This design comes from an exercise in tuning for small area on the open sky130 flow, not from production work. Where RTL was checked, it was by simulation tests only, not by an equivalence proof against the original. Not every run is shown, and edits may drop behaviour that the tests do not exercise. Function not checked in runs 5, 14 and 15: the RTL went through the layout flow alone. The clock port is modelled as an ideal driver; clocking choices that lean on that would not hold on a real chip.

--- config.mk ---
export PLATFORM = sky130hd
export DESIGN_NAME = gain
export DESIGN_NICKNAME = gain
export VERILOG_FILES = /design/flow/design.v
export SDC_FILE = /design/flow/constraint.sdc
export NUM_CORES = 4
export LEC_CHECK = 0
export ABC_AREA = 1
export CAP_MARGIN = 20
export CORE_MARGIN = 2
export CORE_UTILIZATION = 65
export CTS_BUF_LIST = sky130_fd_sc_hd__clkbuf_4
export CTS_CLUSTER_SIZE = 8
export SETUP_SLACK_MARGIN = 0.05
export SLEW_MARGIN = 20
export SYNTH_HIERARCHICAL = 1
export SYNTH_MINIMUM_KEEP_SIZE = 0
--- run.sh ---
#!/bin/bash
# synth_recipe.tcl (not shown) runs the flow's synth.tcl, then flattens the netlist and writes it again
# the make line also repeats each setting of config.mk as NAME=value (left out here)
make -C /OpenROAD-flow-scripts/flow DESIGN_CONFIG=/design/flow/config.mk WORK_HOME=/design/flow/orfs CLKGATE_MAP_FILE= SYNTH_SCRIPT=/design/flow/synth_recipe.tcl finish
--- design.v ---
module gainAvs   
  #( parameter int COEF_WDT = 16 )   
   ( input  logic                      clk,
     input  logic                      reset,     
     input  logic                      avsWr,
     input  logic           [ 31 : 0 ] avsWrData,
     output logic           [ 31 : 0 ] avsRdData,
     output logic [ COEF_WDT - 1 : 0 ] coef );    
   always_ff @( posedge clk, posedge reset )
   if ( reset ) begin
      avsRdData <= '0;
      coef      <= ( COEF_WDT )'( 2 ** ( COEF_WDT / 2 ) );  
   end else begin
      if ( avsWr ) begin
         if ( COEF_WDT == 32 ) begin
            coef <= avsWrData;
         end else begin  
            if ( |avsWrData[ 31 : COEF_WDT ] )  
               coef <= '1;
            else
               coef <= avsWrData[ COEF_WDT - 1 : 0 ];
         end
      end
      avsRdData <= { { 32 - COEF_WDT { 1'b0 } }, coef };
   end
endmodule
module gainMult
   ( input  logic                   clk,
     input  logic                   reset,
     input  logic                   st,
     input  logic signed [ 15 : 0 ] a,
     input  logic        [ 15 : 0 ] coef,
     output logic                   rdy,
     output logic signed [ 15 : 0 ] y );
   logic          [ 1 : 0 ] rdyReg;
   logic         [ 15 : 0 ] aReg;
   logic         [ 23 : 8 ] nP;       
   logic         [ 23 : 8 ] P;
   logic         [ 14 : 0 ] aMag;     
   logic         [ 15 : 0 ] cSuf;     
   logic                    big, neg, ovf;
   logic          [ 7 : 0 ] bOne, bTwo, bNeg;   
   logic [ 16 : 0 ] ra, rb, rs;
   logic [ 16 : 0 ] pg, pp_;
   logic pp1, pp2, pp3, pp4, pp5, pp6, pp7, pp8, pp9, pp10, pp11, pp12, pp13, pp14, pp15, pp16;
   logic pp17, pp18, pp19, pp20, pp21, pp22, pp23, pp24, pp25, pp26, pp27, pp28, pp29, pp30, pp31, pp32;
   logic pp33, pp34, pp35, pp36, pp37, pp38, pp39, pp40, pp41, pp42, pp43, pp44, pp45, pp46, pp47, pp48;
   logic pp49, pp50, pp51, pp52, pp53, pp54, pp55, pp56, pp57, pp58, pp59, pp60, pp61, pp62, pp63, pp64;
   logic pp65, pp66, pp67, pp68, pp69, pp70, pp71, pp72, pp73, pp74, pp75, pp76, pp77, pp78, pp79, pp80;
   logic pp81, pp82, pp83, pp84, pp85, pp86, pp87, pp88, pp89, pp90, pp91, pp92, pp93, pp94, pp95, pp96;
   logic pp97, pp98, pp99, pp100, pp101, pp102, pp103, pp104, pp105, pp106, pp107, pp108, pp109, pp110, pp111, pp112;
   logic pp113, pp114, pp115, pp116, pp117, pp118, pp119, pp120, pp121, pp122, pp123, pp124, s125, c126, s127, c128;
   logic s129, c130, s131, c132, s133, c134, s135, c136, s137, c138, s139, c140, s141, c142, s143, c144;
   logic s145, c146, s147, c148, s149, c150, s151, c152, s153, c154, s155, c156, s157, c158, s159, c160;
   logic s161, c162, s163, c164, s165, c166, s167, c168, s169, c170, s171, c172, s173, c174, s175, c176;
   logic s177, c178, s179, c180, s181, c182, s183, c184, s185, c186, s187, c188, s189, c190, s191, c192;
   logic s193, c194, s195, c196, s197, c198, s199, c200, s201, c202, s203, c204, s205, c206, s207, c208;
   logic s209, c210, s211, c212, s213, c214, s215, c216, s217, c218, s219, c220, s221, c222, s223, c224;
   logic s225, c226, s227, c228, s229, c230, s231, c232, s233, c234, s235, c236, s237, c238, s239, c240;
   logic s241, c242, s243, c244, s245, c246, s247, c248, s249, c250, s251, c252, s253, c254, s255, c256;
   logic s257, c258, s259, c260, s261, c262, s263, c264, s265, c266, s267, c268, s269, c270, s271, c272;
   logic s273, c274, s275, c276, s277, c278, s279, c280, s281, c282, s283, c284, s285, c286, s287, c288;
   logic s289, c290, s291, c292, s293, c294, s295, c296, s297, c298, s299, c300, s301, c302, s303, c304;
   logic s305, c306, s307, c308, s309, c310, s311, c312, s313, c314, s315, c316, s317, c318, s319, c320;
   logic s321, c322, s323, c324, s325, c326, s327, c328, s329, c330, c331, c332, s333, c334, s335, c336;
   logic s337, c338, s339, c340, s341, c342, s343, c344, pG345, pP346, pG347, pP348, pG349, pP350, pG351, pP352;
   logic pG353, pP354, pG355, pP356, pG357, pP358, pG359, pP360, pG361, pP362, pG363, pP364, pG365, pP366, pG367, pP368;
   logic pG369, pP370, pG371, pP372, pG373, pP374, pG375, pP376, pG377, pP378, pG379, pP380, pG381, pP382, pG383, pP384;
   logic pG385, pP386, pG387, pP388, pG389, pP390, pG391, pP392, pG393, pP394, pG395, pP396, pG397, pP398;
   always_ff @( posedge clk )
      aReg <= a;
   assign bOne[ 0 ] = aReg[ 0 ] ^ 1'b0;
   assign bTwo[ 0 ] = ( aReg[ 1 ] & ~aReg[ 0 ] & ~1'b0 ) | ( ~aReg[ 1 ] & aReg[ 0 ] & 1'b0 );
   assign bNeg[ 0 ] = aReg[ 1 ];
   assign pp1 = ( ( bOne[ 0 ] & coef[ 0 ] ) ) ^ bNeg[ 0 ];
   assign pp2 = ( ( bOne[ 0 ] & coef[ 1 ] ) | ( bTwo[ 0 ] & coef[ 0 ] ) ) ^ bNeg[ 0 ];
   assign pp3 = ( ( bOne[ 0 ] & coef[ 2 ] ) | ( bTwo[ 0 ] & coef[ 1 ] ) ) ^ bNeg[ 0 ];
   assign pp4 = ( ( bOne[ 0 ] & coef[ 3 ] ) | ( bTwo[ 0 ] & coef[ 2 ] ) ) ^ bNeg[ 0 ];
   assign pp5 = ( ( bOne[ 0 ] & coef[ 4 ] ) | ( bTwo[ 0 ] & coef[ 3 ] ) ) ^ bNeg[ 0 ];
   assign pp6 = ( ( bOne[ 0 ] & coef[ 5 ] ) | ( bTwo[ 0 ] & coef[ 4 ] ) ) ^ bNeg[ 0 ];
   assign pp7 = ( ( bOne[ 0 ] & coef[ 6 ] ) | ( bTwo[ 0 ] & coef[ 5 ] ) ) ^ bNeg[ 0 ];
   assign pp8 = ( ( bOne[ 0 ] & coef[ 7 ] ) | ( bTwo[ 0 ] & coef[ 6 ] ) ) ^ bNeg[ 0 ];
   assign pp9 = ( ( bOne[ 0 ] & coef[ 8 ] ) | ( bTwo[ 0 ] & coef[ 7 ] ) ) ^ bNeg[ 0 ];
   assign pp10 = ( ( bOne[ 0 ] & coef[ 9 ] ) | ( bTwo[ 0 ] & coef[ 8 ] ) ) ^ bNeg[ 0 ];
   assign pp11 = ( ( bOne[ 0 ] & coef[ 10 ] ) | ( bTwo[ 0 ] & coef[ 9 ] ) ) ^ bNeg[ 0 ];
   assign pp12 = ( ( bOne[ 0 ] & coef[ 11 ] ) | ( bTwo[ 0 ] & coef[ 10 ] ) ) ^ bNeg[ 0 ];
   assign pp13 = ( ( bOne[ 0 ] & coef[ 12 ] ) | ( bTwo[ 0 ] & coef[ 11 ] ) ) ^ bNeg[ 0 ];
   assign pp14 = ( ( bOne[ 0 ] & coef[ 13 ] ) | ( bTwo[ 0 ] & coef[ 12 ] ) ) ^ bNeg[ 0 ];
   assign pp15 = ( ( bOne[ 0 ] & coef[ 14 ] ) | ( bTwo[ 0 ] & coef[ 13 ] ) ) ^ bNeg[ 0 ];
   assign pp16 = ( ( bOne[ 0 ] & coef[ 15 ] ) | ( bTwo[ 0 ] & coef[ 14 ] ) ) ^ bNeg[ 0 ];
   assign pp17 = ( ( bTwo[ 0 ] & coef[ 15 ] ) ) ^ bNeg[ 0 ];
   assign pp18 = ~bNeg[ 0 ];
   assign bOne[ 1 ] = aReg[ 2 ] ^ aReg[ 1 ];
   assign bTwo[ 1 ] = ( aReg[ 3 ] & ~aReg[ 2 ] & ~aReg[ 1 ] ) | ( ~aReg[ 3 ] & aReg[ 2 ] & aReg[ 1 ] );
   assign bNeg[ 1 ] = aReg[ 3 ];
   assign pp19 = ( ( bOne[ 1 ] & coef[ 0 ] ) ) ^ bNeg[ 1 ];
   assign pp20 = ( ( bOne[ 1 ] & coef[ 1 ] ) | ( bTwo[ 1 ] & coef[ 0 ] ) ) ^ bNeg[ 1 ];
   assign pp21 = ( ( bOne[ 1 ] & coef[ 2 ] ) | ( bTwo[ 1 ] & coef[ 1 ] ) ) ^ bNeg[ 1 ];
   assign pp22 = ( ( bOne[ 1 ] & coef[ 3 ] ) | ( bTwo[ 1 ] & coef[ 2 ] ) ) ^ bNeg[ 1 ];
   assign pp23 = ( ( bOne[ 1 ] & coef[ 4 ] ) | ( bTwo[ 1 ] & coef[ 3 ] ) ) ^ bNeg[ 1 ];
   assign pp24 = ( ( bOne[ 1 ] & coef[ 5 ] ) | ( bTwo[ 1 ] & coef[ 4 ] ) ) ^ bNeg[ 1 ];
   assign pp25 = ( ( bOne[ 1 ] & coef[ 6 ] ) | ( bTwo[ 1 ] & coef[ 5 ] ) ) ^ bNeg[ 1 ];
   assign pp26 = ( ( bOne[ 1 ] & coef[ 7 ] ) | ( bTwo[ 1 ] & coef[ 6 ] ) ) ^ bNeg[ 1 ];
   assign pp27 = ( ( bOne[ 1 ] & coef[ 8 ] ) | ( bTwo[ 1 ] & coef[ 7 ] ) ) ^ bNeg[ 1 ];
   assign pp28 = ( ( bOne[ 1 ] & coef[ 9 ] ) | ( bTwo[ 1 ] & coef[ 8 ] ) ) ^ bNeg[ 1 ];
   assign pp29 = ( ( bOne[ 1 ] & coef[ 10 ] ) | ( bTwo[ 1 ] & coef[ 9 ] ) ) ^ bNeg[ 1 ];
   assign pp30 = ( ( bOne[ 1 ] & coef[ 11 ] ) | ( bTwo[ 1 ] & coef[ 10 ] ) ) ^ bNeg[ 1 ];
   assign pp31 = ( ( bOne[ 1 ] & coef[ 12 ] ) | ( bTwo[ 1 ] & coef[ 11 ] ) ) ^ bNeg[ 1 ];
   assign pp32 = ( ( bOne[ 1 ] & coef[ 13 ] ) | ( bTwo[ 1 ] & coef[ 12 ] ) ) ^ bNeg[ 1 ];
   assign pp33 = ( ( bOne[ 1 ] & coef[ 14 ] ) | ( bTwo[ 1 ] & coef[ 13 ] ) ) ^ bNeg[ 1 ];
   assign pp34 = ( ( bOne[ 1 ] & coef[ 15 ] ) | ( bTwo[ 1 ] & coef[ 14 ] ) ) ^ bNeg[ 1 ];
   assign pp35 = ( ( bTwo[ 1 ] & coef[ 15 ] ) ) ^ bNeg[ 1 ];
   assign pp36 = ~bNeg[ 1 ];
   assign bOne[ 2 ] = aReg[ 4 ] ^ aReg[ 3 ];
   assign bTwo[ 2 ] = ( aReg[ 5 ] & ~aReg[ 4 ] & ~aReg[ 3 ] ) | ( ~aReg[ 5 ] & aReg[ 4 ] & aReg[ 3 ] );
   assign bNeg[ 2 ] = aReg[ 5 ];
   assign pp37 = ( ( bOne[ 2 ] & coef[ 0 ] ) ) ^ bNeg[ 2 ];
   assign pp38 = ( ( bOne[ 2 ] & coef[ 1 ] ) | ( bTwo[ 2 ] & coef[ 0 ] ) ) ^ bNeg[ 2 ];
   assign pp39 = ( ( bOne[ 2 ] & coef[ 2 ] ) | ( bTwo[ 2 ] & coef[ 1 ] ) ) ^ bNeg[ 2 ];
   assign pp40 = ( ( bOne[ 2 ] & coef[ 3 ] ) | ( bTwo[ 2 ] & coef[ 2 ] ) ) ^ bNeg[ 2 ];
   assign pp41 = ( ( bOne[ 2 ] & coef[ 4 ] ) | ( bTwo[ 2 ] & coef[ 3 ] ) ) ^ bNeg[ 2 ];
   assign pp42 = ( ( bOne[ 2 ] & coef[ 5 ] ) | ( bTwo[ 2 ] & coef[ 4 ] ) ) ^ bNeg[ 2 ];
   assign pp43 = ( ( bOne[ 2 ] & coef[ 6 ] ) | ( bTwo[ 2 ] & coef[ 5 ] ) ) ^ bNeg[ 2 ];
   assign pp44 = ( ( bOne[ 2 ] & coef[ 7 ] ) | ( bTwo[ 2 ] & coef[ 6 ] ) ) ^ bNeg[ 2 ];
   assign pp45 = ( ( bOne[ 2 ] & coef[ 8 ] ) | ( bTwo[ 2 ] & coef[ 7 ] ) ) ^ bNeg[ 2 ];
   assign pp46 = ( ( bOne[ 2 ] & coef[ 9 ] ) | ( bTwo[ 2 ] & coef[ 8 ] ) ) ^ bNeg[ 2 ];
   assign pp47 = ( ( bOne[ 2 ] & coef[ 10 ] ) | ( bTwo[ 2 ] & coef[ 9 ] ) ) ^ bNeg[ 2 ];
   assign pp48 = ( ( bOne[ 2 ] & coef[ 11 ] ) | ( bTwo[ 2 ] & coef[ 10 ] ) ) ^ bNeg[ 2 ];
   assign pp49 = ( ( bOne[ 2 ] & coef[ 12 ] ) | ( bTwo[ 2 ] & coef[ 11 ] ) ) ^ bNeg[ 2 ];
   assign pp50 = ( ( bOne[ 2 ] & coef[ 13 ] ) | ( bTwo[ 2 ] & coef[ 12 ] ) ) ^ bNeg[ 2 ];
   assign pp51 = ( ( bOne[ 2 ] & coef[ 14 ] ) | ( bTwo[ 2 ] & coef[ 13 ] ) ) ^ bNeg[ 2 ];
   assign pp52 = ( ( bOne[ 2 ] & coef[ 15 ] ) | ( bTwo[ 2 ] & coef[ 14 ] ) ) ^ bNeg[ 2 ];
   assign pp53 = ( ( bTwo[ 2 ] & coef[ 15 ] ) ) ^ bNeg[ 2 ];
   assign pp54 = ~bNeg[ 2 ];
   assign bOne[ 3 ] = aReg[ 6 ] ^ aReg[ 5 ];
   assign bTwo[ 3 ] = ( aReg[ 7 ] & ~aReg[ 6 ] & ~aReg[ 5 ] ) | ( ~aReg[ 7 ] & aReg[ 6 ] & aReg[ 5 ] );
   assign bNeg[ 3 ] = aReg[ 7 ];
   assign pp55 = ( ( bOne[ 3 ] & coef[ 0 ] ) ) ^ bNeg[ 3 ];
   assign pp56 = ( ( bOne[ 3 ] & coef[ 1 ] ) | ( bTwo[ 3 ] & coef[ 0 ] ) ) ^ bNeg[ 3 ];
   assign pp57 = ( ( bOne[ 3 ] & coef[ 2 ] ) | ( bTwo[ 3 ] & coef[ 1 ] ) ) ^ bNeg[ 3 ];
   assign pp58 = ( ( bOne[ 3 ] & coef[ 3 ] ) | ( bTwo[ 3 ] & coef[ 2 ] ) ) ^ bNeg[ 3 ];
   assign pp59 = ( ( bOne[ 3 ] & coef[ 4 ] ) | ( bTwo[ 3 ] & coef[ 3 ] ) ) ^ bNeg[ 3 ];
   assign pp60 = ( ( bOne[ 3 ] & coef[ 5 ] ) | ( bTwo[ 3 ] & coef[ 4 ] ) ) ^ bNeg[ 3 ];
   assign pp61 = ( ( bOne[ 3 ] & coef[ 6 ] ) | ( bTwo[ 3 ] & coef[ 5 ] ) ) ^ bNeg[ 3 ];
   assign pp62 = ( ( bOne[ 3 ] & coef[ 7 ] ) | ( bTwo[ 3 ] & coef[ 6 ] ) ) ^ bNeg[ 3 ];
   assign pp63 = ( ( bOne[ 3 ] & coef[ 8 ] ) | ( bTwo[ 3 ] & coef[ 7 ] ) ) ^ bNeg[ 3 ];
   assign pp64 = ( ( bOne[ 3 ] & coef[ 9 ] ) | ( bTwo[ 3 ] & coef[ 8 ] ) ) ^ bNeg[ 3 ];
   assign pp65 = ( ( bOne[ 3 ] & coef[ 10 ] ) | ( bTwo[ 3 ] & coef[ 9 ] ) ) ^ bNeg[ 3 ];
   assign pp66 = ( ( bOne[ 3 ] & coef[ 11 ] ) | ( bTwo[ 3 ] & coef[ 10 ] ) ) ^ bNeg[ 3 ];
   assign pp67 = ( ( bOne[ 3 ] & coef[ 12 ] ) | ( bTwo[ 3 ] & coef[ 11 ] ) ) ^ bNeg[ 3 ];
   assign pp68 = ( ( bOne[ 3 ] & coef[ 13 ] ) | ( bTwo[ 3 ] & coef[ 12 ] ) ) ^ bNeg[ 3 ];
   assign pp69 = ( ( bOne[ 3 ] & coef[ 14 ] ) | ( bTwo[ 3 ] & coef[ 13 ] ) ) ^ bNeg[ 3 ];
   assign pp70 = ( ( bOne[ 3 ] & coef[ 15 ] ) | ( bTwo[ 3 ] & coef[ 14 ] ) ) ^ bNeg[ 3 ];
   assign pp71 = ( ( bTwo[ 3 ] & coef[ 15 ] ) ) ^ bNeg[ 3 ];
   assign pp72 = ~bNeg[ 3 ];
   assign bOne[ 4 ] = aReg[ 8 ] ^ aReg[ 7 ];
   assign bTwo[ 4 ] = ( aReg[ 9 ] & ~aReg[ 8 ] & ~aReg[ 7 ] ) | ( ~aReg[ 9 ] & aReg[ 8 ] & aReg[ 7 ] );
   assign bNeg[ 4 ] = aReg[ 9 ];
   assign pp73 = ( ( bOne[ 4 ] & coef[ 0 ] ) ) ^ bNeg[ 4 ];
   assign pp74 = ( ( bOne[ 4 ] & coef[ 1 ] ) | ( bTwo[ 4 ] & coef[ 0 ] ) ) ^ bNeg[ 4 ];
   assign pp75 = ( ( bOne[ 4 ] & coef[ 2 ] ) | ( bTwo[ 4 ] & coef[ 1 ] ) ) ^ bNeg[ 4 ];
   assign pp76 = ( ( bOne[ 4 ] & coef[ 3 ] ) | ( bTwo[ 4 ] & coef[ 2 ] ) ) ^ bNeg[ 4 ];
   assign pp77 = ( ( bOne[ 4 ] & coef[ 4 ] ) | ( bTwo[ 4 ] & coef[ 3 ] ) ) ^ bNeg[ 4 ];
   assign pp78 = ( ( bOne[ 4 ] & coef[ 5 ] ) | ( bTwo[ 4 ] & coef[ 4 ] ) ) ^ bNeg[ 4 ];
   assign pp79 = ( ( bOne[ 4 ] & coef[ 6 ] ) | ( bTwo[ 4 ] & coef[ 5 ] ) ) ^ bNeg[ 4 ];
   assign pp80 = ( ( bOne[ 4 ] & coef[ 7 ] ) | ( bTwo[ 4 ] & coef[ 6 ] ) ) ^ bNeg[ 4 ];
   assign pp81 = ( ( bOne[ 4 ] & coef[ 8 ] ) | ( bTwo[ 4 ] & coef[ 7 ] ) ) ^ bNeg[ 4 ];
   assign pp82 = ( ( bOne[ 4 ] & coef[ 9 ] ) | ( bTwo[ 4 ] & coef[ 8 ] ) ) ^ bNeg[ 4 ];
   assign pp83 = ( ( bOne[ 4 ] & coef[ 10 ] ) | ( bTwo[ 4 ] & coef[ 9 ] ) ) ^ bNeg[ 4 ];
   assign pp84 = ( ( bOne[ 4 ] & coef[ 11 ] ) | ( bTwo[ 4 ] & coef[ 10 ] ) ) ^ bNeg[ 4 ];
   assign pp85 = ( ( bOne[ 4 ] & coef[ 12 ] ) | ( bTwo[ 4 ] & coef[ 11 ] ) ) ^ bNeg[ 4 ];
   assign pp86 = ( ( bOne[ 4 ] & coef[ 13 ] ) | ( bTwo[ 4 ] & coef[ 12 ] ) ) ^ bNeg[ 4 ];
   assign pp87 = ( ( bOne[ 4 ] & coef[ 14 ] ) | ( bTwo[ 4 ] & coef[ 13 ] ) ) ^ bNeg[ 4 ];
   assign pp88 = ( ( bOne[ 4 ] & coef[ 15 ] ) | ( bTwo[ 4 ] & coef[ 14 ] ) ) ^ bNeg[ 4 ];
   assign bOne[ 5 ] = aReg[ 10 ] ^ aReg[ 9 ];
   assign bTwo[ 5 ] = ( aReg[ 11 ] & ~aReg[ 10 ] & ~aReg[ 9 ] ) | ( ~aReg[ 11 ] & aReg[ 10 ] & aReg[ 9 ] );
   assign bNeg[ 5 ] = aReg[ 11 ];
   assign pp89 = ( ( bOne[ 5 ] & coef[ 0 ] ) ) ^ bNeg[ 5 ];
   assign pp90 = ( ( bOne[ 5 ] & coef[ 1 ] ) | ( bTwo[ 5 ] & coef[ 0 ] ) ) ^ bNeg[ 5 ];
   assign pp91 = ( ( bOne[ 5 ] & coef[ 2 ] ) | ( bTwo[ 5 ] & coef[ 1 ] ) ) ^ bNeg[ 5 ];
   assign pp92 = ( ( bOne[ 5 ] & coef[ 3 ] ) | ( bTwo[ 5 ] & coef[ 2 ] ) ) ^ bNeg[ 5 ];
   assign pp93 = ( ( bOne[ 5 ] & coef[ 4 ] ) | ( bTwo[ 5 ] & coef[ 3 ] ) ) ^ bNeg[ 5 ];
   assign pp94 = ( ( bOne[ 5 ] & coef[ 5 ] ) | ( bTwo[ 5 ] & coef[ 4 ] ) ) ^ bNeg[ 5 ];
   assign pp95 = ( ( bOne[ 5 ] & coef[ 6 ] ) | ( bTwo[ 5 ] & coef[ 5 ] ) ) ^ bNeg[ 5 ];
   assign pp96 = ( ( bOne[ 5 ] & coef[ 7 ] ) | ( bTwo[ 5 ] & coef[ 6 ] ) ) ^ bNeg[ 5 ];
   assign pp97 = ( ( bOne[ 5 ] & coef[ 8 ] ) | ( bTwo[ 5 ] & coef[ 7 ] ) ) ^ bNeg[ 5 ];
   assign pp98 = ( ( bOne[ 5 ] & coef[ 9 ] ) | ( bTwo[ 5 ] & coef[ 8 ] ) ) ^ bNeg[ 5 ];
   assign pp99 = ( ( bOne[ 5 ] & coef[ 10 ] ) | ( bTwo[ 5 ] & coef[ 9 ] ) ) ^ bNeg[ 5 ];
   assign pp100 = ( ( bOne[ 5 ] & coef[ 11 ] ) | ( bTwo[ 5 ] & coef[ 10 ] ) ) ^ bNeg[ 5 ];
   assign pp101 = ( ( bOne[ 5 ] & coef[ 12 ] ) | ( bTwo[ 5 ] & coef[ 11 ] ) ) ^ bNeg[ 5 ];
   assign pp102 = ( ( bOne[ 5 ] & coef[ 13 ] ) | ( bTwo[ 5 ] & coef[ 12 ] ) ) ^ bNeg[ 5 ];
   assign bOne[ 6 ] = aReg[ 12 ] ^ aReg[ 11 ];
   assign bTwo[ 6 ] = ( aReg[ 13 ] & ~aReg[ 12 ] & ~aReg[ 11 ] ) | ( ~aReg[ 13 ] & aReg[ 12 ] & aReg[ 11 ] );
   assign bNeg[ 6 ] = aReg[ 13 ];
   assign pp103 = ( ( bOne[ 6 ] & coef[ 0 ] ) ) ^ bNeg[ 6 ];
   assign pp104 = ( ( bOne[ 6 ] & coef[ 1 ] ) | ( bTwo[ 6 ] & coef[ 0 ] ) ) ^ bNeg[ 6 ];
   assign pp105 = ( ( bOne[ 6 ] & coef[ 2 ] ) | ( bTwo[ 6 ] & coef[ 1 ] ) ) ^ bNeg[ 6 ];
   assign pp106 = ( ( bOne[ 6 ] & coef[ 3 ] ) | ( bTwo[ 6 ] & coef[ 2 ] ) ) ^ bNeg[ 6 ];
   assign pp107 = ( ( bOne[ 6 ] & coef[ 4 ] ) | ( bTwo[ 6 ] & coef[ 3 ] ) ) ^ bNeg[ 6 ];
   assign pp108 = ( ( bOne[ 6 ] & coef[ 5 ] ) | ( bTwo[ 6 ] & coef[ 4 ] ) ) ^ bNeg[ 6 ];
   assign pp109 = ( ( bOne[ 6 ] & coef[ 6 ] ) | ( bTwo[ 6 ] & coef[ 5 ] ) ) ^ bNeg[ 6 ];
   assign pp110 = ( ( bOne[ 6 ] & coef[ 7 ] ) | ( bTwo[ 6 ] & coef[ 6 ] ) ) ^ bNeg[ 6 ];
   assign pp111 = ( ( bOne[ 6 ] & coef[ 8 ] ) | ( bTwo[ 6 ] & coef[ 7 ] ) ) ^ bNeg[ 6 ];
   assign pp112 = ( ( bOne[ 6 ] & coef[ 9 ] ) | ( bTwo[ 6 ] & coef[ 8 ] ) ) ^ bNeg[ 6 ];
   assign pp113 = ( ( bOne[ 6 ] & coef[ 10 ] ) | ( bTwo[ 6 ] & coef[ 9 ] ) ) ^ bNeg[ 6 ];
   assign pp114 = ( ( bOne[ 6 ] & coef[ 11 ] ) | ( bTwo[ 6 ] & coef[ 10 ] ) ) ^ bNeg[ 6 ];
   assign bOne[ 7 ] = aReg[ 14 ] ^ aReg[ 13 ];
   assign bTwo[ 7 ] = ( aReg[ 15 ] & ~aReg[ 14 ] & ~aReg[ 13 ] ) | ( ~aReg[ 15 ] & aReg[ 14 ] & aReg[ 13 ] );
   assign bNeg[ 7 ] = aReg[ 15 ];
   assign pp115 = ( ( bOne[ 7 ] & coef[ 0 ] ) ) ^ bNeg[ 7 ];
   assign pp116 = ( ( bOne[ 7 ] & coef[ 1 ] ) | ( bTwo[ 7 ] & coef[ 0 ] ) ) ^ bNeg[ 7 ];
   assign pp117 = ( ( bOne[ 7 ] & coef[ 2 ] ) | ( bTwo[ 7 ] & coef[ 1 ] ) ) ^ bNeg[ 7 ];
   assign pp118 = ( ( bOne[ 7 ] & coef[ 3 ] ) | ( bTwo[ 7 ] & coef[ 2 ] ) ) ^ bNeg[ 7 ];
   assign pp119 = ( ( bOne[ 7 ] & coef[ 4 ] ) | ( bTwo[ 7 ] & coef[ 3 ] ) ) ^ bNeg[ 7 ];
   assign pp120 = ( ( bOne[ 7 ] & coef[ 5 ] ) | ( bTwo[ 7 ] & coef[ 4 ] ) ) ^ bNeg[ 7 ];
   assign pp121 = ( ( bOne[ 7 ] & coef[ 6 ] ) | ( bTwo[ 7 ] & coef[ 5 ] ) ) ^ bNeg[ 7 ];
   assign pp122 = ( ( bOne[ 7 ] & coef[ 7 ] ) | ( bTwo[ 7 ] & coef[ 6 ] ) ) ^ bNeg[ 7 ];
   assign pp123 = ( ( bOne[ 7 ] & coef[ 8 ] ) | ( bTwo[ 7 ] & coef[ 7 ] ) ) ^ bNeg[ 7 ];
   assign pp124 = ( ( bOne[ 7 ] & coef[ 9 ] ) | ( bTwo[ 7 ] & coef[ 8 ] ) ) ^ bNeg[ 7 ];
   gainHa ha126 ( bNeg[ 5 ], pp11, s125, c126 );
   gainHa ha128 ( pp12, pp28, s127, c128 );
   gainFa fa130 ( bNeg[ 6 ], pp13, pp29, s129, c130 );
   gainHa ha132 ( pp45, pp61, s131, c132 );
   gainFa fa134 ( pp14, pp30, pp46, s133, c134 );
   gainHa ha136 ( pp62, pp78, s135, c136 );
   gainFa fa138 ( bNeg[ 7 ], pp15, pp31, s137, c138 );
   gainFa fa140 ( pp47, pp63, pp79, s139, c140 );
   gainHa ha142 ( pp93, pp105, s141, c142 );
   gainFa fa144 ( pp16, pp32, pp48, s143, c144 );
   gainFa fa146 ( pp64, pp80, pp94, s145, c146 );
   gainHa ha148 ( pp106, pp116, s147, c148 );
   gainFa fa150 ( pp17, pp33, pp49, s149, c150 );
   gainFa fa152 ( pp65, pp81, pp95, s151, c152 );
   gainHa ha154 ( pp107, pp117, s153, c154 );
   gainFa fa156 ( 1'b1, pp18, pp34, s155, c156 );
   gainFa fa158 ( pp50, pp66, pp82, s157, c158 );
   gainFa fa160 ( pp96, pp108, pp118, s159, c160 );
   gainFa fa162 ( 1'b1, pp35, pp51, s161, c162 );
   gainFa fa164 ( pp67, pp83, pp97, s163, c164 );
   gainHa ha166 ( pp109, pp119, s165, c166 );
   gainFa fa168 ( pp36, pp52, pp68, s167, c168 );
   gainFa fa170 ( pp84, pp98, pp110, s169, c170 );
   gainFa fa172 ( 1'b1, pp53, pp69, s171, c172 );
   gainHa ha174 ( pp85, pp99, s173, c174 );
   gainFa fa176 ( pp54, pp70, pp86, s175, c176 );
   gainHa ha178 ( 1'b1, pp71, s177, c178 );
   gainHa ha180 ( bNeg[ 3 ], pp7, s179, c180 );
   gainHa ha182 ( pp8, pp24, s181, c182 );
   gainFa fa184 ( bNeg[ 4 ], pp9, pp25, s183, c184 );
   gainHa ha186 ( pp41, pp57, s185, c186 );
   gainFa fa188 ( pp10, pp26, pp42, s187, c188 );
   gainHa ha190 ( pp58, pp74, s189, c190 );
   gainFa fa192 ( pp27, pp43, pp59, s191, c192 );
   gainFa fa194 ( pp75, pp89, s125, s193, c194 );
   gainFa fa196 ( pp44, pp60, pp76, s195, c196 );
   gainFa fa198 ( pp90, s127, c126, s197, c198 );
   gainFa fa200 ( pp77, pp91, pp103, s199, c200 );
   gainFa fa202 ( s131, c128, s129, s201, c202 );
   gainFa fa204 ( pp92, pp104, s135, s203, c204 );
   gainFa fa206 ( c132, c130, s133, s205, c206 );
   gainFa fa208 ( pp115, s141, c136, s207, c208 );
   gainFa fa210 ( c134, s137, s139, s209, c210 );
   gainFa fa212 ( s147, c142, c138, s211, c212 );
   gainFa fa214 ( c140, s143, s145, s213, c214 );
   gainFa fa216 ( s153, c148, c144, s215, c216 );
   gainFa fa218 ( c146, s149, s151, s217, c218 );
   gainFa fa220 ( c154, c150, c152, s219, c220 );
   gainFa fa222 ( s155, s157, s159, s221, c222 );
   gainFa fa224 ( s165, c156, c158, s223, c224 );
   gainFa fa226 ( c160, s161, s163, s225, c226 );
   gainFa fa228 ( pp120, c166, c162, s227, c228 );
   gainFa fa230 ( c164, s167, s169, s229, c230 );
   gainFa fa232 ( pp111, pp121, s173, s231, c232 );
   gainFa fa234 ( c168, c170, s171, s233, c234 );
   gainFa fa236 ( pp100, pp112, pp122, s235, c236 );
   gainFa fa238 ( c174, c172, s175, s237, c238 );
   gainFa fa240 ( pp87, pp101, pp113, s239, c240 );
   gainFa fa242 ( pp123, s177, c176, s241, c242 );
   gainFa fa244 ( pp72, pp88, pp102, s243, c244 );
   gainFa fa246 ( pp114, pp124, c178, s245, c246 );
   gainHa ha248 ( bNeg[ 2 ], pp5, s247, c248 );
   gainHa ha250 ( pp6, pp22, s249, c250 );
   gainFa fa252 ( pp23, pp39, pp55, s251, c252 );
   gainFa fa254 ( pp40, pp56, s181, s253, c254 );
   gainFa fa256 ( pp73, s185, c182, s255, c256 );
   gainFa fa258 ( s189, c186, c184, s257, c258 );
   gainFa fa260 ( c190, c188, s191, s259, c260 );
   gainFa fa262 ( c192, s195, c194, s261, c262 );
   gainFa fa264 ( c196, s199, c198, s263, c264 );
   gainFa fa266 ( c200, s203, c202, s265, c266 );
   gainFa fa268 ( c204, s207, c206, s267, c268 );
   gainFa fa270 ( c208, s211, c210, s269, c270 );
   gainFa fa272 ( c212, s215, c214, s271, c272 );
   gainFa fa274 ( c216, s219, c218, s273, c274 );
   gainFa fa276 ( c220, s223, c222, s275, c276 );
   gainFa fa278 ( c224, s227, c226, s277, c278 );
   gainFa fa280 ( s231, c228, c230, s279, c280 );
   gainFa fa282 ( s235, c232, c234, s281, c282 );
   gainFa fa284 ( c236, s239, s241, s283, c284 );
   gainFa fa286 ( c240, s243, s245, s285, c286 );
   gainHa ha288 ( bNeg[ 1 ], pp3, s287, c288 );
   gainHa ha290 ( pp4, pp20, s289, c290 );
   gainFa fa292 ( pp21, pp37, s247, s291, c292 );
   gainFa fa294 ( pp38, s249, c248, s293, c294 );
   gainFa fa296 ( s179, c250, s251, s295, c296 );
   gainFa fa298 ( c180, c252, s253, s297, c298 );
   gainFa fa300 ( s183, c254, s255, s299, c300 );
   gainFa fa302 ( s187, c256, s257, s301, c302 );
   gainFa fa304 ( s193, c258, s259, s303, c304 );
   gainFa fa306 ( s197, c260, s261, s305, c306 );
   gainFa fa308 ( s201, c262, s263, s307, c308 );
   gainFa fa310 ( s205, c264, s265, s309, c310 );
   gainFa fa312 ( s209, c266, s267, s311, c312 );
   gainFa fa314 ( s213, c268, s269, s313, c314 );
   gainFa fa316 ( s217, c270, s271, s315, c316 );
   gainFa fa318 ( s221, c272, s273, s317, c318 );
   gainFa fa320 ( s225, c274, s275, s319, c320 );
   gainFa fa322 ( s229, c276, s277, s321, c322 );
   gainFa fa324 ( s233, c278, s279, s323, c324 );
   gainFa fa326 ( s237, c280, s281, s325, c326 );
   gainFa fa328 ( c238, c282, s283, s327, c328 );
   gainFa fa330 ( c242, s285, c284, s329, c330 );
   assign c331 = bNeg[ 0 ] & pp1;
   assign c332 = pp2 & c331;
   gainFa fa334 ( pp19, s287, c332, s333, c334 );
   gainFa fa336 ( s289, c288, c334, s335, c336 );
   gainFa fa338 ( s291, c290, c336, s337, c338 );
   gainFa fa340 ( s293, c292, c338, s339, c340 );
   gainFa fa342 ( s295, c294, c340, s341, c342 );
   gainFa fa344 ( s297, c296, c342, s343, c344 );
   assign ra = { s329, s327, s325, s323, s321, s319, s317, s315, s313, s311, s309, s307, s305, s303, s301, s299, 1'b1 };
   assign rb = { c328, c326, c324, c322, c320, c318, c316, c314, c312, c310, c308, c306, c304, c302, c300, c298, c344 };
   assign pg[ 0 ] = ra[ 0 ] & rb[ 0 ];
   assign pp_[ 0 ] = ra[ 0 ] ^ rb[ 0 ];
   assign pg[ 1 ] = ra[ 1 ] & rb[ 1 ];
   assign pp_[ 1 ] = ra[ 1 ] ^ rb[ 1 ];
   assign pg[ 2 ] = ra[ 2 ] & rb[ 2 ];
   assign pp_[ 2 ] = ra[ 2 ] ^ rb[ 2 ];
   assign pg[ 3 ] = ra[ 3 ] & rb[ 3 ];
   assign pp_[ 3 ] = ra[ 3 ] ^ rb[ 3 ];
   assign pg[ 4 ] = ra[ 4 ] & rb[ 4 ];
   assign pp_[ 4 ] = ra[ 4 ] ^ rb[ 4 ];
   assign pg[ 5 ] = ra[ 5 ] & rb[ 5 ];
   assign pp_[ 5 ] = ra[ 5 ] ^ rb[ 5 ];
   assign pg[ 6 ] = ra[ 6 ] & rb[ 6 ];
   assign pp_[ 6 ] = ra[ 6 ] ^ rb[ 6 ];
   assign pg[ 7 ] = ra[ 7 ] & rb[ 7 ];
   assign pp_[ 7 ] = ra[ 7 ] ^ rb[ 7 ];
   assign pg[ 8 ] = ra[ 8 ] & rb[ 8 ];
   assign pp_[ 8 ] = ra[ 8 ] ^ rb[ 8 ];
   assign pg[ 9 ] = ra[ 9 ] & rb[ 9 ];
   assign pp_[ 9 ] = ra[ 9 ] ^ rb[ 9 ];
   assign pg[ 10 ] = ra[ 10 ] & rb[ 10 ];
   assign pp_[ 10 ] = ra[ 10 ] ^ rb[ 10 ];
   assign pg[ 11 ] = ra[ 11 ] & rb[ 11 ];
   assign pp_[ 11 ] = ra[ 11 ] ^ rb[ 11 ];
   assign pg[ 12 ] = ra[ 12 ] & rb[ 12 ];
   assign pp_[ 12 ] = ra[ 12 ] ^ rb[ 12 ];
   assign pg[ 13 ] = ra[ 13 ] & rb[ 13 ];
   assign pp_[ 13 ] = ra[ 13 ] ^ rb[ 13 ];
   assign pg[ 14 ] = ra[ 14 ] & rb[ 14 ];
   assign pp_[ 14 ] = ra[ 14 ] ^ rb[ 14 ];
   assign pg[ 15 ] = ra[ 15 ] & rb[ 15 ];
   assign pp_[ 15 ] = ra[ 15 ] ^ rb[ 15 ];
   assign pg[ 16 ] = ra[ 16 ] & rb[ 16 ];
   assign pp_[ 16 ] = ra[ 16 ] ^ rb[ 16 ];
   assign pG345 = pg[ 1 ] | ( pp_[ 1 ] & pg[ 0 ] );
   assign pP346 = pp_[ 1 ] & pp_[ 0 ];
   assign pG347 = pg[ 3 ] | ( pp_[ 3 ] & pg[ 2 ] );
   assign pP348 = pp_[ 3 ] & pp_[ 2 ];
   assign pG349 = pg[ 5 ] | ( pp_[ 5 ] & pg[ 4 ] );
   assign pP350 = pp_[ 5 ] & pp_[ 4 ];
   assign pG351 = pg[ 7 ] | ( pp_[ 7 ] & pg[ 6 ] );
   assign pP352 = pp_[ 7 ] & pp_[ 6 ];
   assign pG353 = pg[ 9 ] | ( pp_[ 9 ] & pg[ 8 ] );
   assign pP354 = pp_[ 9 ] & pp_[ 8 ];
   assign pG355 = pg[ 11 ] | ( pp_[ 11 ] & pg[ 10 ] );
   assign pP356 = pp_[ 11 ] & pp_[ 10 ];
   assign pG357 = pg[ 13 ] | ( pp_[ 13 ] & pg[ 12 ] );
   assign pP358 = pp_[ 13 ] & pp_[ 12 ];
   assign pG359 = pg[ 15 ] | ( pp_[ 15 ] & pg[ 14 ] );
   assign pP360 = pp_[ 15 ] & pp_[ 14 ];
   assign pG361 = pG347 | ( pP348 & pG345 );
   assign pP362 = pP348 & pP346;
   assign pG363 = pG351 | ( pP352 & pG349 );
   assign pP364 = pP352 & pP350;
   assign pG365 = pG355 | ( pP356 & pG353 );
   assign pP366 = pP356 & pP354;
   assign pG367 = pG359 | ( pP360 & pG357 );
   assign pP368 = pP360 & pP358;
   assign pG369 = pG363 | ( pP364 & pG361 );
   assign pP370 = pP364 & pP362;
   assign pG371 = pG367 | ( pP368 & pG365 );
   assign pP372 = pP368 & pP366;
   assign pG373 = pG371 | ( pP372 & pG369 );
   assign pP374 = pP372 & pP370;
   assign pG375 = pG365 | ( pP366 & pG369 );
   assign pP376 = pP366 & pP370;
   assign pG377 = pG349 | ( pP350 & pG361 );
   assign pP378 = pP350 & pP362;
   assign pG379 = pG353 | ( pP354 & pG369 );
   assign pP380 = pP354 & pP370;
   assign pG381 = pG357 | ( pP358 & pG375 );
   assign pP382 = pP358 & pP376;
   assign pG383 = pg[ 2 ] | ( pp_[ 2 ] & pG345 );
   assign pP384 = pp_[ 2 ] & pP346;
   assign pG385 = pg[ 4 ] | ( pp_[ 4 ] & pG361 );
   assign pP386 = pp_[ 4 ] & pP362;
   assign pG387 = pg[ 6 ] | ( pp_[ 6 ] & pG377 );
   assign pP388 = pp_[ 6 ] & pP378;
   assign pG389 = pg[ 8 ] | ( pp_[ 8 ] & pG369 );
   assign pP390 = pp_[ 8 ] & pP370;
   assign pG391 = pg[ 10 ] | ( pp_[ 10 ] & pG379 );
   assign pP392 = pp_[ 10 ] & pP380;
   assign pG393 = pg[ 12 ] | ( pp_[ 12 ] & pG375 );
   assign pP394 = pp_[ 12 ] & pP376;
   assign pG395 = pg[ 14 ] | ( pp_[ 14 ] & pG381 );
   assign pP396 = pp_[ 14 ] & pP382;
   assign pG397 = pg[ 16 ] | ( pp_[ 16 ] & pG373 );
   assign pP398 = pp_[ 16 ] & pP374;
   assign rs[ 0 ] = 1'b0;
   assign rs[ 1 ] = pp_[ 1 ] ^ pg[ 0 ];
   assign rs[ 2 ] = pp_[ 2 ] ^ pG345;
   assign rs[ 3 ] = pp_[ 3 ] ^ pG383;
   assign rs[ 4 ] = pp_[ 4 ] ^ pG361;
   assign rs[ 5 ] = pp_[ 5 ] ^ pG385;
   assign rs[ 6 ] = pp_[ 6 ] ^ pG377;
   assign rs[ 7 ] = pp_[ 7 ] ^ pG387;
   assign rs[ 8 ] = pp_[ 8 ] ^ pG369;
   assign rs[ 9 ] = pp_[ 9 ] ^ pG389;
   assign rs[ 10 ] = pp_[ 10 ] ^ pG379;
   assign rs[ 11 ] = pp_[ 11 ] ^ pG391;
   assign rs[ 12 ] = pp_[ 12 ] ^ pG375;
   assign rs[ 13 ] = pp_[ 13 ] ^ pG393;
   assign rs[ 14 ] = pp_[ 14 ] ^ pG381;
   assign rs[ 15 ] = pp_[ 15 ] ^ pG395;
   assign rs[ 16 ] = pp_[ 16 ] ^ pG373;
   assign nP[ 23 : 8 ] = rs[ 16 : 1 ];
   assign P = nP;
   assign aMag = aReg[ 14 : 0 ] ^ { 15{ aReg[ 15 ] } };
   assign cSuf[ 15 ] = coef[ 15 ];
   for ( genvar k = 14; k >= 0; k-- ) begin : gSuf
      assign cSuf[ k ] = cSuf[ k + 1 ] | coef[ k ];
   end
   assign big = |( aMag[ 14 : 8 ] & { cSuf[ 9 ], cSuf[ 10 ], cSuf[ 11 ], cSuf[ 12 ], cSuf[ 13 ], cSuf[ 14 ], cSuf[ 15 ] } );
   assign neg = aReg[ 15 ] & cSuf[ 0 ];
   assign ovf = big | ( P[ 23 ] ^ neg );
   always_ff @( posedge clk, posedge reset )
   if ( reset ) begin
      y      <= '0;
      rdyReg <= '0;
   end else begin
      rdyReg <= { rdyReg[ 0 ], st };
      if ( ovf )
         y <= { neg, { 15{ ~neg } } };
      else
         y <= P[ 23 : 8 ];
   end
   assign rdy = rdyReg[ 1 ];
endmodule
module gainFa
   ( input  logic a, b, ci,
     output logic s, co );
   assign s  = a ^ b ^ ci;
   assign co = ( a & b ) | ( a & ci ) | ( b & ci );
endmodule
module gainHa
   ( input  logic a, b,
     output logic s, co );
   assign s  = a ^ b;
   assign co = a & b;
endmodule
module gain
   ( input  logic                 clk,
     input  logic                 reset,
     input  logic                 avsWr,
     input  logic        [ 31 : 0 ] avsWrData,
     output logic        [ 31 : 0 ] avsRdData,
     input  logic                 st,
     input  logic signed [ 15 : 0 ] a,
     output logic                 rdy,
     output logic signed [ 15 : 0 ] y );
   logic [ 15 : 0 ] coef;
   gainAvs #( .COEF_WDT ( 16 ) ) gainAvsInst
      ( .clk       ( clk       ),
        .reset     ( reset     ),
        .avsWr     ( avsWr     ),
        .avsWrData ( avsWrData ),
        .avsRdData ( avsRdData ),
        .coef      ( coef      ) );
   gainMult gainMultInst
      ( .clk   ( clk                ),
        .reset ( reset              ),
        .st    ( st                 ),
        .a     ( a                  ),
        .coef  ( avsRdData[ 15 : 0 ] ),
        .rdy   ( rdy                ),
        .y     ( y                  ) );
endmodule
--- constraint.sdc ---
create_clock -name core_clock -period 6.4 [get_ports {clk}]
set_input_delay 1.2800 -clock core_clock [delete_from_list [all_inputs] [get_ports {clk}]]
set_output_delay 1.2800 -clock core_clock [all_outputs]
set_load 0.01 [all_outputs]
==> results.toml, run 1 <==
[synth]
synthAdderAreaFrac_pct = 32.06
synth_top_family_by_area = "adder cells"
synth_compound_area_share_pct = 11.03
ys_seq_area_share_pct = 20.94
synth.avg_cell_area_um2 = 9.306
synth-xor-area-share_pct = 14.58
synthTopCellsByCount = "xor2_1 (123), o22ai_1 (107), fa_1 (99)"
synth_seq_cells = 66
synthSimpleGateAreaFrac_pct = 12.61
synthMuxAreaShare_pct = 0.1333
ys_top_cells_by_area = "fa_1 (26%), dfrtp_1 (16%), xor2_1 (14%)"
synth_ff_type = "dfrtp_1"
synth_top_area_cell = "fa_1"

[routing]
wire_per_inst_um = 17.42
drt-total-wl_um = 17890
via_per_inst = 5.832
antenna_left = 0
vias = 5989
drcViolationCount = 0
first_pass_iters = 5

[floorplanning]
die_w_um = 111.5
fp.dieArea_mm2 = 0.01243
core-area_mm2 = 0.01137

[critical_path]
end_kind = "flop"
critical_path.max_fanout = 16
cp-startpoint = "gainMultInst.aReg[1]$_DFF_P_"
cp.depth = 24
crit_family = "adder cells"
worstReg2RegEnd = "gainMultInst.y[14]$_DFF_PP0_"
path_buf_inv = 3
timing.rr.start = "gainMultInst.aReg[1]$_DFF_P_"
critPathSlowestCell = "fa_1"
setup.worst_path.end = "gainMultInst.y[14]$_DFF_PP0_"
worstPathCellList = "buf_4, nand2_1, o22ai_1, xor2_1, ha_1, fa_1, fa_1, fa_1, fa_1, fa_1, fa_1, inv_1, fa_1, inv_1, nand3_1, nand2_1, nand2_1, a21oi_1, or2_2, a31o_2, fa_1, xor2_1, nand3_1, nand2_1"

[final_layout]
nonClkBufAreaFrac_pct = 12.14
buffers_excl_clock = 110
area_growth_pct = 13.66
post-route-util_pct = 75.07
clock_cell_area_share_pct = 1.393
multi_input_area_share_pct = 62.83
clkbuf_count = 10
dominant-cell-class = "multi-input gates"
final_layout_size_suffix_gt1_share_pct = 7.919
nFlopsAndLatches = 66
layout_commonest_cell = "xor2_1"
multi_input_area_mm2 = 0.005363

[cts]
postCtsHoldBufs = 0
cts_made_buffers = 9
cts_setup_buffers = 0
clk_pin_slew_ns = 0.12
cts_root_buf = "clkbuf_4"
cts_tree = "yes"

[worst_hold_path]
worstHoldStart = "gainMultInst.rdyReg[0]$_DFF_PP0_"
whs_endpoint = "gainMultInst.rdyReg[1]$_DFF_PP0_"

[sta]
min_period_ns = 5.732
final.setup_skew_ns = 0.01428
setup-violations-final = 0
fmax_mhz = 174.5

[global_routing]
grt_antenna_before_repair = 0
grt.total_usage_pct = 30.55
grt_pass1_vias = 6239
grtUsageMet1_pct = 37.51

[placed_design]
dp.cells = 1011

[outcome]
status = "complete, no violations"
[run 1: per-layer routing]
| metal | share of wire [%] | up-vias |
|---|---|---|
| li1 | - | 2750 |
| met1 | 40 | 2950 |
| met2 | 51 | 237 |
| met3 | 5.8 | 52 |
| met4 | 4.0 | 0 |
| met5 | 0 | - |
[run 1: modules after synthesis (local to each module, per instance), excerpt]
module	flip-flops and latches	area, um^2	times used	cells
gainHa	0	12.51	18	1
gainMult	34	4070	1	549
gainFa	0	20.02	91	1
[run 1: sequential cells by signal (all words and copies together) (netlist names)]
signal	flops
gainAvsInst.avsRdData	16
gainAvsInst.coef	16
gainMultInst.aReg	16
gainMultInst.rdyReg	2
gainMultInst.y	16
[run 1: kinds of logic after synthesis]
kind of cell	count (synthesis)
AOI/OAI and AO/OA	133
xor gates and xnor gates	125
adders and majority gates	133
buffers and inverters	138
DFF	66
muxes	1
other	2
and+or+nand+nor	209
Run 1, cell outlines without signal wires:
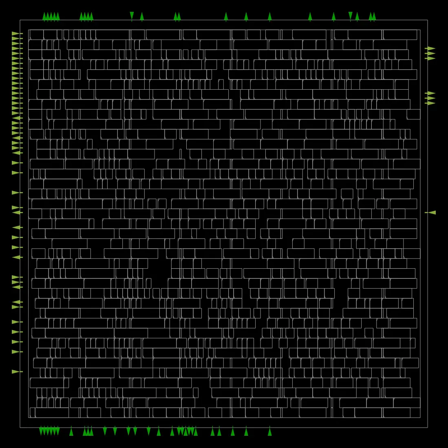
Seq area share: 18.43%
standard-cell rows: 39
final non-filler cell total: 1027
TAP cells: 143

Run 1, wires at chosen ports, followed through buffers:
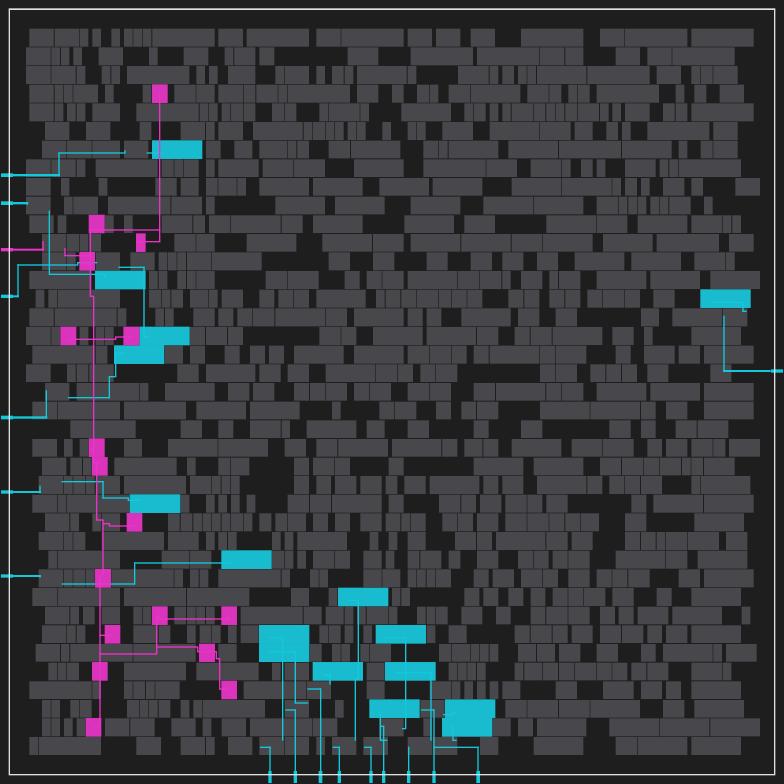
Key: magenta = avsWr [direction input, end cells 17, buffers 1, wire 182 um]; cyan = a [direction input, end cells 16, buffers 16, wire 334 um]
total I/O pin count: 101
I/O Buffers: 84

Run 1, layout detail:
Window x 13 to 43, y 13 to 43 um. Cells in gray, sequential cells in the stronger gray; small squares are vias.
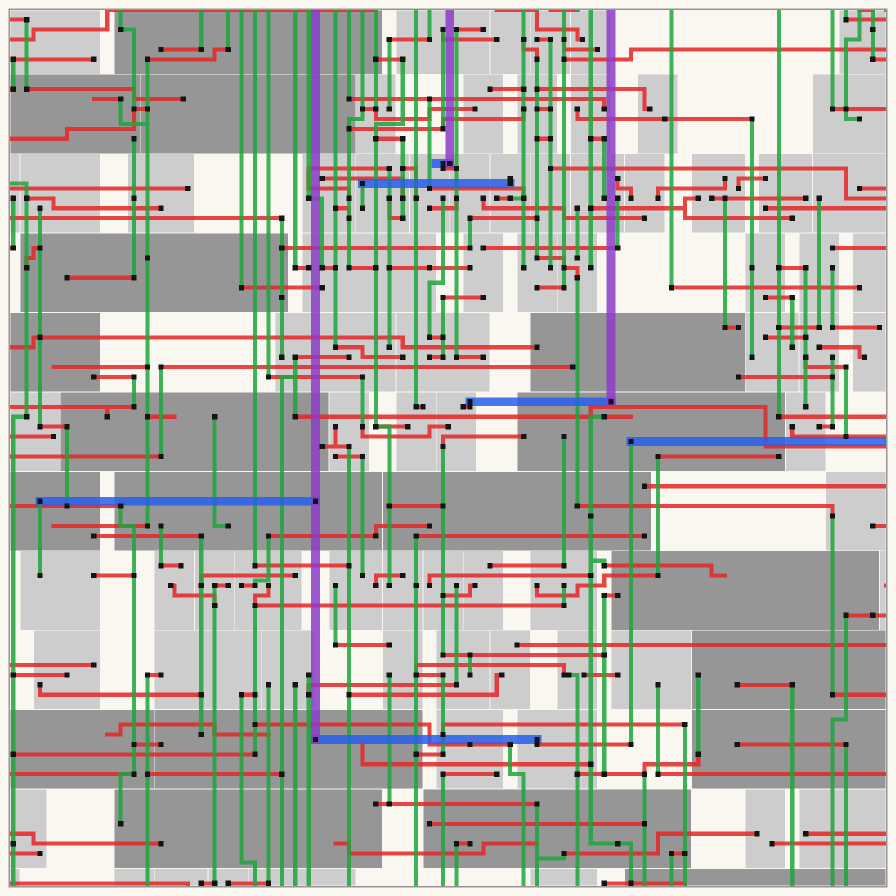
Key: blue = metal 3; red = metal 1; green = metal 2; purple = metal 4
79 logic cells have their middle in the window. Netlist names of flops here include gainAvsInst.avsRdData (8), gainMultInst.aReg (4), gainAvsInst.coef (3). Sequential cells in the window: 15. Most frequent: nand2_1 (14), inv_1 (11), dfrtp_1 (11).

==> run 2: changes to the inputs <==
--- a/config.mk
+++ b/config.mk
@@ -8,9 +8,7 @@
 export ABC_AREA = 1
 export CAP_MARGIN = 20
 export CORE_MARGIN = 2
-export CORE_UTILIZATION = 65
-export CTS_BUF_LIST = sky130_fd_sc_hd__clkbuf_4
-export CTS_CLUSTER_SIZE = 8
+export CORE_UTILIZATION = 40
 export SETUP_SLACK_MARGIN = 0.05
 export SLEW_MARGIN = 20
 export SYNTH_HIERARCHICAL = 1
Run 2, clock wires, drivers and flops:
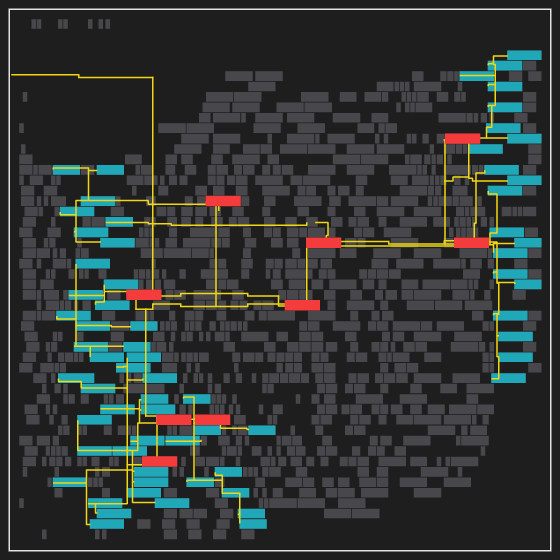
Key: cyan = flip-flops [count 66]; yellow = clock wires [length 1110 um]; red = clock drivers [count 9]
Position of the flops: widely spread.
skew final: 0.01057 ns
clock latency at the later pin of the worst-skew pair: 0.34 ns

Run 2, register map, names as in the netlist:
Scale bar: 50 um.
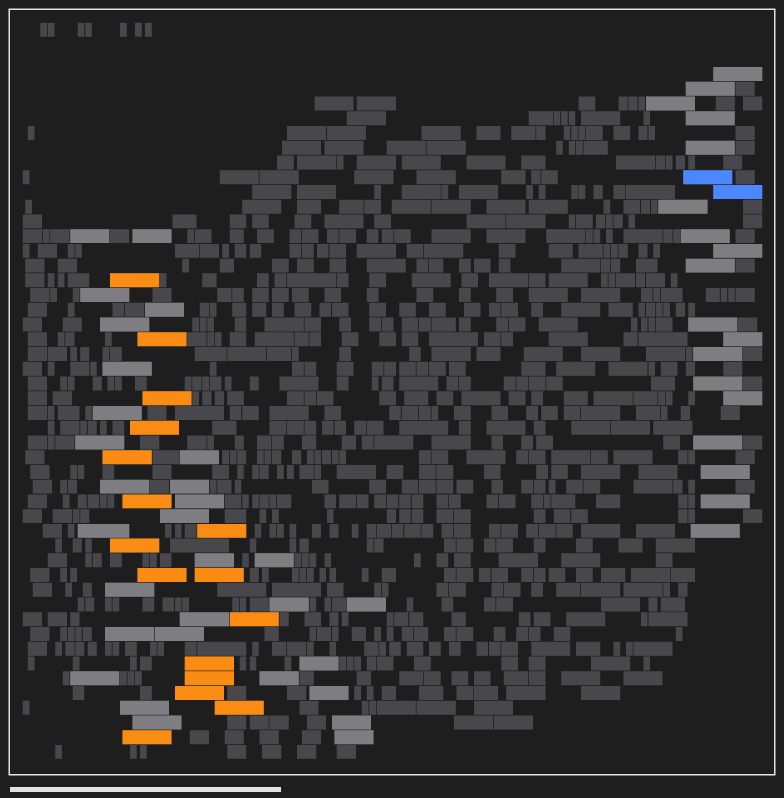
Key: orange = gainAvsInst.avsRdData [placed flops 16]; blue = gainMultInst.rdyReg [placed flops 2]
Seq area share: 17.76%
utilization after layout: 47.67%
Reg area: 0.001573 mm^2

==> run 2 against run 1 <==
Against the previous run:
- clock skew down 0.0037 ns
- critical endpoint unchanged
- largest cell class unchanged
- global-route usage down 11 points
- non-clock buffer count is 3 higher
- worst hold slack worse by 0.014 ns
- maximum frequency shrank 0.64%
- still clean on timing, DRC and antenna
- area after synthesis unchanged
- count of clock-buffer cells in the layout unchanged
==> results.toml, run 2 <==
[outcome]
status = "complete, no violations"

[global_routing]
grt_antenna_before_repair = 0
grt_pass1_wl_um = 30490
grt_pass1_vias = 5813
grt.total_usage_pct = 19.70

[worst_hold_path]
whs_endpoint = "gainMultInst.rdyReg[1]$_DFF_PP0_"
min_path_type = "flop to flop"
worstHoldStart = "gainMultInst.rdyReg[0]$_DFF_PP0_"

[sta]
relSlewSlack_pct = 38.08
fmax_mhz = 173.3
rsz0062_at_grt = "no"
min_period_ns = 5.769
finalHoldViolations = 0
layout_setup_ws_ns = 0.6310
setup-violations-final = 0

[placed_design]
dp.cells = 1105
portBuffers = 84
post-place-ws_ns = 0.7164

[routing]
drcViolationCount = 0
drt-total-wl_um = 18710
first_pass_iters = 5
wire_per_inst_um = 16.69
via_per_inst = 5.132
vias = 5753
antenna_left = 0

[critical_path]
path_buf_inv = 3
critical_path.max_fanout = 16
cp.depth = 24
end_kind = "flop"
crit_family = "adder cells"
cp-startpoint = "gainMultInst.aReg[0]$_DFF_P_"
worstReg2RegEnd = "gainMultInst.y[14]$_DFF_PP0_"
timing.rr.start = "gainMultInst.aReg[0]$_DFF_P_"
r2r_setup_slack_ns = 0.63
setup.worst_path.end = "gainMultInst.y[14]$_DFF_PP0_"
critPathSlowestCell = "fa_1"
worstPathCellList = "inv_1, nand2_1, o22ai_1, xor2_1, ha_1, fa_1, fa_1, fa_1, fa_1, fa_1, fa_1, inv_1, fa_1, inv_1, nand3_1, nand2_1, nand2_1, a21oi_1, or2_2, a31o_2, fa_1, xor2_1, nand3_1, nand2_1"

[final_layout]
area_growth_pct = 17.94
final_layout_size_suffix_gt1_share_pct = 8.230
fin_cells = 1121
mostFrequentLayoutCells = "xor2_1 (123), o22ai_1 (107), fa_1 (99)"
layout_commonest_cell = "xor2_1"
n_fill_cell = 1764
num_antenna_cells = 0

[synth]
synthTopCellsByCount = "xor2_1 (123), o22ai_1 (107), fa_1 (99)"
synth_top_area_cell = "fa_1"
ys_seq_area_share_pct = 20.94
synth.most_common_cell = "xor2_1"
synth.avg_cell_area_um2 = 9.306
synthCells = 807
synth_ff_type = "dfrtp_1"
netlist.area_leader.share_pct = 26.39
synth_async_sr_flop_share_pct = 75.76
synth_seq_cells = 66
ys_top_cells_by_area = "fa_1 (26%), dfrtp_1 (16%), xor2_1 (14%)"

[floorplanning]
die_w_um = 141.0
row_count = 50
fp.dieArea_mm2 = 0.01989
core-area_mm2 = 0.01858
io_pins = 101
fp.dieH_um = 141.0
initial_utilization_pct = 40.42

[cts]
cts_made_buffers = 9
clk_pin_slew_ns = 0.06
postCtsHoldBufs = 0
cts_root_buf = "clkbuf_16"
cts_setup_buffers = 0
cts_tree = "yes"
clk_path_buf_depth = 2
cts_num_sinks = 66

[job]
cap_viol_max_count = 0
==> run 2: cell count changes in the layout (fill, tap and decap cells not counted), sizes merged <==
cell and delta:
inv +1, buf +3, bufinv +1, clkinv -2
==> run 2: layout make-up <==
class / instances / area (um^2) / area share, %
Tap cell: 234 / 292.8 / 3.306
Inverter: 71 / 266.5 / 3.009
Timing Repair Buffer: 113 / 1059 / 11.95
Multi-Input combinational cell: 621 / 5363 / 60.55
Clock inverter: 6 / 65.06 / 0.7346
Sequential cell: 66 / 1573 / 17.76
Clock buffer: 10 / 239.0 / 2.698
==> run 2: cell families (layout without fill, tap and decap cells) <==
family                   Yosys count  in the layout  share of synthesized area, %
buffers and inverters            138            200                         8.547
adder cells (fa/ha/maj)          133            133                         32.06
other                              2             20                        0.1000
AO/OA/AOI/OAI                    133            133                         11.03
flip-flops                        66             66                         20.94
AND/OR/NAND/NOR                  209            209                         12.61
XOR/XNOR                         125            125                         14.58
multiplexers                       1              1                        0.1333
==> run 2: metal layers <==
layer / vias up / global-route usage [%] / share of wire (%)
met5: - / 0 / 0
met4: 0 / 7.579 / 3.1
met3: 36 / 4.076 / 7.1
met2: 235 / 32.50 / 47
met1: 2732 / 25.59 / 43
li1: 2750 / - / -
==> run 3: changes to the inputs <==
--- a/config.mk
+++ b/config.mk
@@ -8,7 +8,8 @@
 export ABC_AREA = 1
 export CAP_MARGIN = 20
 export CORE_MARGIN = 2
-export CORE_UTILIZATION = 40
+export CORE_UTILIZATION = 65
+export CTS_BUF_LIST = sky130_fd_sc_hd__clkbuf_8
 export SETUP_SLACK_MARGIN = 0.05
 export SLEW_MARGIN = 20
 export SYNTH_HIERARCHICAL = 1
Run 3, register map, names as in the netlist:
Scale bar: 20 um.
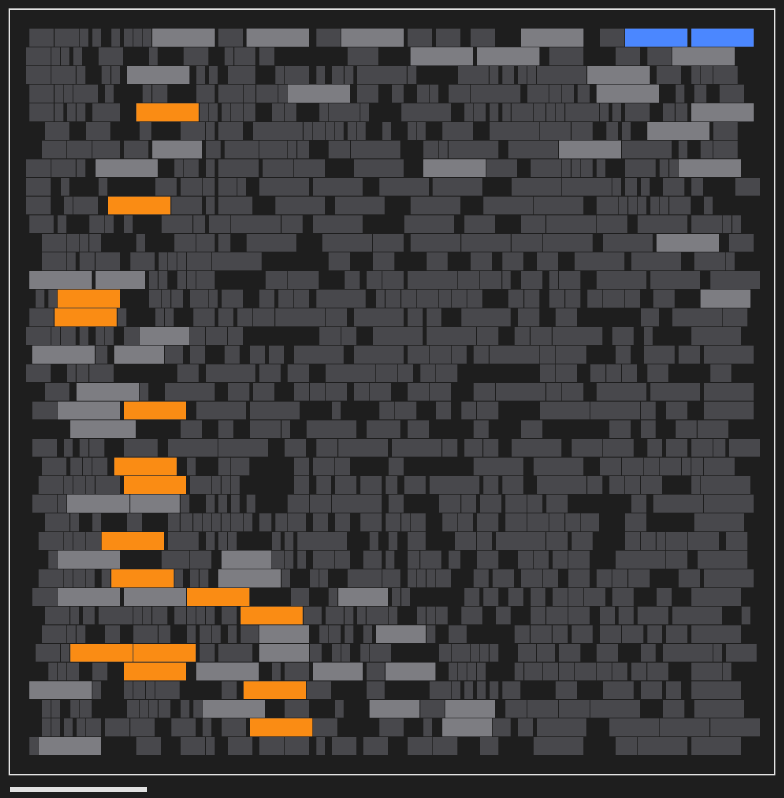
Key: blue = gainMultInst.rdyReg [placed flops 2]; orange = gainAvsInst.avsRdData [placed flops 16]
Seq area share: 18.31%
utilization after layout: 75.54%

Run 3, cell outlines without signal wires:
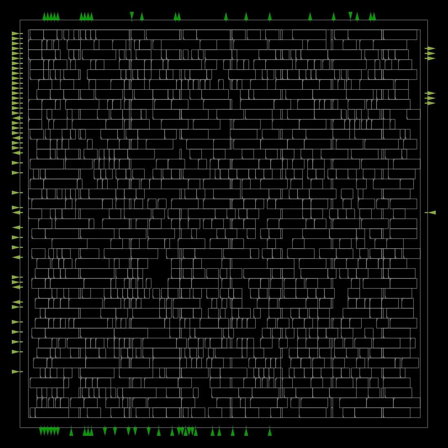
fill count: 854
FFs & Latches: 66
Core Box Area: 0.01137 mm^2

==> run 3 against run 2 <==
Against the previous run:
- final cell count shrank 8.4%
- worst hold slack gained 0.0039 ns
- maximum frequency grew 0.61%
- core utilization grew 28 points
- critical path depth is the same
- non-clock buffer count shrank 3
- flip-flop and latch count is the same
- sequential share of layout area grew 0.56 points
- wire length shrank 4.4%
- highest routed layer unchanged
==> results.toml, run 3 <==
[synth]
synth-xor-area-share_pct = 14.58
syn-cell-area_mm2 = 0.007510
synth.avg_cell_area_um2 = 9.306
synth_ff_type = "dfrtp_1"
synthSimpleGateAreaFrac_pct = 12.61
synth_compound_area_share_pct = 11.03
ys_top_cells_by_area = "fa_1 (26%), dfrtp_1 (16%), xor2_1 (14%)"
ys_seq_area_share_pct = 20.94
synth_top_family_by_area = "adder cells"
synth_async_sr_flop_share_pct = 75.76
synthTopCellsByCount = "xor2_1 (123), o22ai_1 (107), fa_1 (99)"
synth_seq_cells = 66
synth_top_area_cell = "fa_1"
synthCells = 807
synthMuxAreaShare_pct = 0.1333
netlist.area_leader.share_pct = 26.39
synth.most_common_cell = "xor2_1"
synthAdderAreaFrac_pct = 32.06

[critical_path]
setup.worst_path.end = "gainMultInst.y[14]$_DFF_PP0_"
cp.depth = 24
critPathSlowestCell = "fa_1"
worstPathCellList = "buf_4, nand2_1, o22ai_1, xor2_1, ha_1, fa_1, fa_1, fa_1, fa_1, fa_1, fa_1, inv_1, fa_1, inv_1, nand3_1, nand2_1, nand2_1, a21oi_1, or2_2, a31o_2, fa_1, xor2_1, nand3_1, nand2_1"
critical_path.max_fanout = 16
end_kind = "flop"
timing.rr.start = "gainMultInst.aReg[1]$_DFF_P_"
r2r_setup_slack_ns = 0.67
worstSetupPathType = "flop to flop"
cp-startpoint = "gainMultInst.aReg[1]$_DFF_P_"
worstReg2RegEnd = "gainMultInst.y[14]$_DFF_PP0_"
crit_family = "adder cells"
path_buf_inv = 3

[final_layout]
dominant-cell-class = "multi-input gates"
area_growth_pct = 14.36
buffers_excl_clock = 110
layout_commonest_cell = "xor2_1"
clock_cell_area_share_pct = 1.996
multi_input_area_share_pct = 62.44
final_layout_size_suffix_gt1_share_pct = 7.805
num_antenna_cells = 0
final-seq-area_mm2 = 0.001573
multi_input_cells = 621
fin_cells = 1027
nonClkBufAreaFrac_pct = 12.06
inverters = 71
clkbuf_count = 9
mostFrequentLayoutCells = "xor2_1 (123), o22ai_1 (107), fa_1 (99)"
multi_input_area_mm2 = 0.005363

[placed_design]
post-place-ws_ns = 0.7230
dp.cells = 1011
portBuffers = 84
hpwl_um = 14000
placed_area_mm2 = 0.008417

[sta]
fmax_mhz = 174.4
setup-violations-final = 0
rsz0062_at_grt = "no"
min_period_ns = 5.734
relSlewSlack_pct = 53.35
final.setup_skew_ns = 0.008963
worst_pin_slew_ns = 0.6990
finalSetupTns_ns = 0
finalHoldViolations = 0
layout_setup_ws_ns = 0.6662

[floorplanning]
n_tap_cell = 143
fp.dieH_um = 111.5
initial_utilization_pct = 66.05
fp.dieArea_mm2 = 0.01243
die_w_um = 111.5
io_pins = 101
row_count = 39

[cts]
clk_pin_slew_ns = 0.08
cts_root_buf = "clkbuf_8"
cts_tree = "yes"
cts_num_sinks = 66
clock_latency_ns = 0.36
cts_made_buffers = 9
clk_path_buf_depth = 2
cts_setup_buffers = 0
postCtsHoldBufs = 0

[global_routing]
use_met2_pct = 53.37
busiest_layer = "met2"
grt_pass1_vias = 6245
grt_pass1_wl_um = 30150
grt_antenna_before_repair = 0
grtUsageMet1_pct = 37.44
met3_usage_pct = 5.280
grt.total_usage_pct = 30.59

[routing]
wl_met1_um = 6964
wire_per_inst_um = 17.41
route.met3.wl_um = 1120
antenna_left = 0
vias = 5956
via_per_inst = 5.799
top_layer = "met4"
dr_wl_met2_um = 9153
drcViolationCount = 0
drt-total-wl_um = 17880
first_pass_iters = 5

[outcome]
status = "complete, no violations"

[job]
cap_viol_max_count = 0

[worst_hold_path]
worstHoldStart = "gainMultInst.rdyReg[0]$_DFF_PP0_"
min_path_type = "flop to flop"
whs_endpoint = "gainMultInst.rdyReg[1]$_DFF_PP0_"
-- run 3: cell types whose count changed in the layout (fill, tap and decap cells not counted), sizes merged --
cell	before	now
buf	29	26
clkinv	7	9
bufinv	1	0
clkbuf	10	9
-- run 3: cells by family (layout without fill, tap and decap cells) --
family                   Yosys count  after routing
adder cells (fa/ha/maj)          133            133
multiplexers                       1              1
AND/OR/NAND/NOR                  209            209
buffers and inverters            138            197
flip-flops                        66             66
XOR/XNOR                         125            125
AO/OA/AOI/OAI                    133            133
other                              2             20
-- run 3: worst reg2reg max path: stages, from the launching register on --
cell and delay, ns:
dfxtp_1 0.35, buf_4 0.27, nand2_1 0.11, o22ai_1 0.15, xor2_1 0.16, ha_1 0.26, fa_1 0.41, fa_1 0.41
fa_1 0.41, fa_1 0.40, fa_1 0.39, fa_1 0.37, inv_1 0.07, fa_1 0.18, inv_1 0.07, nand3_1 0.06
nand2_1 0.13, nand2_1 0.12, a21oi_1 0.08, or2_2 0.31, a31o_2 0.22, fa_1 0.37, xor2_1 0.17, nand3_1 0.08
nand2_1 0.05
==> run 4: changes to the inputs <==
==> flow/run.sh (new file) <==
#!/bin/bash
# Standard layout (standard.sh: standard synthesis and ORFS steps), with the
# input and output ports buffered by the smallest buffer cell instead of the one
# buffer_ports picks by default. Each ORFS step keeps its own log under orfs/logs/.
set -euo pipefail
bash standard.sh 'BUFFER_PORTS_ARGS=-buffer_cell sky130_fd_sc_hd__buf_1' finish > standard_flow.log 2>&1
==> standard.sh (new file) <==
#!/bin/bash
# synth_recipe.tcl (not shown) runs the flow's synth.tcl, then flattens the netlist and writes it again
# the make line also repeats each setting of config.mk as NAME=value (left out here)
make -C /OpenROAD-flow-scripts/flow DESIGN_CONFIG=/design/flow/config.mk WORK_HOME=/design/flow/orfs CLKGATE_MAP_FILE= SYNTH_SCRIPT=/design/flow/synth_recipe.tcl "${@:-finish}"
--- a/config.mk
+++ b/config.mk
@@ -9,7 +9,7 @@
 export CAP_MARGIN = 20
 export CORE_MARGIN = 2
 export CORE_UTILIZATION = 65
-export CTS_BUF_LIST = sky130_fd_sc_hd__clkbuf_8
+export CTS_BUF_LIST = sky130_fd_sc_hd__clkbuf_4
 export SETUP_SLACK_MARGIN = 0.05
 export SLEW_MARGIN = 20
 export SYNTH_HIERARCHICAL = 1
removed: run.sh
Run 4, register map, names as in the netlist:
Scale bar: 20 um.
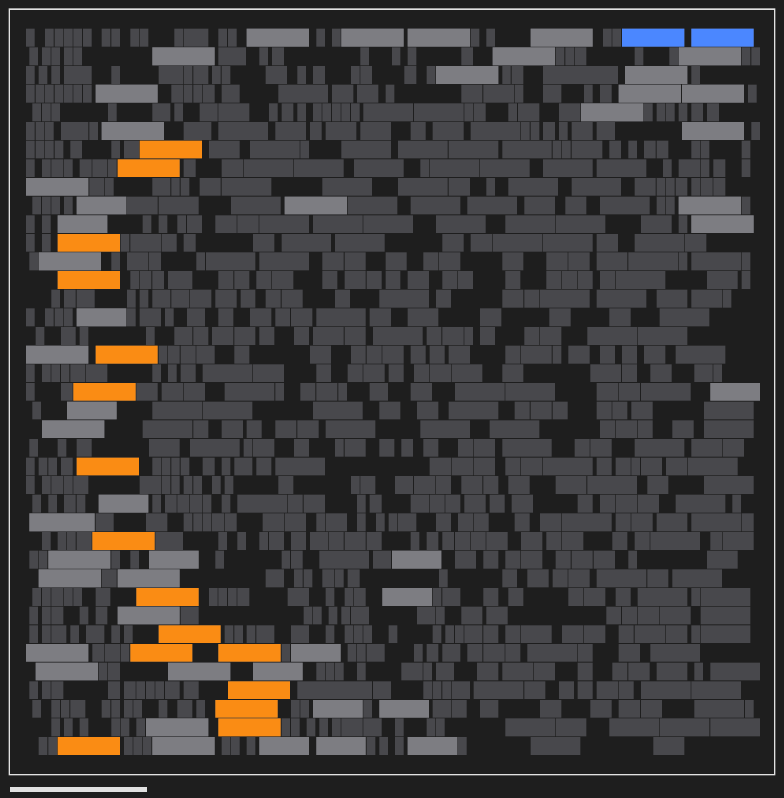
Key: blue = gainMultInst.rdyReg [placed flops 2]; orange = gainAvsInst.avsRdData [placed flops 16]
Another 48 sequential cells are not colored.
Seq area share: 19.51%

Run 4, cell outlines without signal wires:
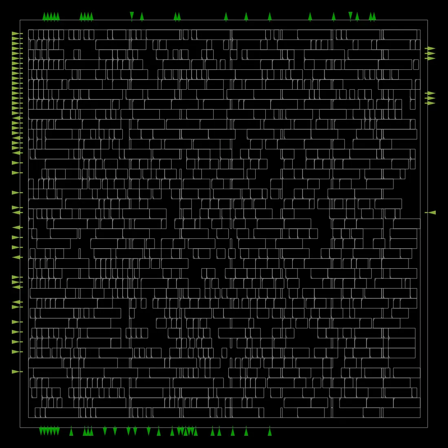
fill count: 934
utilization after layout: 70.89%

==> run 4 against run 3 <==
Against the previous run:
- maximum frequency fell by 2.3%
- flip-flop and latch count unchanged
- area after synthesis did not move
- die area unchanged
- final area fell by 6.1%
- critical endpoint unchanged
- clock skew up 0.0053 ns
- critical path type unchanged
- core utilization fell by 4.6 points
- count of clock-buffer cells in the layout did not move
==> results.toml, run 4 <==
[outcome]
status = "complete, no violations"

[global_routing]
grt.total_usage_pct = 31.18
use_met2_pct = 52.89
grt_pass1_wl_um = 30640
busiest_layer = "met2"
grt_antenna_before_repair = 0
met3_usage_pct = 7.077
grtUsageMet1_pct = 38.98
grt_pass1_vias = 6263

[placed_design]
dp.cells = 1011
placed_area_mm2 = 0.007891
portBuffers = 84
hpwl_um = 14160
post-place-ws_ns = 0.5986

[critical_path]
setup.worst_path.end = "gainMultInst.y[14]$_DFF_PP0_"
crit_family = "adder cells"
timing.rr.start = "gainMultInst.aReg[0]$_DFF_P_"
worstReg2RegEnd = "gainMultInst.y[14]$_DFF_PP0_"
critical_path.max_fanout = 16
worstSetupPathType = "flop to flop"
cpPeakStageDelay_ns = 0.43
r2r_setup_slack_ns = 0.53
cp.depth = 24
worstPathCellList = "inv_1, nand2_1, o22ai_1, xor2_1, ha_1, fa_1, fa_1, fa_1, fa_1, fa_1, fa_1, inv_1, fa_1, inv_1, nand3_1, nand2_1, nand2_1, a21oi_1, or2_2, a31o_2, fa_1, xor2_1, nand3_1, nand2_1"
critPathSlowestCell = "fa_1"
path_buf_inv = 3
cp-startpoint = "gainMultInst.aReg[0]$_DFF_P_"
cp-start-kind = "flop"

[floorplanning]
io_pins = 101
fp.dieH_um = 111.5
initial_utilization_pct = 66.05
row_count = 39
die_w_um = 111.5
n_tap_cell = 143
core-area_mm2 = 0.01137
fp.dieArea_mm2 = 0.01243

[final_layout]
clkbuf_count = 9
fin_cells = 1027
nFlopsAndLatches = 66
multi_input_area_share_pct = 66.53
multi_input_cells = 621
final_layout_size_suffix_gt1_share_pct = 7.919
dominant-cell-class = "multi-input gates"
mostFrequentLayoutCells = "xor2_1 (123), o22ai_1 (107), fa_1 (99)"
multi_input_area_mm2 = 0.005363
final-seq-area_mm2 = 0.001573
nonClkBufAreaFrac_pct = 6.333
inverters = 71
num_antenna_cells = 0
buffers_excl_clock = 110
layout_commonest_cell = "xor2_1"

[routing]
route.met3.wl_um = 1330
drt-total-wl_um = 18320
drcViolationCount = 0
wl_met1_um = 7242
wire_per_inst_um = 17.84
first_pass_iters = 5
antenna_left = 0
top_layer = "met4"
vias = 5990
via_per_inst = 5.833

[sta]
layout_setup_ws_ns = 0.5316
fmax_mhz = 170.4
finalHoldViolations = 0
relSlewSlack_pct = 52.73
min_period_ns = 5.868
rsz0062_at_grt = "no"
finalSetupTns_ns = 0
worst_pin_slew_ns = 0.7044

[synth]
synthCells = 807
synth_ff_type = "dfrtp_1"
ys_top_cells_by_area = "fa_1 (26%), dfrtp_1 (16%), xor2_1 (14%)"
ys_seq_area_share_pct = 20.94
synth.avg_cell_area_um2 = 9.306
synth_top_area_cell = "fa_1"
synthTopCellsByCount = "xor2_1 (123), o22ai_1 (107), fa_1 (99)"
synth_async_sr_flop_share_pct = 75.76
netlist.area_leader.share_pct = 26.39
synth_seq_cells = 66
syn-cell-area_mm2 = 0.007510
yosysUniqueCellTypes = 36

[job]
cap_viol_max_count = 0

[worst_hold_path]
whs_endpoint = "gainMultInst.rdyReg[1]$_DFF_PP0_"
worstHoldStart = "gainMultInst.rdyReg[0]$_DFF_PP0_"
min_path_type = "flop to flop"

[cts]
cts_num_sinks = 66
cts_made_buffers = 9
cts_tree = "yes"
clock_latency_ns = 0.45
clk_pin_slew_ns = 0.12
## run 4: cell count changes in the layout (fill, tap and decap cells not counted)
| cell | change |
|---|---|
| inv_1 | -1 |
| bufinv_16 | +2 |
| buf_1 | +84 |
| clkinv_2 | -2 |
| clkbuf_4 | +9 |
| clkinv_4 | -2 |
| inv_6 | +2 |
| clkinvlp_4 | +1 |
| clkdlybuf4s50_1 | -84 |
| clkbuf_8 | -9 |
## run 4: cells by family after synthesis
| group | synth area share (%) |
|---|---|
| multiplexers | 0.1333 |
| XOR/XNOR | 14.58 |
| AO/OA/AOI/OAI | 11.03 |
| adder cells (fa/ha/maj) | 32.06 |
| buffers and inverters | 8.547 |
| flip-flops | 20.94 |
| other | 0.1000 |
| AND/OR/NAND/NOR | 12.61 |
==> run 5: a larger rewrite; changed files in full <==
==> design.v <==
module gainAvs
   ( input  logic              clk,
     input  logic              reset,     
     input  logic              avsWr,
     input  logic   [ 31 : 0 ] avsWrData,
     output logic   [ 31 : 0 ] avsRdData,
     output logic   [ 15 : 0 ] coef );    
   logic            wrSat, hold;
   logic [ 15 : 0 ] coefNext;
   assign wrSat = avsWr & ( |avsWrData[ 31 : 16 ] );
   assign hold  = ~avsWr;
   for ( genvar i = 0; i < 16; i++ ) begin : gBit
      gainCoefBit coefBitInst
         ( .wr   ( avsWr          ),
           .hold ( hold           ),
           .sat  ( wrSat          ),
           .d    ( avsWrData[ i ] ),
           .q    ( coef[ i ]      ),
           .n    ( coefNext[ i ]  ) );
   end
   always_ff @( posedge clk, posedge reset )
   if ( reset ) begin
      avsRdData <= '0;
      coef      <= 16'd256;    
   end else begin
      coef      <= coefNext;
      avsRdData <= { 16'b0, coef };
   end
endmodule
module gainCoefBit
   ( input  logic wr, hold, sat, d, q,
     output logic n );
   assign n = ( wr & d ) | ( hold & q ) | sat;
endmodule
module gainMult
   ( input  logic                   clk,
     input  logic                   reset,
     input  logic                   st,
     input  logic signed [ 15 : 0 ] a,
     input  logic        [ 15 : 0 ] coef,
     output logic                   rdy,
     output logic signed [ 15 : 0 ] y );
   logic          [ 1 : 0 ] rdyReg;
   logic         [ 15 : 0 ] aReg;
   logic         [ 15 : 0 ] nCoef;
   logic          [ 7 : 0 ] bNOne, bNTwo, bNeg;    
   logic         [ 23 : 8 ] nP;                    
   logic         [ 14 : 0 ] aMag;                  
   logic         [ 15 : 0 ] cSuf;                  
   logic                    big, neg, ovf, nSet0, nSet1;
   logic         [ 15 : 0 ] yNext;
   logic         [ 16 : 0 ] ag, ap;
   logic pp1, pp2, pp3, pp4, pp5, pp6, pp7, pp8, pp9, pp10, pp11, pp12;
   logic pp13, pp14, pp15, pp16, pp17, pp18, pp19, pp20, pp21, pp22, pp23, pp24;
   logic pp25, pp26, pp27, pp28, pp29, pp30, pp31, pp32, pp33, pp34, pp35, pp36;
   logic pp37, pp38, pp39, pp40, pp41, pp42, pp43, pp44, pp45, pp46, pp47, pp48;
   logic pp49, pp50, pp51, pp52, pp53, pp54, pp55, pp56, pp57, pp58, pp59, pp60;
   logic pp61, pp62, pp63, pp64, pp65, pp66, pp67, pp68, pp69, pp70, pp71, pp72;
   logic pp73, pp74, pp75, pp76, pp77, pp78, pp79, pp80, pp81, pp82, pp83, pp84;
   logic pp85, pp86, pp87, pp88, pp89, pp90, pp91, pp92, pp93, pp94, pp95, pp96;
   logic pp97, pp98, pp99, pp100, pp101, pp102, pp103, pp104, pp105, pp106, pp107, pp108;
   logic pp109, pp110, pp111, pp112, pp113, pp114, pp115, pp116, pp117, pp118, pp119, pp120;
   logic pp121, pp122, pp123, pp124, s125, c126, s127, c128, s129, c130, s131, c132;
   logic s133, c134, s135, c136, s137, c138, s139, c140, s141, c142, s143, c144;
   logic s145, c146, s147, c148, s149, c150, s151, c152, s153, c154, s155, c156;
   logic s157, c158, s159, c160, s161, c162, s163, c164, s165, c166, s167, c168;
   logic s169, c170, s171, c172, s173, c174, s175, c176, s177, c178, s179, c180;
   logic s181, c182, s183, c184, s185, c186, s187, c188, s189, c190, s191, c192;
   logic s193, c194, s195, c196, s197, c198, s199, c200, s201, c202, s203, c204;
   logic s205, c206, s207, c208, s209, c210, s211, c212, s213, c214, s215, c216;
   logic s217, c218, s219, c220, s221, c222, s223, c224, s225, c226, s227, c228;
   logic s229, c230, s231, c232, s233, c234, s235, c236, s237, c238, s239, c240;
   logic s241, c242, s243, c244, s245, c246, s247, c248, s249, c250, s251, c252;
   logic s253, c254, s255, c256, s257, c258, s259, c260, s261, c262, s263, c264;
   logic s265, c266, s267, c268, s269, c270, s271, c272, s273, c274, s275, c276;
   logic s277, c278, s279, c280, s281, c282, s283, c284, s285, c286, s287, c288;
   logic s289, c290, s291, c292, s293, c294, s295, c296, s297, c298, s299, c300;
   logic s301, c302, s303, c304, s305, c306, s307, c308, s309, c310, s311, c312;
   logic s313, c314, s315, c316, s317, c318, s319, c320, s321, c322, s323, c324;
   logic s325, c326, s327, c328, s329, c330, c331, c332, c333, c334, c335, c336;
   logic c337, c338, pG339, pP340, pG341, pP342, pG343, pP344, pG345, pP346, pG347, pP348;
   logic pG349, pP350, pG351, pP352, pG353, pP354, pG355, pP356, pG357, pP358, pG359, pP360;
   logic pG361, pP362, pG363, pP364, pG365, pP366, pG367, pP368, pG369, pP370, pG371, pP372;
   logic pG373, pP374, pG375, pP376, pG377, pP378, pG379, pP380, pG381, pP382, pG383, pP384;
   logic pG385, pP386, pG387, pP388, pG389, pP390, pG391, pP392;
   always_ff @( posedge clk )
      aReg <= a;
   assign nCoef = ~coef;
   for ( genvar k = 0; k < 8; k++ ) begin : gEnc
      logic b2, b1, b0;
      assign b2 = aReg[ 2 * k + 1 ];
      assign b1 = aReg[ 2 * k ];
      if ( k == 0 ) begin : gLow
         assign b0 = 1'b0;
      end else begin : gHigh
         assign b0 = aReg[ 2 * k - 1 ];
      end
      assign bNOne[ k ] = ~( b1 ^ b0 );
      assign bNTwo[ k ] = ~( ( b2 & ~b1 & ~b0 ) | ( ~b2 & b1 & b0 ) );
      assign bNeg[ k ]  = b2;
   end
   gainBsel bsel1 ( bNOne[ 0 ], bNTwo[ 0 ], bNeg[ 0 ], nCoef[ 0 ], 1'b1, pp1 );
   gainBsel bsel2 ( bNOne[ 0 ], bNTwo[ 0 ], bNeg[ 0 ], nCoef[ 1 ], nCoef[ 0 ], pp2 );
   gainBsel bsel3 ( bNOne[ 0 ], bNTwo[ 0 ], bNeg[ 0 ], nCoef[ 2 ], nCoef[ 1 ], pp3 );
   gainBsel bsel4 ( bNOne[ 0 ], bNTwo[ 0 ], bNeg[ 0 ], nCoef[ 3 ], nCoef[ 2 ], pp4 );
   gainBsel bsel5 ( bNOne[ 0 ], bNTwo[ 0 ], bNeg[ 0 ], nCoef[ 4 ], nCoef[ 3 ], pp5 );
   gainBsel bsel6 ( bNOne[ 0 ], bNTwo[ 0 ], bNeg[ 0 ], nCoef[ 5 ], nCoef[ 4 ], pp6 );
   gainBsel bsel7 ( bNOne[ 0 ], bNTwo[ 0 ], bNeg[ 0 ], nCoef[ 6 ], nCoef[ 5 ], pp7 );
   gainBsel bsel8 ( bNOne[ 0 ], bNTwo[ 0 ], bNeg[ 0 ], nCoef[ 7 ], nCoef[ 6 ], pp8 );
   gainBsel bsel9 ( bNOne[ 0 ], bNTwo[ 0 ], bNeg[ 0 ], nCoef[ 8 ], nCoef[ 7 ], pp9 );
   gainBsel bsel10 ( bNOne[ 0 ], bNTwo[ 0 ], bNeg[ 0 ], nCoef[ 9 ], nCoef[ 8 ], pp10 );
   gainBsel bsel11 ( bNOne[ 0 ], bNTwo[ 0 ], bNeg[ 0 ], nCoef[ 10 ], nCoef[ 9 ], pp11 );
   gainBsel bsel12 ( bNOne[ 0 ], bNTwo[ 0 ], bNeg[ 0 ], nCoef[ 11 ], nCoef[ 10 ], pp12 );
   gainBsel bsel13 ( bNOne[ 0 ], bNTwo[ 0 ], bNeg[ 0 ], nCoef[ 12 ], nCoef[ 11 ], pp13 );
   gainBsel bsel14 ( bNOne[ 0 ], bNTwo[ 0 ], bNeg[ 0 ], nCoef[ 13 ], nCoef[ 12 ], pp14 );
   gainBsel bsel15 ( bNOne[ 0 ], bNTwo[ 0 ], bNeg[ 0 ], nCoef[ 14 ], nCoef[ 13 ], pp15 );
   gainBsel bsel16 ( bNOne[ 0 ], bNTwo[ 0 ], bNeg[ 0 ], nCoef[ 15 ], nCoef[ 14 ], pp16 );
   gainBsel bsel17 ( bNOne[ 0 ], bNTwo[ 0 ], bNeg[ 0 ], 1'b1, nCoef[ 15 ], pp17 );
   assign pp18 = ~bNeg[ 0 ];
   gainBsel bsel19 ( bNOne[ 1 ], bNTwo[ 1 ], bNeg[ 1 ], nCoef[ 0 ], 1'b1, pp19 );
   gainBsel bsel20 ( bNOne[ 1 ], bNTwo[ 1 ], bNeg[ 1 ], nCoef[ 1 ], nCoef[ 0 ], pp20 );
   gainBsel bsel21 ( bNOne[ 1 ], bNTwo[ 1 ], bNeg[ 1 ], nCoef[ 2 ], nCoef[ 1 ], pp21 );
   gainBsel bsel22 ( bNOne[ 1 ], bNTwo[ 1 ], bNeg[ 1 ], nCoef[ 3 ], nCoef[ 2 ], pp22 );
   gainBsel bsel23 ( bNOne[ 1 ], bNTwo[ 1 ], bNeg[ 1 ], nCoef[ 4 ], nCoef[ 3 ], pp23 );
   gainBsel bsel24 ( bNOne[ 1 ], bNTwo[ 1 ], bNeg[ 1 ], nCoef[ 5 ], nCoef[ 4 ], pp24 );
   gainBsel bsel25 ( bNOne[ 1 ], bNTwo[ 1 ], bNeg[ 1 ], nCoef[ 6 ], nCoef[ 5 ], pp25 );
   gainBsel bsel26 ( bNOne[ 1 ], bNTwo[ 1 ], bNeg[ 1 ], nCoef[ 7 ], nCoef[ 6 ], pp26 );
   gainBsel bsel27 ( bNOne[ 1 ], bNTwo[ 1 ], bNeg[ 1 ], nCoef[ 8 ], nCoef[ 7 ], pp27 );
   gainBsel bsel28 ( bNOne[ 1 ], bNTwo[ 1 ], bNeg[ 1 ], nCoef[ 9 ], nCoef[ 8 ], pp28 );
   gainBsel bsel29 ( bNOne[ 1 ], bNTwo[ 1 ], bNeg[ 1 ], nCoef[ 10 ], nCoef[ 9 ], pp29 );
   gainBsel bsel30 ( bNOne[ 1 ], bNTwo[ 1 ], bNeg[ 1 ], nCoef[ 11 ], nCoef[ 10 ], pp30 );
   gainBsel bsel31 ( bNOne[ 1 ], bNTwo[ 1 ], bNeg[ 1 ], nCoef[ 12 ], nCoef[ 11 ], pp31 );
   gainBsel bsel32 ( bNOne[ 1 ], bNTwo[ 1 ], bNeg[ 1 ], nCoef[ 13 ], nCoef[ 12 ], pp32 );
   gainBsel bsel33 ( bNOne[ 1 ], bNTwo[ 1 ], bNeg[ 1 ], nCoef[ 14 ], nCoef[ 13 ], pp33 );
   gainBsel bsel34 ( bNOne[ 1 ], bNTwo[ 1 ], bNeg[ 1 ], nCoef[ 15 ], nCoef[ 14 ], pp34 );
   gainBsel bsel35 ( bNOne[ 1 ], bNTwo[ 1 ], bNeg[ 1 ], 1'b1, nCoef[ 15 ], pp35 );
   assign pp36 = ~bNeg[ 1 ];
   gainBsel bsel37 ( bNOne[ 2 ], bNTwo[ 2 ], bNeg[ 2 ], nCoef[ 0 ], 1'b1, pp37 );
   gainBsel bsel38 ( bNOne[ 2 ], bNTwo[ 2 ], bNeg[ 2 ], nCoef[ 1 ], nCoef[ 0 ], pp38 );
   gainBsel bsel39 ( bNOne[ 2 ], bNTwo[ 2 ], bNeg[ 2 ], nCoef[ 2 ], nCoef[ 1 ], pp39 );
   gainBsel bsel40 ( bNOne[ 2 ], bNTwo[ 2 ], bNeg[ 2 ], nCoef[ 3 ], nCoef[ 2 ], pp40 );
   gainBsel bsel41 ( bNOne[ 2 ], bNTwo[ 2 ], bNeg[ 2 ], nCoef[ 4 ], nCoef[ 3 ], pp41 );
   gainBsel bsel42 ( bNOne[ 2 ], bNTwo[ 2 ], bNeg[ 2 ], nCoef[ 5 ], nCoef[ 4 ], pp42 );
   gainBsel bsel43 ( bNOne[ 2 ], bNTwo[ 2 ], bNeg[ 2 ], nCoef[ 6 ], nCoef[ 5 ], pp43 );
   gainBsel bsel44 ( bNOne[ 2 ], bNTwo[ 2 ], bNeg[ 2 ], nCoef[ 7 ], nCoef[ 6 ], pp44 );
   gainBsel bsel45 ( bNOne[ 2 ], bNTwo[ 2 ], bNeg[ 2 ], nCoef[ 8 ], nCoef[ 7 ], pp45 );
   gainBsel bsel46 ( bNOne[ 2 ], bNTwo[ 2 ], bNeg[ 2 ], nCoef[ 9 ], nCoef[ 8 ], pp46 );
   gainBsel bsel47 ( bNOne[ 2 ], bNTwo[ 2 ], bNeg[ 2 ], nCoef[ 10 ], nCoef[ 9 ], pp47 );
   gainBsel bsel48 ( bNOne[ 2 ], bNTwo[ 2 ], bNeg[ 2 ], nCoef[ 11 ], nCoef[ 10 ], pp48 );
   gainBsel bsel49 ( bNOne[ 2 ], bNTwo[ 2 ], bNeg[ 2 ], nCoef[ 12 ], nCoef[ 11 ], pp49 );
   gainBsel bsel50 ( bNOne[ 2 ], bNTwo[ 2 ], bNeg[ 2 ], nCoef[ 13 ], nCoef[ 12 ], pp50 );
   gainBsel bsel51 ( bNOne[ 2 ], bNTwo[ 2 ], bNeg[ 2 ], nCoef[ 14 ], nCoef[ 13 ], pp51 );
   gainBsel bsel52 ( bNOne[ 2 ], bNTwo[ 2 ], bNeg[ 2 ], nCoef[ 15 ], nCoef[ 14 ], pp52 );
   gainBsel bsel53 ( bNOne[ 2 ], bNTwo[ 2 ], bNeg[ 2 ], 1'b1, nCoef[ 15 ], pp53 );
   assign pp54 = ~bNeg[ 2 ];
   gainBsel bsel55 ( bNOne[ 3 ], bNTwo[ 3 ], bNeg[ 3 ], nCoef[ 0 ], 1'b1, pp55 );
   gainBsel bsel56 ( bNOne[ 3 ], bNTwo[ 3 ], bNeg[ 3 ], nCoef[ 1 ], nCoef[ 0 ], pp56 );
   gainBsel bsel57 ( bNOne[ 3 ], bNTwo[ 3 ], bNeg[ 3 ], nCoef[ 2 ], nCoef[ 1 ], pp57 );
   gainBsel bsel58 ( bNOne[ 3 ], bNTwo[ 3 ], bNeg[ 3 ], nCoef[ 3 ], nCoef[ 2 ], pp58 );
   gainBsel bsel59 ( bNOne[ 3 ], bNTwo[ 3 ], bNeg[ 3 ], nCoef[ 4 ], nCoef[ 3 ], pp59 );
   gainBsel bsel60 ( bNOne[ 3 ], bNTwo[ 3 ], bNeg[ 3 ], nCoef[ 5 ], nCoef[ 4 ], pp60 );
   gainBsel bsel61 ( bNOne[ 3 ], bNTwo[ 3 ], bNeg[ 3 ], nCoef[ 6 ], nCoef[ 5 ], pp61 );
   gainBsel bsel62 ( bNOne[ 3 ], bNTwo[ 3 ], bNeg[ 3 ], nCoef[ 7 ], nCoef[ 6 ], pp62 );
   gainBsel bsel63 ( bNOne[ 3 ], bNTwo[ 3 ], bNeg[ 3 ], nCoef[ 8 ], nCoef[ 7 ], pp63 );
   gainBsel bsel64 ( bNOne[ 3 ], bNTwo[ 3 ], bNeg[ 3 ], nCoef[ 9 ], nCoef[ 8 ], pp64 );
   gainBsel bsel65 ( bNOne[ 3 ], bNTwo[ 3 ], bNeg[ 3 ], nCoef[ 10 ], nCoef[ 9 ], pp65 );
   gainBsel bsel66 ( bNOne[ 3 ], bNTwo[ 3 ], bNeg[ 3 ], nCoef[ 11 ], nCoef[ 10 ], pp66 );
   gainBsel bsel67 ( bNOne[ 3 ], bNTwo[ 3 ], bNeg[ 3 ], nCoef[ 12 ], nCoef[ 11 ], pp67 );
   gainBsel bsel68 ( bNOne[ 3 ], bNTwo[ 3 ], bNeg[ 3 ], nCoef[ 13 ], nCoef[ 12 ], pp68 );
   gainBsel bsel69 ( bNOne[ 3 ], bNTwo[ 3 ], bNeg[ 3 ], nCoef[ 14 ], nCoef[ 13 ], pp69 );
   gainBsel bsel70 ( bNOne[ 3 ], bNTwo[ 3 ], bNeg[ 3 ], nCoef[ 15 ], nCoef[ 14 ], pp70 );
   gainBsel bsel71 ( bNOne[ 3 ], bNTwo[ 3 ], bNeg[ 3 ], 1'b1, nCoef[ 15 ], pp71 );
   assign pp72 = ~bNeg[ 3 ];
   gainBsel bsel73 ( bNOne[ 4 ], bNTwo[ 4 ], bNeg[ 4 ], nCoef[ 0 ], 1'b1, pp73 );
   gainBsel bsel74 ( bNOne[ 4 ], bNTwo[ 4 ], bNeg[ 4 ], nCoef[ 1 ], nCoef[ 0 ], pp74 );
   gainBsel bsel75 ( bNOne[ 4 ], bNTwo[ 4 ], bNeg[ 4 ], nCoef[ 2 ], nCoef[ 1 ], pp75 );
   gainBsel bsel76 ( bNOne[ 4 ], bNTwo[ 4 ], bNeg[ 4 ], nCoef[ 3 ], nCoef[ 2 ], pp76 );
   gainBsel bsel77 ( bNOne[ 4 ], bNTwo[ 4 ], bNeg[ 4 ], nCoef[ 4 ], nCoef[ 3 ], pp77 );
   gainBsel bsel78 ( bNOne[ 4 ], bNTwo[ 4 ], bNeg[ 4 ], nCoef[ 5 ], nCoef[ 4 ], pp78 );
   gainBsel bsel79 ( bNOne[ 4 ], bNTwo[ 4 ], bNeg[ 4 ], nCoef[ 6 ], nCoef[ 5 ], pp79 );
   gainBsel bsel80 ( bNOne[ 4 ], bNTwo[ 4 ], bNeg[ 4 ], nCoef[ 7 ], nCoef[ 6 ], pp80 );
   gainBsel bsel81 ( bNOne[ 4 ], bNTwo[ 4 ], bNeg[ 4 ], nCoef[ 8 ], nCoef[ 7 ], pp81 );
   gainBsel bsel82 ( bNOne[ 4 ], bNTwo[ 4 ], bNeg[ 4 ], nCoef[ 9 ], nCoef[ 8 ], pp82 );
   gainBsel bsel83 ( bNOne[ 4 ], bNTwo[ 4 ], bNeg[ 4 ], nCoef[ 10 ], nCoef[ 9 ], pp83 );
   gainBsel bsel84 ( bNOne[ 4 ], bNTwo[ 4 ], bNeg[ 4 ], nCoef[ 11 ], nCoef[ 10 ], pp84 );
   gainBsel bsel85 ( bNOne[ 4 ], bNTwo[ 4 ], bNeg[ 4 ], nCoef[ 12 ], nCoef[ 11 ], pp85 );
   gainBsel bsel86 ( bNOne[ 4 ], bNTwo[ 4 ], bNeg[ 4 ], nCoef[ 13 ], nCoef[ 12 ], pp86 );
   gainBsel bsel87 ( bNOne[ 4 ], bNTwo[ 4 ], bNeg[ 4 ], nCoef[ 14 ], nCoef[ 13 ], pp87 );
   gainBsel bsel88 ( bNOne[ 4 ], bNTwo[ 4 ], bNeg[ 4 ], nCoef[ 15 ], nCoef[ 14 ], pp88 );
   gainBsel bsel89 ( bNOne[ 5 ], bNTwo[ 5 ], bNeg[ 5 ], nCoef[ 0 ], 1'b1, pp89 );
   gainBsel bsel90 ( bNOne[ 5 ], bNTwo[ 5 ], bNeg[ 5 ], nCoef[ 1 ], nCoef[ 0 ], pp90 );
   gainBsel bsel91 ( bNOne[ 5 ], bNTwo[ 5 ], bNeg[ 5 ], nCoef[ 2 ], nCoef[ 1 ], pp91 );
   gainBsel bsel92 ( bNOne[ 5 ], bNTwo[ 5 ], bNeg[ 5 ], nCoef[ 3 ], nCoef[ 2 ], pp92 );
   gainBsel bsel93 ( bNOne[ 5 ], bNTwo[ 5 ], bNeg[ 5 ], nCoef[ 4 ], nCoef[ 3 ], pp93 );
   gainBsel bsel94 ( bNOne[ 5 ], bNTwo[ 5 ], bNeg[ 5 ], nCoef[ 5 ], nCoef[ 4 ], pp94 );
   gainBsel bsel95 ( bNOne[ 5 ], bNTwo[ 5 ], bNeg[ 5 ], nCoef[ 6 ], nCoef[ 5 ], pp95 );
   gainBsel bsel96 ( bNOne[ 5 ], bNTwo[ 5 ], bNeg[ 5 ], nCoef[ 7 ], nCoef[ 6 ], pp96 );
   gainBsel bsel97 ( bNOne[ 5 ], bNTwo[ 5 ], bNeg[ 5 ], nCoef[ 8 ], nCoef[ 7 ], pp97 );
   gainBsel bsel98 ( bNOne[ 5 ], bNTwo[ 5 ], bNeg[ 5 ], nCoef[ 9 ], nCoef[ 8 ], pp98 );
   gainBsel bsel99 ( bNOne[ 5 ], bNTwo[ 5 ], bNeg[ 5 ], nCoef[ 10 ], nCoef[ 9 ], pp99 );
   gainBsel bsel100 ( bNOne[ 5 ], bNTwo[ 5 ], bNeg[ 5 ], nCoef[ 11 ], nCoef[ 10 ], pp100 );
   gainBsel bsel101 ( bNOne[ 5 ], bNTwo[ 5 ], bNeg[ 5 ], nCoef[ 12 ], nCoef[ 11 ], pp101 );
   gainBsel bsel102 ( bNOne[ 5 ], bNTwo[ 5 ], bNeg[ 5 ], nCoef[ 13 ], nCoef[ 12 ], pp102 );
   gainBsel bsel103 ( bNOne[ 6 ], bNTwo[ 6 ], bNeg[ 6 ], nCoef[ 0 ], 1'b1, pp103 );
   gainBsel bsel104 ( bNOne[ 6 ], bNTwo[ 6 ], bNeg[ 6 ], nCoef[ 1 ], nCoef[ 0 ], pp104 );
   gainBsel bsel105 ( bNOne[ 6 ], bNTwo[ 6 ], bNeg[ 6 ], nCoef[ 2 ], nCoef[ 1 ], pp105 );
   gainBsel bsel106 ( bNOne[ 6 ], bNTwo[ 6 ], bNeg[ 6 ], nCoef[ 3 ], nCoef[ 2 ], pp106 );
   gainBsel bsel107 ( bNOne[ 6 ], bNTwo[ 6 ], bNeg[ 6 ], nCoef[ 4 ], nCoef[ 3 ], pp107 );
   gainBsel bsel108 ( bNOne[ 6 ], bNTwo[ 6 ], bNeg[ 6 ], nCoef[ 5 ], nCoef[ 4 ], pp108 );
   gainBsel bsel109 ( bNOne[ 6 ], bNTwo[ 6 ], bNeg[ 6 ], nCoef[ 6 ], nCoef[ 5 ], pp109 );
   gainBsel bsel110 ( bNOne[ 6 ], bNTwo[ 6 ], bNeg[ 6 ], nCoef[ 7 ], nCoef[ 6 ], pp110 );
   gainBsel bsel111 ( bNOne[ 6 ], bNTwo[ 6 ], bNeg[ 6 ], nCoef[ 8 ], nCoef[ 7 ], pp111 );
   gainBsel bsel112 ( bNOne[ 6 ], bNTwo[ 6 ], bNeg[ 6 ], nCoef[ 9 ], nCoef[ 8 ], pp112 );
   gainBsel bsel113 ( bNOne[ 6 ], bNTwo[ 6 ], bNeg[ 6 ], nCoef[ 10 ], nCoef[ 9 ], pp113 );
   gainBsel bsel114 ( bNOne[ 6 ], bNTwo[ 6 ], bNeg[ 6 ], nCoef[ 11 ], nCoef[ 10 ], pp114 );
   gainBsel bsel115 ( bNOne[ 7 ], bNTwo[ 7 ], bNeg[ 7 ], nCoef[ 0 ], 1'b1, pp115 );
   gainBsel bsel116 ( bNOne[ 7 ], bNTwo[ 7 ], bNeg[ 7 ], nCoef[ 1 ], nCoef[ 0 ], pp116 );
   gainBsel bsel117 ( bNOne[ 7 ], bNTwo[ 7 ], bNeg[ 7 ], nCoef[ 2 ], nCoef[ 1 ], pp117 );
   gainBsel bsel118 ( bNOne[ 7 ], bNTwo[ 7 ], bNeg[ 7 ], nCoef[ 3 ], nCoef[ 2 ], pp118 );
   gainBsel bsel119 ( bNOne[ 7 ], bNTwo[ 7 ], bNeg[ 7 ], nCoef[ 4 ], nCoef[ 3 ], pp119 );
   gainBsel bsel120 ( bNOne[ 7 ], bNTwo[ 7 ], bNeg[ 7 ], nCoef[ 5 ], nCoef[ 4 ], pp120 );
   gainBsel bsel121 ( bNOne[ 7 ], bNTwo[ 7 ], bNeg[ 7 ], nCoef[ 6 ], nCoef[ 5 ], pp121 );
   gainBsel bsel122 ( bNOne[ 7 ], bNTwo[ 7 ], bNeg[ 7 ], nCoef[ 7 ], nCoef[ 6 ], pp122 );
   gainBsel bsel123 ( bNOne[ 7 ], bNTwo[ 7 ], bNeg[ 7 ], nCoef[ 8 ], nCoef[ 7 ], pp123 );
   gainBsel bsel124 ( bNOne[ 7 ], bNTwo[ 7 ], bNeg[ 7 ], nCoef[ 9 ], nCoef[ 8 ], pp124 );
   gainHa ha126 ( bNeg[ 5 ], pp11, s125, c126 );
   gainHa ha128 ( pp12, pp28, s127, c128 );
   gainFa fa130 ( bNeg[ 6 ], pp13, pp29, s129, c130 );
   gainHa ha132 ( pp45, pp61, s131, c132 );
   gainFa fa134 ( pp14, pp30, pp46, s133, c134 );
   gainHa ha136 ( pp62, pp78, s135, c136 );
   gainFa fa138 ( bNeg[ 7 ], pp15, pp31, s137, c138 );
   gainFa fa140 ( pp47, pp63, pp79, s139, c140 );
   gainHa ha142 ( pp93, pp105, s141, c142 );
   gainFa fa144 ( pp16, pp32, pp48, s143, c144 );
   gainFa fa146 ( pp64, pp80, pp94, s145, c146 );
   gainHa ha148 ( pp106, pp116, s147, c148 );
   gainFa fa150 ( pp17, pp33, pp49, s149, c150 );
   gainFa fa152 ( pp65, pp81, pp95, s151, c152 );
   gainHa ha154 ( pp107, pp117, s153, c154 );
   gainFa1 fa156 ( pp18, pp34, s155, c156 );
   gainFa fa158 ( pp50, pp66, pp82, s157, c158 );
   gainFa fa160 ( pp96, pp108, pp118, s159, c160 );
   gainFa1 fa162 ( pp35, pp51, s161, c162 );
   gainFa fa164 ( pp67, pp83, pp97, s163, c164 );
   gainHa ha166 ( pp109, pp119, s165, c166 );
   gainFa fa168 ( pp36, pp52, pp68, s167, c168 );
   gainFa fa170 ( pp84, pp98, pp110, s169, c170 );
   gainFa1 fa172 ( pp53, pp69, s171, c172 );
   gainHa ha174 ( pp85, pp99, s173, c174 );
   gainFa fa176 ( pp54, pp70, pp86, s175, c176 );
   assign s177 = ~pp71;
   assign c178 = pp71;
   gainHa ha180 ( bNeg[ 3 ], pp7, s179, c180 );
   gainHa ha182 ( pp8, pp24, s181, c182 );
   gainFa fa184 ( bNeg[ 4 ], pp9, pp25, s183, c184 );
   gainHa ha186 ( pp41, pp57, s185, c186 );
   gainFa fa188 ( pp10, pp26, pp42, s187, c188 );
   gainHa ha190 ( pp58, pp74, s189, c190 );
   gainFa fa192 ( pp27, pp43, pp59, s191, c192 );
   gainFa fa194 ( pp75, pp89, s125, s193, c194 );
   gainFa fa196 ( pp44, pp60, pp76, s195, c196 );
   gainFa fa198 ( pp90, s127, c126, s197, c198 );
   gainFa fa200 ( pp77, pp91, pp103, s199, c200 );
   gainFa fa202 ( s131, c128, s129, s201, c202 );
   gainFa fa204 ( pp92, pp104, s135, s203, c204 );
   gainFa fa206 ( c132, c130, s133, s205, c206 );
   gainFa fa208 ( pp115, s141, c136, s207, c208 );
   gainFa fa210 ( c134, s137, s139, s209, c210 );
   gainFa fa212 ( s147, c142, c138, s211, c212 );
   gainFa fa214 ( c140, s143, s145, s213, c214 );
   gainFa fa216 ( s153, c148, c144, s215, c216 );
   gainFa fa218 ( c146, s149, s151, s217, c218 );
   gainFa fa220 ( c154, c150, c152, s219, c220 );
   gainFa fa222 ( s155, s157, s159, s221, c222 );
   gainFa fa224 ( s165, c156, c158, s223, c224 );
   gainFa fa226 ( c160, s161, s163, s225, c226 );
   gainFa fa228 ( pp120, c166, c162, s227, c228 );
   gainFa fa230 ( c164, s167, s169, s229, c230 );
   gainFa fa232 ( pp111, pp121, s173, s231, c232 );
   gainFa fa234 ( c168, c170, s171, s233, c234 );
   gainFa fa236 ( pp100, pp112, pp122, s235, c236 );
   gainFa fa238 ( c174, c172, s175, s237, c238 );
   gainFa fa240 ( pp87, pp101, pp113, s239, c240 );
   gainFa fa242 ( pp123, s177, c176, s241, c242 );
   gainFa fa244 ( pp72, pp88, pp102, s243, c244 );
   gainFa fa246 ( pp114, pp124, c178, s245, c246 );
   gainHa ha248 ( bNeg[ 2 ], pp5, s247, c248 );
   gainHa ha250 ( pp6, pp22, s249, c250 );
   gainFa fa252 ( pp23, pp39, pp55, s251, c252 );
   gainFa fa254 ( pp40, pp56, s181, s253, c254 );
   gainFa fa256 ( pp73, s185, c182, s255, c256 );
   gainFa fa258 ( s189, c186, c184, s257, c258 );
   gainFa fa260 ( c190, c188, s191, s259, c260 );
   gainFa fa262 ( c192, s195, c194, s261, c262 );
   gainFa fa264 ( c196, s199, c198, s263, c264 );
   gainFa fa266 ( c200, s203, c202, s265, c266 );
   gainFa fa268 ( c204, s207, c206, s267, c268 );
   gainFa fa270 ( c208, s211, c210, s269, c270 );
   gainFa fa272 ( c212, s215, c214, s271, c272 );
   gainFa fa274 ( c216, s219, c218, s273, c274 );
   gainFa fa276 ( c220, s223, c222, s275, c276 );
   gainFa fa278 ( c224, s227, c226, s277, c278 );
   gainFa fa280 ( s231, c228, c230, s279, c280 );
   gainFa fa282 ( s235, c232, c234, s281, c282 );
   gainFa fa284 ( c236, s239, s241, s283, c284 );
   gainFa fa286 ( c240, s243, s245, s285, c286 );
   gainHa ha288 ( bNeg[ 1 ], pp3, s287, c288 );
   gainHa ha290 ( pp4, pp20, s289, c290 );
   gainFa fa292 ( pp21, pp37, s247, s291, c292 );
   gainFa fa294 ( pp38, s249, c248, s293, c294 );
   gainFa fa296 ( s179, c250, s251, s295, c296 );
   gainFa fa298 ( c180, c252, s253, s297, c298 );
   gainFa fa300 ( s183, c254, s255, s299, c300 );
   gainFa fa302 ( s187, c256, s257, s301, c302 );
   gainFa fa304 ( s193, c258, s259, s303, c304 );
   gainFa fa306 ( s197, c260, s261, s305, c306 );
   gainFa fa308 ( s201, c262, s263, s307, c308 );
   gainFa fa310 ( s205, c264, s265, s309, c310 );
   gainFa fa312 ( s209, c266, s267, s311, c312 );
   gainFa fa314 ( s213, c268, s269, s313, c314 );
   gainFa fa316 ( s217, c270, s271, s315, c316 );
   gainFa fa318 ( s221, c272, s273, s317, c318 );
   gainFa fa320 ( s225, c274, s275, s319, c320 );
   gainFa fa322 ( s229, c276, s277, s321, c322 );
   gainFa fa324 ( s233, c278, s279, s323, c324 );
   gainFa fa326 ( s237, c280, s281, s325, c326 );
   gainFa fa328 ( c238, c282, s283, s327, c328 );
   gainFa fa330 ( c242, s285, c284, s329, c330 );
   assign c331 = bNeg[ 0 ] & pp1;
   assign c332 = pp2 & c331;
   gainMaj maj333 ( pp19, s287, c332, c333 );
   gainMaj maj334 ( s289, c288, c333, c334 );
   gainMaj maj335 ( s291, c290, c334, c335 );
   gainMaj maj336 ( s293, c292, c335, c336 );
   gainMaj maj337 ( s295, c294, c336, c337 );
   gainMaj maj338 ( s297, c296, c337, c338 );
   assign ag[ 0 ] = 1'b1 & c338;
   assign ap[ 0 ] = 1'b1 ^ c338;
   assign ag[ 1 ] = s299 & c298;
   assign ap[ 1 ] = s299 ^ c298;
   assign ag[ 2 ] = s301 & c300;
   assign ap[ 2 ] = s301 ^ c300;
   assign ag[ 3 ] = s303 & c302;
   assign ap[ 3 ] = s303 ^ c302;
   assign ag[ 4 ] = s305 & c304;
   assign ap[ 4 ] = s305 ^ c304;
   assign ag[ 5 ] = s307 & c306;
   assign ap[ 5 ] = s307 ^ c306;
   assign ag[ 6 ] = s309 & c308;
   assign ap[ 6 ] = s309 ^ c308;
   assign ag[ 7 ] = s311 & c310;
   assign ap[ 7 ] = s311 ^ c310;
   assign ag[ 8 ] = s313 & c312;
   assign ap[ 8 ] = s313 ^ c312;
   assign ag[ 9 ] = s315 & c314;
   assign ap[ 9 ] = s315 ^ c314;
   assign ag[ 10 ] = s317 & c316;
   assign ap[ 10 ] = s317 ^ c316;
   assign ag[ 11 ] = s319 & c318;
   assign ap[ 11 ] = s319 ^ c318;
   assign ag[ 12 ] = s321 & c320;
   assign ap[ 12 ] = s321 ^ c320;
   assign ag[ 13 ] = s323 & c322;
   assign ap[ 13 ] = s323 ^ c322;
   assign ag[ 14 ] = s325 & c324;
   assign ap[ 14 ] = s325 ^ c324;
   assign ag[ 15 ] = s327 & c326;
   assign ap[ 15 ] = s327 ^ c326;
   assign ag[ 16 ] = s329 & c328;
   assign ap[ 16 ] = s329 ^ c328;
   assign pG339 = ag[ 1 ] | ( ap[ 1 ] & ag[ 0 ] );
   assign pP340 = ap[ 1 ] & ap[ 0 ];
   assign pG341 = ag[ 3 ] | ( ap[ 3 ] & ag[ 2 ] );
   assign pP342 = ap[ 3 ] & ap[ 2 ];
   assign pG343 = ag[ 5 ] | ( ap[ 5 ] & ag[ 4 ] );
   assign pP344 = ap[ 5 ] & ap[ 4 ];
   assign pG345 = ag[ 7 ] | ( ap[ 7 ] & ag[ 6 ] );
   assign pP346 = ap[ 7 ] & ap[ 6 ];
   assign pG347 = ag[ 9 ] | ( ap[ 9 ] & ag[ 8 ] );
   assign pP348 = ap[ 9 ] & ap[ 8 ];
   assign pG349 = ag[ 11 ] | ( ap[ 11 ] & ag[ 10 ] );
   assign pP350 = ap[ 11 ] & ap[ 10 ];
   assign pG351 = ag[ 13 ] | ( ap[ 13 ] & ag[ 12 ] );
   assign pP352 = ap[ 13 ] & ap[ 12 ];
   assign pG353 = ag[ 15 ] | ( ap[ 15 ] & ag[ 14 ] );
   assign pP354 = ap[ 15 ] & ap[ 14 ];
   assign pG355 = pG341 | ( pP342 & pG339 );
   assign pP356 = pP342 & pP340;
   assign pG357 = pG345 | ( pP346 & pG343 );
   assign pP358 = pP346 & pP344;
   assign pG359 = pG349 | ( pP350 & pG347 );
   assign pP360 = pP350 & pP348;
   assign pG361 = pG353 | ( pP354 & pG351 );
   assign pP362 = pP354 & pP352;
   assign pG363 = pG357 | ( pP358 & pG355 );
   assign pP364 = pP358 & pP356;
   assign pG365 = pG361 | ( pP362 & pG359 );
   assign pP366 = pP362 & pP360;
   assign pG367 = pG365 | ( pP366 & pG363 );
   assign pP368 = pP366 & pP364;
   assign pG369 = pG359 | ( pP360 & pG363 );
   assign pP370 = pP360 & pP364;
   assign pG371 = pG343 | ( pP344 & pG355 );
   assign pP372 = pP344 & pP356;
   assign pG373 = pG347 | ( pP348 & pG363 );
   assign pP374 = pP348 & pP364;
   assign pG375 = pG351 | ( pP352 & pG369 );
   assign pP376 = pP352 & pP370;
   assign pG377 = ag[ 2 ] | ( ap[ 2 ] & pG339 );
   assign pP378 = ap[ 2 ] & pP340;
   assign pG379 = ag[ 4 ] | ( ap[ 4 ] & pG355 );
   assign pP380 = ap[ 4 ] & pP356;
   assign pG381 = ag[ 6 ] | ( ap[ 6 ] & pG371 );
   assign pP382 = ap[ 6 ] & pP372;
   assign pG383 = ag[ 8 ] | ( ap[ 8 ] & pG363 );
   assign pP384 = ap[ 8 ] & pP364;
   assign pG385 = ag[ 10 ] | ( ap[ 10 ] & pG373 );
   assign pP386 = ap[ 10 ] & pP374;
   assign pG387 = ag[ 12 ] | ( ap[ 12 ] & pG369 );
   assign pP388 = ap[ 12 ] & pP370;
   assign pG389 = ag[ 14 ] | ( ap[ 14 ] & pG375 );
   assign pP390 = ap[ 14 ] & pP376;
   assign pG391 = ag[ 16 ] | ( ap[ 16 ] & pG367 );
   assign pP392 = ap[ 16 ] & pP368;
   assign nP[ 8 ] = ~( ap[ 1 ] ^ ag[ 0 ] );
   assign nP[ 9 ] = ~( ap[ 2 ] ^ pG339 );
   assign nP[ 10 ] = ~( ap[ 3 ] ^ pG377 );
   assign nP[ 11 ] = ~( ap[ 4 ] ^ pG355 );
   assign nP[ 12 ] = ~( ap[ 5 ] ^ pG379 );
   assign nP[ 13 ] = ~( ap[ 6 ] ^ pG371 );
   assign nP[ 14 ] = ~( ap[ 7 ] ^ pG381 );
   assign nP[ 15 ] = ~( ap[ 8 ] ^ pG363 );
   assign nP[ 16 ] = ~( ap[ 9 ] ^ pG383 );
   assign nP[ 17 ] = ~( ap[ 10 ] ^ pG373 );
   assign nP[ 18 ] = ~( ap[ 11 ] ^ pG385 );
   assign nP[ 19 ] = ~( ap[ 12 ] ^ pG369 );
   assign nP[ 20 ] = ~( ap[ 13 ] ^ pG387 );
   assign nP[ 21 ] = ~( ap[ 14 ] ^ pG375 );
   assign nP[ 22 ] = ~( ap[ 15 ] ^ pG389 );
   assign nP[ 23 ] = ~( ap[ 16 ] ^ pG367 );
   assign aMag = aReg[ 14 : 0 ] ^ { 15{ aReg[ 15 ] } };
   assign cSuf[ 15 ] = coef[ 15 ];
   for ( genvar k = 14; k >= 0; k-- ) begin : gSuf
      assign cSuf[ k ] = cSuf[ k + 1 ] | coef[ k ];
   end
   assign big = |( aMag[ 14 : 8 ] & { cSuf[ 9 ], cSuf[ 10 ], cSuf[ 11 ], cSuf[ 12 ], cSuf[ 13 ], cSuf[ 14 ], cSuf[ 15 ] } );
   assign neg = aReg[ 15 ] & cSuf[ 0 ];
   assign ovf = big | ~( nP[ 23 ] ^ neg );
   assign nSet0 = ~( ovf & ~neg );
   for ( genvar k = 0; k < 15; k++ ) begin : gSat
      gainSat satInst ( ovf, nP[ k + 8 ], nSet0, yNext[ k ] );
   end
   assign yNext[ 15 ] = neg;
   always_ff @( posedge clk, posedge reset )
   if ( reset ) begin
      y      <= '0;
      rdyReg <= '0;
   end else begin
      rdyReg <= { rdyReg[ 0 ], st };
      y      <= yNext;
   end
   assign rdy = rdyReg[ 1 ];
endmodule
module gainBsel
   ( input  logic nOne, nTwo, neg, nc0, nc1,
     output logic x );
   assign x = ~( ( nOne | nc0 ) & ( nTwo | nc1 ) ) ^ neg;
endmodule
module gainFa
   ( input  logic a, b, ci,
     output logic s, co );
   assign s  = a ^ b ^ ci;
   assign co = ( a & b ) | ( a & ci ) | ( b & ci );
endmodule
module gainFa1
   ( input  logic a, b,
     output logic s, co );
   assign s  = ~( a ^ b );
   assign co = a | b;
endmodule
module gainHa
   ( input  logic a, b,
     output logic s, co );
   assign s  = a ^ b;
   assign co = a & b;
endmodule
module gainMaj
   ( input  logic a, b, ci,
     output logic co );
   assign co = ( a & b ) | ( a & ci ) | ( b & ci );
endmodule
module gainSat
   ( input  logic ovf, nP, nSet,
     output logic y );
   assign y = ~( ( ovf | nP ) & nSet );
endmodule
module gain
   ( input  logic                 clk,
     input  logic                 reset,
     input  logic                 avsWr,
     input  logic        [ 31 : 0 ] avsWrData,
     output logic        [ 31 : 0 ] avsRdData,
     input  logic                 st,
     input  logic signed [ 15 : 0 ] a,
     output logic                 rdy,
     output logic signed [ 15 : 0 ] y );
   logic [ 15 : 0 ] coef;
   gainAvs gainAvsInst
      ( .clk       ( clk       ),
        .reset     ( reset     ),
        .avsWr     ( avsWr     ),
        .avsWrData ( avsWrData ),
        .avsRdData ( avsRdData ),
        .coef      ( coef      ) );
   gainMult gainMultInst
      ( .clk   ( clk                ),
        .reset ( reset              ),
        .st    ( st                 ),
        .a     ( a                  ),
        .coef  ( avsRdData[ 15 : 0 ] ),
        .rdy   ( rdy                ),
        .y     ( y                  ) );
endmodule
==> flow/run.sh <==
#!/bin/bash
# Standard layout (standard.sh: standard synthesis and ORFS steps) with two
# changes: every combinational cell is set to its smallest drive strength after
# floorplan (flow/downsize.tcl; later repair steps size up what they need), and the
# ports are buffered with the smallest buffer cell. Each ORFS step keeps its own log
# under orfs/logs/; make's output goes to standard_flow.log.
set -euo pipefail
here=$(pwd)
bash standard.sh "POST_FLOORPLAN_TCL=$here/flow/downsize.tcl" \
  'BUFFER_PORTS_ARGS=-buffer_cell sky130_fd_sc_hd__buf_1' finish > standard_flow.log 2>&1
==> flow/downsize.tcl <==
# Sourced after floorplan (POST_FLOORPLAN_TCL): give every combinational cell
# the smallest drive strength of its function; the later repair steps size up
# what timing, slew and capacitance need.
set skip {^(df|dl|sdf|edf|conb|tap|fill|decap|diode|clk|lpflow|probe|macro)}
set dont_use [split [string trim $::env(DONT_USE_CELLS)]]
set n_swapped 0
foreach inst [get_cells *] {
  set m [get_property $inst ref_name]
  if { ![regexp {^sky130_fd_sc_hd__(.+)_([0-9]+)$} $m -> base drv] } { continue }
  if { [regexp $skip $base] } { continue }
  set best ""
  set best_area 1e9
  foreach lc [get_lib_cells sky130_fd_sc_hd__${base}_*] {
    set name [get_property $lc name]
    if { ![regexp "^sky130_fd_sc_hd__${base}_\[0-9\]+\$" $name] } { continue }
    if { [lsearch -exact $dont_use $name] >= 0 } { continue }
    set a [get_property $lc area]
    if { $a < $best_area } {
      set best_area $a
      set best $name
    }
  }
  if { $best ne "" && $best ne $m } {
    set cur_area [get_property [lindex [get_lib_cells $m] 0] area]
    if { $best_area < $cur_area } {
      replace_cell [get_property $inst full_name] $best
      incr n_swapped
    }
  }
}
puts "downsize: $n_swapped cells downsized"
==> config.mk <==
export PLATFORM = sky130hd
export DESIGN_NAME = gain
export DESIGN_NICKNAME = gain
export VERILOG_FILES = /design/flow/design.v
export SDC_FILE = /design/flow/constraint.sdc
export NUM_CORES = 4
export LEC_CHECK = 0
export CAP_MARGIN = 20
export CORE_MARGIN = 2
export CORE_UTILIZATION = 65
export CTS_BUF_LIST = sky130_fd_sc_hd__clkbuf_8
export SETUP_SLACK_MARGIN = 0.05
export SLEW_MARGIN = 20
export SYNTH_HIERARCHICAL = 1
export SYNTH_MINIMUM_KEEP_SIZE = 0
Run 5, clock wires, drivers and flops:
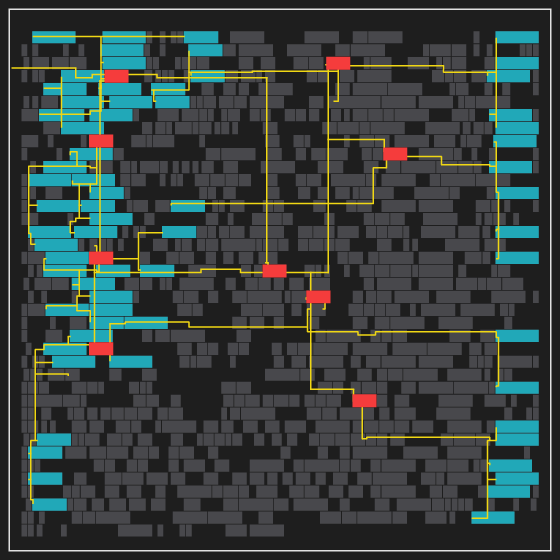
Key: cyan = flip-flops [count 66]; yellow = clock wires [length 997 um]; red = clock drivers [count 9]
There are 10 routed clock nets. Position of the flops: widely spread.
skew final: 0.01611 ns
clock latency at the later pin of the worst-skew pair: 0.37 ns

Run 5, register map, names as in the netlist:
Scale bar: 20 um.
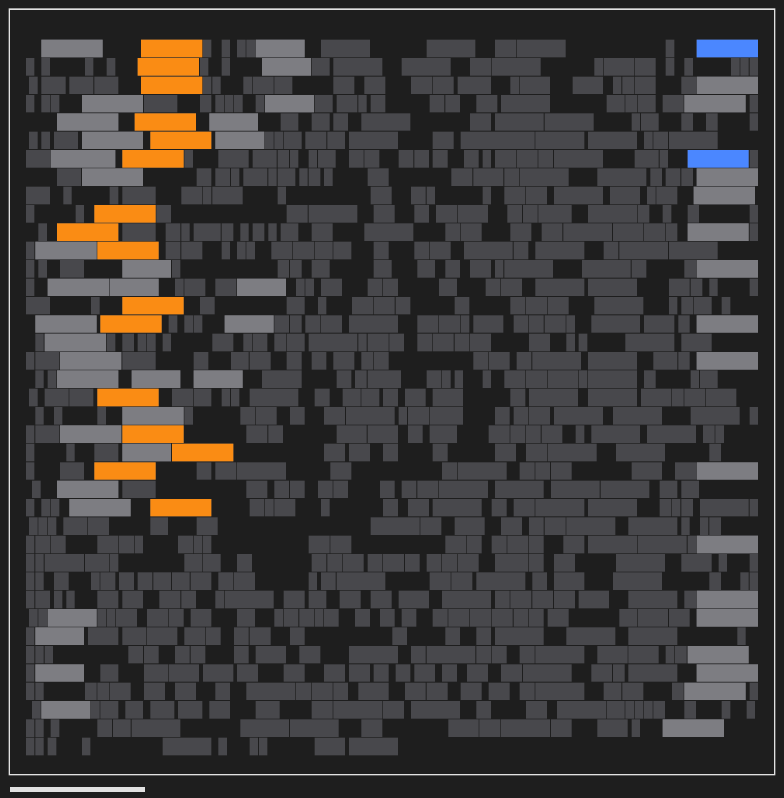
Key: orange = gainAvsInst.avsRdData [placed flops 16]; blue = gainMultInst.rdyReg [placed flops 2]
utilization after layout: 68.39%
Seq area share: 19.97%

==> run 5 against run 4 <==
Against the previous run:
- still clean on timing, DRC and antenna
- final area fell by 2.3%
- non-clock buffer count rose by 6
- flip-flop and latch count did not move
- wire length rose by 3.5%
- global-route usage barely moved
- worst hold slack improved by 0.0098 ns
- sequential share of layout area rose by 0.46 points
- die area rose by 3.0%
- synthesized cell count fell by 19%
- largest cell class unchanged
==> results.toml, run 5 <==
[final_layout]
nFlopsAndLatches = 66
clkbuf_count = 10
buffers_excl_clock = 116
clock_cell_area_share_pct = 2.669
fin_area_mm2 = 0.007876
num_antenna_cells = 0
multi_input_area_mm2 = 0.005152
n_fill_cell = 901
multi_input_cells = 538
dominant-cell-class = "multi-input gates"
multi_input_area_share_pct = 65.42
nonClkBufAreaFrac_pct = 7.053
final_nets = 964
final_layout_size_suffix_gt1_share_pct = 6.953
fin_cells = 934
final-seq-area_mm2 = 0.001573
mostFrequentLayoutCells = "xor2_1 (123), o22ai_1 (120), fa_1 (90)"
layout_commonest_cell = "xor2_1"
area_growth_pct = 1.713
inverters = 55

[synth]
synth_seq_cells = 66
synth_edf_count = 0
yosysUniqueCellTypes = 45
ys_seq_area_share_pct = 20.31
synth.avg_cell_area_um2 = 11.88
ys_top_cells_by_area = "fa_1 (23%), o22ai_2 (19%), dfrtp_1 (16%)"
yosys_warnings = 8
synth_top_area_cell = "fa_1"
synth_ff_type = "dfrtp_1"
syn-cell-area_mm2 = 0.007744
synthTopCellsByCount = "xor2_1 (123), o22ai_2 (120), fa_1 (90)"
synth.most_common_cell = "xor2_1"
synthCells = 652
synth_async_sr_flop_share_pct = 75.76
netlist.area_leader.share_pct = 23.27

[floorplanning]
fp.dieH_um = 113.2
core-area_mm2 = 0.01152
row_count = 39
io_pins = 101
n_tap_cell = 143
die_w_um = 113.2
initial_utilization_pct = 67.24
fp.dieArea_mm2 = 0.01280

[critical_path]
cp.arrival_ns = 6.13
r2r_setup_slack_ns = 0.50
cp-startpoint = "gainAvsInst.avsRdData[1]$_DFF_PP0_"
r2r_cells = 18
critPathSlowestCell = "fa_1"
worstSetupPathType = "flop to flop"
timing.rr.start = "gainAvsInst.avsRdData[1]$_DFF_PP0_"
worstPathCellList = "inv_1, o22ai_1, xor2_1, ha_1, maj3_1, maj3_1, maj3_1, maj3_1, maj3_1, maj3_1, fa_1, a211o_1, a21oi_1, a2111oi_1, a211o_1, a21oi_1, or2_1, o21ai_1"
setup.worst_path.end = "gainMultInst.y[8]$_DFF_PP0_"
worstReg2RegEnd = "gainMultInst.y[8]$_DFF_PP0_"
cp-start-kind = "flop"
path_common_cell = "maj3_1"
end_kind = "flop"
required_ns = 6.63
critical_path.max_fanout = 15
cpPeakStageDelay_ns = 0.45

[outcome]
status = "complete, no violations"

[placed_design]
portBuffers = 84
globalplace.congestion = 0.9746
hpwl_um = 14420
dp.cells = 918
post-place-ws_ns = 0.2848
placed_area_mm2 = 0.007657

[sta]
worst_pin_slew_ns = 0.9818
finalHoldViolations = 0
fin_crit_sh_pct = 92.13
fmax_mhz = 169.6
relSlewSlack_pct = 34.08
rsz0062_at_grt = "no"
setup-violations-final = 0
layout_setup_ws_ns = 0.5037
finalMaxSlewViolations = 0
min_period_ns = 5.896
whs_ns = 0.3714
finalSetupTns_ns = 0

[cts]
ctsResizeCount = 0
clk_pin_slew_ns = 0.09
cts_root_buf = "clkbuf_8"
postCtsHoldBufs = 0
htreeDepth = 3
clk_path_buf_depth = 2
cts_num_sinks = 66
cts_tree = "yes"
cts_setup_buffers = 0
cts_made_buffers = 9

[global_routing]
met3_usage_pct = 4.713
busiest_layer = "met2"
grtUsageMet1_pct = 41.55
grt.total_usage_pct = 31.20
grt_pass1_vias = 5840
grt_pass1_wl_um = 30770
grt_antenna_before_repair = 0
use_met2_pct = 52.46
grt-ovfl-total = 0
grt_max_degree = 33

[job]
cap_viol_max_count = 0

[routing]
drcViolationCount = 0
drt_iter0_markers = 489
via_per_inst = 6.223
vias = 5812
wire_per_inst_um = 20.30
antenna_left = 0
first_pass_iters = 18
drt-total-wl_um = 18960

[worst_hold_path]
min_path_type = "flop to flop"
worstHoldStart = "gainAvsInst.coef[1]$_DFF_PP0_"
hold_depth = 0
whs_endpoint = "gainAvsInst.avsRdData[1]$_DFF_PP0_"
## run 5: cell count changes after synthesis, sizes merged, moves of 9 or more
cell	delta
a221o	+16
buf	-28
clkbuf	-20
fa	-9
inv	-12
nand2	-81
nand3	-44
nor2	-45
o21ai	+9
o22ai	+13
or2	-13
xnor2	+12
## run 5: routing by layer
metal	wire, um	vias up
met3	1555	53
met2	9103	334
met4	569	0
met1	7730	2848
met5	0	-
li1	-	2577
## run 5: critical path, delay by kind of cell, from the launching register on
family,cells,cell delay (ns)
adder cells (fa/ha/maj),8,2.97
AO/OA/AOI/OAI,7,1.59
XOR/XNOR,1,0.16
AND/OR/NAND/NOR,1,0.40
buffers and inverters,1,0.21
flip-flops,1,0.42
## run 5: cells by family after synthesis
kind of cell / after synthesis / share of synthesized area [%]
AO/OA/AOI/OAI: 193 / 26.45
XOR/XNOR: 137 / 15.50
adder cells (fa/ha/maj): 132 / 29.96
buffers and inverters: 74 / 4.460
flip-flops: 66 / 20.31
AND/OR/NAND/NOR: 46 / 2.973
other: 2 / 0.09698
multiplexers: 2 / 0.2585
==> run 6: changes to the inputs <==
--- a/design.v
+++ b/design.v
@@ -99,7 +99,7 @@
       assign bNTwo[ k ] = ~( ( b2 & ~b1 & ~b0 ) | ( ~b2 & b1 & b0 ) );
       assign bNeg[ k ]  = b2;
    end
-   gainBsel bsel1 ( bNOne[ 0 ], bNTwo[ 0 ], bNeg[ 0 ], nCoef[ 0 ], 1'b1, pp1 );
+   gainBsel1 bsel1 ( bNOne[ 0 ], bNeg[ 0 ], nCoef[ 0 ], pp1 );
    gainBsel bsel2 ( bNOne[ 0 ], bNTwo[ 0 ], bNeg[ 0 ], nCoef[ 1 ], nCoef[ 0 ], pp2 );
    gainBsel bsel3 ( bNOne[ 0 ], bNTwo[ 0 ], bNeg[ 0 ], nCoef[ 2 ], nCoef[ 1 ], pp3 );
    gainBsel bsel4 ( bNOne[ 0 ], bNTwo[ 0 ], bNeg[ 0 ], nCoef[ 3 ], nCoef[ 2 ], pp4 );
@@ -115,9 +115,9 @@
    gainBsel bsel14 ( bNOne[ 0 ], bNTwo[ 0 ], bNeg[ 0 ], nCoef[ 13 ], nCoef[ 12 ], pp14 );
    gainBsel bsel15 ( bNOne[ 0 ], bNTwo[ 0 ], bNeg[ 0 ], nCoef[ 14 ], nCoef[ 13 ], pp15 );
    gainBsel bsel16 ( bNOne[ 0 ], bNTwo[ 0 ], bNeg[ 0 ], nCoef[ 15 ], nCoef[ 14 ], pp16 );
-   gainBsel bsel17 ( bNOne[ 0 ], bNTwo[ 0 ], bNeg[ 0 ], 1'b1, nCoef[ 15 ], pp17 );
+   gainBsel1 bsel17 ( bNTwo[ 0 ], bNeg[ 0 ], nCoef[ 15 ], pp17 );
    assign pp18 = ~bNeg[ 0 ];
-   gainBsel bsel19 ( bNOne[ 1 ], bNTwo[ 1 ], bNeg[ 1 ], nCoef[ 0 ], 1'b1, pp19 );
+   gainBsel1 bsel19 ( bNOne[ 1 ], bNeg[ 1 ], nCoef[ 0 ], pp19 );
    gainBsel bsel20 ( bNOne[ 1 ], bNTwo[ 1 ], bNeg[ 1 ], nCoef[ 1 ], nCoef[ 0 ], pp20 );
    gainBsel bsel21 ( bNOne[ 1 ], bNTwo[ 1 ], bNeg[ 1 ], nCoef[ 2 ], nCoef[ 1 ], pp21 );
    gainBsel bsel22 ( bNOne[ 1 ], bNTwo[ 1 ], bNeg[ 1 ], nCoef[ 3 ], nCoef[ 2 ], pp22 );
@@ -133,9 +133,9 @@
    gainBsel bsel32 ( bNOne[ 1 ], bNTwo[ 1 ], bNeg[ 1 ], nCoef[ 13 ], nCoef[ 12 ], pp32 );
    gainBsel bsel33 ( bNOne[ 1 ], bNTwo[ 1 ], bNeg[ 1 ], nCoef[ 14 ], nCoef[ 13 ], pp33 );
    gainBsel bsel34 ( bNOne[ 1 ], bNTwo[ 1 ], bNeg[ 1 ], nCoef[ 15 ], nCoef[ 14 ], pp34 );
-   gainBsel bsel35 ( bNOne[ 1 ], bNTwo[ 1 ], bNeg[ 1 ], 1'b1, nCoef[ 15 ], pp35 );
+   gainBsel1 bsel35 ( bNTwo[ 1 ], bNeg[ 1 ], nCoef[ 15 ], pp35 );
    assign pp36 = ~bNeg[ 1 ];
-   gainBsel bsel37 ( bNOne[ 2 ], bNTwo[ 2 ], bNeg[ 2 ], nCoef[ 0 ], 1'b1, pp37 );
+   gainBsel1 bsel37 ( bNOne[ 2 ], bNeg[ 2 ], nCoef[ 0 ], pp37 );
    gainBsel bsel38 ( bNOne[ 2 ], bNTwo[ 2 ], bNeg[ 2 ], nCoef[ 1 ], nCoef[ 0 ], pp38 );
    gainBsel bsel39 ( bNOne[ 2 ], bNTwo[ 2 ], bNeg[ 2 ], nCoef[ 2 ], nCoef[ 1 ], pp39 );
    gainBsel bsel40 ( bNOne[ 2 ], bNTwo[ 2 ], bNeg[ 2 ], nCoef[ 3 ], nCoef[ 2 ], pp40 );
@@ -151,9 +151,9 @@
    gainBsel bsel50 ( bNOne[ 2 ], bNTwo[ 2 ], bNeg[ 2 ], nCoef[ 13 ], nCoef[ 12 ], pp50 );
    gainBsel bsel51 ( bNOne[ 2 ], bNTwo[ 2 ], bNeg[ 2 ], nCoef[ 14 ], nCoef[ 13 ], pp51 );
    gainBsel bsel52 ( bNOne[ 2 ], bNTwo[ 2 ], bNeg[ 2 ], nCoef[ 15 ], nCoef[ 14 ], pp52 );
-   gainBsel bsel53 ( bNOne[ 2 ], bNTwo[ 2 ], bNeg[ 2 ], 1'b1, nCoef[ 15 ], pp53 );
+   gainBsel1 bsel53 ( bNTwo[ 2 ], bNeg[ 2 ], nCoef[ 15 ], pp53 );
    assign pp54 = ~bNeg[ 2 ];
-   gainBsel bsel55 ( bNOne[ 3 ], bNTwo[ 3 ], bNeg[ 3 ], nCoef[ 0 ], 1'b1, pp55 );
+   gainBsel1 bsel55 ( bNOne[ 3 ], bNeg[ 3 ], nCoef[ 0 ], pp55 );
    gainBsel bsel56 ( bNOne[ 3 ], bNTwo[ 3 ], bNeg[ 3 ], nCoef[ 1 ], nCoef[ 0 ], pp56 );
    gainBsel bsel57 ( bNOne[ 3 ], bNTwo[ 3 ], bNeg[ 3 ], nCoef[ 2 ], nCoef[ 1 ], pp57 );
    gainBsel bsel58 ( bNOne[ 3 ], bNTwo[ 3 ], bNeg[ 3 ], nCoef[ 3 ], nCoef[ 2 ], pp58 );
@@ -169,9 +169,9 @@
    gainBsel bsel68 ( bNOne[ 3 ], bNTwo[ 3 ], bNeg[ 3 ], nCoef[ 13 ], nCoef[ 12 ], pp68 );
    gainBsel bsel69 ( bNOne[ 3 ], bNTwo[ 3 ], bNeg[ 3 ], nCoef[ 14 ], nCoef[ 13 ], pp69 );
    gainBsel bsel70 ( bNOne[ 3 ], bNTwo[ 3 ], bNeg[ 3 ], nCoef[ 15 ], nCoef[ 14 ], pp70 );
-   gainBsel bsel71 ( bNOne[ 3 ], bNTwo[ 3 ], bNeg[ 3 ], 1'b1, nCoef[ 15 ], pp71 );
+   gainBsel1 bsel71 ( bNTwo[ 3 ], bNeg[ 3 ], nCoef[ 15 ], pp71 );
    assign pp72 = ~bNeg[ 3 ];
-   gainBsel bsel73 ( bNOne[ 4 ], bNTwo[ 4 ], bNeg[ 4 ], nCoef[ 0 ], 1'b1, pp73 );
+   gainBsel1 bsel73 ( bNOne[ 4 ], bNeg[ 4 ], nCoef[ 0 ], pp73 );
    gainBsel bsel74 ( bNOne[ 4 ], bNTwo[ 4 ], bNeg[ 4 ], nCoef[ 1 ], nCoef[ 0 ], pp74 );
    gainBsel bsel75 ( bNOne[ 4 ], bNTwo[ 4 ], bNeg[ 4 ], nCoef[ 2 ], nCoef[ 1 ], pp75 );
    gainBsel bsel76 ( bNOne[ 4 ], bNTwo[ 4 ], bNeg[ 4 ], nCoef[ 3 ], nCoef[ 2 ], pp76 );
@@ -187,7 +187,7 @@
    gainBsel bsel86 ( bNOne[ 4 ], bNTwo[ 4 ], bNeg[ 4 ], nCoef[ 13 ], nCoef[ 12 ], pp86 );
    gainBsel bsel87 ( bNOne[ 4 ], bNTwo[ 4 ], bNeg[ 4 ], nCoef[ 14 ], nCoef[ 13 ], pp87 );
    gainBsel bsel88 ( bNOne[ 4 ], bNTwo[ 4 ], bNeg[ 4 ], nCoef[ 15 ], nCoef[ 14 ], pp88 );
-   gainBsel bsel89 ( bNOne[ 5 ], bNTwo[ 5 ], bNeg[ 5 ], nCoef[ 0 ], 1'b1, pp89 );
+   gainBsel1 bsel89 ( bNOne[ 5 ], bNeg[ 5 ], nCoef[ 0 ], pp89 );
    gainBsel bsel90 ( bNOne[ 5 ], bNTwo[ 5 ], bNeg[ 5 ], nCoef[ 1 ], nCoef[ 0 ], pp90 );
    gainBsel bsel91 ( bNOne[ 5 ], bNTwo[ 5 ], bNeg[ 5 ], nCoef[ 2 ], nCoef[ 1 ], pp91 );
    gainBsel bsel92 ( bNOne[ 5 ], bNTwo[ 5 ], bNeg[ 5 ], nCoef[ 3 ], nCoef[ 2 ], pp92 );
@@ -201,7 +201,7 @@
    gainBsel bsel100 ( bNOne[ 5 ], bNTwo[ 5 ], bNeg[ 5 ], nCoef[ 11 ], nCoef[ 10 ], pp100 );
    gainBsel bsel101 ( bNOne[ 5 ], bNTwo[ 5 ], bNeg[ 5 ], nCoef[ 12 ], nCoef[ 11 ], pp101 );
    gainBsel bsel102 ( bNOne[ 5 ], bNTwo[ 5 ], bNeg[ 5 ], nCoef[ 13 ], nCoef[ 12 ], pp102 );
-   gainBsel bsel103 ( bNOne[ 6 ], bNTwo[ 6 ], bNeg[ 6 ], nCoef[ 0 ], 1'b1, pp103 );
+   gainBsel1 bsel103 ( bNOne[ 6 ], bNeg[ 6 ], nCoef[ 0 ], pp103 );
    gainBsel bsel104 ( bNOne[ 6 ], bNTwo[ 6 ], bNeg[ 6 ], nCoef[ 1 ], nCoef[ 0 ], pp104 );
    gainBsel bsel105 ( bNOne[ 6 ], bNTwo[ 6 ], bNeg[ 6 ], nCoef[ 2 ], nCoef[ 1 ], pp105 );
    gainBsel bsel106 ( bNOne[ 6 ], bNTwo[ 6 ], bNeg[ 6 ], nCoef[ 3 ], nCoef[ 2 ], pp106 );
@@ -213,7 +213,7 @@
    gainBsel bsel112 ( bNOne[ 6 ], bNTwo[ 6 ], bNeg[ 6 ], nCoef[ 9 ], nCoef[ 8 ], pp112 );
    gainBsel bsel113 ( bNOne[ 6 ], bNTwo[ 6 ], bNeg[ 6 ], nCoef[ 10 ], nCoef[ 9 ], pp113 );
    gainBsel bsel114 ( bNOne[ 6 ], bNTwo[ 6 ], bNeg[ 6 ], nCoef[ 11 ], nCoef[ 10 ], pp114 );
-   gainBsel bsel115 ( bNOne[ 7 ], bNTwo[ 7 ], bNeg[ 7 ], nCoef[ 0 ], 1'b1, pp115 );
+   gainBsel1 bsel115 ( bNOne[ 7 ], bNeg[ 7 ], nCoef[ 0 ], pp115 );
    gainBsel bsel116 ( bNOne[ 7 ], bNTwo[ 7 ], bNeg[ 7 ], nCoef[ 1 ], nCoef[ 0 ], pp116 );
    gainBsel bsel117 ( bNOne[ 7 ], bNTwo[ 7 ], bNeg[ 7 ], nCoef[ 2 ], nCoef[ 1 ], pp117 );
    gainBsel bsel118 ( bNOne[ 7 ], bNTwo[ 7 ], bNeg[ 7 ], nCoef[ 3 ], nCoef[ 2 ], pp118 );
@@ -467,6 +467,11 @@
      output logic x );
    assign x = ~( ( nOne | nc0 ) & ( nTwo | nc1 ) ) ^ neg;
 endmodule
+module gainBsel1
+   ( input  logic nSel, neg, nc,
+     output logic x );
+   assign x = ~( nSel | nc ) ^ neg;
+endmodule
 module gainFa
    ( input  logic a, b, ci,
      output logic s, co );
==> flow/run.sh (replaced) <==
#!/bin/bash
# Standard layout (standard.sh: standard synthesis and ORFS steps) with these
# changes: every combinational cell is set to its smallest drive strength after
# floorplan (flow/downsize.tcl; later repair steps size up what they need), the ports
# are buffered with the smallest buffer cell, and clock tree synthesis adds no dummy
# loads. Each ORFS step keeps its own log under orfs/logs/; make's output goes to
# standard_flow.log.
set -euo pipefail
here=$(pwd)
bash standard.sh "POST_FLOORPLAN_TCL=$here/flow/downsize.tcl" \
  'BUFFER_PORTS_ARGS=-buffer_cell sky130_fd_sc_hd__buf_1' \
  'CTS_ARGS=-sink_clustering_enable -repair_clock_nets -buf_list sky130_fd_sc_hd__clkbuf_8 -dont_use_dummy_load' \
  finish > standard_flow.log 2>&1
--- a/config.mk
+++ b/config.mk
@@ -7,7 +7,7 @@
 export LEC_CHECK = 0
 export CAP_MARGIN = 20
 export CORE_MARGIN = 2
-export CORE_UTILIZATION = 65
+export CORE_UTILIZATION = 75
 export CTS_BUF_LIST = sky130_fd_sc_hd__clkbuf_8
 export SETUP_SLACK_MARGIN = 0.05
 export SLEW_MARGIN = 20
Run 6, layout detail:
Window x 11 to 41, y 11 to 41 um. Cells in gray, sequential cells in the stronger gray; small squares are vias.
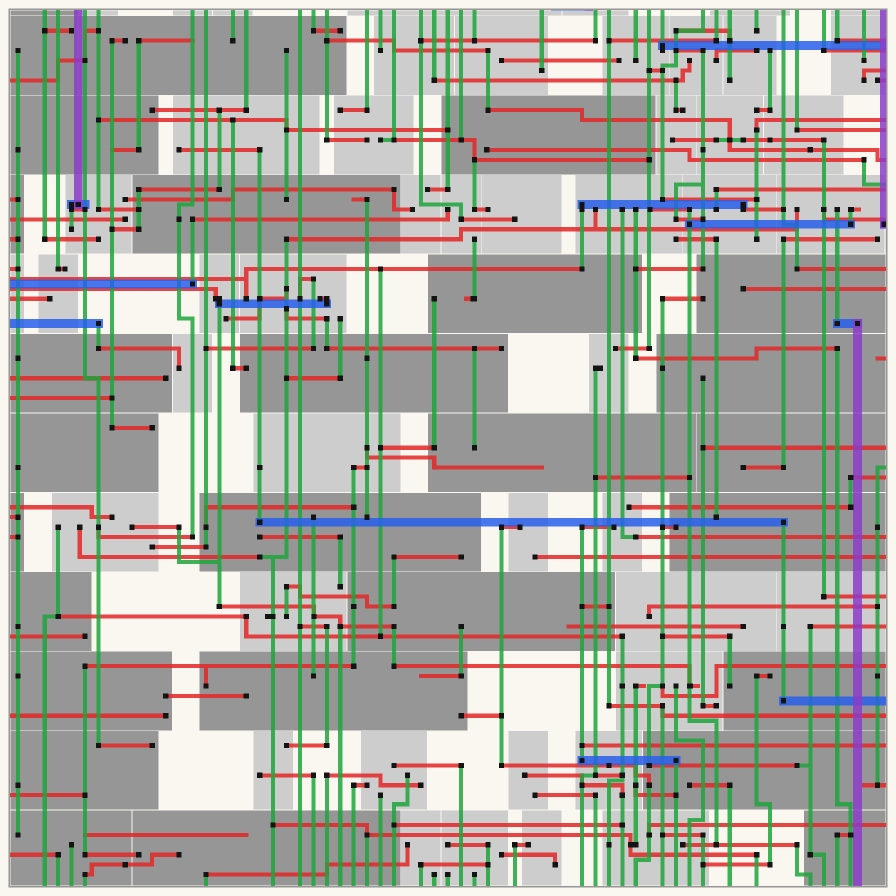
Key: red = metal 1; green = metal 2; purple = metal 4; blue = metal 3
Most frequent: dfrtp_1 (18), inv_1 (8), a221o_1 (7). 60 logic cells have their middle in the window. Sequential cells in the window: 21. Netlist names of flops here include gainAvsInst.coef (10), gainAvsInst.avsRdData (9), gainMultInst.aReg (2).

Run 6, wires at chosen ports, followed through buffers:
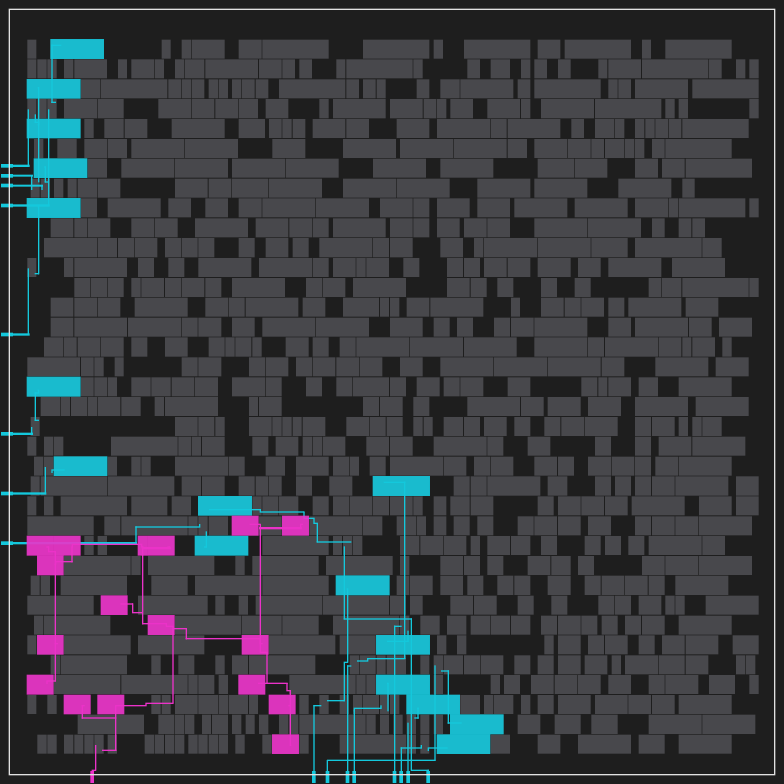
Key: magenta = avsWr [direction input, end cells 17, buffers 1, wire 154 um]; cyan = a [direction input, end cells 16, buffers 16, wire 374 um]

==> run 6 against run 5 <==
Against the previous run:
- global-route usage grew 2.8 points
- via count shrank 3.2%
- worst hold slack lost 0.020 ns
- wire length shrank 8.7%
- critical endpoint is now gainMultInst.y[1]$_DFF_PP0_
- flip-flop and latch count is the same
- first-iteration DRC count shrank 19%
- die area shrank 14%
- synthesized cell count shrank 0.92%
- still clean
==> results.toml, run 6 <==
[synth]
ys_seq_area_share_pct = 20.71
syn-cell-area_mm2 = 0.007595
synthSimpleGateAreaFrac_pct = 3.493
synthMuxAreaShare_pct = 0.1318
synth-xor-area-share_pct = 16.03
yosys_warnings = 8
synthTopCellsByCount = "xor2_1 (124), o22ai_2 (108), fa_1 (90)"
synth_compound_area_share_pct = 24.65
synth_top_family_by_area = "adder cells"
synth_seq_cells = 66
synthCells = 646
synthAdderAreaFrac_pct = 30.54
synth_top_area_cell = "fa_1"
synth_async_sr_flop_share_pct = 75.76
netlist.area_leader.share_pct = 23.72

[placed_design]
hpwl_um = 13430
dp.cells = 892
portBuffers = 84
placed_area_mm2 = 0.007555

[final_layout]
multi_input_area_share_pct = 65.61
mostFrequentLayoutCells = "xor2_1 (124), o22ai_1 (109), fa_1 (90)"
multi_input_area_mm2 = 0.005039
post-route-util_pct = 78.21
layout_commonest_cell = "xor2_1"
n_fill_cell = 700
clock_cell_area_share_pct = 1.613
seq_share_pct = 20.50
nonClkBufAreaFrac_pct = 7.527
fin_cells = 901
dominant-cell-class = "multi-input gates"
final_layout_size_suffix_gt1_share_pct = 5.990
area_growth_pct = 1.120
num_antenna_cells = 0
nFlopsAndLatches = 66

[outcome]
status = "complete, no violations"

[sta]
rsz0062_at_grt = "no"
finalSetupTns_ns = 0
setup-violations-final = 0
layout_setup_ws_ns = 0.4060
final.setup_skew_ns = 0.01846
whs_ns = 0.3514
min_period_ns = 5.994
worst_pin_slew_ns = 1.130
finalMaxSlewViolations = 0
fin_crit_sh_pct = 93.66
finalHoldViolations = 0

[critical_path]
end_kind = "flop"
cpPeakStageDelay_ns = 0.62
r2r_setup_slack_ns = 0.41
cp-start-kind = "flop"
path_common_cell = "maj3_1"
path_buf_inv = 1
worstPathCellList = "inv_1, nand2_1, o22ai_1, xor2_1, ha_1, maj3_1, maj3_1, maj3_1, maj3_1, maj3_1, maj3_1, fa_1, a211o_1, a21oi_1, a211o_1, a211o_1, a21oi_1, or3b_1, o21ai_1"
worstSetupPathType = "flop to flop"
critical_path.max_fanout = 16
crit_family = "adder cells"

[global_routing]
grtUsageMet1_pct = 42.89
grt_antenna_before_repair = 1
met3_usage_pct = 5.240
grt_pass1_wl_um = 29150
grt-ovfl-total = 0
grt_max_degree = 23
use_met2_pct = 57.61

[routing]
drt_iter0_markers = 397
dr_wl_met2_um = 8844
via_per_inst = 6.242
antenna_left = 0
wl_met1_um = 6620
wire_per_inst_um = 19.22
drcViolationCount = 0
drt-total-wl_um = 17310
top_layer = "met4"
first_pass_iters = 5
vias = 5624

[cts]
cts_root_buf = "clkbuf_8"
clk_path_buf_depth = 2
clock_latency_ns = 0.35
cts_made_buffers = 9
cts_setup_buffers = 0
postCtsHoldBufs = 0
cts_num_sinks = 66
ctsResizeCount = 0
cts_tree = "yes"
clk_pin_slew_ns = 0.06

[worst_hold_path]
min_path_type = "flop to flop"

[floorplanning]
initial_utilization_pct = 77.34
fp.dieArea_mm2 = 0.01095
row_count = 36
core-area_mm2 = 0.009819
fp.dieH_um = 104.6
die_w_um = 104.6

[job]
cap_viol_max_count = 0
## run 6: final timing paths
path	start	endpoint	cells after the start
max	gainMultInst.aReg[0]$_DFF_P_	gainMultInst.y[1]$_DFF_PP0_	19
min	gainMultInst.rdyReg[0]$_DFF_PP0_	gainMultInst.rdyReg[1]$_DFF_PP0_	0
max reg2reg	gainMultInst.aReg[0]$_DFF_P_	gainMultInst.y[1]$_DFF_PP0_	19
min reg2reg	gainMultInst.rdyReg[0]$_DFF_PP0_	gainMultInst.rdyReg[1]$_DFF_PP0_	0
max in group asynchronous	reset	gainMultInst.y[4]$_DFF_PP0_	2
min in group asynchronous	reset	gainAvsInst.avsRdData[4]$_DFF_PP0_	2
## run 6: cells by family after synthesis
family	after synthesis
AO/OA/AOI/OAI	181
XOR/XNOR	139
adder cells (fa/ha/maj)	132
buffers and inverters	73
flip-flops	66
AND/OR/NAND/NOR	53
other	1
multiplexers	1
## run 6: worst register-to-register path, delay by kind of cell (launching register included)
kind | cells | cell delay (ns)
DFF | 1 | 0.29
and+or+nand+nor | 2 | 0.93
adders and majority gates | 8 | 2.88
AOI/OAI and AO/OA | 7 | 1.58
buffers and inverters | 1 | 0.06
xor gates and xnor gates | 1 | 0.18
==> run 7: changes to the inputs <==
==> flow/run.sh (replaced) <==
#!/bin/bash
# Standard layout (standard.sh: standard synthesis and ORFS steps) with these
# changes: every combinational cell is set to its smallest drive strength after
# floorplan (flow/downsize.tcl; later repair steps size up what they need), the ports
# are buffered with the smallest buffer cell, and clock tree synthesis adds no dummy
# loads, and the constant outputs share one tie cell. Each ORFS step keeps its own log under orfs/logs/; make's output goes to
# standard_flow.log.
set -euo pipefail
here=$(pwd)
bash standard.sh "POST_FLOORPLAN_TCL=$here/flow/downsize.tcl" \
  'BUFFER_PORTS_ARGS=-buffer_cell sky130_fd_sc_hd__buf_1' \
  'CTS_ARGS=-sink_clustering_enable -repair_clock_nets -buf_list sky130_fd_sc_hd__clkbuf_8 -dont_use_dummy_load' \
  'SKIP_REPAIR_TIE_FANOUT=1' finish > standard_flow.log 2>&1
--- a/config.mk
+++ b/config.mk
@@ -7,8 +7,9 @@
 export LEC_CHECK = 0
 export CAP_MARGIN = 20
 export CORE_MARGIN = 2
-export CORE_UTILIZATION = 75
+export CORE_UTILIZATION = 85
 export CTS_BUF_LIST = sky130_fd_sc_hd__clkbuf_8
+export GPL_TIMING_DRIVEN = 0
 export SETUP_SLACK_MARGIN = 0.05
 export SLEW_MARGIN = 20
 export SYNTH_HIERARCHICAL = 1
Run 7, layout detail:
Window x 10 to 40, y 10 to 40 um. Cells in gray, sequential cells in the stronger gray; small squares are vias.
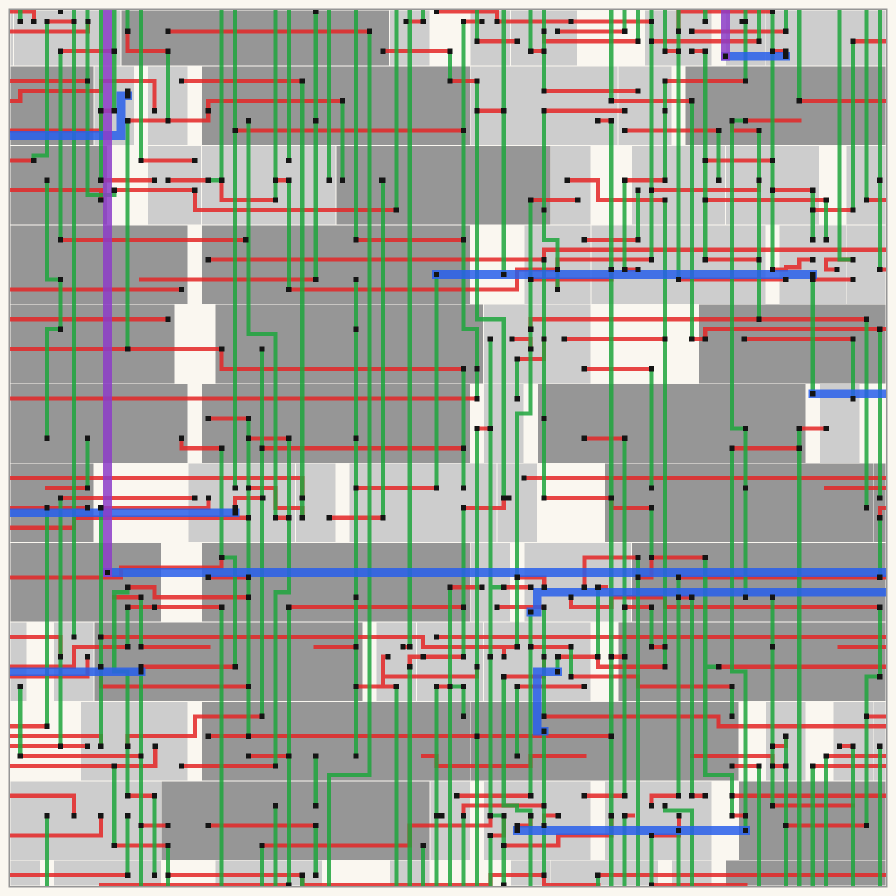
Key: blue = metal 3; purple = metal 4; red = metal 1; green = metal 2
61 logic cells have their middle in the window. Sequential cells in the window: 22. Most frequent: dfrtp_1 (19), inv_1 (8), a221o_1 (8). Netlist names of flops here include gainAvsInst.coef (12), gainAvsInst.avsRdData (8), gainMultInst.aReg (2).

Run 7, cell outlines without signal wires:
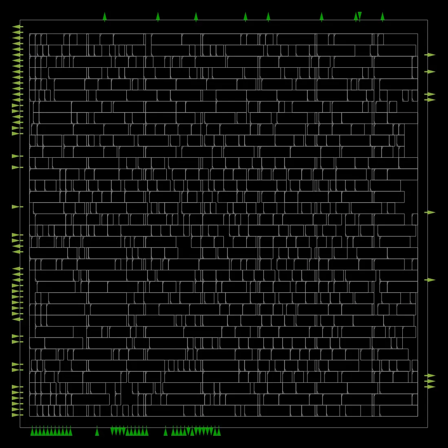
TAP cells: 108
Core Box Area: 0.008678 mm^2
final non-filler cell total: 856
fill count: 436

==> run 7 against run 6 <==
Against the previous run:
- still clean
- core utilization is 9.6 points higher
- wire length is 7.7% higher
- worst hold slack worse by 0.0044 ns
- critical path depth is 1 lower
- final area is 0.81% lower
- via count is 6.2% higher
- register-to-register slack worse by 0.22 ns
- flip-flop and latch count stayed put
- global-route usage is 5.1 points higher
==> results.toml, run 7 <==
[global_routing]
use_met2_pct = 64.00
grt_pass1_vias = 5992
busiest_layer = "met2"
grt_antenna_before_repair = 0
grtUsageMet1_pct = 49.12
grt.total_usage_pct = 39.05
grt_max_degree = 33
grt_pass1_wl_um = 29660
met3_usage_pct = 8.085

[cts]
cts_num_sinks = 66
cts_tree = "yes"
clk_path_buf_depth = 2
clk_pin_slew_ns = 0.07
htreeDepth = 3
clock_latency_ns = 0.35
ctsResizeCount = 14
postCtsHoldBufs = 0

[final_layout]
multi_input_cells = 507
nonClkBufAreaFrac_pct = 6.061
area_growth_pct = 0.2966
clock_cell_area_share_pct = 1.626
multi_input_area_share_pct = 66.90
final_layout_size_suffix_gt1_share_pct = 6.551
mostFrequentLayoutCells = "xor2_1 (124), o22ai_1 (109), buf_1 (100)"
seq_share_pct = 20.88
buffers_excl_clock = 113
clkbuf_count = 9
multi_input_area_mm2 = 0.005096
layout_commonest_cell = "xor2_1"
final_nets = 928
post-route-util_pct = 87.77

[placed_design]
portBuffers = 84
globalplace.congestion = 0.9094
dp.cells = 838
post-place-ws_ns = -0.9670
hpwl_um = 12670

[synth]
synth_top_family_by_area = "adder cells"
synth_async_sr_flop_share_pct = 75.76
synth_ff_type = "dfrtp_1"
synth_edf_count = 0
synthAdderAreaFrac_pct = 30.54
syn-cell-area_mm2 = 0.007595
ys_seq_area_share_pct = 20.71
synthTopCellsByCount = "xor2_1 (124), o22ai_2 (108), fa_1 (90)"
ys_top_cells_by_area = "fa_1 (24%), o22ai_2 (18%), dfrtp_1 (16%)"
synth_seq_cells = 66
synthMuxAreaShare_pct = 0.1318
synth.avg_cell_area_um2 = 11.76
synthSimpleGateAreaFrac_pct = 3.493
synthCells = 646
yosys_warnings = 8

[critical_path]
end_kind = "flop"
timing.rr.start = "gainAvsInst.avsRdData[1]$_DFF_PP0_"
r2r_cells = 18
cp.arrival_ns = 6.46
worstReg2RegEnd = "gainMultInst.y[8]$_DFF_PP0_"
worstSetupPathType = "flop to flop"
critical_path.max_fanout = 17
required_ns = 6.65

[routing]
drcViolationCount = 0
dr_wl_met2_um = 9116
via_per_inst = 6.979
drt-total-wl_um = 18640
antenna_left = 0
wire_per_inst_um = 21.78

[floorplanning]
die_w_um = 98.53
fp.dieH_um = 98.53
io_pins = 101
initial_utilization_pct = 87.51

[sta]
relSlewSlack_pct = 16.38
finalSetupTns_ns = 0
fin_crit_sh_pct = 97.05
worst_pin_slew_ns = 1.245
finalMaxSlewViolations = 0
layout_setup_ws_ns = 0.1891

[job]
cap_viol_max_count = 0

[worst_hold_path]
whs_endpoint = "gainMultInst.rdyReg[1]$_DFF_PP0_"
hold_depth = 0

[outcome]
status = "complete, no violations"
-- run 7: critical path, cell delays in order, from the launching register on --
cell        delay, ns
dfrtp_1          0.42
clkinvlp_4       0.37
o22ai_1          0.30
xor2_1           0.19
ha_1             0.25
maj3_1           0.35
maj3_1           0.37
maj3_1           0.36
maj3_1           0.40
maj3_1           0.38
maj3_1           0.38
fa_1             0.44
a211o_1          0.30
a21oi_2          0.27
a211o_1          0.29
a211o_1          0.20
a21oi_1          0.08
or3b_4           0.53
o21ai_1          0.21
-- run 7: worst max-delay path by stage --
stage	from	end	cells after the start
2_1_floorplan	gainMultInst.aReg[1]$_DFF_P_	gainMultInst.y[0]$_DFF_PP0_	18
3_3_place_gp	gainMultInst.aReg[3]$_DFF_P_	gainMultInst.y[1]$_DFF_PP0_	18
6_report	gainAvsInst.avsRdData[1]$_DFF_PP0_	gainMultInst.y[8]$_DFF_PP0_	18
4_1_cts	gainMultInst.aReg[0]$_DFF_P_	gainMultInst.y[8]$_DFF_PP0_	19
5_1_grt	gainAvsInst.avsRdData[1]$_DFF_PP0_	gainMultInst.y[1]$_DFF_PP0_	18
3_5_place_dp	gainMultInst.aReg[3]$_DFF_P_	gainMultInst.y[8]$_DFF_PP0_	18
==> run 8: changes to the inputs <==
--- a/config.mk
+++ b/config.mk
@@ -9,7 +9,6 @@
 export CORE_MARGIN = 2
 export CORE_UTILIZATION = 85
 export CTS_BUF_LIST = sky130_fd_sc_hd__clkbuf_8
-export GPL_TIMING_DRIVEN = 0
 export SETUP_SLACK_MARGIN = 0.05
 export SLEW_MARGIN = 20
 export SYNTH_HIERARCHICAL = 1
Run 8, layout detail:
Window x 10 to 40, y 10 to 40 um. Cells in gray, sequential cells in the stronger gray; small squares are vias.
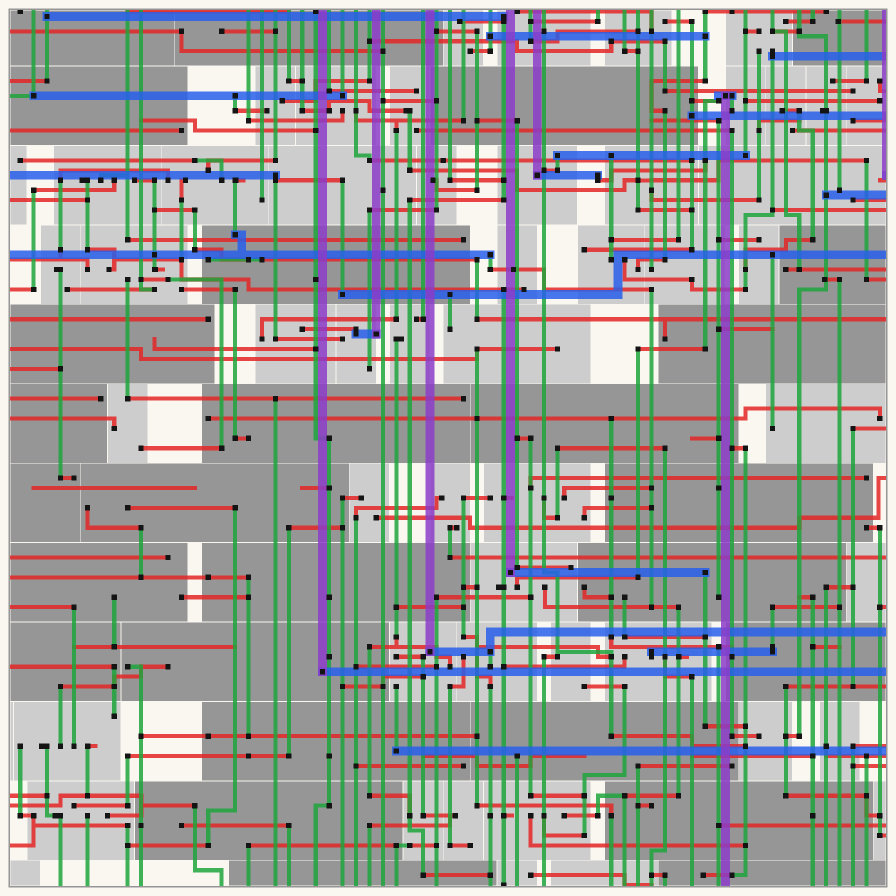
Key: green = metal 2; purple = metal 4; red = metal 1; blue = metal 3
66 logic cells have their middle in the window. Sequential cells in the window: 20. Netlist names of flops here include gainAvsInst.coef (12), gainAvsInst.avsRdData (8). Most frequent: dfrtp_1 (19), inv_1 (12), a221o_1 (9).

Run 8, wires at chosen ports, followed through buffers:
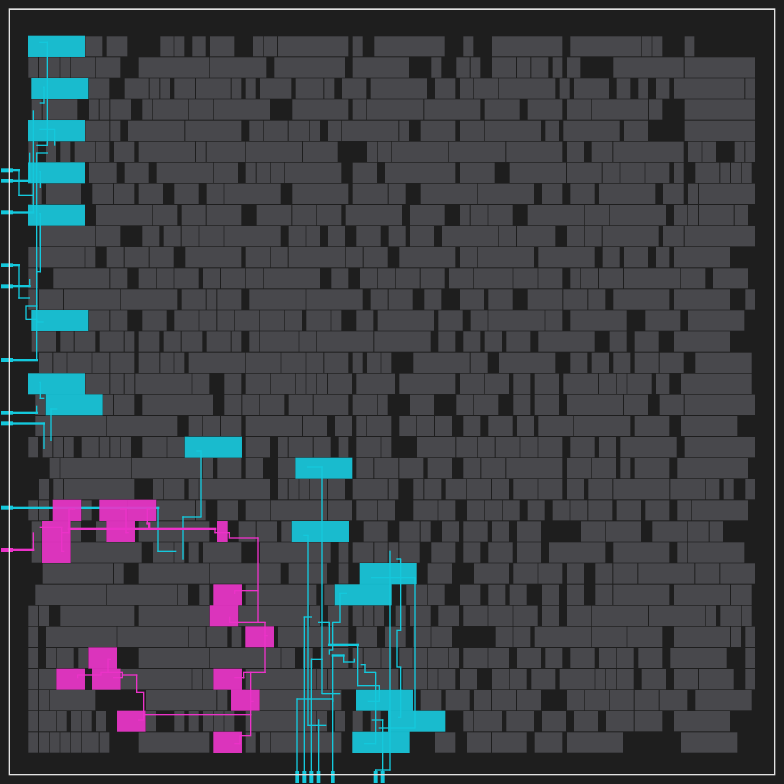
Key: magenta = avsWr [direction input, end cells 17, buffers 1, wire 122 um]; cyan = a [direction input, end cells 16, buffers 16, wire 437 um]

==> run 8 against run 7 <==
Against the previous run:
- wire length fell by 0.33%
- final area fell by 0.41%
- still clean
- maximum frequency increased by 4.3%
- non-clock buffer count is 3 higher
- synthesized cell count is the same
- clock skew down 0.00056 ns
- worst hold slack worse by 0.013 ns
- global-route usage increased by 1.5 points
- die area stayed put
- setup slack gained 0.26 ns
- sequential share of layout area is 0.14 points lower
- largest cell class unchanged
==> results.toml, run 8 <==
[outcome]
status = "complete, no violations"

[cts]
htreeDepth = 3
cts_num_sinks = 66
ctsResizeCount = 0
cts_made_buffers = 9
clk_pin_slew_ns = 0.07
cts_tree = "yes"
clock_latency_ns = 0.35
cts_root_buf = "clkbuf_8"
clk_path_buf_depth = 2
cts_setup_buffers = 0

[global_routing]
busiest_layer = "met2"
grt.total_usage_pct = 40.51
grt_pass1_wl_um = 30770
grt_max_degree = 33
grt_antenna_before_repair = 0
use_met2_pct = 69.60
met3_usage_pct = 7.092
grt_pass1_vias = 6234

[sta]
setup-violations-final = 0
finalMaxSlewViolations = 0
final.setup_skew_ns = 0.02355
fin_crit_sh_pct = 93.04
worst_pin_slew_ns = 0.8635
rsz0062_at_grt = "no"
fmax_mhz = 167.9
finalHoldViolations = 0

[critical_path]
timing.rr.start = "gainMultInst.aReg[0]$_DFF_P_"
worstReg2RegEnd = "gainMultInst.y[13]$_DFF_PP0_"
cp.depth = 19
end_kind = "flop"
path_buf_inv = 1
cpPeakStageDelay_ns = 0.54
setup.worst_path.end = "gainMultInst.y[13]$_DFF_PP0_"
cp-startpoint = "gainMultInst.aReg[0]$_DFF_P_"
critPathSlowestCell = "or3b_4"
cp-start-kind = "flop"
path_common_cell = "maj3_1"
worstSetupPathType = "flop to flop"
required_ns = 6.65
cp.arrival_ns = 6.20
crit_family = "adder cells"

[final_layout]
final_nets = 931
fin_area_mm2 = 0.007586
multi_input_cells = 507
layout_commonest_cell = "xor2_1"
n_fill_cell = 484
final-seq-area_mm2 = 0.001573
nFlopsAndLatches = 66
final_layout_size_suffix_gt1_share_pct = 6.391
clock_cell_area_share_pct = 1.633
nonClkBufAreaFrac_pct = 7.323
multi_input_area_share_pct = 65.86
multi_input_area_mm2 = 0.004996
clkbuf_count = 9
area_growth_pct = -0.1153
post-route-util_pct = 87.41
dominant-cell-class = "multi-input gates"
mostFrequentLayoutCells = "xor2_1 (124), o22ai_1 (109), fa_1 (90)"
seq_share_pct = 20.73

[synth]
synthSimpleGateAreaFrac_pct = 3.493
synth.avg_cell_area_um2 = 11.76
synth.most_common_cell = "xor2_1"
ys_seq_area_share_pct = 20.71
yosysUniqueCellTypes = 45
synthMuxAreaShare_pct = 0.1318
synth_seq_cells = 66
synth_async_sr_flop_share_pct = 75.76
synth_edf_count = 0
netlist.area_leader.share_pct = 23.72
synthAdderAreaFrac_pct = 30.54
synth_compound_area_share_pct = 24.65
synth_top_family_by_area = "adder cells"
synth_ff_type = "dfrtp_1"
synth-xor-area-share_pct = 16.03
syn-cell-area_mm2 = 0.007595
synthCells = 646

[floorplanning]
io_pins = 101
initial_utilization_pct = 87.51
core-area_mm2 = 0.008678
row_count = 34
n_tap_cell = 108
die_w_um = 98.53
fp.dieArea_mm2 = 0.009707

[placed_design]
globalplace.congestion = 0.9198
placed_area_mm2 = 0.007452
hpwl_um = 13540

[routing]
drt-total-wl_um = 18580
vias = 5937
first_pass_iters = 7
drt_iter0_markers = 578
antenna_left = 0
wire_per_inst_um = 21.63
via_per_inst = 6.912
drcViolationCount = 0

[worst_hold_path]
whs_endpoint = "gainMultInst.rdyReg[1]$_DFF_PP0_"
hold_depth = 0
worstHoldStart = "gainMultInst.rdyReg[0]$_DFF_PP0_"
min_path_type = "flop to flop"

[job]
cap_viol_max_count = 0
run 8: cell count changes in the layout (fill, tap and decap cells not counted), sizes merged:
cell and change:
buf +7, clkbuf -4, clkinvlp -2, inv +2
run 8: per-stage QoR:
stage               cells  setup WS, ns  hold WS (ns)
floorplan             646        0.1347        0.3312
global placement      850        0.4962        0.3368
detailed placement    850        0.2050        0.3347
CTS                   859        0.1794        0.3377
global route          859        0.2226        0.3502
finish                859        0.4457        0.3340
run 8: metal layers:
layer | wire length, um | vias to the layer above
met1 | 6489 | 2873
met2 | 9261 | 430
met5 | 0 | -
met3 | 1646 | 129
met4 | 1183 | 0
li1 | - | 2505
==> run 9: changes to the inputs <==
--- a/config.mk
+++ b/config.mk
@@ -7,7 +7,7 @@
 export LEC_CHECK = 0
 export CAP_MARGIN = 20
 export CORE_MARGIN = 2
-export CORE_UTILIZATION = 85
+export CORE_UTILIZATION = 90
 export CTS_BUF_LIST = sky130_fd_sc_hd__clkbuf_8
 export SETUP_SLACK_MARGIN = 0.05
 export SLEW_MARGIN = 20
Run 9, layout detail:
Window x 9 to 39, y 9 to 39 um. Cells in gray, sequential cells in the stronger gray; small squares are vias.
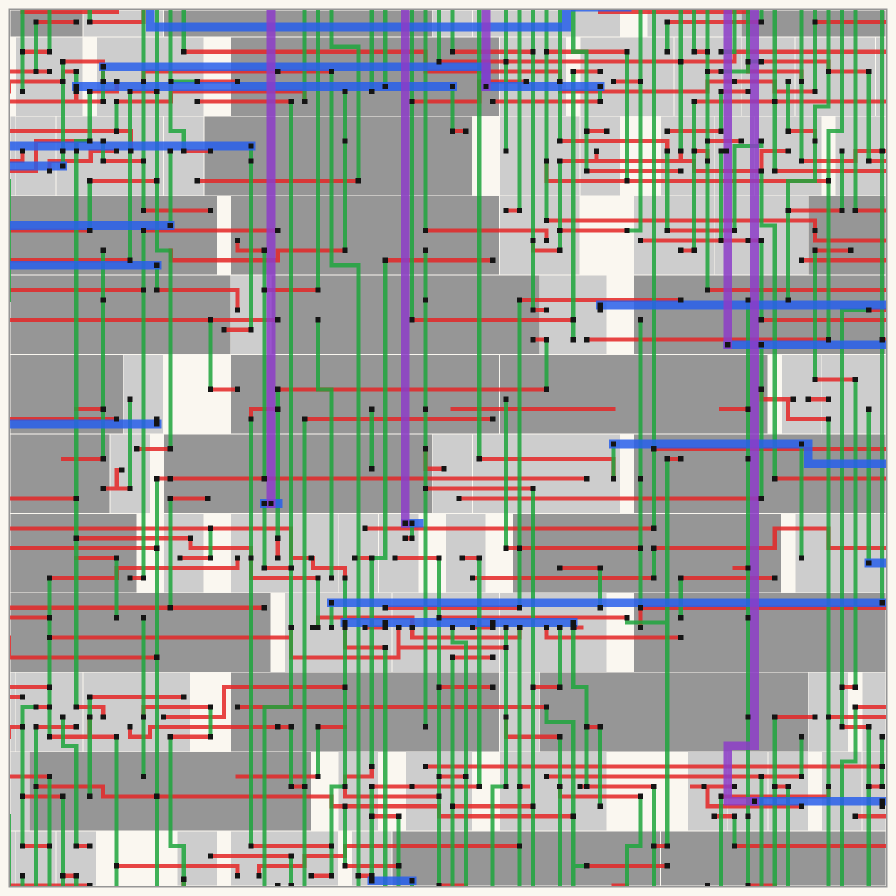
Key: red = metal 1; blue = metal 3; purple = metal 4; green = metal 2
71 logic cells have their middle in the window. Most frequent: dfrtp_1 (18), buf_1 (13), inv_1 (10). Sequential cells in the window: 19. Netlist names of flops here include gainAvsInst.coef (10), gainAvsInst.avsRdData (9).

Run 9, clock wires, drivers and flops:
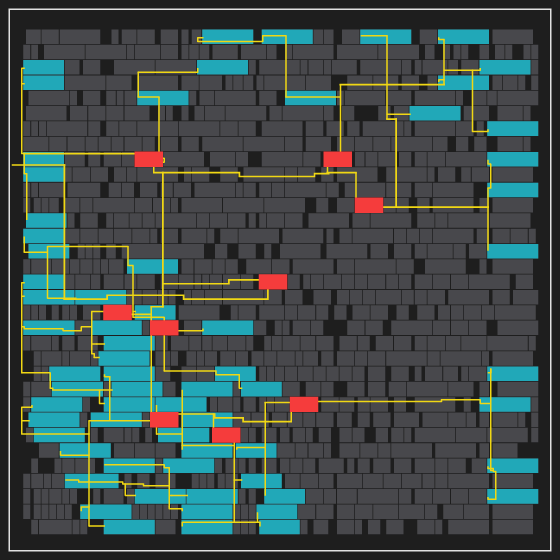
Key: red = clock drivers [count 9]; cyan = flip-flops [count 66]; yellow = clock wires [length 937 um]
There are 10 routed clock nets.
clock latency at the later pin of the worst-skew pair: 0.36 ns
skew final: 0.02697 ns

==> run 9 against run 8 <==
Against the previous run:
- critical endpoint is now gainMultInst.y[10]$_DFF_PP0_
- flip-flop and latch count did not move
- global-route usage rose by 6.6 points
- via count up 3.6%
- final area down 0.20%
- final cell count fell by 0.70%
- clock skew up 0.0034 ns
- first-iteration DRC count rose by 53%
- non-clock buffer count down 3
- count of clock-buffer cells in the layout unchanged
- worst hold slack gained 0.036 ns
==> results.toml, run 9 <==
[placed_design]
globalplace.congestion = 0.9156
hpwl_um = 14320
post-place-ws_ns = 0.2307
portBuffers = 84
placed_area_mm2 = 0.007418

[critical_path]
critPathSlowestCell = "fa_1"
cp-start-kind = "flop"
path_common_cell = "maj3_1"
worstPathCellList = "inv_1, buf_4, nand2_1, o22ai_1, xor2_1, ha_1, maj3_1, maj3_1, maj3_1, maj3_1, maj3_1, maj3_1, fa_1, a211o_1, a21oi_2, a21oi_1, a21o_1, a21o_1, fa_1, xnor2_1, o21ai_1"
crit_family = "adder cells"
cpPeakStageDelay_ns = 0.42
r2r_cells = 21
r2r_setup_slack_ns = 0.33
worstSetupPathType = "flop to flop"
worstReg2RegEnd = "gainMultInst.y[10]$_DFF_PP0_"
required_ns = 6.59
timing.rr.start = "gainMultInst.aReg[0]$_DFF_P_"
path_buf_inv = 2
end_kind = "flop"
critical_path.max_fanout = 17

[synth]
synthTopCellsByCount = "xor2_1 (124), o22ai_2 (108), fa_1 (90)"
yosysUniqueCellTypes = 45
yosys_warnings = 8
synth_async_sr_flop_share_pct = 75.76
ys_seq_area_share_pct = 20.71
synth_ff_type = "dfrtp_1"
synth_seq_cells = 66
netlist.area_leader.share_pct = 23.72
synth_top_area_cell = "fa_1"
synthCells = 646
syn-cell-area_mm2 = 0.007595

[routing]
drt-total-wl_um = 20230
first_pass_iters = 8
wire_per_inst_um = 23.71
dr_wl_met2_um = 9963
route.met3.wl_um = 2358
via_per_inst = 7.209
drt_iter0_markers = 884
drcViolationCount = 0
antenna_left = 0
top_layer = "met4"

[global_routing]
grt-ovfl-total = 0
use_met2_pct = 75.35
grtUsageMet1_pct = 52.86
met3_usage_pct = 16.76
grt.total_usage_pct = 47.12
grt_pass1_vias = 6704
grt_pass1_wl_um = 32130
busiest_layer = "met2"

[floorplanning]
die_w_um = 95.86
fp.dieH_um = 95.86
initial_utilization_pct = 92.43
core-area_mm2 = 0.008217
fp.dieArea_mm2 = 0.009189

[sta]
finalSetupTns_ns = 0
layout_setup_ws_ns = 0.3345
min_period_ns = 6.066
whs_ns = 0.3696
finalMaxSlewViolations = 0
relSlewSlack_pct = 41.14
setup-violations-final = 0

[worst_hold_path]
whs_endpoint = "gainAvsInst.avsRdData[2]$_DFF_PP0_"
min_path_type = "flop to flop"

[cts]
clk_pin_slew_ns = 0.09
ctsResizeCount = 0
cts_tree = "yes"
cts_setup_buffers = 0
clk_path_buf_depth = 2
cts_num_sinks = 66
cts_root_buf = "clkbuf_8"
htreeDepth = 3
postCtsHoldBufs = 0

[final_layout]
post-route-util_pct = 92.14
num_antenna_cells = 0
final_nets = 928
layout_commonest_cell = "xor2_1"
fin_cells = 853
fin_area_mm2 = 0.007571

[outcome]
status = "complete, no violations"
==> run 9: cell counts after synthesis <==
Identical to the previous run, type by type.
==> run 9: worst max-delay path by stage <==
stage | cells past startpoint | endpoint
final | 21 | gainMultInst.y[10]$_DFF_PP0_
after global routing | 21 | gainMultInst.y[10]$_DFF_PP0_
after CTS | 20 | gainMultInst.y[6]$_DFF_PP0_
after detailed placement | 20 | gainMultInst.y[6]$_DFF_PP0_
after global placement | 20 | gainMultInst.y[0]$_DFF_PP0_
after floorplan | 18 | gainMultInst.y[0]$_DFF_PP0_
==> run 9: kinds of logic after synthesis <==
| family | share of synthesized area [%] |
|---|---|
| AO/OA/AOI/OAI | 24.65 |
| XOR/XNOR | 16.03 |
| adder cells (fa/ha/maj) | 30.54 |
| buffers and inverters | 4.399 |
| flip-flops | 20.71 |
| AND/OR/NAND/NOR | 3.493 |
| other | 0.04938 |
| multiplexers | 0.1318 |
==> run 9: final cells by class <==
type,count,area [um^2]
repair buffers,113,540.5
flip-flops and latches,66,1573
inverters,53,198.9
fillers,313,645.6
well taps,105,131.4
clock buffers,9,123.9
multi-input cells,507,5004
==> run 10: changes to the inputs <==
==> config.mk (replaced) <==
export PLATFORM = sky130hd
export DESIGN_NAME = gain
export DESIGN_NICKNAME = gain
export VERILOG_FILES = /design/flow/design.v
export SDC_FILE = /design/flow/constraint.sdc
export NUM_CORES = 4
export LEC_CHECK = 0
export CAP_MARGIN = 5
export CORE_MARGIN = 2
export CORE_UTILIZATION = 85
export CTS_BUF_LIST = sky130_fd_sc_hd__clkbuf_8
export SETUP_SLACK_MARGIN = 0.05
export SLEW_MARGIN = 5
export SYNTH_HIERARCHICAL = 1
export SYNTH_MINIMUM_KEEP_SIZE = 0
Run 10, register map, names as in the netlist:
Scale bar: 20 um.
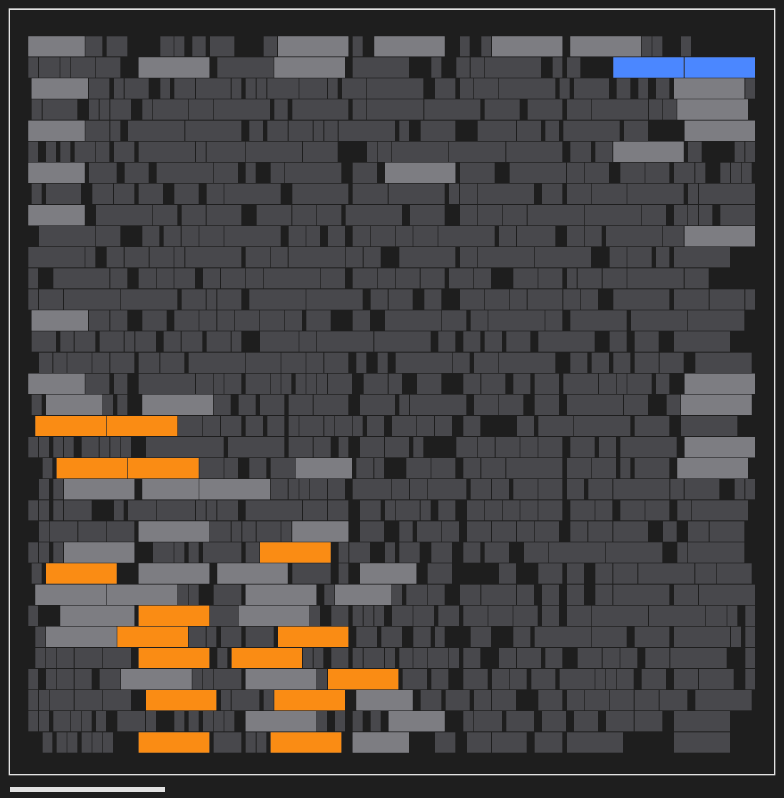
Key: orange = gainAvsInst.avsRdData [placed flops 16, where lower left]; blue = gainMultInst.rdyReg [placed flops 2]
utilization after layout: 87.69%
Seq area share: 20.67%

Run 10, wires at chosen ports, followed through buffers:
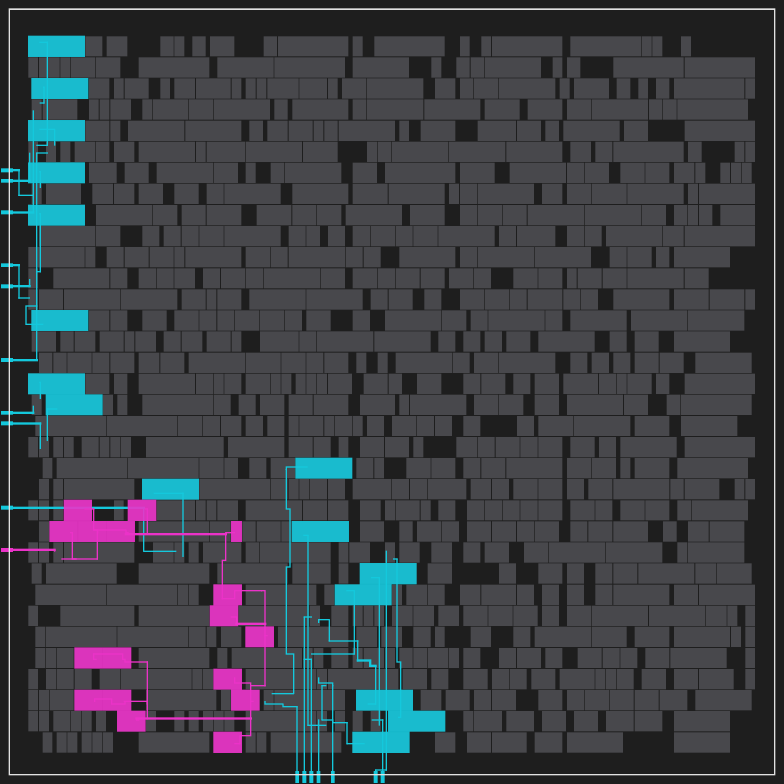
Key: magenta = avsWr [direction input, end cells 17, buffers 1, wire 131 um]; cyan = a [direction input, end cells 16, buffers 16, wire 422 um]

==> run 10 against run 9 <==
Against the previous run:
- highest routed layer unchanged
- worst hold slack got worse by 0.027 ns
- flip-flop and latch count did not move
- non-clock buffer count rose by 5
- register-to-register slack improved by 0.05 ns
- count of clock-buffer cells in the layout did not move
- maximum frequency rose by 0.84%
- clock skew fell by 0.0047 ns
- first-iteration DRC count fell by 41%
- via count fell by 4.4%
- largest cell class unchanged
- global-route usage fell by 7.3 points
- area after synthesis did not move
==> results.toml, run 10 <==
[outcome]
status = "complete, no violations"

[routing]
vias = 5878
dr_wl_met2_um = 9247
route.met3.wl_um = 1638
drt-total-wl_um = 18240
via_per_inst = 6.827
antenna_left = 0
first_pass_iters = 6
wire_per_inst_um = 21.18
top_layer = "met4"

[critical_path]
cpPeakStageDelay_ns = 0.54
end_kind = "flop"
cp.arrival_ns = 6.27
required_ns = 6.65
path_buf_inv = 1
path_common_cell = "maj3_1"
critPathSlowestCell = "or3b_4"
worstPathCellList = "clkinvlp_4, nand2_1, o22ai_1, xor2_1, ha_1, maj3_1, maj3_1, maj3_1, maj3_1, maj3_1, maj3_1, fa_1, a211o_1, a21oi_1, a211o_1, a211o_1, a21oi_1, or3b_4, o21ai_1"
critical_path.max_fanout = 17
cp-start-kind = "flop"
cp.depth = 19
crit_family = "adder cells"

[floorplanning]
n_tap_cell = 108
initial_utilization_pct = 87.51
die_w_um = 98.53
core-area_mm2 = 0.008678
fp.dieH_um = 98.53
fp.dieArea_mm2 = 0.009707
io_pins = 101

[sta]
rsz0062_at_grt = "no"
whs_ns = 0.3422
fmax_mhz = 166.2
layout_setup_ws_ns = 0.3849
finalSetupTns_ns = 0
min_period_ns = 6.015
worst_pin_slew_ns = 0.8488
relSlewSlack_pct = 43.35
setup-violations-final = 0
finalMaxSlewViolations = 0

[final_layout]
n_fill_cell = 470
final_layout_size_suffix_gt1_share_pct = 6.242
mostFrequentLayoutCells = "xor2_1 (124), o22ai_1 (109), fa_1 (90)"
clkbuf_count = 9
layout_commonest_cell = "xor2_1"
nonClkBufAreaFrac_pct = 7.761
fin_area_mm2 = 0.007610
fin_cells = 861
inverters = 53
nFlopsAndLatches = 66
dominant-cell-class = "multi-input gates"
num_antenna_cells = 0
final_nets = 933

[cts]
clock_latency_ns = 0.35
cts_tree = "yes"
clk_path_buf_depth = 2
cts_num_sinks = 66
cts_made_buffers = 9
clk_pin_slew_ns = 0.06
cts_root_buf = "clkbuf_8"

[job]
cap_viol_max_count = 0

[synth]
synth.most_common_cell = "xor2_1"
synth_async_sr_flop_share_pct = 75.76
synth_top_area_cell = "fa_1"
yosysUniqueCellTypes = 45
synthSimpleGateAreaFrac_pct = 3.493
netlist.area_leader.share_pct = 23.72
synthMuxAreaShare_pct = 0.1318
synth.avg_cell_area_um2 = 11.76
syn-cell-area_mm2 = 0.007595
synth_compound_area_share_pct = 24.65
synth_edf_count = 0
synthCells = 646
synthAdderAreaFrac_pct = 30.54

[placed_design]
globalplace.congestion = 0.9198
dp.cells = 850
placed_area_mm2 = 0.007445

[worst_hold_path]
min_path_type = "flop to flop"
hold_depth = 0

[global_routing]
grt_antenna_before_repair = 0
grt_max_degree = 33
busiest_layer = "met2"
grt-ovfl-total = 0
grt.total_usage_pct = 39.78
grtUsageMet1_pct = 48.74
==> run 10: timing repair <==
action | 4_1_cts | 5_1_grt
endpoints found under the setup margin | 0 | 15
setup buffers | 0 | 0
resized for setup | 0 | 3
==> run 10: worst paths after layout <==
| kind | from | to | slack [ns] |
|---|---|---|---|
| setup / recovery | gainMultInst.aReg[0]$_DFF_P_ | gainMultInst.y[3]$_DFF_PP0_ | 0.38 |
| hold / removal | gainMultInst.rdyReg[0]$_DFF_PP0_ | gainMultInst.rdyReg[1]$_DFF_PP0_ | 0.34 |
| setup reg to reg | gainMultInst.aReg[0]$_DFF_P_ | gainMultInst.y[3]$_DFF_PP0_ | 0.38 |
| hold reg to reg | gainMultInst.rdyReg[0]$_DFF_PP0_ | gainMultInst.rdyReg[1]$_DFF_PP0_ | 0.34 |
| max in group asynchronous | reset | gainMultInst.y[9]$_DFF_PP0_ | 4.75 |
| min in group asynchronous | reset | gainAvsInst.coef[9]$_DFF_PP0_ | 0.94 |
==> run 11: changes to the inputs <==
==> flow/run.sh (replaced) <==
#!/bin/bash
# Standard layout (standard.sh: standard synthesis and ORFS steps) with these
# changes: every combinational cell is set to its smallest drive strength after
# floorplan (flow/downsize.tcl; later repair steps size up what they need), the ports
# are buffered with the smallest buffer cell, and clock tree synthesis uses large sink clusters and adds no dummy
# loads, and the constant outputs share one tie cell. Each ORFS step keeps its own log under orfs/logs/; make's output goes to
# standard_flow.log.
set -euo pipefail
here=$(pwd)
bash standard.sh "POST_FLOORPLAN_TCL=$here/flow/downsize.tcl" \
  'BUFFER_PORTS_ARGS=-buffer_cell sky130_fd_sc_hd__buf_1' \
  'CTS_ARGS=-sink_clustering_enable -sink_clustering_size 34 -sink_clustering_max_diameter 300 -repair_clock_nets -buf_list sky130_fd_sc_hd__clkbuf_8 -dont_use_dummy_load' \
  'SKIP_REPAIR_TIE_FANOUT=1' finish > standard_flow.log 2>&1
--- a/config.mk
+++ b/config.mk
@@ -5,11 +5,11 @@
 export SDC_FILE = /design/flow/constraint.sdc
 export NUM_CORES = 4
 export LEC_CHECK = 0
-export CAP_MARGIN = 5
+export CAP_MARGIN = 20
 export CORE_MARGIN = 2
 export CORE_UTILIZATION = 85
 export CTS_BUF_LIST = sky130_fd_sc_hd__clkbuf_8
 export SETUP_SLACK_MARGIN = 0.05
-export SLEW_MARGIN = 5
+export SLEW_MARGIN = 20
 export SYNTH_HIERARCHICAL = 1
 export SYNTH_MINIMUM_KEEP_SIZE = 0
Run 11, clock wires, drivers and flops:
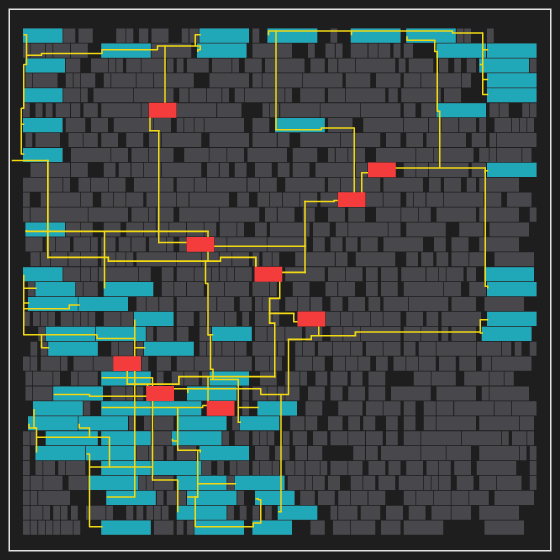
Key: red = clock drivers [count 9]; yellow = clock wires [length 953 um]; cyan = flip-flops [count 66]
There are 10 routed clock nets.
clock latency at the later pin of the worst-skew pair: 0.35 ns
skew final: 0.02355 ns

Run 11, register map, names as in the netlist:
Scale bar: 20 um.
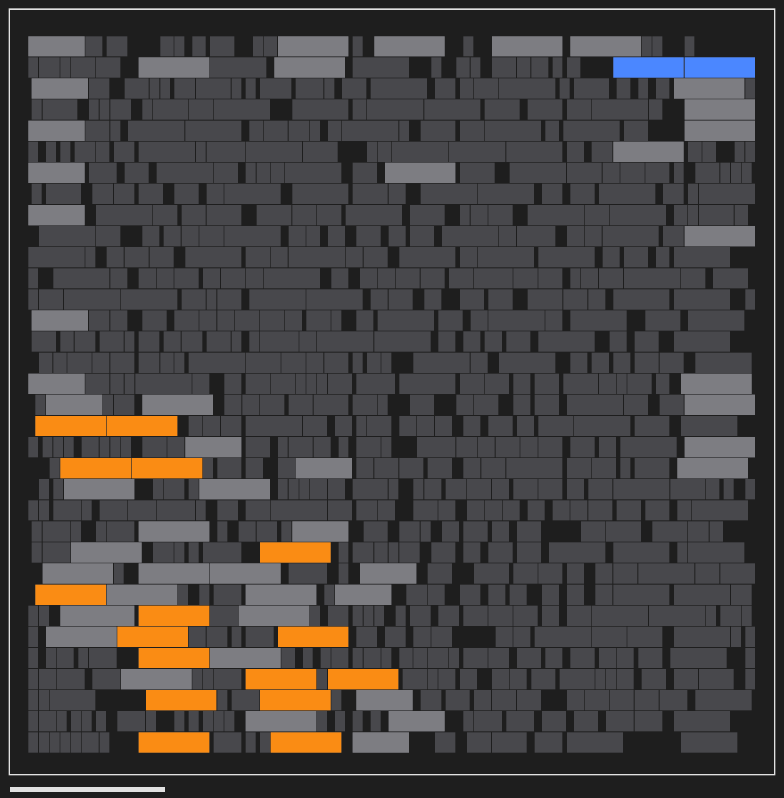
Key: orange = gainAvsInst.avsRdData [placed flops 16, where lower left]; blue = gainMultInst.rdyReg [placed flops 2]
Another 48 sequential cells are not colored.
utilization after layout: 87.41%
Seq area share: 20.73%

==> run 11 against run 10 <==
Against the previous run:
- flip-flop and latch count is the same
- wire length increased by 1.9%
- setup slack better by 0.061 ns
- worst hold slack lost 0.0082 ns
- final cell count shrank 0.23%
- critical endpoint is now gainMultInst.y[13]$_DFF_PP0_
- final area decreased by 0.31%
==> results.toml, run 11 <==
[sta]
setup-violations-final = 0
finalMaxSlewViolations = 0
min_period_ns = 5.954
finalSetupTns_ns = 0
rsz0062_at_grt = "no"
fin_crit_sh_pct = 93.04
relSlewSlack_pct = 42.37
worst_pin_slew_ns = 0.8635
finalHoldViolations = 0
fmax_mhz = 167.9

[synth]
netlist.area_leader.share_pct = 23.72
ys_seq_area_share_pct = 20.71
syn-cell-area_mm2 = 0.007595
synth_edf_count = 0
ys_top_cells_by_area = "fa_1 (24%), o22ai_2 (18%), dfrtp_1 (16%)"
synth_ff_type = "dfrtp_1"
synth.most_common_cell = "xor2_1"
synth.avg_cell_area_um2 = 11.76
synth_seq_cells = 66
synth_top_area_cell = "fa_1"
synthCells = 646
yosysUniqueCellTypes = 45
synthTopCellsByCount = "xor2_1 (124), o22ai_2 (108), fa_1 (90)"
synth_async_sr_flop_share_pct = 75.76
yosys_warnings = 8

[global_routing]
use_met2_pct = 69.60
met3_usage_pct = 7.092
grt-ovfl-total = 0
grt_pass1_wl_um = 30770
busiest_layer = "met2"
grt_antenna_before_repair = 0
grt_pass1_vias = 6234
grtUsageMet1_pct = 49.08
grt_max_degree = 33
grt.total_usage_pct = 40.51

[cts]
cts_made_buffers = 9
htreeDepth = 3
cts_num_sinks = 66
cts_setup_buffers = 0
cts_tree = "yes"
ctsResizeCount = 0
clk_path_buf_depth = 2
postCtsHoldBufs = 0
clk_pin_slew_ns = 0.07
cts_root_buf = "clkbuf_8"

[placed_design]
placed_area_mm2 = 0.007452
globalplace.congestion = 0.9198
portBuffers = 84
dp.cells = 850
hpwl_um = 13540

[worst_hold_path]
whs_endpoint = "gainMultInst.rdyReg[1]$_DFF_PP0_"
worstHoldStart = "gainMultInst.rdyReg[0]$_DFF_PP0_"
hold_depth = 0
min_path_type = "flop to flop"

[floorplanning]
row_count = 34
fp.dieH_um = 98.53
io_pins = 101
core-area_mm2 = 0.008678
fp.dieArea_mm2 = 0.009707
initial_utilization_pct = 87.51
die_w_um = 98.53

[final_layout]
mostFrequentLayoutCells = "xor2_1 (124), o22ai_1 (109), fa_1 (90)"
fin_cells = 859
fin_area_mm2 = 0.007586
final_nets = 931
num_antenna_cells = 0
layout_commonest_cell = "xor2_1"
final_layout_size_suffix_gt1_share_pct = 6.391
area_growth_pct = -0.1153

[critical_path]
cpPeakStageDelay_ns = 0.54
setup.worst_path.end = "gainMultInst.y[13]$_DFF_PP0_"
cp.depth = 19
timing.rr.start = "gainMultInst.aReg[0]$_DFF_P_"
cp-start-kind = "flop"
end_kind = "flop"
critical_path.max_fanout = 17
worstReg2RegEnd = "gainMultInst.y[13]$_DFF_PP0_"
r2r_setup_slack_ns = 0.45
path_buf_inv = 1
worstPathCellList = "clkinvlp_4, nand2_1, o22ai_1, xor2_1, ha_1, maj3_1, maj3_1, maj3_1, maj3_1, maj3_1, maj3_1, fa_1, a211o_1, a21oi_2, a211o_1, a211o_1, a21oi_1, or3b_4, o21ai_1"
r2r_cells = 19
path_common_cell = "maj3_1"
cp-startpoint = "gainMultInst.aReg[0]$_DFF_P_"
cp.arrival_ns = 6.20
worstSetupPathType = "flop to flop"
critPathSlowestCell = "or3b_4"
required_ns = 6.65
crit_family = "adder cells"

[routing]
route.met3.wl_um = 1646
via_per_inst = 6.912
drt_iter0_markers = 578
wl_met1_um = 6489
drt-total-wl_um = 18580
first_pass_iters = 7
dr_wl_met2_um = 9261
vias = 5937
drcViolationCount = 0
wire_per_inst_um = 21.63
antenna_left = 0
top_layer = "met4"

[outcome]
status = "complete, no violations"

[job]
cap_viol_max_count = 0
-- run 11: metrics by stage --
stage | worst slack [ns] | hold WS [ns]
2_1_floorplan | 0.1347 | 0.3312
3_3_place_gp | 0.4962 | 0.3368
3_5_place_dp | 0.2050 | 0.3347
4_1_cts | 0.1794 | 0.3377
5_1_grt | 0.2226 | 0.3502
6_report | 0.4457 | 0.3340
-- run 11: area by class of cell --
type | instances | area [um^2]
Timing Repair Buffer | 116 | 555.5
Inverter | 53 | 202.7
Tap cell | 108 | 135.1
Multi-Input combinational cell | 507 | 4996
Clock buffer | 9 | 123.9
Fill cell | 484 | 1092
Sequential cell | 66 | 1573
-- run 11: kinds of logic after synthesis --
logic type / synth area share, %
AOI/OAI and AO/OA: 24.65
xor gates and xnor gates: 16.03
adders and majority gates: 30.54
buffers and inverters: 4.399
DFF: 20.71
and+or+nand+nor: 3.493
other: 0.04938
muxes: 0.1318
==> run 12: changes to the inputs <==
--- a/design.v
+++ b/design.v
@@ -238,15 +238,18 @@
    gainFa fa150 ( pp17, pp33, pp49, s149, c150 );
    gainFa fa152 ( pp65, pp81, pp95, s151, c152 );
    gainHa ha154 ( pp107, pp117, s153, c154 );
-   gainFa1 fa156 ( pp18, pp34, s155, c156 );
+   gainXnor xn156 ( pp18, pp34, s155 );
+   gainOr or156 ( pp18, pp34, c156 );
    gainFa fa158 ( pp50, pp66, pp82, s157, c158 );
    gainFa fa160 ( pp96, pp108, pp118, s159, c160 );
-   gainFa1 fa162 ( pp35, pp51, s161, c162 );
+   gainXnor xn162 ( pp35, pp51, s161 );
+   gainOr or162 ( pp35, pp51, c162 );
    gainFa fa164 ( pp67, pp83, pp97, s163, c164 );
    gainHa ha166 ( pp109, pp119, s165, c166 );
    gainFa fa168 ( pp36, pp52, pp68, s167, c168 );
    gainFa fa170 ( pp84, pp98, pp110, s169, c170 );
-   gainFa1 fa172 ( pp53, pp69, s171, c172 );
+   gainXnor xn172 ( pp53, pp69, s171 );
+   gainOr or172 ( pp53, pp69, c172 );
    gainHa ha174 ( pp85, pp99, s173, c174 );
    gainFa fa176 ( pp54, pp70, pp86, s175, c176 );
    assign s177 = ~pp71;
@@ -478,10 +481,14 @@
    assign s  = a ^ b ^ ci;
    assign co = ( a & b ) | ( a & ci ) | ( b & ci );
 endmodule
-module gainFa1
+module gainXnor
    ( input  logic a, b,
-     output logic s, co );
-   assign s  = ~( a ^ b );
+     output logic s );
+   assign s = ~( a ^ b );
+endmodule
+module gainOr
+   ( input  logic a, b,
+     output logic co );
    assign co = a | b;
 endmodule
 module gainHa
==> flow/run.sh (replaced) <==
#!/bin/bash
# Standard layout (standard.sh: standard synthesis and ORFS steps) with these
# changes: every combinational cell is set to its smallest drive strength after
# floorplan (flow/downsize.tcl; later repair steps size up what they need), the ports
# are buffered with the smallest buffer cell, and clock tree synthesis adds no dummy
# loads, and the constant outputs share one tie cell. Each ORFS step keeps its own log under orfs/logs/; make's output goes to
# standard_flow.log.
set -euo pipefail
here=$(pwd)
bash standard.sh "POST_FLOORPLAN_TCL=$here/flow/downsize.tcl" \
  'BUFFER_PORTS_ARGS=-buffer_cell sky130_fd_sc_hd__buf_1' \
  'CTS_ARGS=-sink_clustering_enable -repair_clock_nets -buf_list sky130_fd_sc_hd__clkbuf_8 -dont_use_dummy_load' \
  'SKIP_REPAIR_TIE_FANOUT=1' finish > standard_flow.log 2>&1
--- a/config.mk
+++ b/config.mk
@@ -7,7 +7,7 @@
 export LEC_CHECK = 0
 export CAP_MARGIN = 20
 export CORE_MARGIN = 2
-export CORE_UTILIZATION = 85
+export CORE_UTILIZATION = 90
 export CTS_BUF_LIST = sky130_fd_sc_hd__clkbuf_8
 export SETUP_SLACK_MARGIN = 0.05
 export SLEW_MARGIN = 20
Run 12, layout detail:
Window x 9 to 39, y 9 to 39 um. Cells in gray, sequential cells in the stronger gray; small squares are vias.
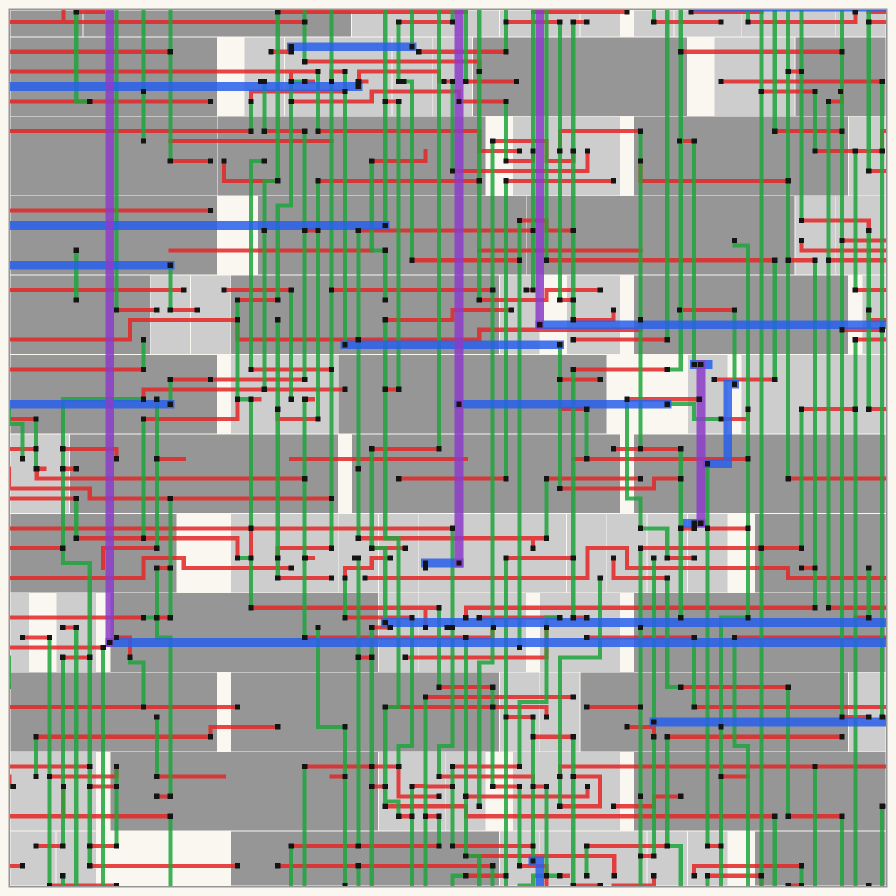
Key: blue = metal 3; green = metal 2; red = metal 1; purple = metal 4
Sequential cells in the window: 25. 66 logic cells have their middle in the window. Netlist names of flops here include gainAvsInst.coef (13), gainAvsInst.avsRdData (9), gainMultInst.aReg (3). Most frequent: dfrtp_1 (21), buf_1 (15), a221o_1 (9).

Run 12, register map, names as in the netlist:
Scale bar: 20 um.
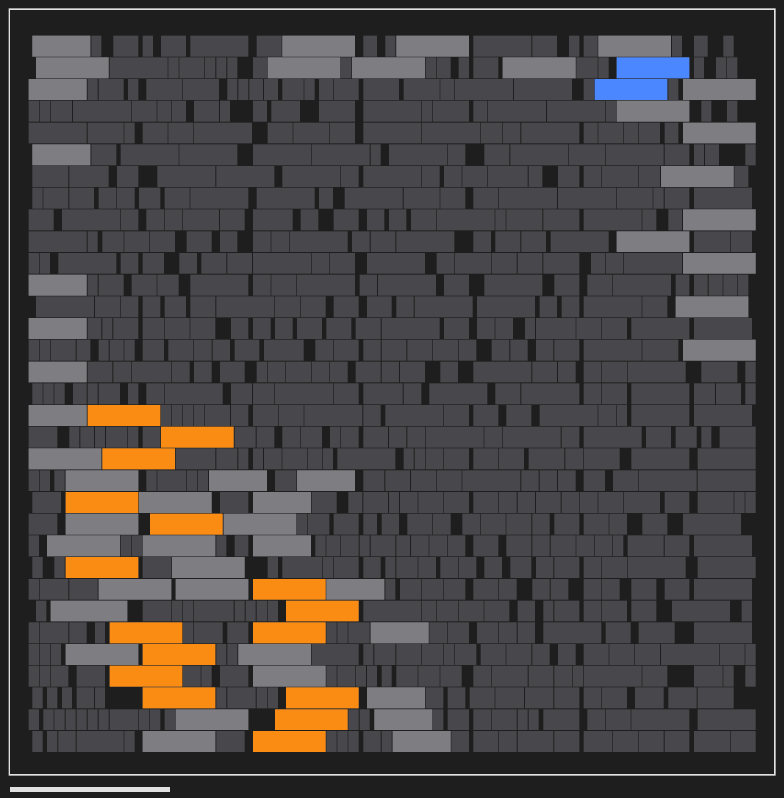
Key: orange = gainAvsInst.avsRdData [placed flops 16, where lower left]; blue = gainMultInst.rdyReg [placed flops 2]
utilization after layout: 92.26%
Seq area share: 20.85%

==> run 12 against run 11 <==
Against the previous run:
- still clean
- count of clock-buffer cells in the layout stayed put
- clock skew fell by 0.0065 ns
- non-clock buffer count shrank 1
- sequential share of layout area increased by 0.12 points
- core utilization rose by 4.8 points
- critical path type unchanged
==> results.toml, run 12 <==
[final_layout]
dominant-cell-class = "multi-input gates"
num_antenna_cells = 0
final-seq-area_mm2 = 0.001573
final_layout_size_suffix_gt1_share_pct = 6.478
buffers_excl_clock = 115
multi_input_cells = 510
mostFrequentLayoutCells = "xor2_1 (124), o22ai_1 (109), fa_1 (90)"
fin_area_mm2 = 0.007542
fin_cells = 846
final_nets = 918
multi_input_area_share_pct = 66.46
clkbuf_count = 9
n_fill_cell = 308
inverters = 41
multi_input_area_mm2 = 0.005012
nFlopsAndLatches = 66
clock_cell_area_share_pct = 1.642
layout_commonest_cell = "xor2_1"
nonClkBufAreaFrac_pct = 7.266
area_growth_pct = -0.1987

[synth]
synth_edf_count = 0
synthCells = 637
syn-cell-area_mm2 = 0.007557
synth.avg_cell_area_um2 = 11.86
ys_seq_area_share_pct = 20.81
synth.most_common_cell = "xor2_1"
synth_ff_type = "dfrtp_1"
synth_seq_cells = 66
yosys_warnings = 8
ys_top_cells_by_area = "fa_1 (24%), o22ai_2 (18%), dfrtp_1 (16%)"
yosysUniqueCellTypes = 46
netlist.area_leader.share_pct = 23.84
synth_async_sr_flop_share_pct = 75.76
synth_top_area_cell = "fa_1"
synthTopCellsByCount = "xor2_1 (124), o22ai_2 (108), fa_1 (90)"

[critical_path]
worstReg2RegEnd = "gainMultInst.y[8]$_DFF_PP0_"
cpPeakStageDelay_ns = 0.67
path_common_cell = "maj3_1"
critical_path.max_fanout = 15
required_ns = 6.65
end_kind = "flop"
worstSetupPathType = "flop to flop"
r2r_setup_slack_ns = 0.40
cp.arrival_ns = 6.25
cp-start-kind = "flop"
timing.rr.start = "gainMultInst.aReg[0]$_DFF_P_"
crit_family = "adder cells"
path_buf_inv = 1
critPathSlowestCell = "or3b_2"
worstPathCellList = "inv_1, nand2_1, o22ai_1, xor2_1, ha_1, maj3_1, maj3_1, maj3_1, maj3_1, maj3_1, maj3_1, fa_1, a211o_1, a21oi_2, a211o_1, a211o_1, a21oi_1, or3b_2, o21ai_1"
r2r_cells = 19

[routing]
drcViolationCount = 0
drt-total-wl_um = 19560
first_pass_iters = 9
top_layer = "met4"
via_per_inst = 7.152
wl_met1_um = 6634
route.met3.wl_um = 2096
dr_wl_met2_um = 9424
antenna_left = 0
drt_iter0_markers = 906
wire_per_inst_um = 23.11
vias = 6051

[cts]
cts_root_buf = "clkbuf_8"
clock_latency_ns = 0.36
clk_path_buf_depth = 2
ctsResizeCount = 0
clk_pin_slew_ns = 0.08
cts_tree = "yes"
cts_made_buffers = 9
htreeDepth = 3
cts_setup_buffers = 0
cts_num_sinks = 66
postCtsHoldBufs = 0

[floorplanning]
io_pins = 101
n_tap_cell = 105
initial_utilization_pct = 92.44
fp.dieH_um = 95.64
row_count = 33
fp.dieArea_mm2 = 0.009146
core-area_mm2 = 0.008175
die_w_um = 95.64

[global_routing]
grt.total_usage_pct = 46.41
grtUsageMet1_pct = 53.63
grt-ovfl-total = 0
busiest_layer = "met2"
grt_max_degree = 33
met3_usage_pct = 14.86
grt_antenna_before_repair = 0
grt_pass1_wl_um = 31530
grt_pass1_vias = 6263
use_met2_pct = 75.12

[job]
cap_viol_max_count = 0

[worst_hold_path]
hold_depth = 0
min_path_type = "flop to flop"
whs_endpoint = "gainMultInst.rdyReg[1]$_DFF_PP0_"
worstHoldStart = "gainMultInst.rdyReg[0]$_DFF_PP0_"

[sta]
fmax_mhz = 166.6
finalMaxSlewViolations = 0
finalSetupTns_ns = 0
relSlewSlack_pct = 34.85
fin_crit_sh_pct = 93.81
rsz0062_at_grt = "no"
min_period_ns = 6.004
finalHoldViolations = 0
worst_pin_slew_ns = 0.9703
whs_ns = 0.3482
final.setup_skew_ns = 0.01706
layout_setup_ws_ns = 0.3962
setup-violations-final = 0

[placed_design]
placed_area_mm2 = 0.007396
hpwl_um = 14000
globalplace.congestion = 0.9511
portBuffers = 84
post-place-ws_ns = 0.3777
dp.cells = 836

[outcome]
status = "complete, no violations"
## run 12: cell types whose count changed after synthesis, sizes merged
| cell | before | now |
|---|---|---|
| or2 | 0 | 3 |
| inv | 53 | 41 |
| ha | 36 | 33 |
| xnor2 | 15 | 18 |
## run 12: cell families after synthesis
logic type / synth area share [%]
fa+ha+maj: 30.20
buf+inv: 3.825
other cells: 0.04962
xor+xnor: 16.46
simple gates: 3.758
mux: 0.1325
compound gates: 24.77
flops: 20.81
## run 12: how the worst max path moves through the flow
stage                                        startpoint                           end  slack (ns)  cells past startpoint
after floorplan            gainMultInst.aReg[1]$_DFF_P_   gainMultInst.y[0]$_DFF_PP0_        0.13                     18
after global placement     gainMultInst.aReg[0]$_DFF_P_   gainMultInst.y[8]$_DFF_PP0_        0.66                     19
after detailed placement  gainMultInst.aReg[15]$_DFF_P_  gainMultInst.y[13]$_DFF_PP0_        0.38                     17
after CTS                 gainMultInst.aReg[15]$_DFF_P_   gainMultInst.y[8]$_DFF_PP0_        0.29                     17
after global routing       gainMultInst.aReg[0]$_DFF_P_   gainMultInst.y[8]$_DFF_PP0_        0.14                     19
final                      gainMultInst.aReg[0]$_DFF_P_   gainMultInst.y[8]$_DFF_PP0_        0.40                     19
==> run 13: changes to the inputs <==
--- a/design.v
+++ b/design.v
@@ -238,18 +238,15 @@
    gainFa fa150 ( pp17, pp33, pp49, s149, c150 );
    gainFa fa152 ( pp65, pp81, pp95, s151, c152 );
    gainHa ha154 ( pp107, pp117, s153, c154 );
-   gainXnor xn156 ( pp18, pp34, s155 );
-   gainOr or156 ( pp18, pp34, c156 );
+   gainFa1 fa156 ( pp18, pp34, s155, c156 );
    gainFa fa158 ( pp50, pp66, pp82, s157, c158 );
    gainFa fa160 ( pp96, pp108, pp118, s159, c160 );
-   gainXnor xn162 ( pp35, pp51, s161 );
-   gainOr or162 ( pp35, pp51, c162 );
+   gainFa1 fa162 ( pp35, pp51, s161, c162 );
    gainFa fa164 ( pp67, pp83, pp97, s163, c164 );
    gainHa ha166 ( pp109, pp119, s165, c166 );
    gainFa fa168 ( pp36, pp52, pp68, s167, c168 );
    gainFa fa170 ( pp84, pp98, pp110, s169, c170 );
-   gainXnor xn172 ( pp53, pp69, s171 );
-   gainOr or172 ( pp53, pp69, c172 );
+   gainFa1 fa172 ( pp53, pp69, s171, c172 );
    gainHa ha174 ( pp85, pp99, s173, c174 );
    gainFa fa176 ( pp54, pp70, pp86, s175, c176 );
    assign s177 = ~pp71;
@@ -481,14 +478,10 @@
    assign s  = a ^ b ^ ci;
    assign co = ( a & b ) | ( a & ci ) | ( b & ci );
 endmodule
-module gainXnor
+module gainFa1
    ( input  logic a, b,
-     output logic s );
-   assign s = ~( a ^ b );
-endmodule
-module gainOr
-   ( input  logic a, b,
-     output logic co );
+     output logic s, co );
+   assign s  = ~( a ^ b );
    assign co = a | b;
 endmodule
 module gainHa
==> flow/run.sh (replaced) <==
#!/bin/bash
# Standard layout (standard.sh: standard synthesis and ORFS steps) with these
# changes: every combinational cell is set to its smallest drive strength after
# floorplan (flow/downsize.tcl; later repair steps size up what they need), the ports
# are buffered with the smallest buffer cell, clock tree synthesis adds no dummy
# loads, and the repairs after floorplan use only buf_1 and buf_2 (flow/smallbuf.tcl).
# Each ORFS step keeps its own log under orfs/logs/; make's output goes to
# standard_flow.log.
set -euo pipefail
here=$(pwd)
sb=$here/flow/smallbuf.tcl
bash standard.sh "POST_FLOORPLAN_TCL=$here/flow/downsize.tcl" \
  'BUFFER_PORTS_ARGS=-buffer_cell sky130_fd_sc_hd__buf_1' \
  'CTS_ARGS=-sink_clustering_enable -repair_clock_nets -buf_list sky130_fd_sc_hd__clkbuf_8 -dont_use_dummy_load' \
  "PRE_GLOBAL_PLACE_TCL=$sb" "PRE_RESIZE_TCL=$sb" "PRE_REPAIR_TIMING_POST_PLACE_TCL=$sb" \
  "PRE_CTS_TCL=$sb" "PRE_GLOBAL_ROUTE_TCL=$sb" \
  finish > standard_flow.log 2>&1
==> flow/smallbuf.tcl (new file) <==
# Sourced before the steps that repair the design: leave only the two smallest
# buffers to the repairs.
set_dont_use {sky130_fd_sc_hd__buf_4 sky130_fd_sc_hd__buf_6 sky130_fd_sc_hd__buf_8 sky130_fd_sc_hd__buf_12 sky130_fd_sc_hd__buf_16}
--- a/config.mk
+++ b/config.mk
@@ -7,7 +7,7 @@
 export LEC_CHECK = 0
 export CAP_MARGIN = 20
 export CORE_MARGIN = 2
-export CORE_UTILIZATION = 90
+export CORE_UTILIZATION = 75
 export CTS_BUF_LIST = sky130_fd_sc_hd__clkbuf_8
 export SETUP_SLACK_MARGIN = 0.05
 export SLEW_MARGIN = 20
Run 13, clock wires, drivers and flops:
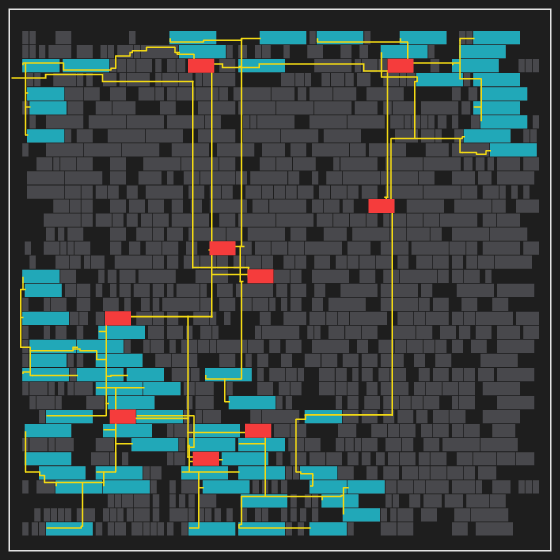
Key: cyan = flip-flops [count 66]; yellow = clock wires [length 949 um]; red = clock drivers [count 9]
Position of the flops: widely spread. There are 10 routed clock nets.
skew final: 0.02103 ns
clock latency at the later pin of the worst-skew pair: 0.36 ns

Run 13, layout detail:
Window x 11 to 41, y 11 to 41 um. Cells in gray, sequential cells in the stronger gray; small squares are vias.
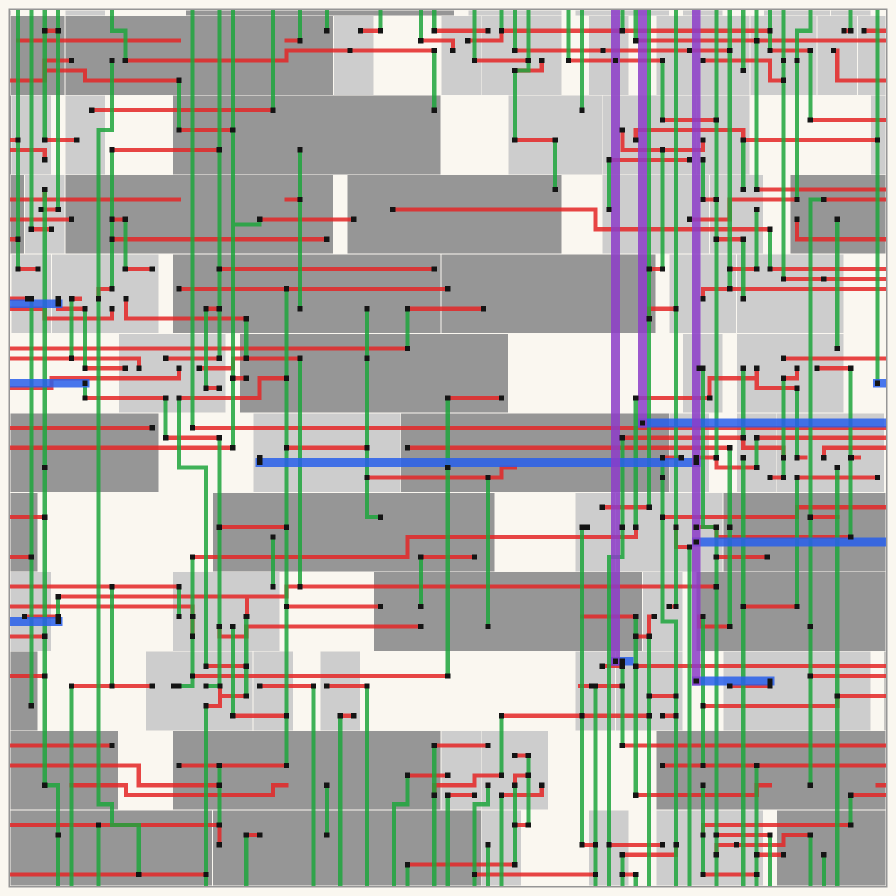
Key: purple = metal 4; red = metal 1; green = metal 2; blue = metal 3
58 logic cells have their middle in the window. Most frequent: dfrtp_1 (14), inv_1 (12), a221o_1 (8). Sequential cells in the window: 17. Netlist names of flops here include gainAvsInst.coef (9), gainAvsInst.avsRdData (6), gainMultInst.aReg (2).

==> run 13 against run 12 <==
Against the previous run:
- area after synthesis is 0.50% higher
- largest cell class unchanged
- via count is 7.0% lower
- final area is 2.2% higher
==> results.toml, run 13 <==
[outcome]
status = "complete, no violations"

[cts]
clk_pin_slew_ns = 0.08
cts_setup_buffers = 0
postCtsHoldBufs = 0
cts_made_buffers = 9
ctsResizeCount = 0
cts_tree = "yes"
cts_num_sinks = 66

[sta]
layout_setup_ws_ns = 0.3788
finalHoldViolations = 0
min_period_ns = 6.021
finalMaxSlewViolations = 0
worst_pin_slew_ns = 1.061
rsz0062_at_grt = "no"
fmax_mhz = 166.1
finalSetupTns_ns = 0
whs_ns = 0.3554
setup-violations-final = 0
fin_crit_sh_pct = 94.08
relSlewSlack_pct = 29.27

[critical_path]
r2r_setup_slack_ns = 0.38
cpPeakStageDelay_ns = 0.76
worstReg2RegEnd = "gainMultInst.y[8]$_DFF_PP0_"
worstSetupPathType = "flop to flop"
worstPathCellList = "dlygate4sd1_1, xor2_1, ha_1, maj3_1, maj3_1, maj3_1, maj3_1, maj3_1, fa_1, a211o_1, a21oi_1, a211o_1, a211o_1, a21oi_1, or3b_1, o21ai_1"
cp-startpoint = "gainMultInst.aReg[1]$_DFF_P_"
setup.worst_path.end = "gainMultInst.y[8]$_DFF_PP0_"
cp.arrival_ns = 6.29
crit_family = "adder cells"
r2r_cells = 16
end_kind = "flop"
critPathSlowestCell = "dlygate4sd1_1"
path_buf_inv = 1
cp.depth = 16
critical_path.max_fanout = 15
cp-start-kind = "flop"
required_ns = 6.67
timing.rr.start = "gainMultInst.aReg[1]$_DFF_P_"
path_common_cell = "maj3_1"

[routing]
drt-total-wl_um = 17150
drt_iter0_markers = 425
wire_per_inst_um = 19.05
drcViolationCount = 0
via_per_inst = 6.253
first_pass_iters = 4
vias = 5628
antenna_left = 0

[global_routing]
grt-ovfl-total = 0
grt_pass1_wl_um = 28570
grt.total_usage_pct = 33.61
grt_antenna_before_repair = 0
grt_max_degree = 33
grt_pass1_vias = 5735

[final_layout]
layout_commonest_cell = "xor2_1"
fin_cells = 900
area_growth_pct = 1.499
final_nets = 947
mostFrequentLayoutCells = "xor2_1 (124), o22ai_1 (109), fa_1 (90)"
final_layout_size_suffix_gt1_share_pct = 1.956
fin_area_mm2 = 0.007709
post-route-util_pct = 78.50
num_antenna_cells = 0

[floorplanning]
die_w_um = 104.6
initial_utilization_pct = 77.34
core-area_mm2 = 0.009819
row_count = 36
fp.dieH_um = 104.6
io_pins = 101
fp.dieArea_mm2 = 0.01095

[synth]
synth_top_area_cell = "fa_1"
netlist.area_leader.share_pct = 23.72
synth_compound_area_share_pct = 24.65
synthTopCellsByCount = "xor2_1 (124), o22ai_2 (108), fa_1 (90)"
synthAdderAreaFrac_pct = 30.54
synth.avg_cell_area_um2 = 11.76
syn-cell-area_mm2 = 0.007595
ys_top_cells_by_area = "fa_1 (24%), o22ai_2 (18%), dfrtp_1 (16%)"
synth.most_common_cell = "xor2_1"
synth_ff_type = "dfrtp_1"
ys_seq_area_share_pct = 20.71
synth_async_sr_flop_share_pct = 75.76
synth_edf_count = 0
yosysUniqueCellTypes = 45
synthMuxAreaShare_pct = 0.1318
synth_seq_cells = 66
synth-xor-area-share_pct = 16.03
yosys_warnings = 8
synthCells = 646
synthSimpleGateAreaFrac_pct = 3.493
synth_top_family_by_area = "adder cells"

[placed_design]
hpwl_um = 13170
placed_area_mm2 = 0.007585
post-place-ws_ns = 0.3911
dp.cells = 891
portBuffers = 84
globalplace.congestion = 0.9166

[worst_hold_path]
whs_endpoint = "gainMultInst.rdyReg[1]$_DFF_PP0_"
worstHoldStart = "gainMultInst.rdyReg[0]$_DFF_PP0_"
min_path_type = "flop to flop"
hold_depth = 0

[job]
cap_viol_max_count = 0
## run 13: modules after synthesis (local to each module, per instance), excerpt
module | cell area [um^2] | flip-flops and latches | cells inside | times used
gainMult | 1941 | 34 | 199 | 1
gainAvs | 967.2 | 32 | 56 | 1
gainFa1 | 27.53 | 0 | 5 | 3
gainBsel | 21.27 | 0 | 2 | 108
gainFa | 20.02 | 0 | 1 | 82
gainBsel1 | 12.51 | 0 | 2 | 12
gainHa | 12.51 | 0 | 1 | 17
gainMaj | 11.26 | 0 | 1 | 6
gainCoefBit | 10.01 | 0 | 1 | 16
gainSat | 5.005 | 0 | 1 | 15
## run 13: layer usage
metal | track usage (%) | vias to the layer above | routed length, um
li1 | - | 2515 | -
met1 | 43.27 | 2789 | 6623
met2 | 55.98 | 269 | 8628
met3 | 5.178 | 55 | 1188
met4 | 16.10 | 0 | 704
met5 | 0 | - | 0
## run 13: final cells by class
cell class / instances / area (um^2)
repair buffers: 117 / 608.1
fillers: 703 / 2111
multi-input cells: 522 / 5039
clock buffers: 9 / 123.9
flip-flops and latches: 66 / 1573
well taps: 133 / 166.4
inverters: 53 / 198.9
==> run 14: changes to the inputs <==
--- a/design.v
+++ b/design.v
@@ -49,7 +49,7 @@
    logic         [ 15 : 0 ] cSuf;                  
    logic                    big, neg, ovf, nSet0, nSet1;
    logic         [ 15 : 0 ] yNext;
-   logic         [ 16 : 0 ] ag, ap;
+   logic         [ 14 : 0 ] ag, ap;
    logic pp1, pp2, pp3, pp4, pp5, pp6, pp7, pp8, pp9, pp10, pp11, pp12;
    logic pp13, pp14, pp15, pp16, pp17, pp18, pp19, pp20, pp21, pp22, pp23, pp24;
    logic pp25, pp26, pp27, pp28, pp29, pp30, pp31, pp32, pp33, pp34, pp35, pp36;
@@ -78,11 +78,11 @@
    logic s301, c302, s303, c304, s305, c306, s307, c308, s309, c310, s311, c312;
    logic s313, c314, s315, c316, s317, c318, s319, c320, s321, c322, s323, c324;
    logic s325, c326, s327, c328, s329, c330, c331, c332, c333, c334, c335, c336;
-   logic c337, c338, pG339, pP340, pG341, pP342, pG343, pP344, pG345, pP346, pG347, pP348;
+   logic c337, c338, c339, s340, c341, s342, pG343, pP344, pG345, pP346, pG347, pP348;
    logic pG349, pP350, pG351, pP352, pG353, pP354, pG355, pP356, pG357, pP358, pG359, pP360;
    logic pG361, pP362, pG363, pP364, pG365, pP366, pG367, pP368, pG369, pP370, pG371, pP372;
    logic pG373, pP374, pG375, pP376, pG377, pP378, pG379, pP380, pG381, pP382, pG383, pP384;
-   logic pG385, pP386, pG387, pP388, pG389, pP390, pG391, pP392;
+   logic pG385, pP386;
    always_ff @( posedge clk )
       aReg <= a;
    assign nCoef = ~coef;
@@ -335,110 +335,98 @@
    gainMaj maj336 ( s293, c292, c335, c336 );
    gainMaj maj337 ( s295, c294, c336, c337 );
    gainMaj maj338 ( s297, c296, c337, c338 );
-   assign ag[ 0 ] = 1'b1 & c338;
-   assign ap[ 0 ] = 1'b1 ^ c338;
-   assign ag[ 1 ] = s299 & c298;
-   assign ap[ 1 ] = s299 ^ c298;
-   assign ag[ 2 ] = s301 & c300;
-   assign ap[ 2 ] = s301 ^ c300;
-   assign ag[ 3 ] = s303 & c302;
-   assign ap[ 3 ] = s303 ^ c302;
-   assign ag[ 4 ] = s305 & c304;
-   assign ap[ 4 ] = s305 ^ c304;
-   assign ag[ 5 ] = s307 & c306;
-   assign ap[ 5 ] = s307 ^ c306;
-   assign ag[ 6 ] = s309 & c308;
-   assign ap[ 6 ] = s309 ^ c308;
-   assign ag[ 7 ] = s311 & c310;
-   assign ap[ 7 ] = s311 ^ c310;
-   assign ag[ 8 ] = s313 & c312;
-   assign ap[ 8 ] = s313 ^ c312;
-   assign ag[ 9 ] = s315 & c314;
-   assign ap[ 9 ] = s315 ^ c314;
-   assign ag[ 10 ] = s317 & c316;
-   assign ap[ 10 ] = s317 ^ c316;
-   assign ag[ 11 ] = s319 & c318;
-   assign ap[ 11 ] = s319 ^ c318;
-   assign ag[ 12 ] = s321 & c320;
-   assign ap[ 12 ] = s321 ^ c320;
-   assign ag[ 13 ] = s323 & c322;
-   assign ap[ 13 ] = s323 ^ c322;
-   assign ag[ 14 ] = s325 & c324;
-   assign ap[ 14 ] = s325 ^ c324;
-   assign ag[ 15 ] = s327 & c326;
-   assign ap[ 15 ] = s327 ^ c326;
-   assign ag[ 16 ] = s329 & c328;
-   assign ap[ 16 ] = s329 ^ c328;
-   assign pG339 = ag[ 1 ] | ( ap[ 1 ] & ag[ 0 ] );
-   assign pP340 = ap[ 1 ] & ap[ 0 ];
-   assign pG341 = ag[ 3 ] | ( ap[ 3 ] & ag[ 2 ] );
-   assign pP342 = ap[ 3 ] & ap[ 2 ];
-   assign pG343 = ag[ 5 ] | ( ap[ 5 ] & ag[ 4 ] );
-   assign pP344 = ap[ 5 ] & ap[ 4 ];
-   assign pG345 = ag[ 7 ] | ( ap[ 7 ] & ag[ 6 ] );
-   assign pP346 = ap[ 7 ] & ap[ 6 ];
-   assign pG347 = ag[ 9 ] | ( ap[ 9 ] & ag[ 8 ] );
-   assign pP348 = ap[ 9 ] & ap[ 8 ];
-   assign pG349 = ag[ 11 ] | ( ap[ 11 ] & ag[ 10 ] );
-   assign pP350 = ap[ 11 ] & ap[ 10 ];
-   assign pG351 = ag[ 13 ] | ( ap[ 13 ] & ag[ 12 ] );
-   assign pP352 = ap[ 13 ] & ap[ 12 ];
-   assign pG353 = ag[ 15 ] | ( ap[ 15 ] & ag[ 14 ] );
-   assign pP354 = ap[ 15 ] & ap[ 14 ];
-   assign pG355 = pG341 | ( pP342 & pG339 );
-   assign pP356 = pP342 & pP340;
+   gainFa fa340 ( s299, c298, c338, s340, c339 );
+   gainFa fa342 ( s301, c300, c339, s342, c341 );
+   assign nP[ 8 ] = ~s340;
+   assign nP[ 9 ] = ~s342;
+   assign ag[ 0 ] = 1'b1 & c341;
+   assign ap[ 0 ] = 1'b1 ^ c341;
+   assign ag[ 1 ] = s303 & c302;
+   assign ap[ 1 ] = s303 ^ c302;
+   assign ag[ 2 ] = s305 & c304;
+   assign ap[ 2 ] = s305 ^ c304;
+   assign ag[ 3 ] = s307 & c306;
+   assign ap[ 3 ] = s307 ^ c306;
+   assign ag[ 4 ] = s309 & c308;
+   assign ap[ 4 ] = s309 ^ c308;
+   assign ag[ 5 ] = s311 & c310;
+   assign ap[ 5 ] = s311 ^ c310;
+   assign ag[ 6 ] = s313 & c312;
+   assign ap[ 6 ] = s313 ^ c312;
+   assign ag[ 7 ] = s315 & c314;
+   assign ap[ 7 ] = s315 ^ c314;
+   assign ag[ 8 ] = s317 & c316;
+   assign ap[ 8 ] = s317 ^ c316;
+   assign ag[ 9 ] = s319 & c318;
+   assign ap[ 9 ] = s319 ^ c318;
+   assign ag[ 10 ] = s321 & c320;
+   assign ap[ 10 ] = s321 ^ c320;
+   assign ag[ 11 ] = s323 & c322;
+   assign ap[ 11 ] = s323 ^ c322;
+   assign ag[ 12 ] = s325 & c324;
+   assign ap[ 12 ] = s325 ^ c324;
+   assign ag[ 13 ] = s327 & c326;
+   assign ap[ 13 ] = s327 ^ c326;
+   assign ag[ 14 ] = s329 & c328;
+   assign ap[ 14 ] = s329 ^ c328;
+   assign pG343 = ag[ 1 ] | ( ap[ 1 ] & ag[ 0 ] );
+   assign pP344 = ap[ 1 ] & ap[ 0 ];
+   assign pG345 = ag[ 3 ] | ( ap[ 3 ] & ag[ 2 ] );
+   assign pP346 = ap[ 3 ] & ap[ 2 ];
+   assign pG347 = ag[ 5 ] | ( ap[ 5 ] & ag[ 4 ] );
+   assign pP348 = ap[ 5 ] & ap[ 4 ];
+   assign pG349 = ag[ 7 ] | ( ap[ 7 ] & ag[ 6 ] );
+   assign pP350 = ap[ 7 ] & ap[ 6 ];
+   assign pG351 = ag[ 9 ] | ( ap[ 9 ] & ag[ 8 ] );
+   assign pP352 = ap[ 9 ] & ap[ 8 ];
+   assign pG353 = ag[ 11 ] | ( ap[ 11 ] & ag[ 10 ] );
+   assign pP354 = ap[ 11 ] & ap[ 10 ];
+   assign pG355 = ag[ 13 ] | ( ap[ 13 ] & ag[ 12 ] );
+   assign pP356 = ap[ 13 ] & ap[ 12 ];
    assign pG357 = pG345 | ( pP346 & pG343 );
    assign pP358 = pP346 & pP344;
    assign pG359 = pG349 | ( pP350 & pG347 );
    assign pP360 = pP350 & pP348;
    assign pG361 = pG353 | ( pP354 & pG351 );
    assign pP362 = pP354 & pP352;
-   assign pG363 = pG357 | ( pP358 & pG355 );
-   assign pP364 = pP358 & pP356;
-   assign pG365 = pG361 | ( pP362 & pG359 );
-   assign pP366 = pP362 & pP360;
-   assign pG367 = pG365 | ( pP366 & pG363 );
-   assign pP368 = pP366 & pP364;
-   assign pG369 = pG359 | ( pP360 & pG363 );
-   assign pP370 = pP360 & pP364;
-   assign pG371 = pG343 | ( pP344 & pG355 );
-   assign pP372 = pP344 & pP356;
-   assign pG373 = pG347 | ( pP348 & pG363 );
-   assign pP374 = pP348 & pP364;
-   assign pG375 = pG351 | ( pP352 & pG369 );
-   assign pP376 = pP352 & pP370;
-   assign pG377 = ag[ 2 ] | ( ap[ 2 ] & pG339 );
-   assign pP378 = ap[ 2 ] & pP340;
-   assign pG379 = ag[ 4 ] | ( ap[ 4 ] & pG355 );
-   assign pP380 = ap[ 4 ] & pP356;
-   assign pG381 = ag[ 6 ] | ( ap[ 6 ] & pG371 );
-   assign pP382 = ap[ 6 ] & pP372;
-   assign pG383 = ag[ 8 ] | ( ap[ 8 ] & pG363 );
-   assign pP384 = ap[ 8 ] & pP364;
-   assign pG385 = ag[ 10 ] | ( ap[ 10 ] & pG373 );
-   assign pP386 = ap[ 10 ] & pP374;
-   assign pG387 = ag[ 12 ] | ( ap[ 12 ] & pG369 );
-   assign pP388 = ap[ 12 ] & pP370;
-   assign pG389 = ag[ 14 ] | ( ap[ 14 ] & pG375 );
-   assign pP390 = ap[ 14 ] & pP376;
-   assign pG391 = ag[ 16 ] | ( ap[ 16 ] & pG367 );
-   assign pP392 = ap[ 16 ] & pP368;
-   assign nP[ 8 ] = ~( ap[ 1 ] ^ ag[ 0 ] );
-   assign nP[ 9 ] = ~( ap[ 2 ] ^ pG339 );
-   assign nP[ 10 ] = ~( ap[ 3 ] ^ pG377 );
-   assign nP[ 11 ] = ~( ap[ 4 ] ^ pG355 );
-   assign nP[ 12 ] = ~( ap[ 5 ] ^ pG379 );
-   assign nP[ 13 ] = ~( ap[ 6 ] ^ pG371 );
-   assign nP[ 14 ] = ~( ap[ 7 ] ^ pG381 );
-   assign nP[ 15 ] = ~( ap[ 8 ] ^ pG363 );
-   assign nP[ 16 ] = ~( ap[ 9 ] ^ pG383 );
-   assign nP[ 17 ] = ~( ap[ 10 ] ^ pG373 );
-   assign nP[ 18 ] = ~( ap[ 11 ] ^ pG385 );
-   assign nP[ 19 ] = ~( ap[ 12 ] ^ pG369 );
-   assign nP[ 20 ] = ~( ap[ 13 ] ^ pG387 );
-   assign nP[ 21 ] = ~( ap[ 14 ] ^ pG375 );
-   assign nP[ 22 ] = ~( ap[ 15 ] ^ pG389 );
-   assign nP[ 23 ] = ~( ap[ 16 ] ^ pG367 );
+   assign pG363 = pG359 | ( pP360 & pG357 );
+   assign pP364 = pP360 & pP358;
+   assign pG365 = pG361 | ( pP362 & pG363 );
+   assign pP366 = pP362 & pP364;
+   assign pG367 = pG347 | ( pP348 & pG357 );
+   assign pP368 = pP348 & pP358;
+   assign pG369 = pG351 | ( pP352 & pG363 );
+   assign pP370 = pP352 & pP364;
+   assign pG371 = pG355 | ( pP356 & pG365 );
+   assign pP372 = pP356 & pP366;
+   assign pG373 = ag[ 2 ] | ( ap[ 2 ] & pG343 );
+   assign pP374 = ap[ 2 ] & pP344;
+   assign pG375 = ag[ 4 ] | ( ap[ 4 ] & pG357 );
+   assign pP376 = ap[ 4 ] & pP358;
+   assign pG377 = ag[ 6 ] | ( ap[ 6 ] & pG367 );
+   assign pP378 = ap[ 6 ] & pP368;
+   assign pG379 = ag[ 8 ] | ( ap[ 8 ] & pG363 );
+   assign pP380 = ap[ 8 ] & pP364;
+   assign pG381 = ag[ 10 ] | ( ap[ 10 ] & pG369 );
+   assign pP382 = ap[ 10 ] & pP370;
+   assign pG383 = ag[ 12 ] | ( ap[ 12 ] & pG365 );
+   assign pP384 = ap[ 12 ] & pP366;
+   assign pG385 = ag[ 14 ] | ( ap[ 14 ] & pG371 );
+   assign pP386 = ap[ 14 ] & pP372;
+   assign nP[ 10 ] = ~( ap[ 1 ] ^ ag[ 0 ] );
+   assign nP[ 11 ] = ~( ap[ 2 ] ^ pG343 );
+   assign nP[ 12 ] = ~( ap[ 3 ] ^ pG373 );
+   assign nP[ 13 ] = ~( ap[ 4 ] ^ pG357 );
+   assign nP[ 14 ] = ~( ap[ 5 ] ^ pG375 );
+   assign nP[ 15 ] = ~( ap[ 6 ] ^ pG367 );
+   assign nP[ 16 ] = ~( ap[ 7 ] ^ pG377 );
+   assign nP[ 17 ] = ~( ap[ 8 ] ^ pG363 );
+   assign nP[ 18 ] = ~( ap[ 9 ] ^ pG379 );
+   assign nP[ 19 ] = ~( ap[ 10 ] ^ pG369 );
+   assign nP[ 20 ] = ~( ap[ 11 ] ^ pG381 );
+   assign nP[ 21 ] = ~( ap[ 12 ] ^ pG365 );
+   assign nP[ 22 ] = ~( ap[ 13 ] ^ pG383 );
+   assign nP[ 23 ] = ~( ap[ 14 ] ^ pG371 );
    assign aMag = aReg[ 14 : 0 ] ^ { 15{ aReg[ 15 ] } };
    assign cSuf[ 15 ] = coef[ 15 ];
    for ( genvar k = 14; k >= 0; k-- ) begin : gSuf
==> flow/run.sh (replaced) <==
#!/bin/bash
# Standard layout (standard.sh: standard synthesis and ORFS steps) with these
# changes: every combinational cell is set to its smallest drive strength after
# floorplan (flow/downsize.tcl; later repair steps size up what they need), the ports
# are buffered with the smallest buffer cell, and clock tree synthesis adds no dummy
# loads, and the constant outputs share one tie cell. Each ORFS step keeps its own log under orfs/logs/; make's output goes to
# standard_flow.log.
set -euo pipefail
here=$(pwd)
bash standard.sh "POST_FLOORPLAN_TCL=$here/flow/downsize.tcl" \
  'BUFFER_PORTS_ARGS=-buffer_cell sky130_fd_sc_hd__buf_1' \
  'CTS_ARGS=-sink_clustering_enable -repair_clock_nets -buf_list sky130_fd_sc_hd__clkbuf_8 -dont_use_dummy_load' \
  'SKIP_REPAIR_TIE_FANOUT=1' finish > standard_flow.log 2>&1
--- a/config.mk
+++ b/config.mk
@@ -7,7 +7,7 @@
 export LEC_CHECK = 0
 export CAP_MARGIN = 20
 export CORE_MARGIN = 2
-export CORE_UTILIZATION = 75
+export CORE_UTILIZATION = 85
 export CTS_BUF_LIST = sky130_fd_sc_hd__clkbuf_8
 export SETUP_SLACK_MARGIN = 0.05
 export SLEW_MARGIN = 20
removed: flow/smallbuf.tcl
Run 14, clock wires, drivers and flops:
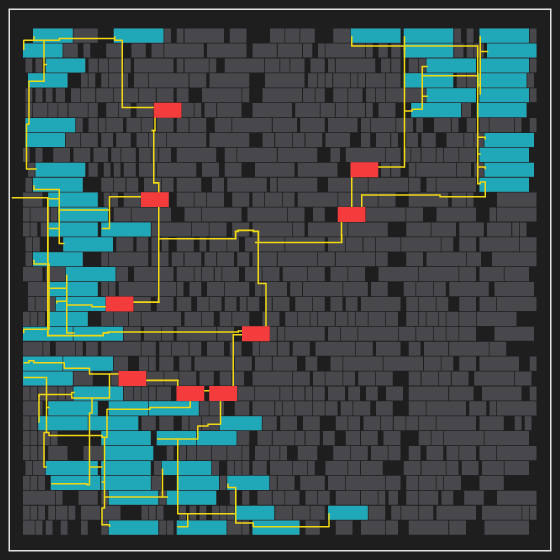
Key: yellow = clock wires [length 794 um]; cyan = flip-flops [count 66]; red = clock drivers [count 9]
There are 10 routed clock nets. Position of the flops: widely spread.
clock latency at the later pin of the worst-skew pair: 0.34 ns
skew final: 0.01497 ns

Run 14, layout detail:
Window x 10 to 40, y 10 to 40 um. Cells in gray, sequential cells in the stronger gray; small squares are vias.
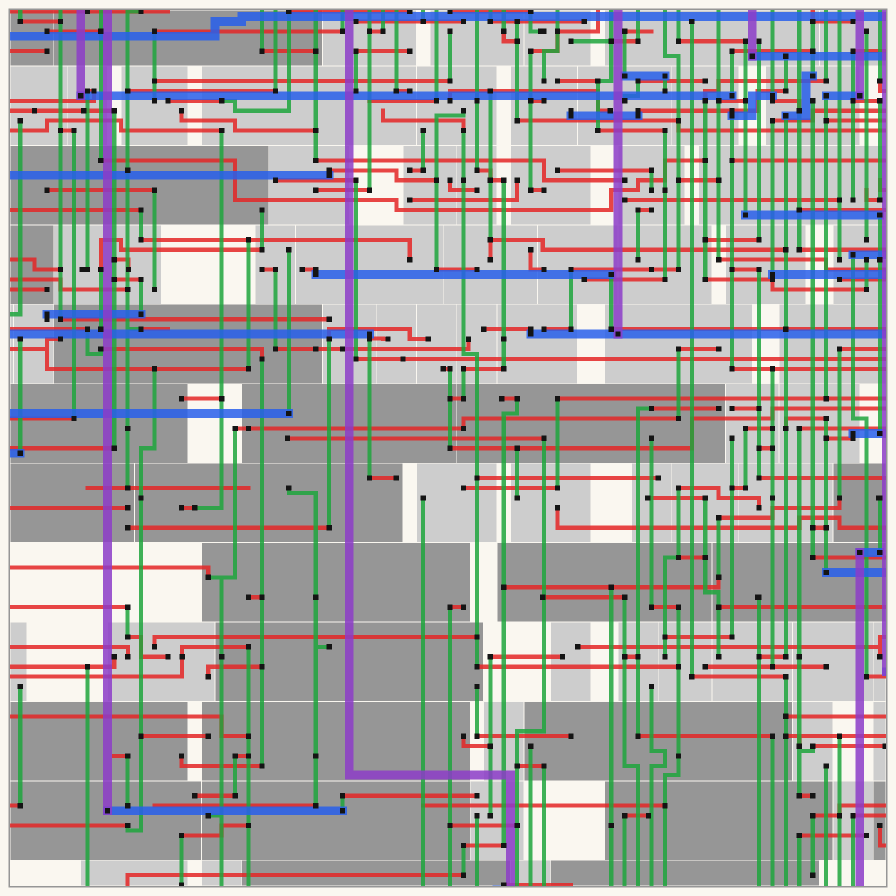
Key: blue = metal 3; purple = metal 4; red = metal 1; green = metal 2
Netlist names of flops here include gainAvsInst.avsRdData (7), gainAvsInst.coef (6), gainMultInst.aReg (4). 70 logic cells have their middle in the window. Sequential cells in the window: 17. Most frequent: dfrtp_1 (12), buf_4 (10).

==> run 14 against run 13 <==
Against the previous run:
- still clean
- worst hold slack got worse by 0.0011 ns
- setup slack got worse by 0.12 ns
- register-to-register slack got worse by 0.12 ns
- final cell count decreased by 3.7%
- largest cell class unchanged
==> results.toml, run 14 <==
[outcome]
status = "complete, no violations"

[synth]
synth_edf_count = 0
synth_ff_type = "dfrtp_1"
ys_top_cells_by_area = "fa_1 (24%), o22ai_2 (18%), dfrtp_1 (16%)"
yosys_warnings = 8
ys_seq_area_share_pct = 20.71
yosysUniqueCellTypes = 45
synthTopCellsByCount = "xor2_1 (125), o22ai_2 (108), fa_1 (91)"
synthCells = 644
synth_async_sr_flop_share_pct = 75.76
synth.avg_cell_area_um2 = 11.79
synth_top_area_cell = "fa_1"
syn-cell-area_mm2 = 0.007594
synth.most_common_cell = "xor2_1"
synth_seq_cells = 66

[final_layout]
n_fill_cell = 418
area_growth_pct = 1.368
final_layout_size_suffix_gt1_share_pct = 9.223
num_antenna_cells = 0
post-route-util_pct = 88.70
fin_area_mm2 = 0.007697
mostFrequentLayoutCells = "xor2_1 (125), o22ai_1 (106), fa_1 (88)"
final_nets = 938
layout_commonest_cell = "xor2_1"

[floorplanning]
core-area_mm2 = 0.008678
io_pins = 101
initial_utilization_pct = 87.50
die_w_um = 98.52
row_count = 34
fp.dieArea_mm2 = 0.009705

[worst_hold_path]
min_path_type = "flop to flop"
worstHoldStart = "gainMultInst.rdyReg[0]$_DFF_PP0_"
whs_endpoint = "gainMultInst.rdyReg[1]$_DFF_PP0_"
hold_depth = 0

[sta]
finalHoldViolations = 0
finalMaxSlewViolations = 0
relSlewSlack_pct = 51.83
worst_pin_slew_ns = 0.7226
setup-violations-final = 0
min_period_ns = 6.138
fin_crit_sh_pct = 95.91

[global_routing]
grt.total_usage_pct = 41.61
grt_antenna_before_repair = 0
grt_pass1_vias = 6194
grt_pass1_wl_um = 31220

[critical_path]
cp-start-kind = "flop"
required_ns = 6.61
end_kind = "flop"
r2r_cells = 21
crit_family = "adder cells"
setup.worst_path.end = "gainMultInst.y[3]$_DFF_PP0_"
critPathSlowestCell = "fa_2"
cp-startpoint = "gainMultInst.aReg[0]$_DFF_P_"
path_buf_inv = 2
r2r_setup_slack_ns = 0.26
timing.rr.start = "gainMultInst.aReg[0]$_DFF_P_"
worstSetupPathType = "flop to flop"
cpPeakStageDelay_ns = 0.41
cp.depth = 21
worstPathCellList = "clkinvlp_4, nand2_4, o22ai_2, xor2_1, ha_1, maj3_1, maj3_2, maj3_2, maj3_1, maj3_1, maj3_2, fa_2, fa_2, fa_2, a211oi_2, o211ai_1, a22o_1, a221oi_2, mux2i_1, buf_4, o21ai_1"
critical_path.max_fanout = 8

[cts]
postCtsHoldBufs = 0
clk_pin_slew_ns = 0.07
cts_made_buffers = 9
htreeDepth = 3
cts_num_sinks = 66
cts_root_buf = "clkbuf_8"
clk_path_buf_depth = 2
cts_setup_buffers = 0
ctsResizeCount = 3

[placed_design]
portBuffers = 84
hpwl_um = 14260
globalplace.congestion = 1.018
placed_area_mm2 = 0.007473

[routing]
drcViolationCount = 0
first_pass_iters = 6
wire_per_inst_um = 23.06
via_per_inst = 7.035
antenna_left = 0
drt-total-wl_um = 19990
drt_iter0_markers = 694

[job]
cap_viol_max_count = 0
run 14: final cells by class:
type                       count  area (um^2)  area share, %
timing repair buffer         125        630.6          8.192
multi-input combinational    504         5017          65.18
inverter                      55        210.2          2.731
clock buffer                   9        123.9          1.609
sequential                    66         1580          20.53
tap                          108        135.1          1.756
run 14: layer usage:
metal | wire, um | GRT usage, %
met2 | 9510 | 69.81
met4 | 1415 | 21.07
met5 | 0 | 0
met3 | 2329 | 9.078
met1 | 6734 | 51.12
run 14: cell families after synthesis:
| kind of cell | count (synthesis) | share of synthesized area [%] |
|---|---|---|
| AOI/OAI and AO/OA | 182 | 24.62 |
| other | 1 | 0.04938 |
| DFF | 66 | 20.71 |
| buffers and inverters | 74 | 4.680 |
| adders and majority gates | 131 | 30.48 |
| and+or+nand+nor | 53 | 3.625 |
| xor gates and xnor gates | 135 | 15.57 |
| muxes | 2 | 0.2636 |
run 14: through the flow:
step / setup slack [ns] / instances / TNS, ns
floorplan: 0.05410 / 644 / 0
global placement: 0.1934 / 853 / 0
detailed placement: -0.06644 / 853 / -0.8419
CTS: 0.1359 / 862 / 0
global route: -0.02268 / 867 / -0.04419
finish: 0.2619 / 867 / 0
## Run 15: large edit since run 14, in outline
design.v: 517 -> 531 lines; modules unchanged: 9
  gainMult: edited, 418 -> 422 lines
  gainLsb: new, 6 lines
  gainXnor: new, 5 lines
  gainOr: new, 5 lines
  removed: gainFa1
==> module gainLsb as of run 15 <==
module gainLsb
   ( input  logic nSel, neg, nc,
     output logic u, w );
   assign u = ~( nSel | nc );
   assign w = neg & ( nSel | nc );
endmodule
==> module gainOr as of run 15 <==
module gainOr
   ( input  logic a, b,
     output logic co );
   assign co = a | b;
endmodule
==> module gainXnor as of run 15 <==
module gainXnor
   ( input  logic a, b,
     output logic s );
   assign s = ~( a ^ b );
endmodule
--- a/config.mk
+++ b/config.mk
@@ -8,5 +8,5 @@
 export CAP_MARGIN = 20
 export CORE_MARGIN = 2
-export CORE_UTILIZATION = 85
+export CORE_UTILIZATION = 90
 export CTS_BUF_LIST = sky130_fd_sc_hd__clkbuf_8
 export SETUP_SLACK_MARGIN = 0.05
Run 15, cell outlines without signal wires:
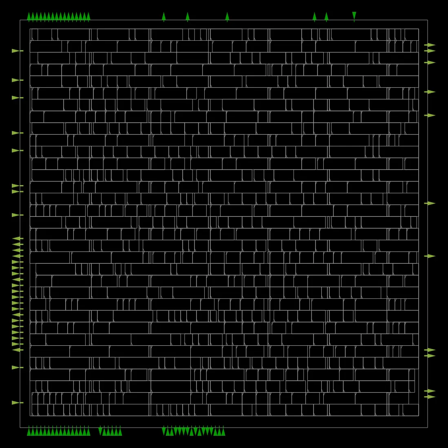
final non-filler cell total: 847
Core Box Area: 0.008093 mm^2

Run 15, layout detail:
Window x 9 to 39, y 9 to 39 um. Cells in gray, sequential cells in the stronger gray; small squares are vias.
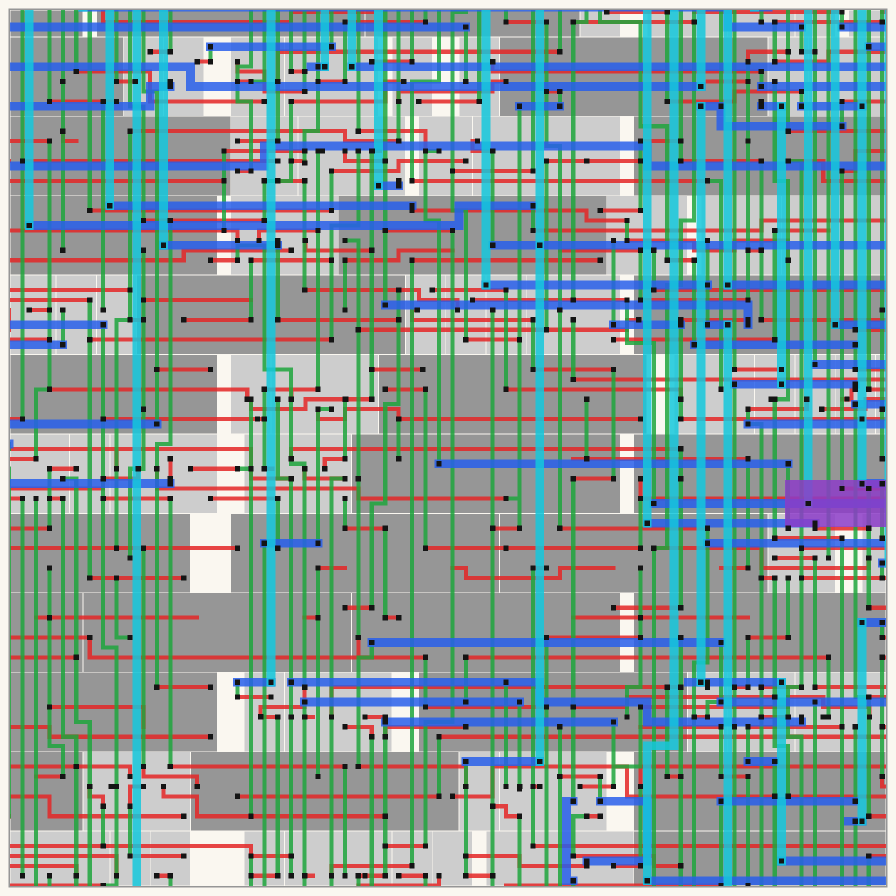
Key: cyan = metal 4; purple = metal 5; red = metal 1; green = metal 2; blue = metal 3
Sequential cells in the window: 22. Most frequent: dfrtp_1 (22), buf_1 (12), a221o_1 (10). 69 logic cells have their middle in the window. Netlist names of flops here include gainAvsInst.avsRdData (11), gainAvsInst.coef (11).

==> run 15 against run 14 <==
Against the previous run:
- now fails the layout checks on setup timing
- flip-flop and latch count stayed put
- die area is 7.9% lower
- final area fell by 0.24%
- critical endpoint is now gainMultInst.y[14]$_DFF_PP0_
==> results.toml, run 15 <==
[global_routing]
busiest_layer = "met2"
grt.total_usage_pct = 52.85
grt-ovfl-total = 0
grt_antenna_before_repair = 0
met3_usage_pct = 25.46
grt_pass1_wl_um = 34270
grt_pass1_vias = 6446
use_met2_pct = 78.33
grt_max_degree = 33
grtUsageMet1_pct = 60.54

[critical_path]
cpPeakStageDelay_ns = 0.62
r2r_setup_slack_ns = -0.32
critical_path.max_fanout = 15
cp-start-kind = "flop"
cp.arrival_ns = 7.00
r2r_cells = 23
worstSetupPathType = "flop to flop"
path_common_cell = "fa_1"
critPathSlowestCell = "fa_1"
cp-startpoint = "gainMultInst.aReg[7]$_DFF_P_"
required_ns = 6.68
cp.depth = 23
end_kind = "flop"
timing.rr.start = "gainMultInst.aReg[7]$_DFF_P_"
path_buf_inv = 3
setup.worst_path.end = "gainMultInst.y[14]$_DFF_PP0_"
worstPathCellList = "inv_1, nor3_1, a21oi_2, buf_4, o22ai_1, xor2_1, fa_1, fa_1, fa_1, fa_1, ha_1, o21ai_0, a21oi_1, nand4_1, o21ai_1, a21oi_2, fa_2, xor2_2, xnor2_2, xor2_1, buf_4, nand2b_4, o21ai_2"
crit_family = "adder cells"
worstReg2RegEnd = "gainMultInst.y[14]$_DFF_PP0_"

[cts]
clock_latency_ns = 0.37
ctsResizeCount = 5
cts_num_sinks = 66
cts_made_buffers = 9
clk_path_buf_depth = 2
cts_root_buf = "clkbuf_8"
clk_pin_slew_ns = 0.08
htreeDepth = 3
postCtsHoldBufs = 0
cts_tree = "yes"
cts_setup_buffers = 2

[sta]
worst_pin_slew_ns = 0.9013
layout_setup_ws_ns = -0.3160
fmax_mhz = 148.9
relSlewSlack_pct = 39.62
finalHoldViolations = 0
whs_ns = 0.3673
finalMaxSlewViolations = 0
fin_crit_sh_pct = 104.9
min_period_ns = 6.716
setup-violations-final = 15
final.setup_skew_ns = 0.02064

[final_layout]
final_nets = 911
layout_commonest_cell = "xor2_1"
fin_area_mm2 = 0.007679
mostFrequentLayoutCells = "xor2_1 (119), o22ai_1 (105), fa_1 (88)"
final_layout_size_suffix_gt1_share_pct = 13.21
num_antenna_cells = 0
n_fill_cell = 222
area_growth_pct = 4.087

[worst_hold_path]
whs_endpoint = "gainAvsInst.avsRdData[15]$_DFF_PP0_"
hold_depth = 0
worstHoldStart = "gainAvsInst.coef[15]$_DFF_PP0_"
min_path_type = "flop to flop"

[floorplanning]
io_pins = 101
die_w_um = 94.54
fp.dieArea_mm2 = 0.008937
initial_utilization_pct = 91.16
row_count = 33
fp.dieH_um = 94.54

[routing]
wire_per_inst_um = 31.30
first_pass_iters = 22
antenna_left = 0
drt-total-wl_um = 26510
vias = 6859
via_per_inst = 8.098
drcViolationCount = 0
drt_iter0_markers = 1604

[placed_design]
dp.cells = 830
hpwl_um = 14960
placed_area_mm2 = 0.007306
portBuffers = 84
globalplace.congestion = 0.9881
post-place-ws_ns = -0.4775

[synth]
syn-cell-area_mm2 = 0.007377
synth.avg_cell_area_um2 = 11.90
synthCells = 620
yosys_warnings = 8

[outcome]
status = "complete, but fails checks"
failed_checks = "setup timing"

[job]
cap_viol_max_count = 0
run 15: changes by cell type in the layout (fill, tap and decap cells not counted), moves of 5 or more:
cell,before,now
xor2_1,125,119
a21oi_1,15,7
o21ai_2,0,9
inv_1,53,41
o21a_1,3,8
a21oi_2,0,5
nor3_1,9,2
o21ai_1,15,8
ha_1,34,24
run 15: layer usage:
| layer | vias to the layer above | part of all wire (%) |
|---|---|---|
| met4 | 2 | 13 |
| met5 | - | 0.19 |
| li1 | 2450 | - |
| met2 | 893 | 41 |
| met3 | 416 | 17 |
| met1 | 3098 | 29 |
run 15: through the flow:
step | utilization, % | TNS, ns
global route | 94.88 | -5.218
detailed placement | 90.28 | -6.340
floorplan | - | 0
global placement | 90.18 | 0
CTS | 92.41 | 0
finish | 94.88 | -4.011
run 15: final cells by class:
type	count	area, um^2	share of cell area (%)
inverter	46	172.7	2.249
clock buffer	9	123.9	1.613
sequential	66	1578	20.55
timing repair buffer	131	683.2	8.897
multi-input combinational	490	4990	64.98
tap	105	131.4	1.711

==> layout pictures side by side <==
Cell outlines without signal wires.
picture 1
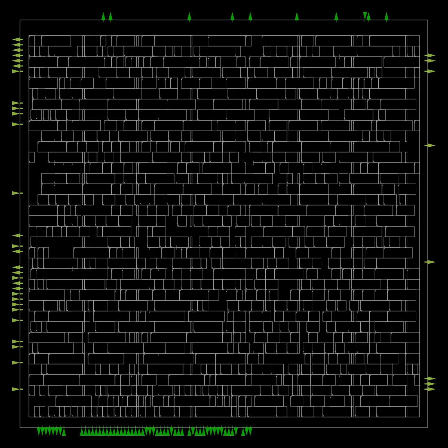
picture 2
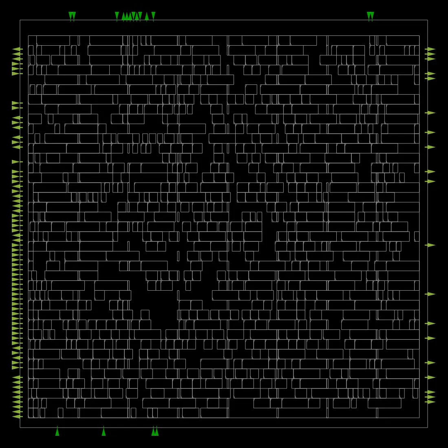
picture 3
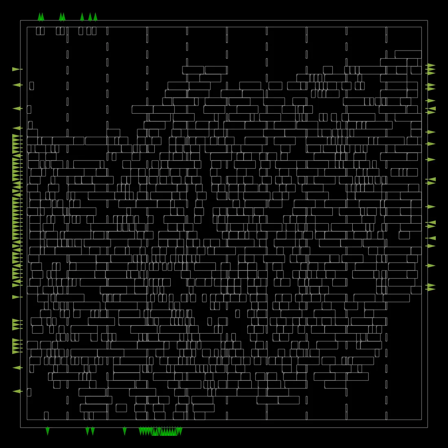
picture 4
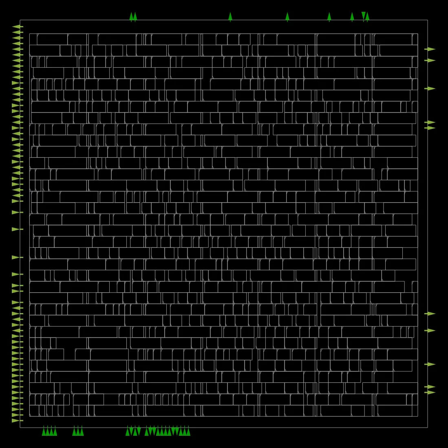
| from | picture |
|---|---|
| run 5 | picture 2 |
| run 6 | picture 1 |
| run 14 | picture 4 |
| run 2 | picture 3 |
- lowest utilization: picture 3
- most cells: picture 3


==> layout pictures side by side <==
Clock wires, drivers and flops.
shot_01.png
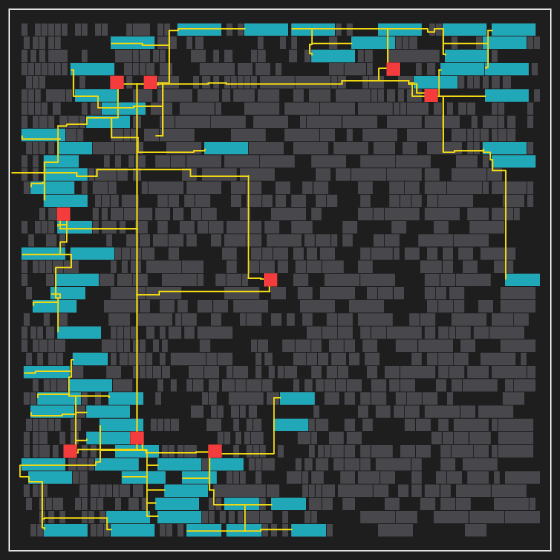
shot_02.png
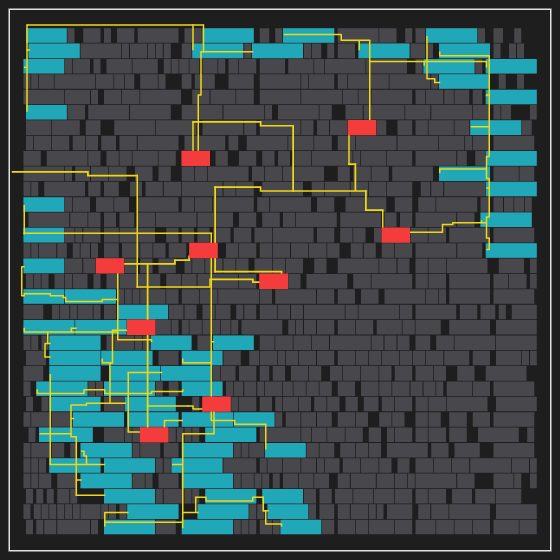
shot_02.png -> run 12
shot_01.png -> run 4

## port drivers added, routing unchanged
In the flow no input, the clock included, has a driving cell. The finished layouts below were timed again as built, in two steps.
Step 1: set_driving_cell puts a clkbuf_16 on clk and a buf_2 on each other input, an assumption about the parent block.
Step 2, shift: input delay + t, output delay - t, t = (earliest + latest rising clock arrival at the registers) / 2. This alone moves slack from input paths to output paths.
Three values: ideal ports, drivers, drivers and shift; two values: the first two.
run | t, ns | setup slack, ns | worst setup path at the end
run 1 | 0.487 | 0.668 / 0.668 / 0.668 | register to register
run 2 | 0.384 | 0.631 / 0.631 / 0.631 | register to register
run 3 | 0.390 | 0.666 / 0.666 / 0.666 | register to register
run 4 | 0.470 | 0.532 / 0.532 / 0.532 | register to register
run 5 | 0.400 | 0.504 / 0.504 / 0.504 | register to register
run 6 | 0.374 | 0.406 / 0.406 / 0.406 | register to register
run 7 | 0.373 | 0.189 / 0.189 / 0.189 | register to register
run 8 | 0.373 | 0.446 / 0.446 / 0.446 | register to register
run 9 | 0.377 | 0.334 / 0.334 / 0.334 | register to register
run 10 | 0.376 | 0.385 / 0.385 / 0.385 | register to register
run 11 | 0.373 | 0.446 / 0.446 / 0.446 | register to register
run 12 | 0.379 | 0.396 / 0.396 / 0.396 | register to register
run 13 | 0.384 | 0.379 / 0.379 / 0.379 | register to register
run 14 | 0.363 | 0.262 / 0.262 / 0.262 | register to register
run 15 | 0.395 | -0.316 / -0.316 / -0.316 | register to register
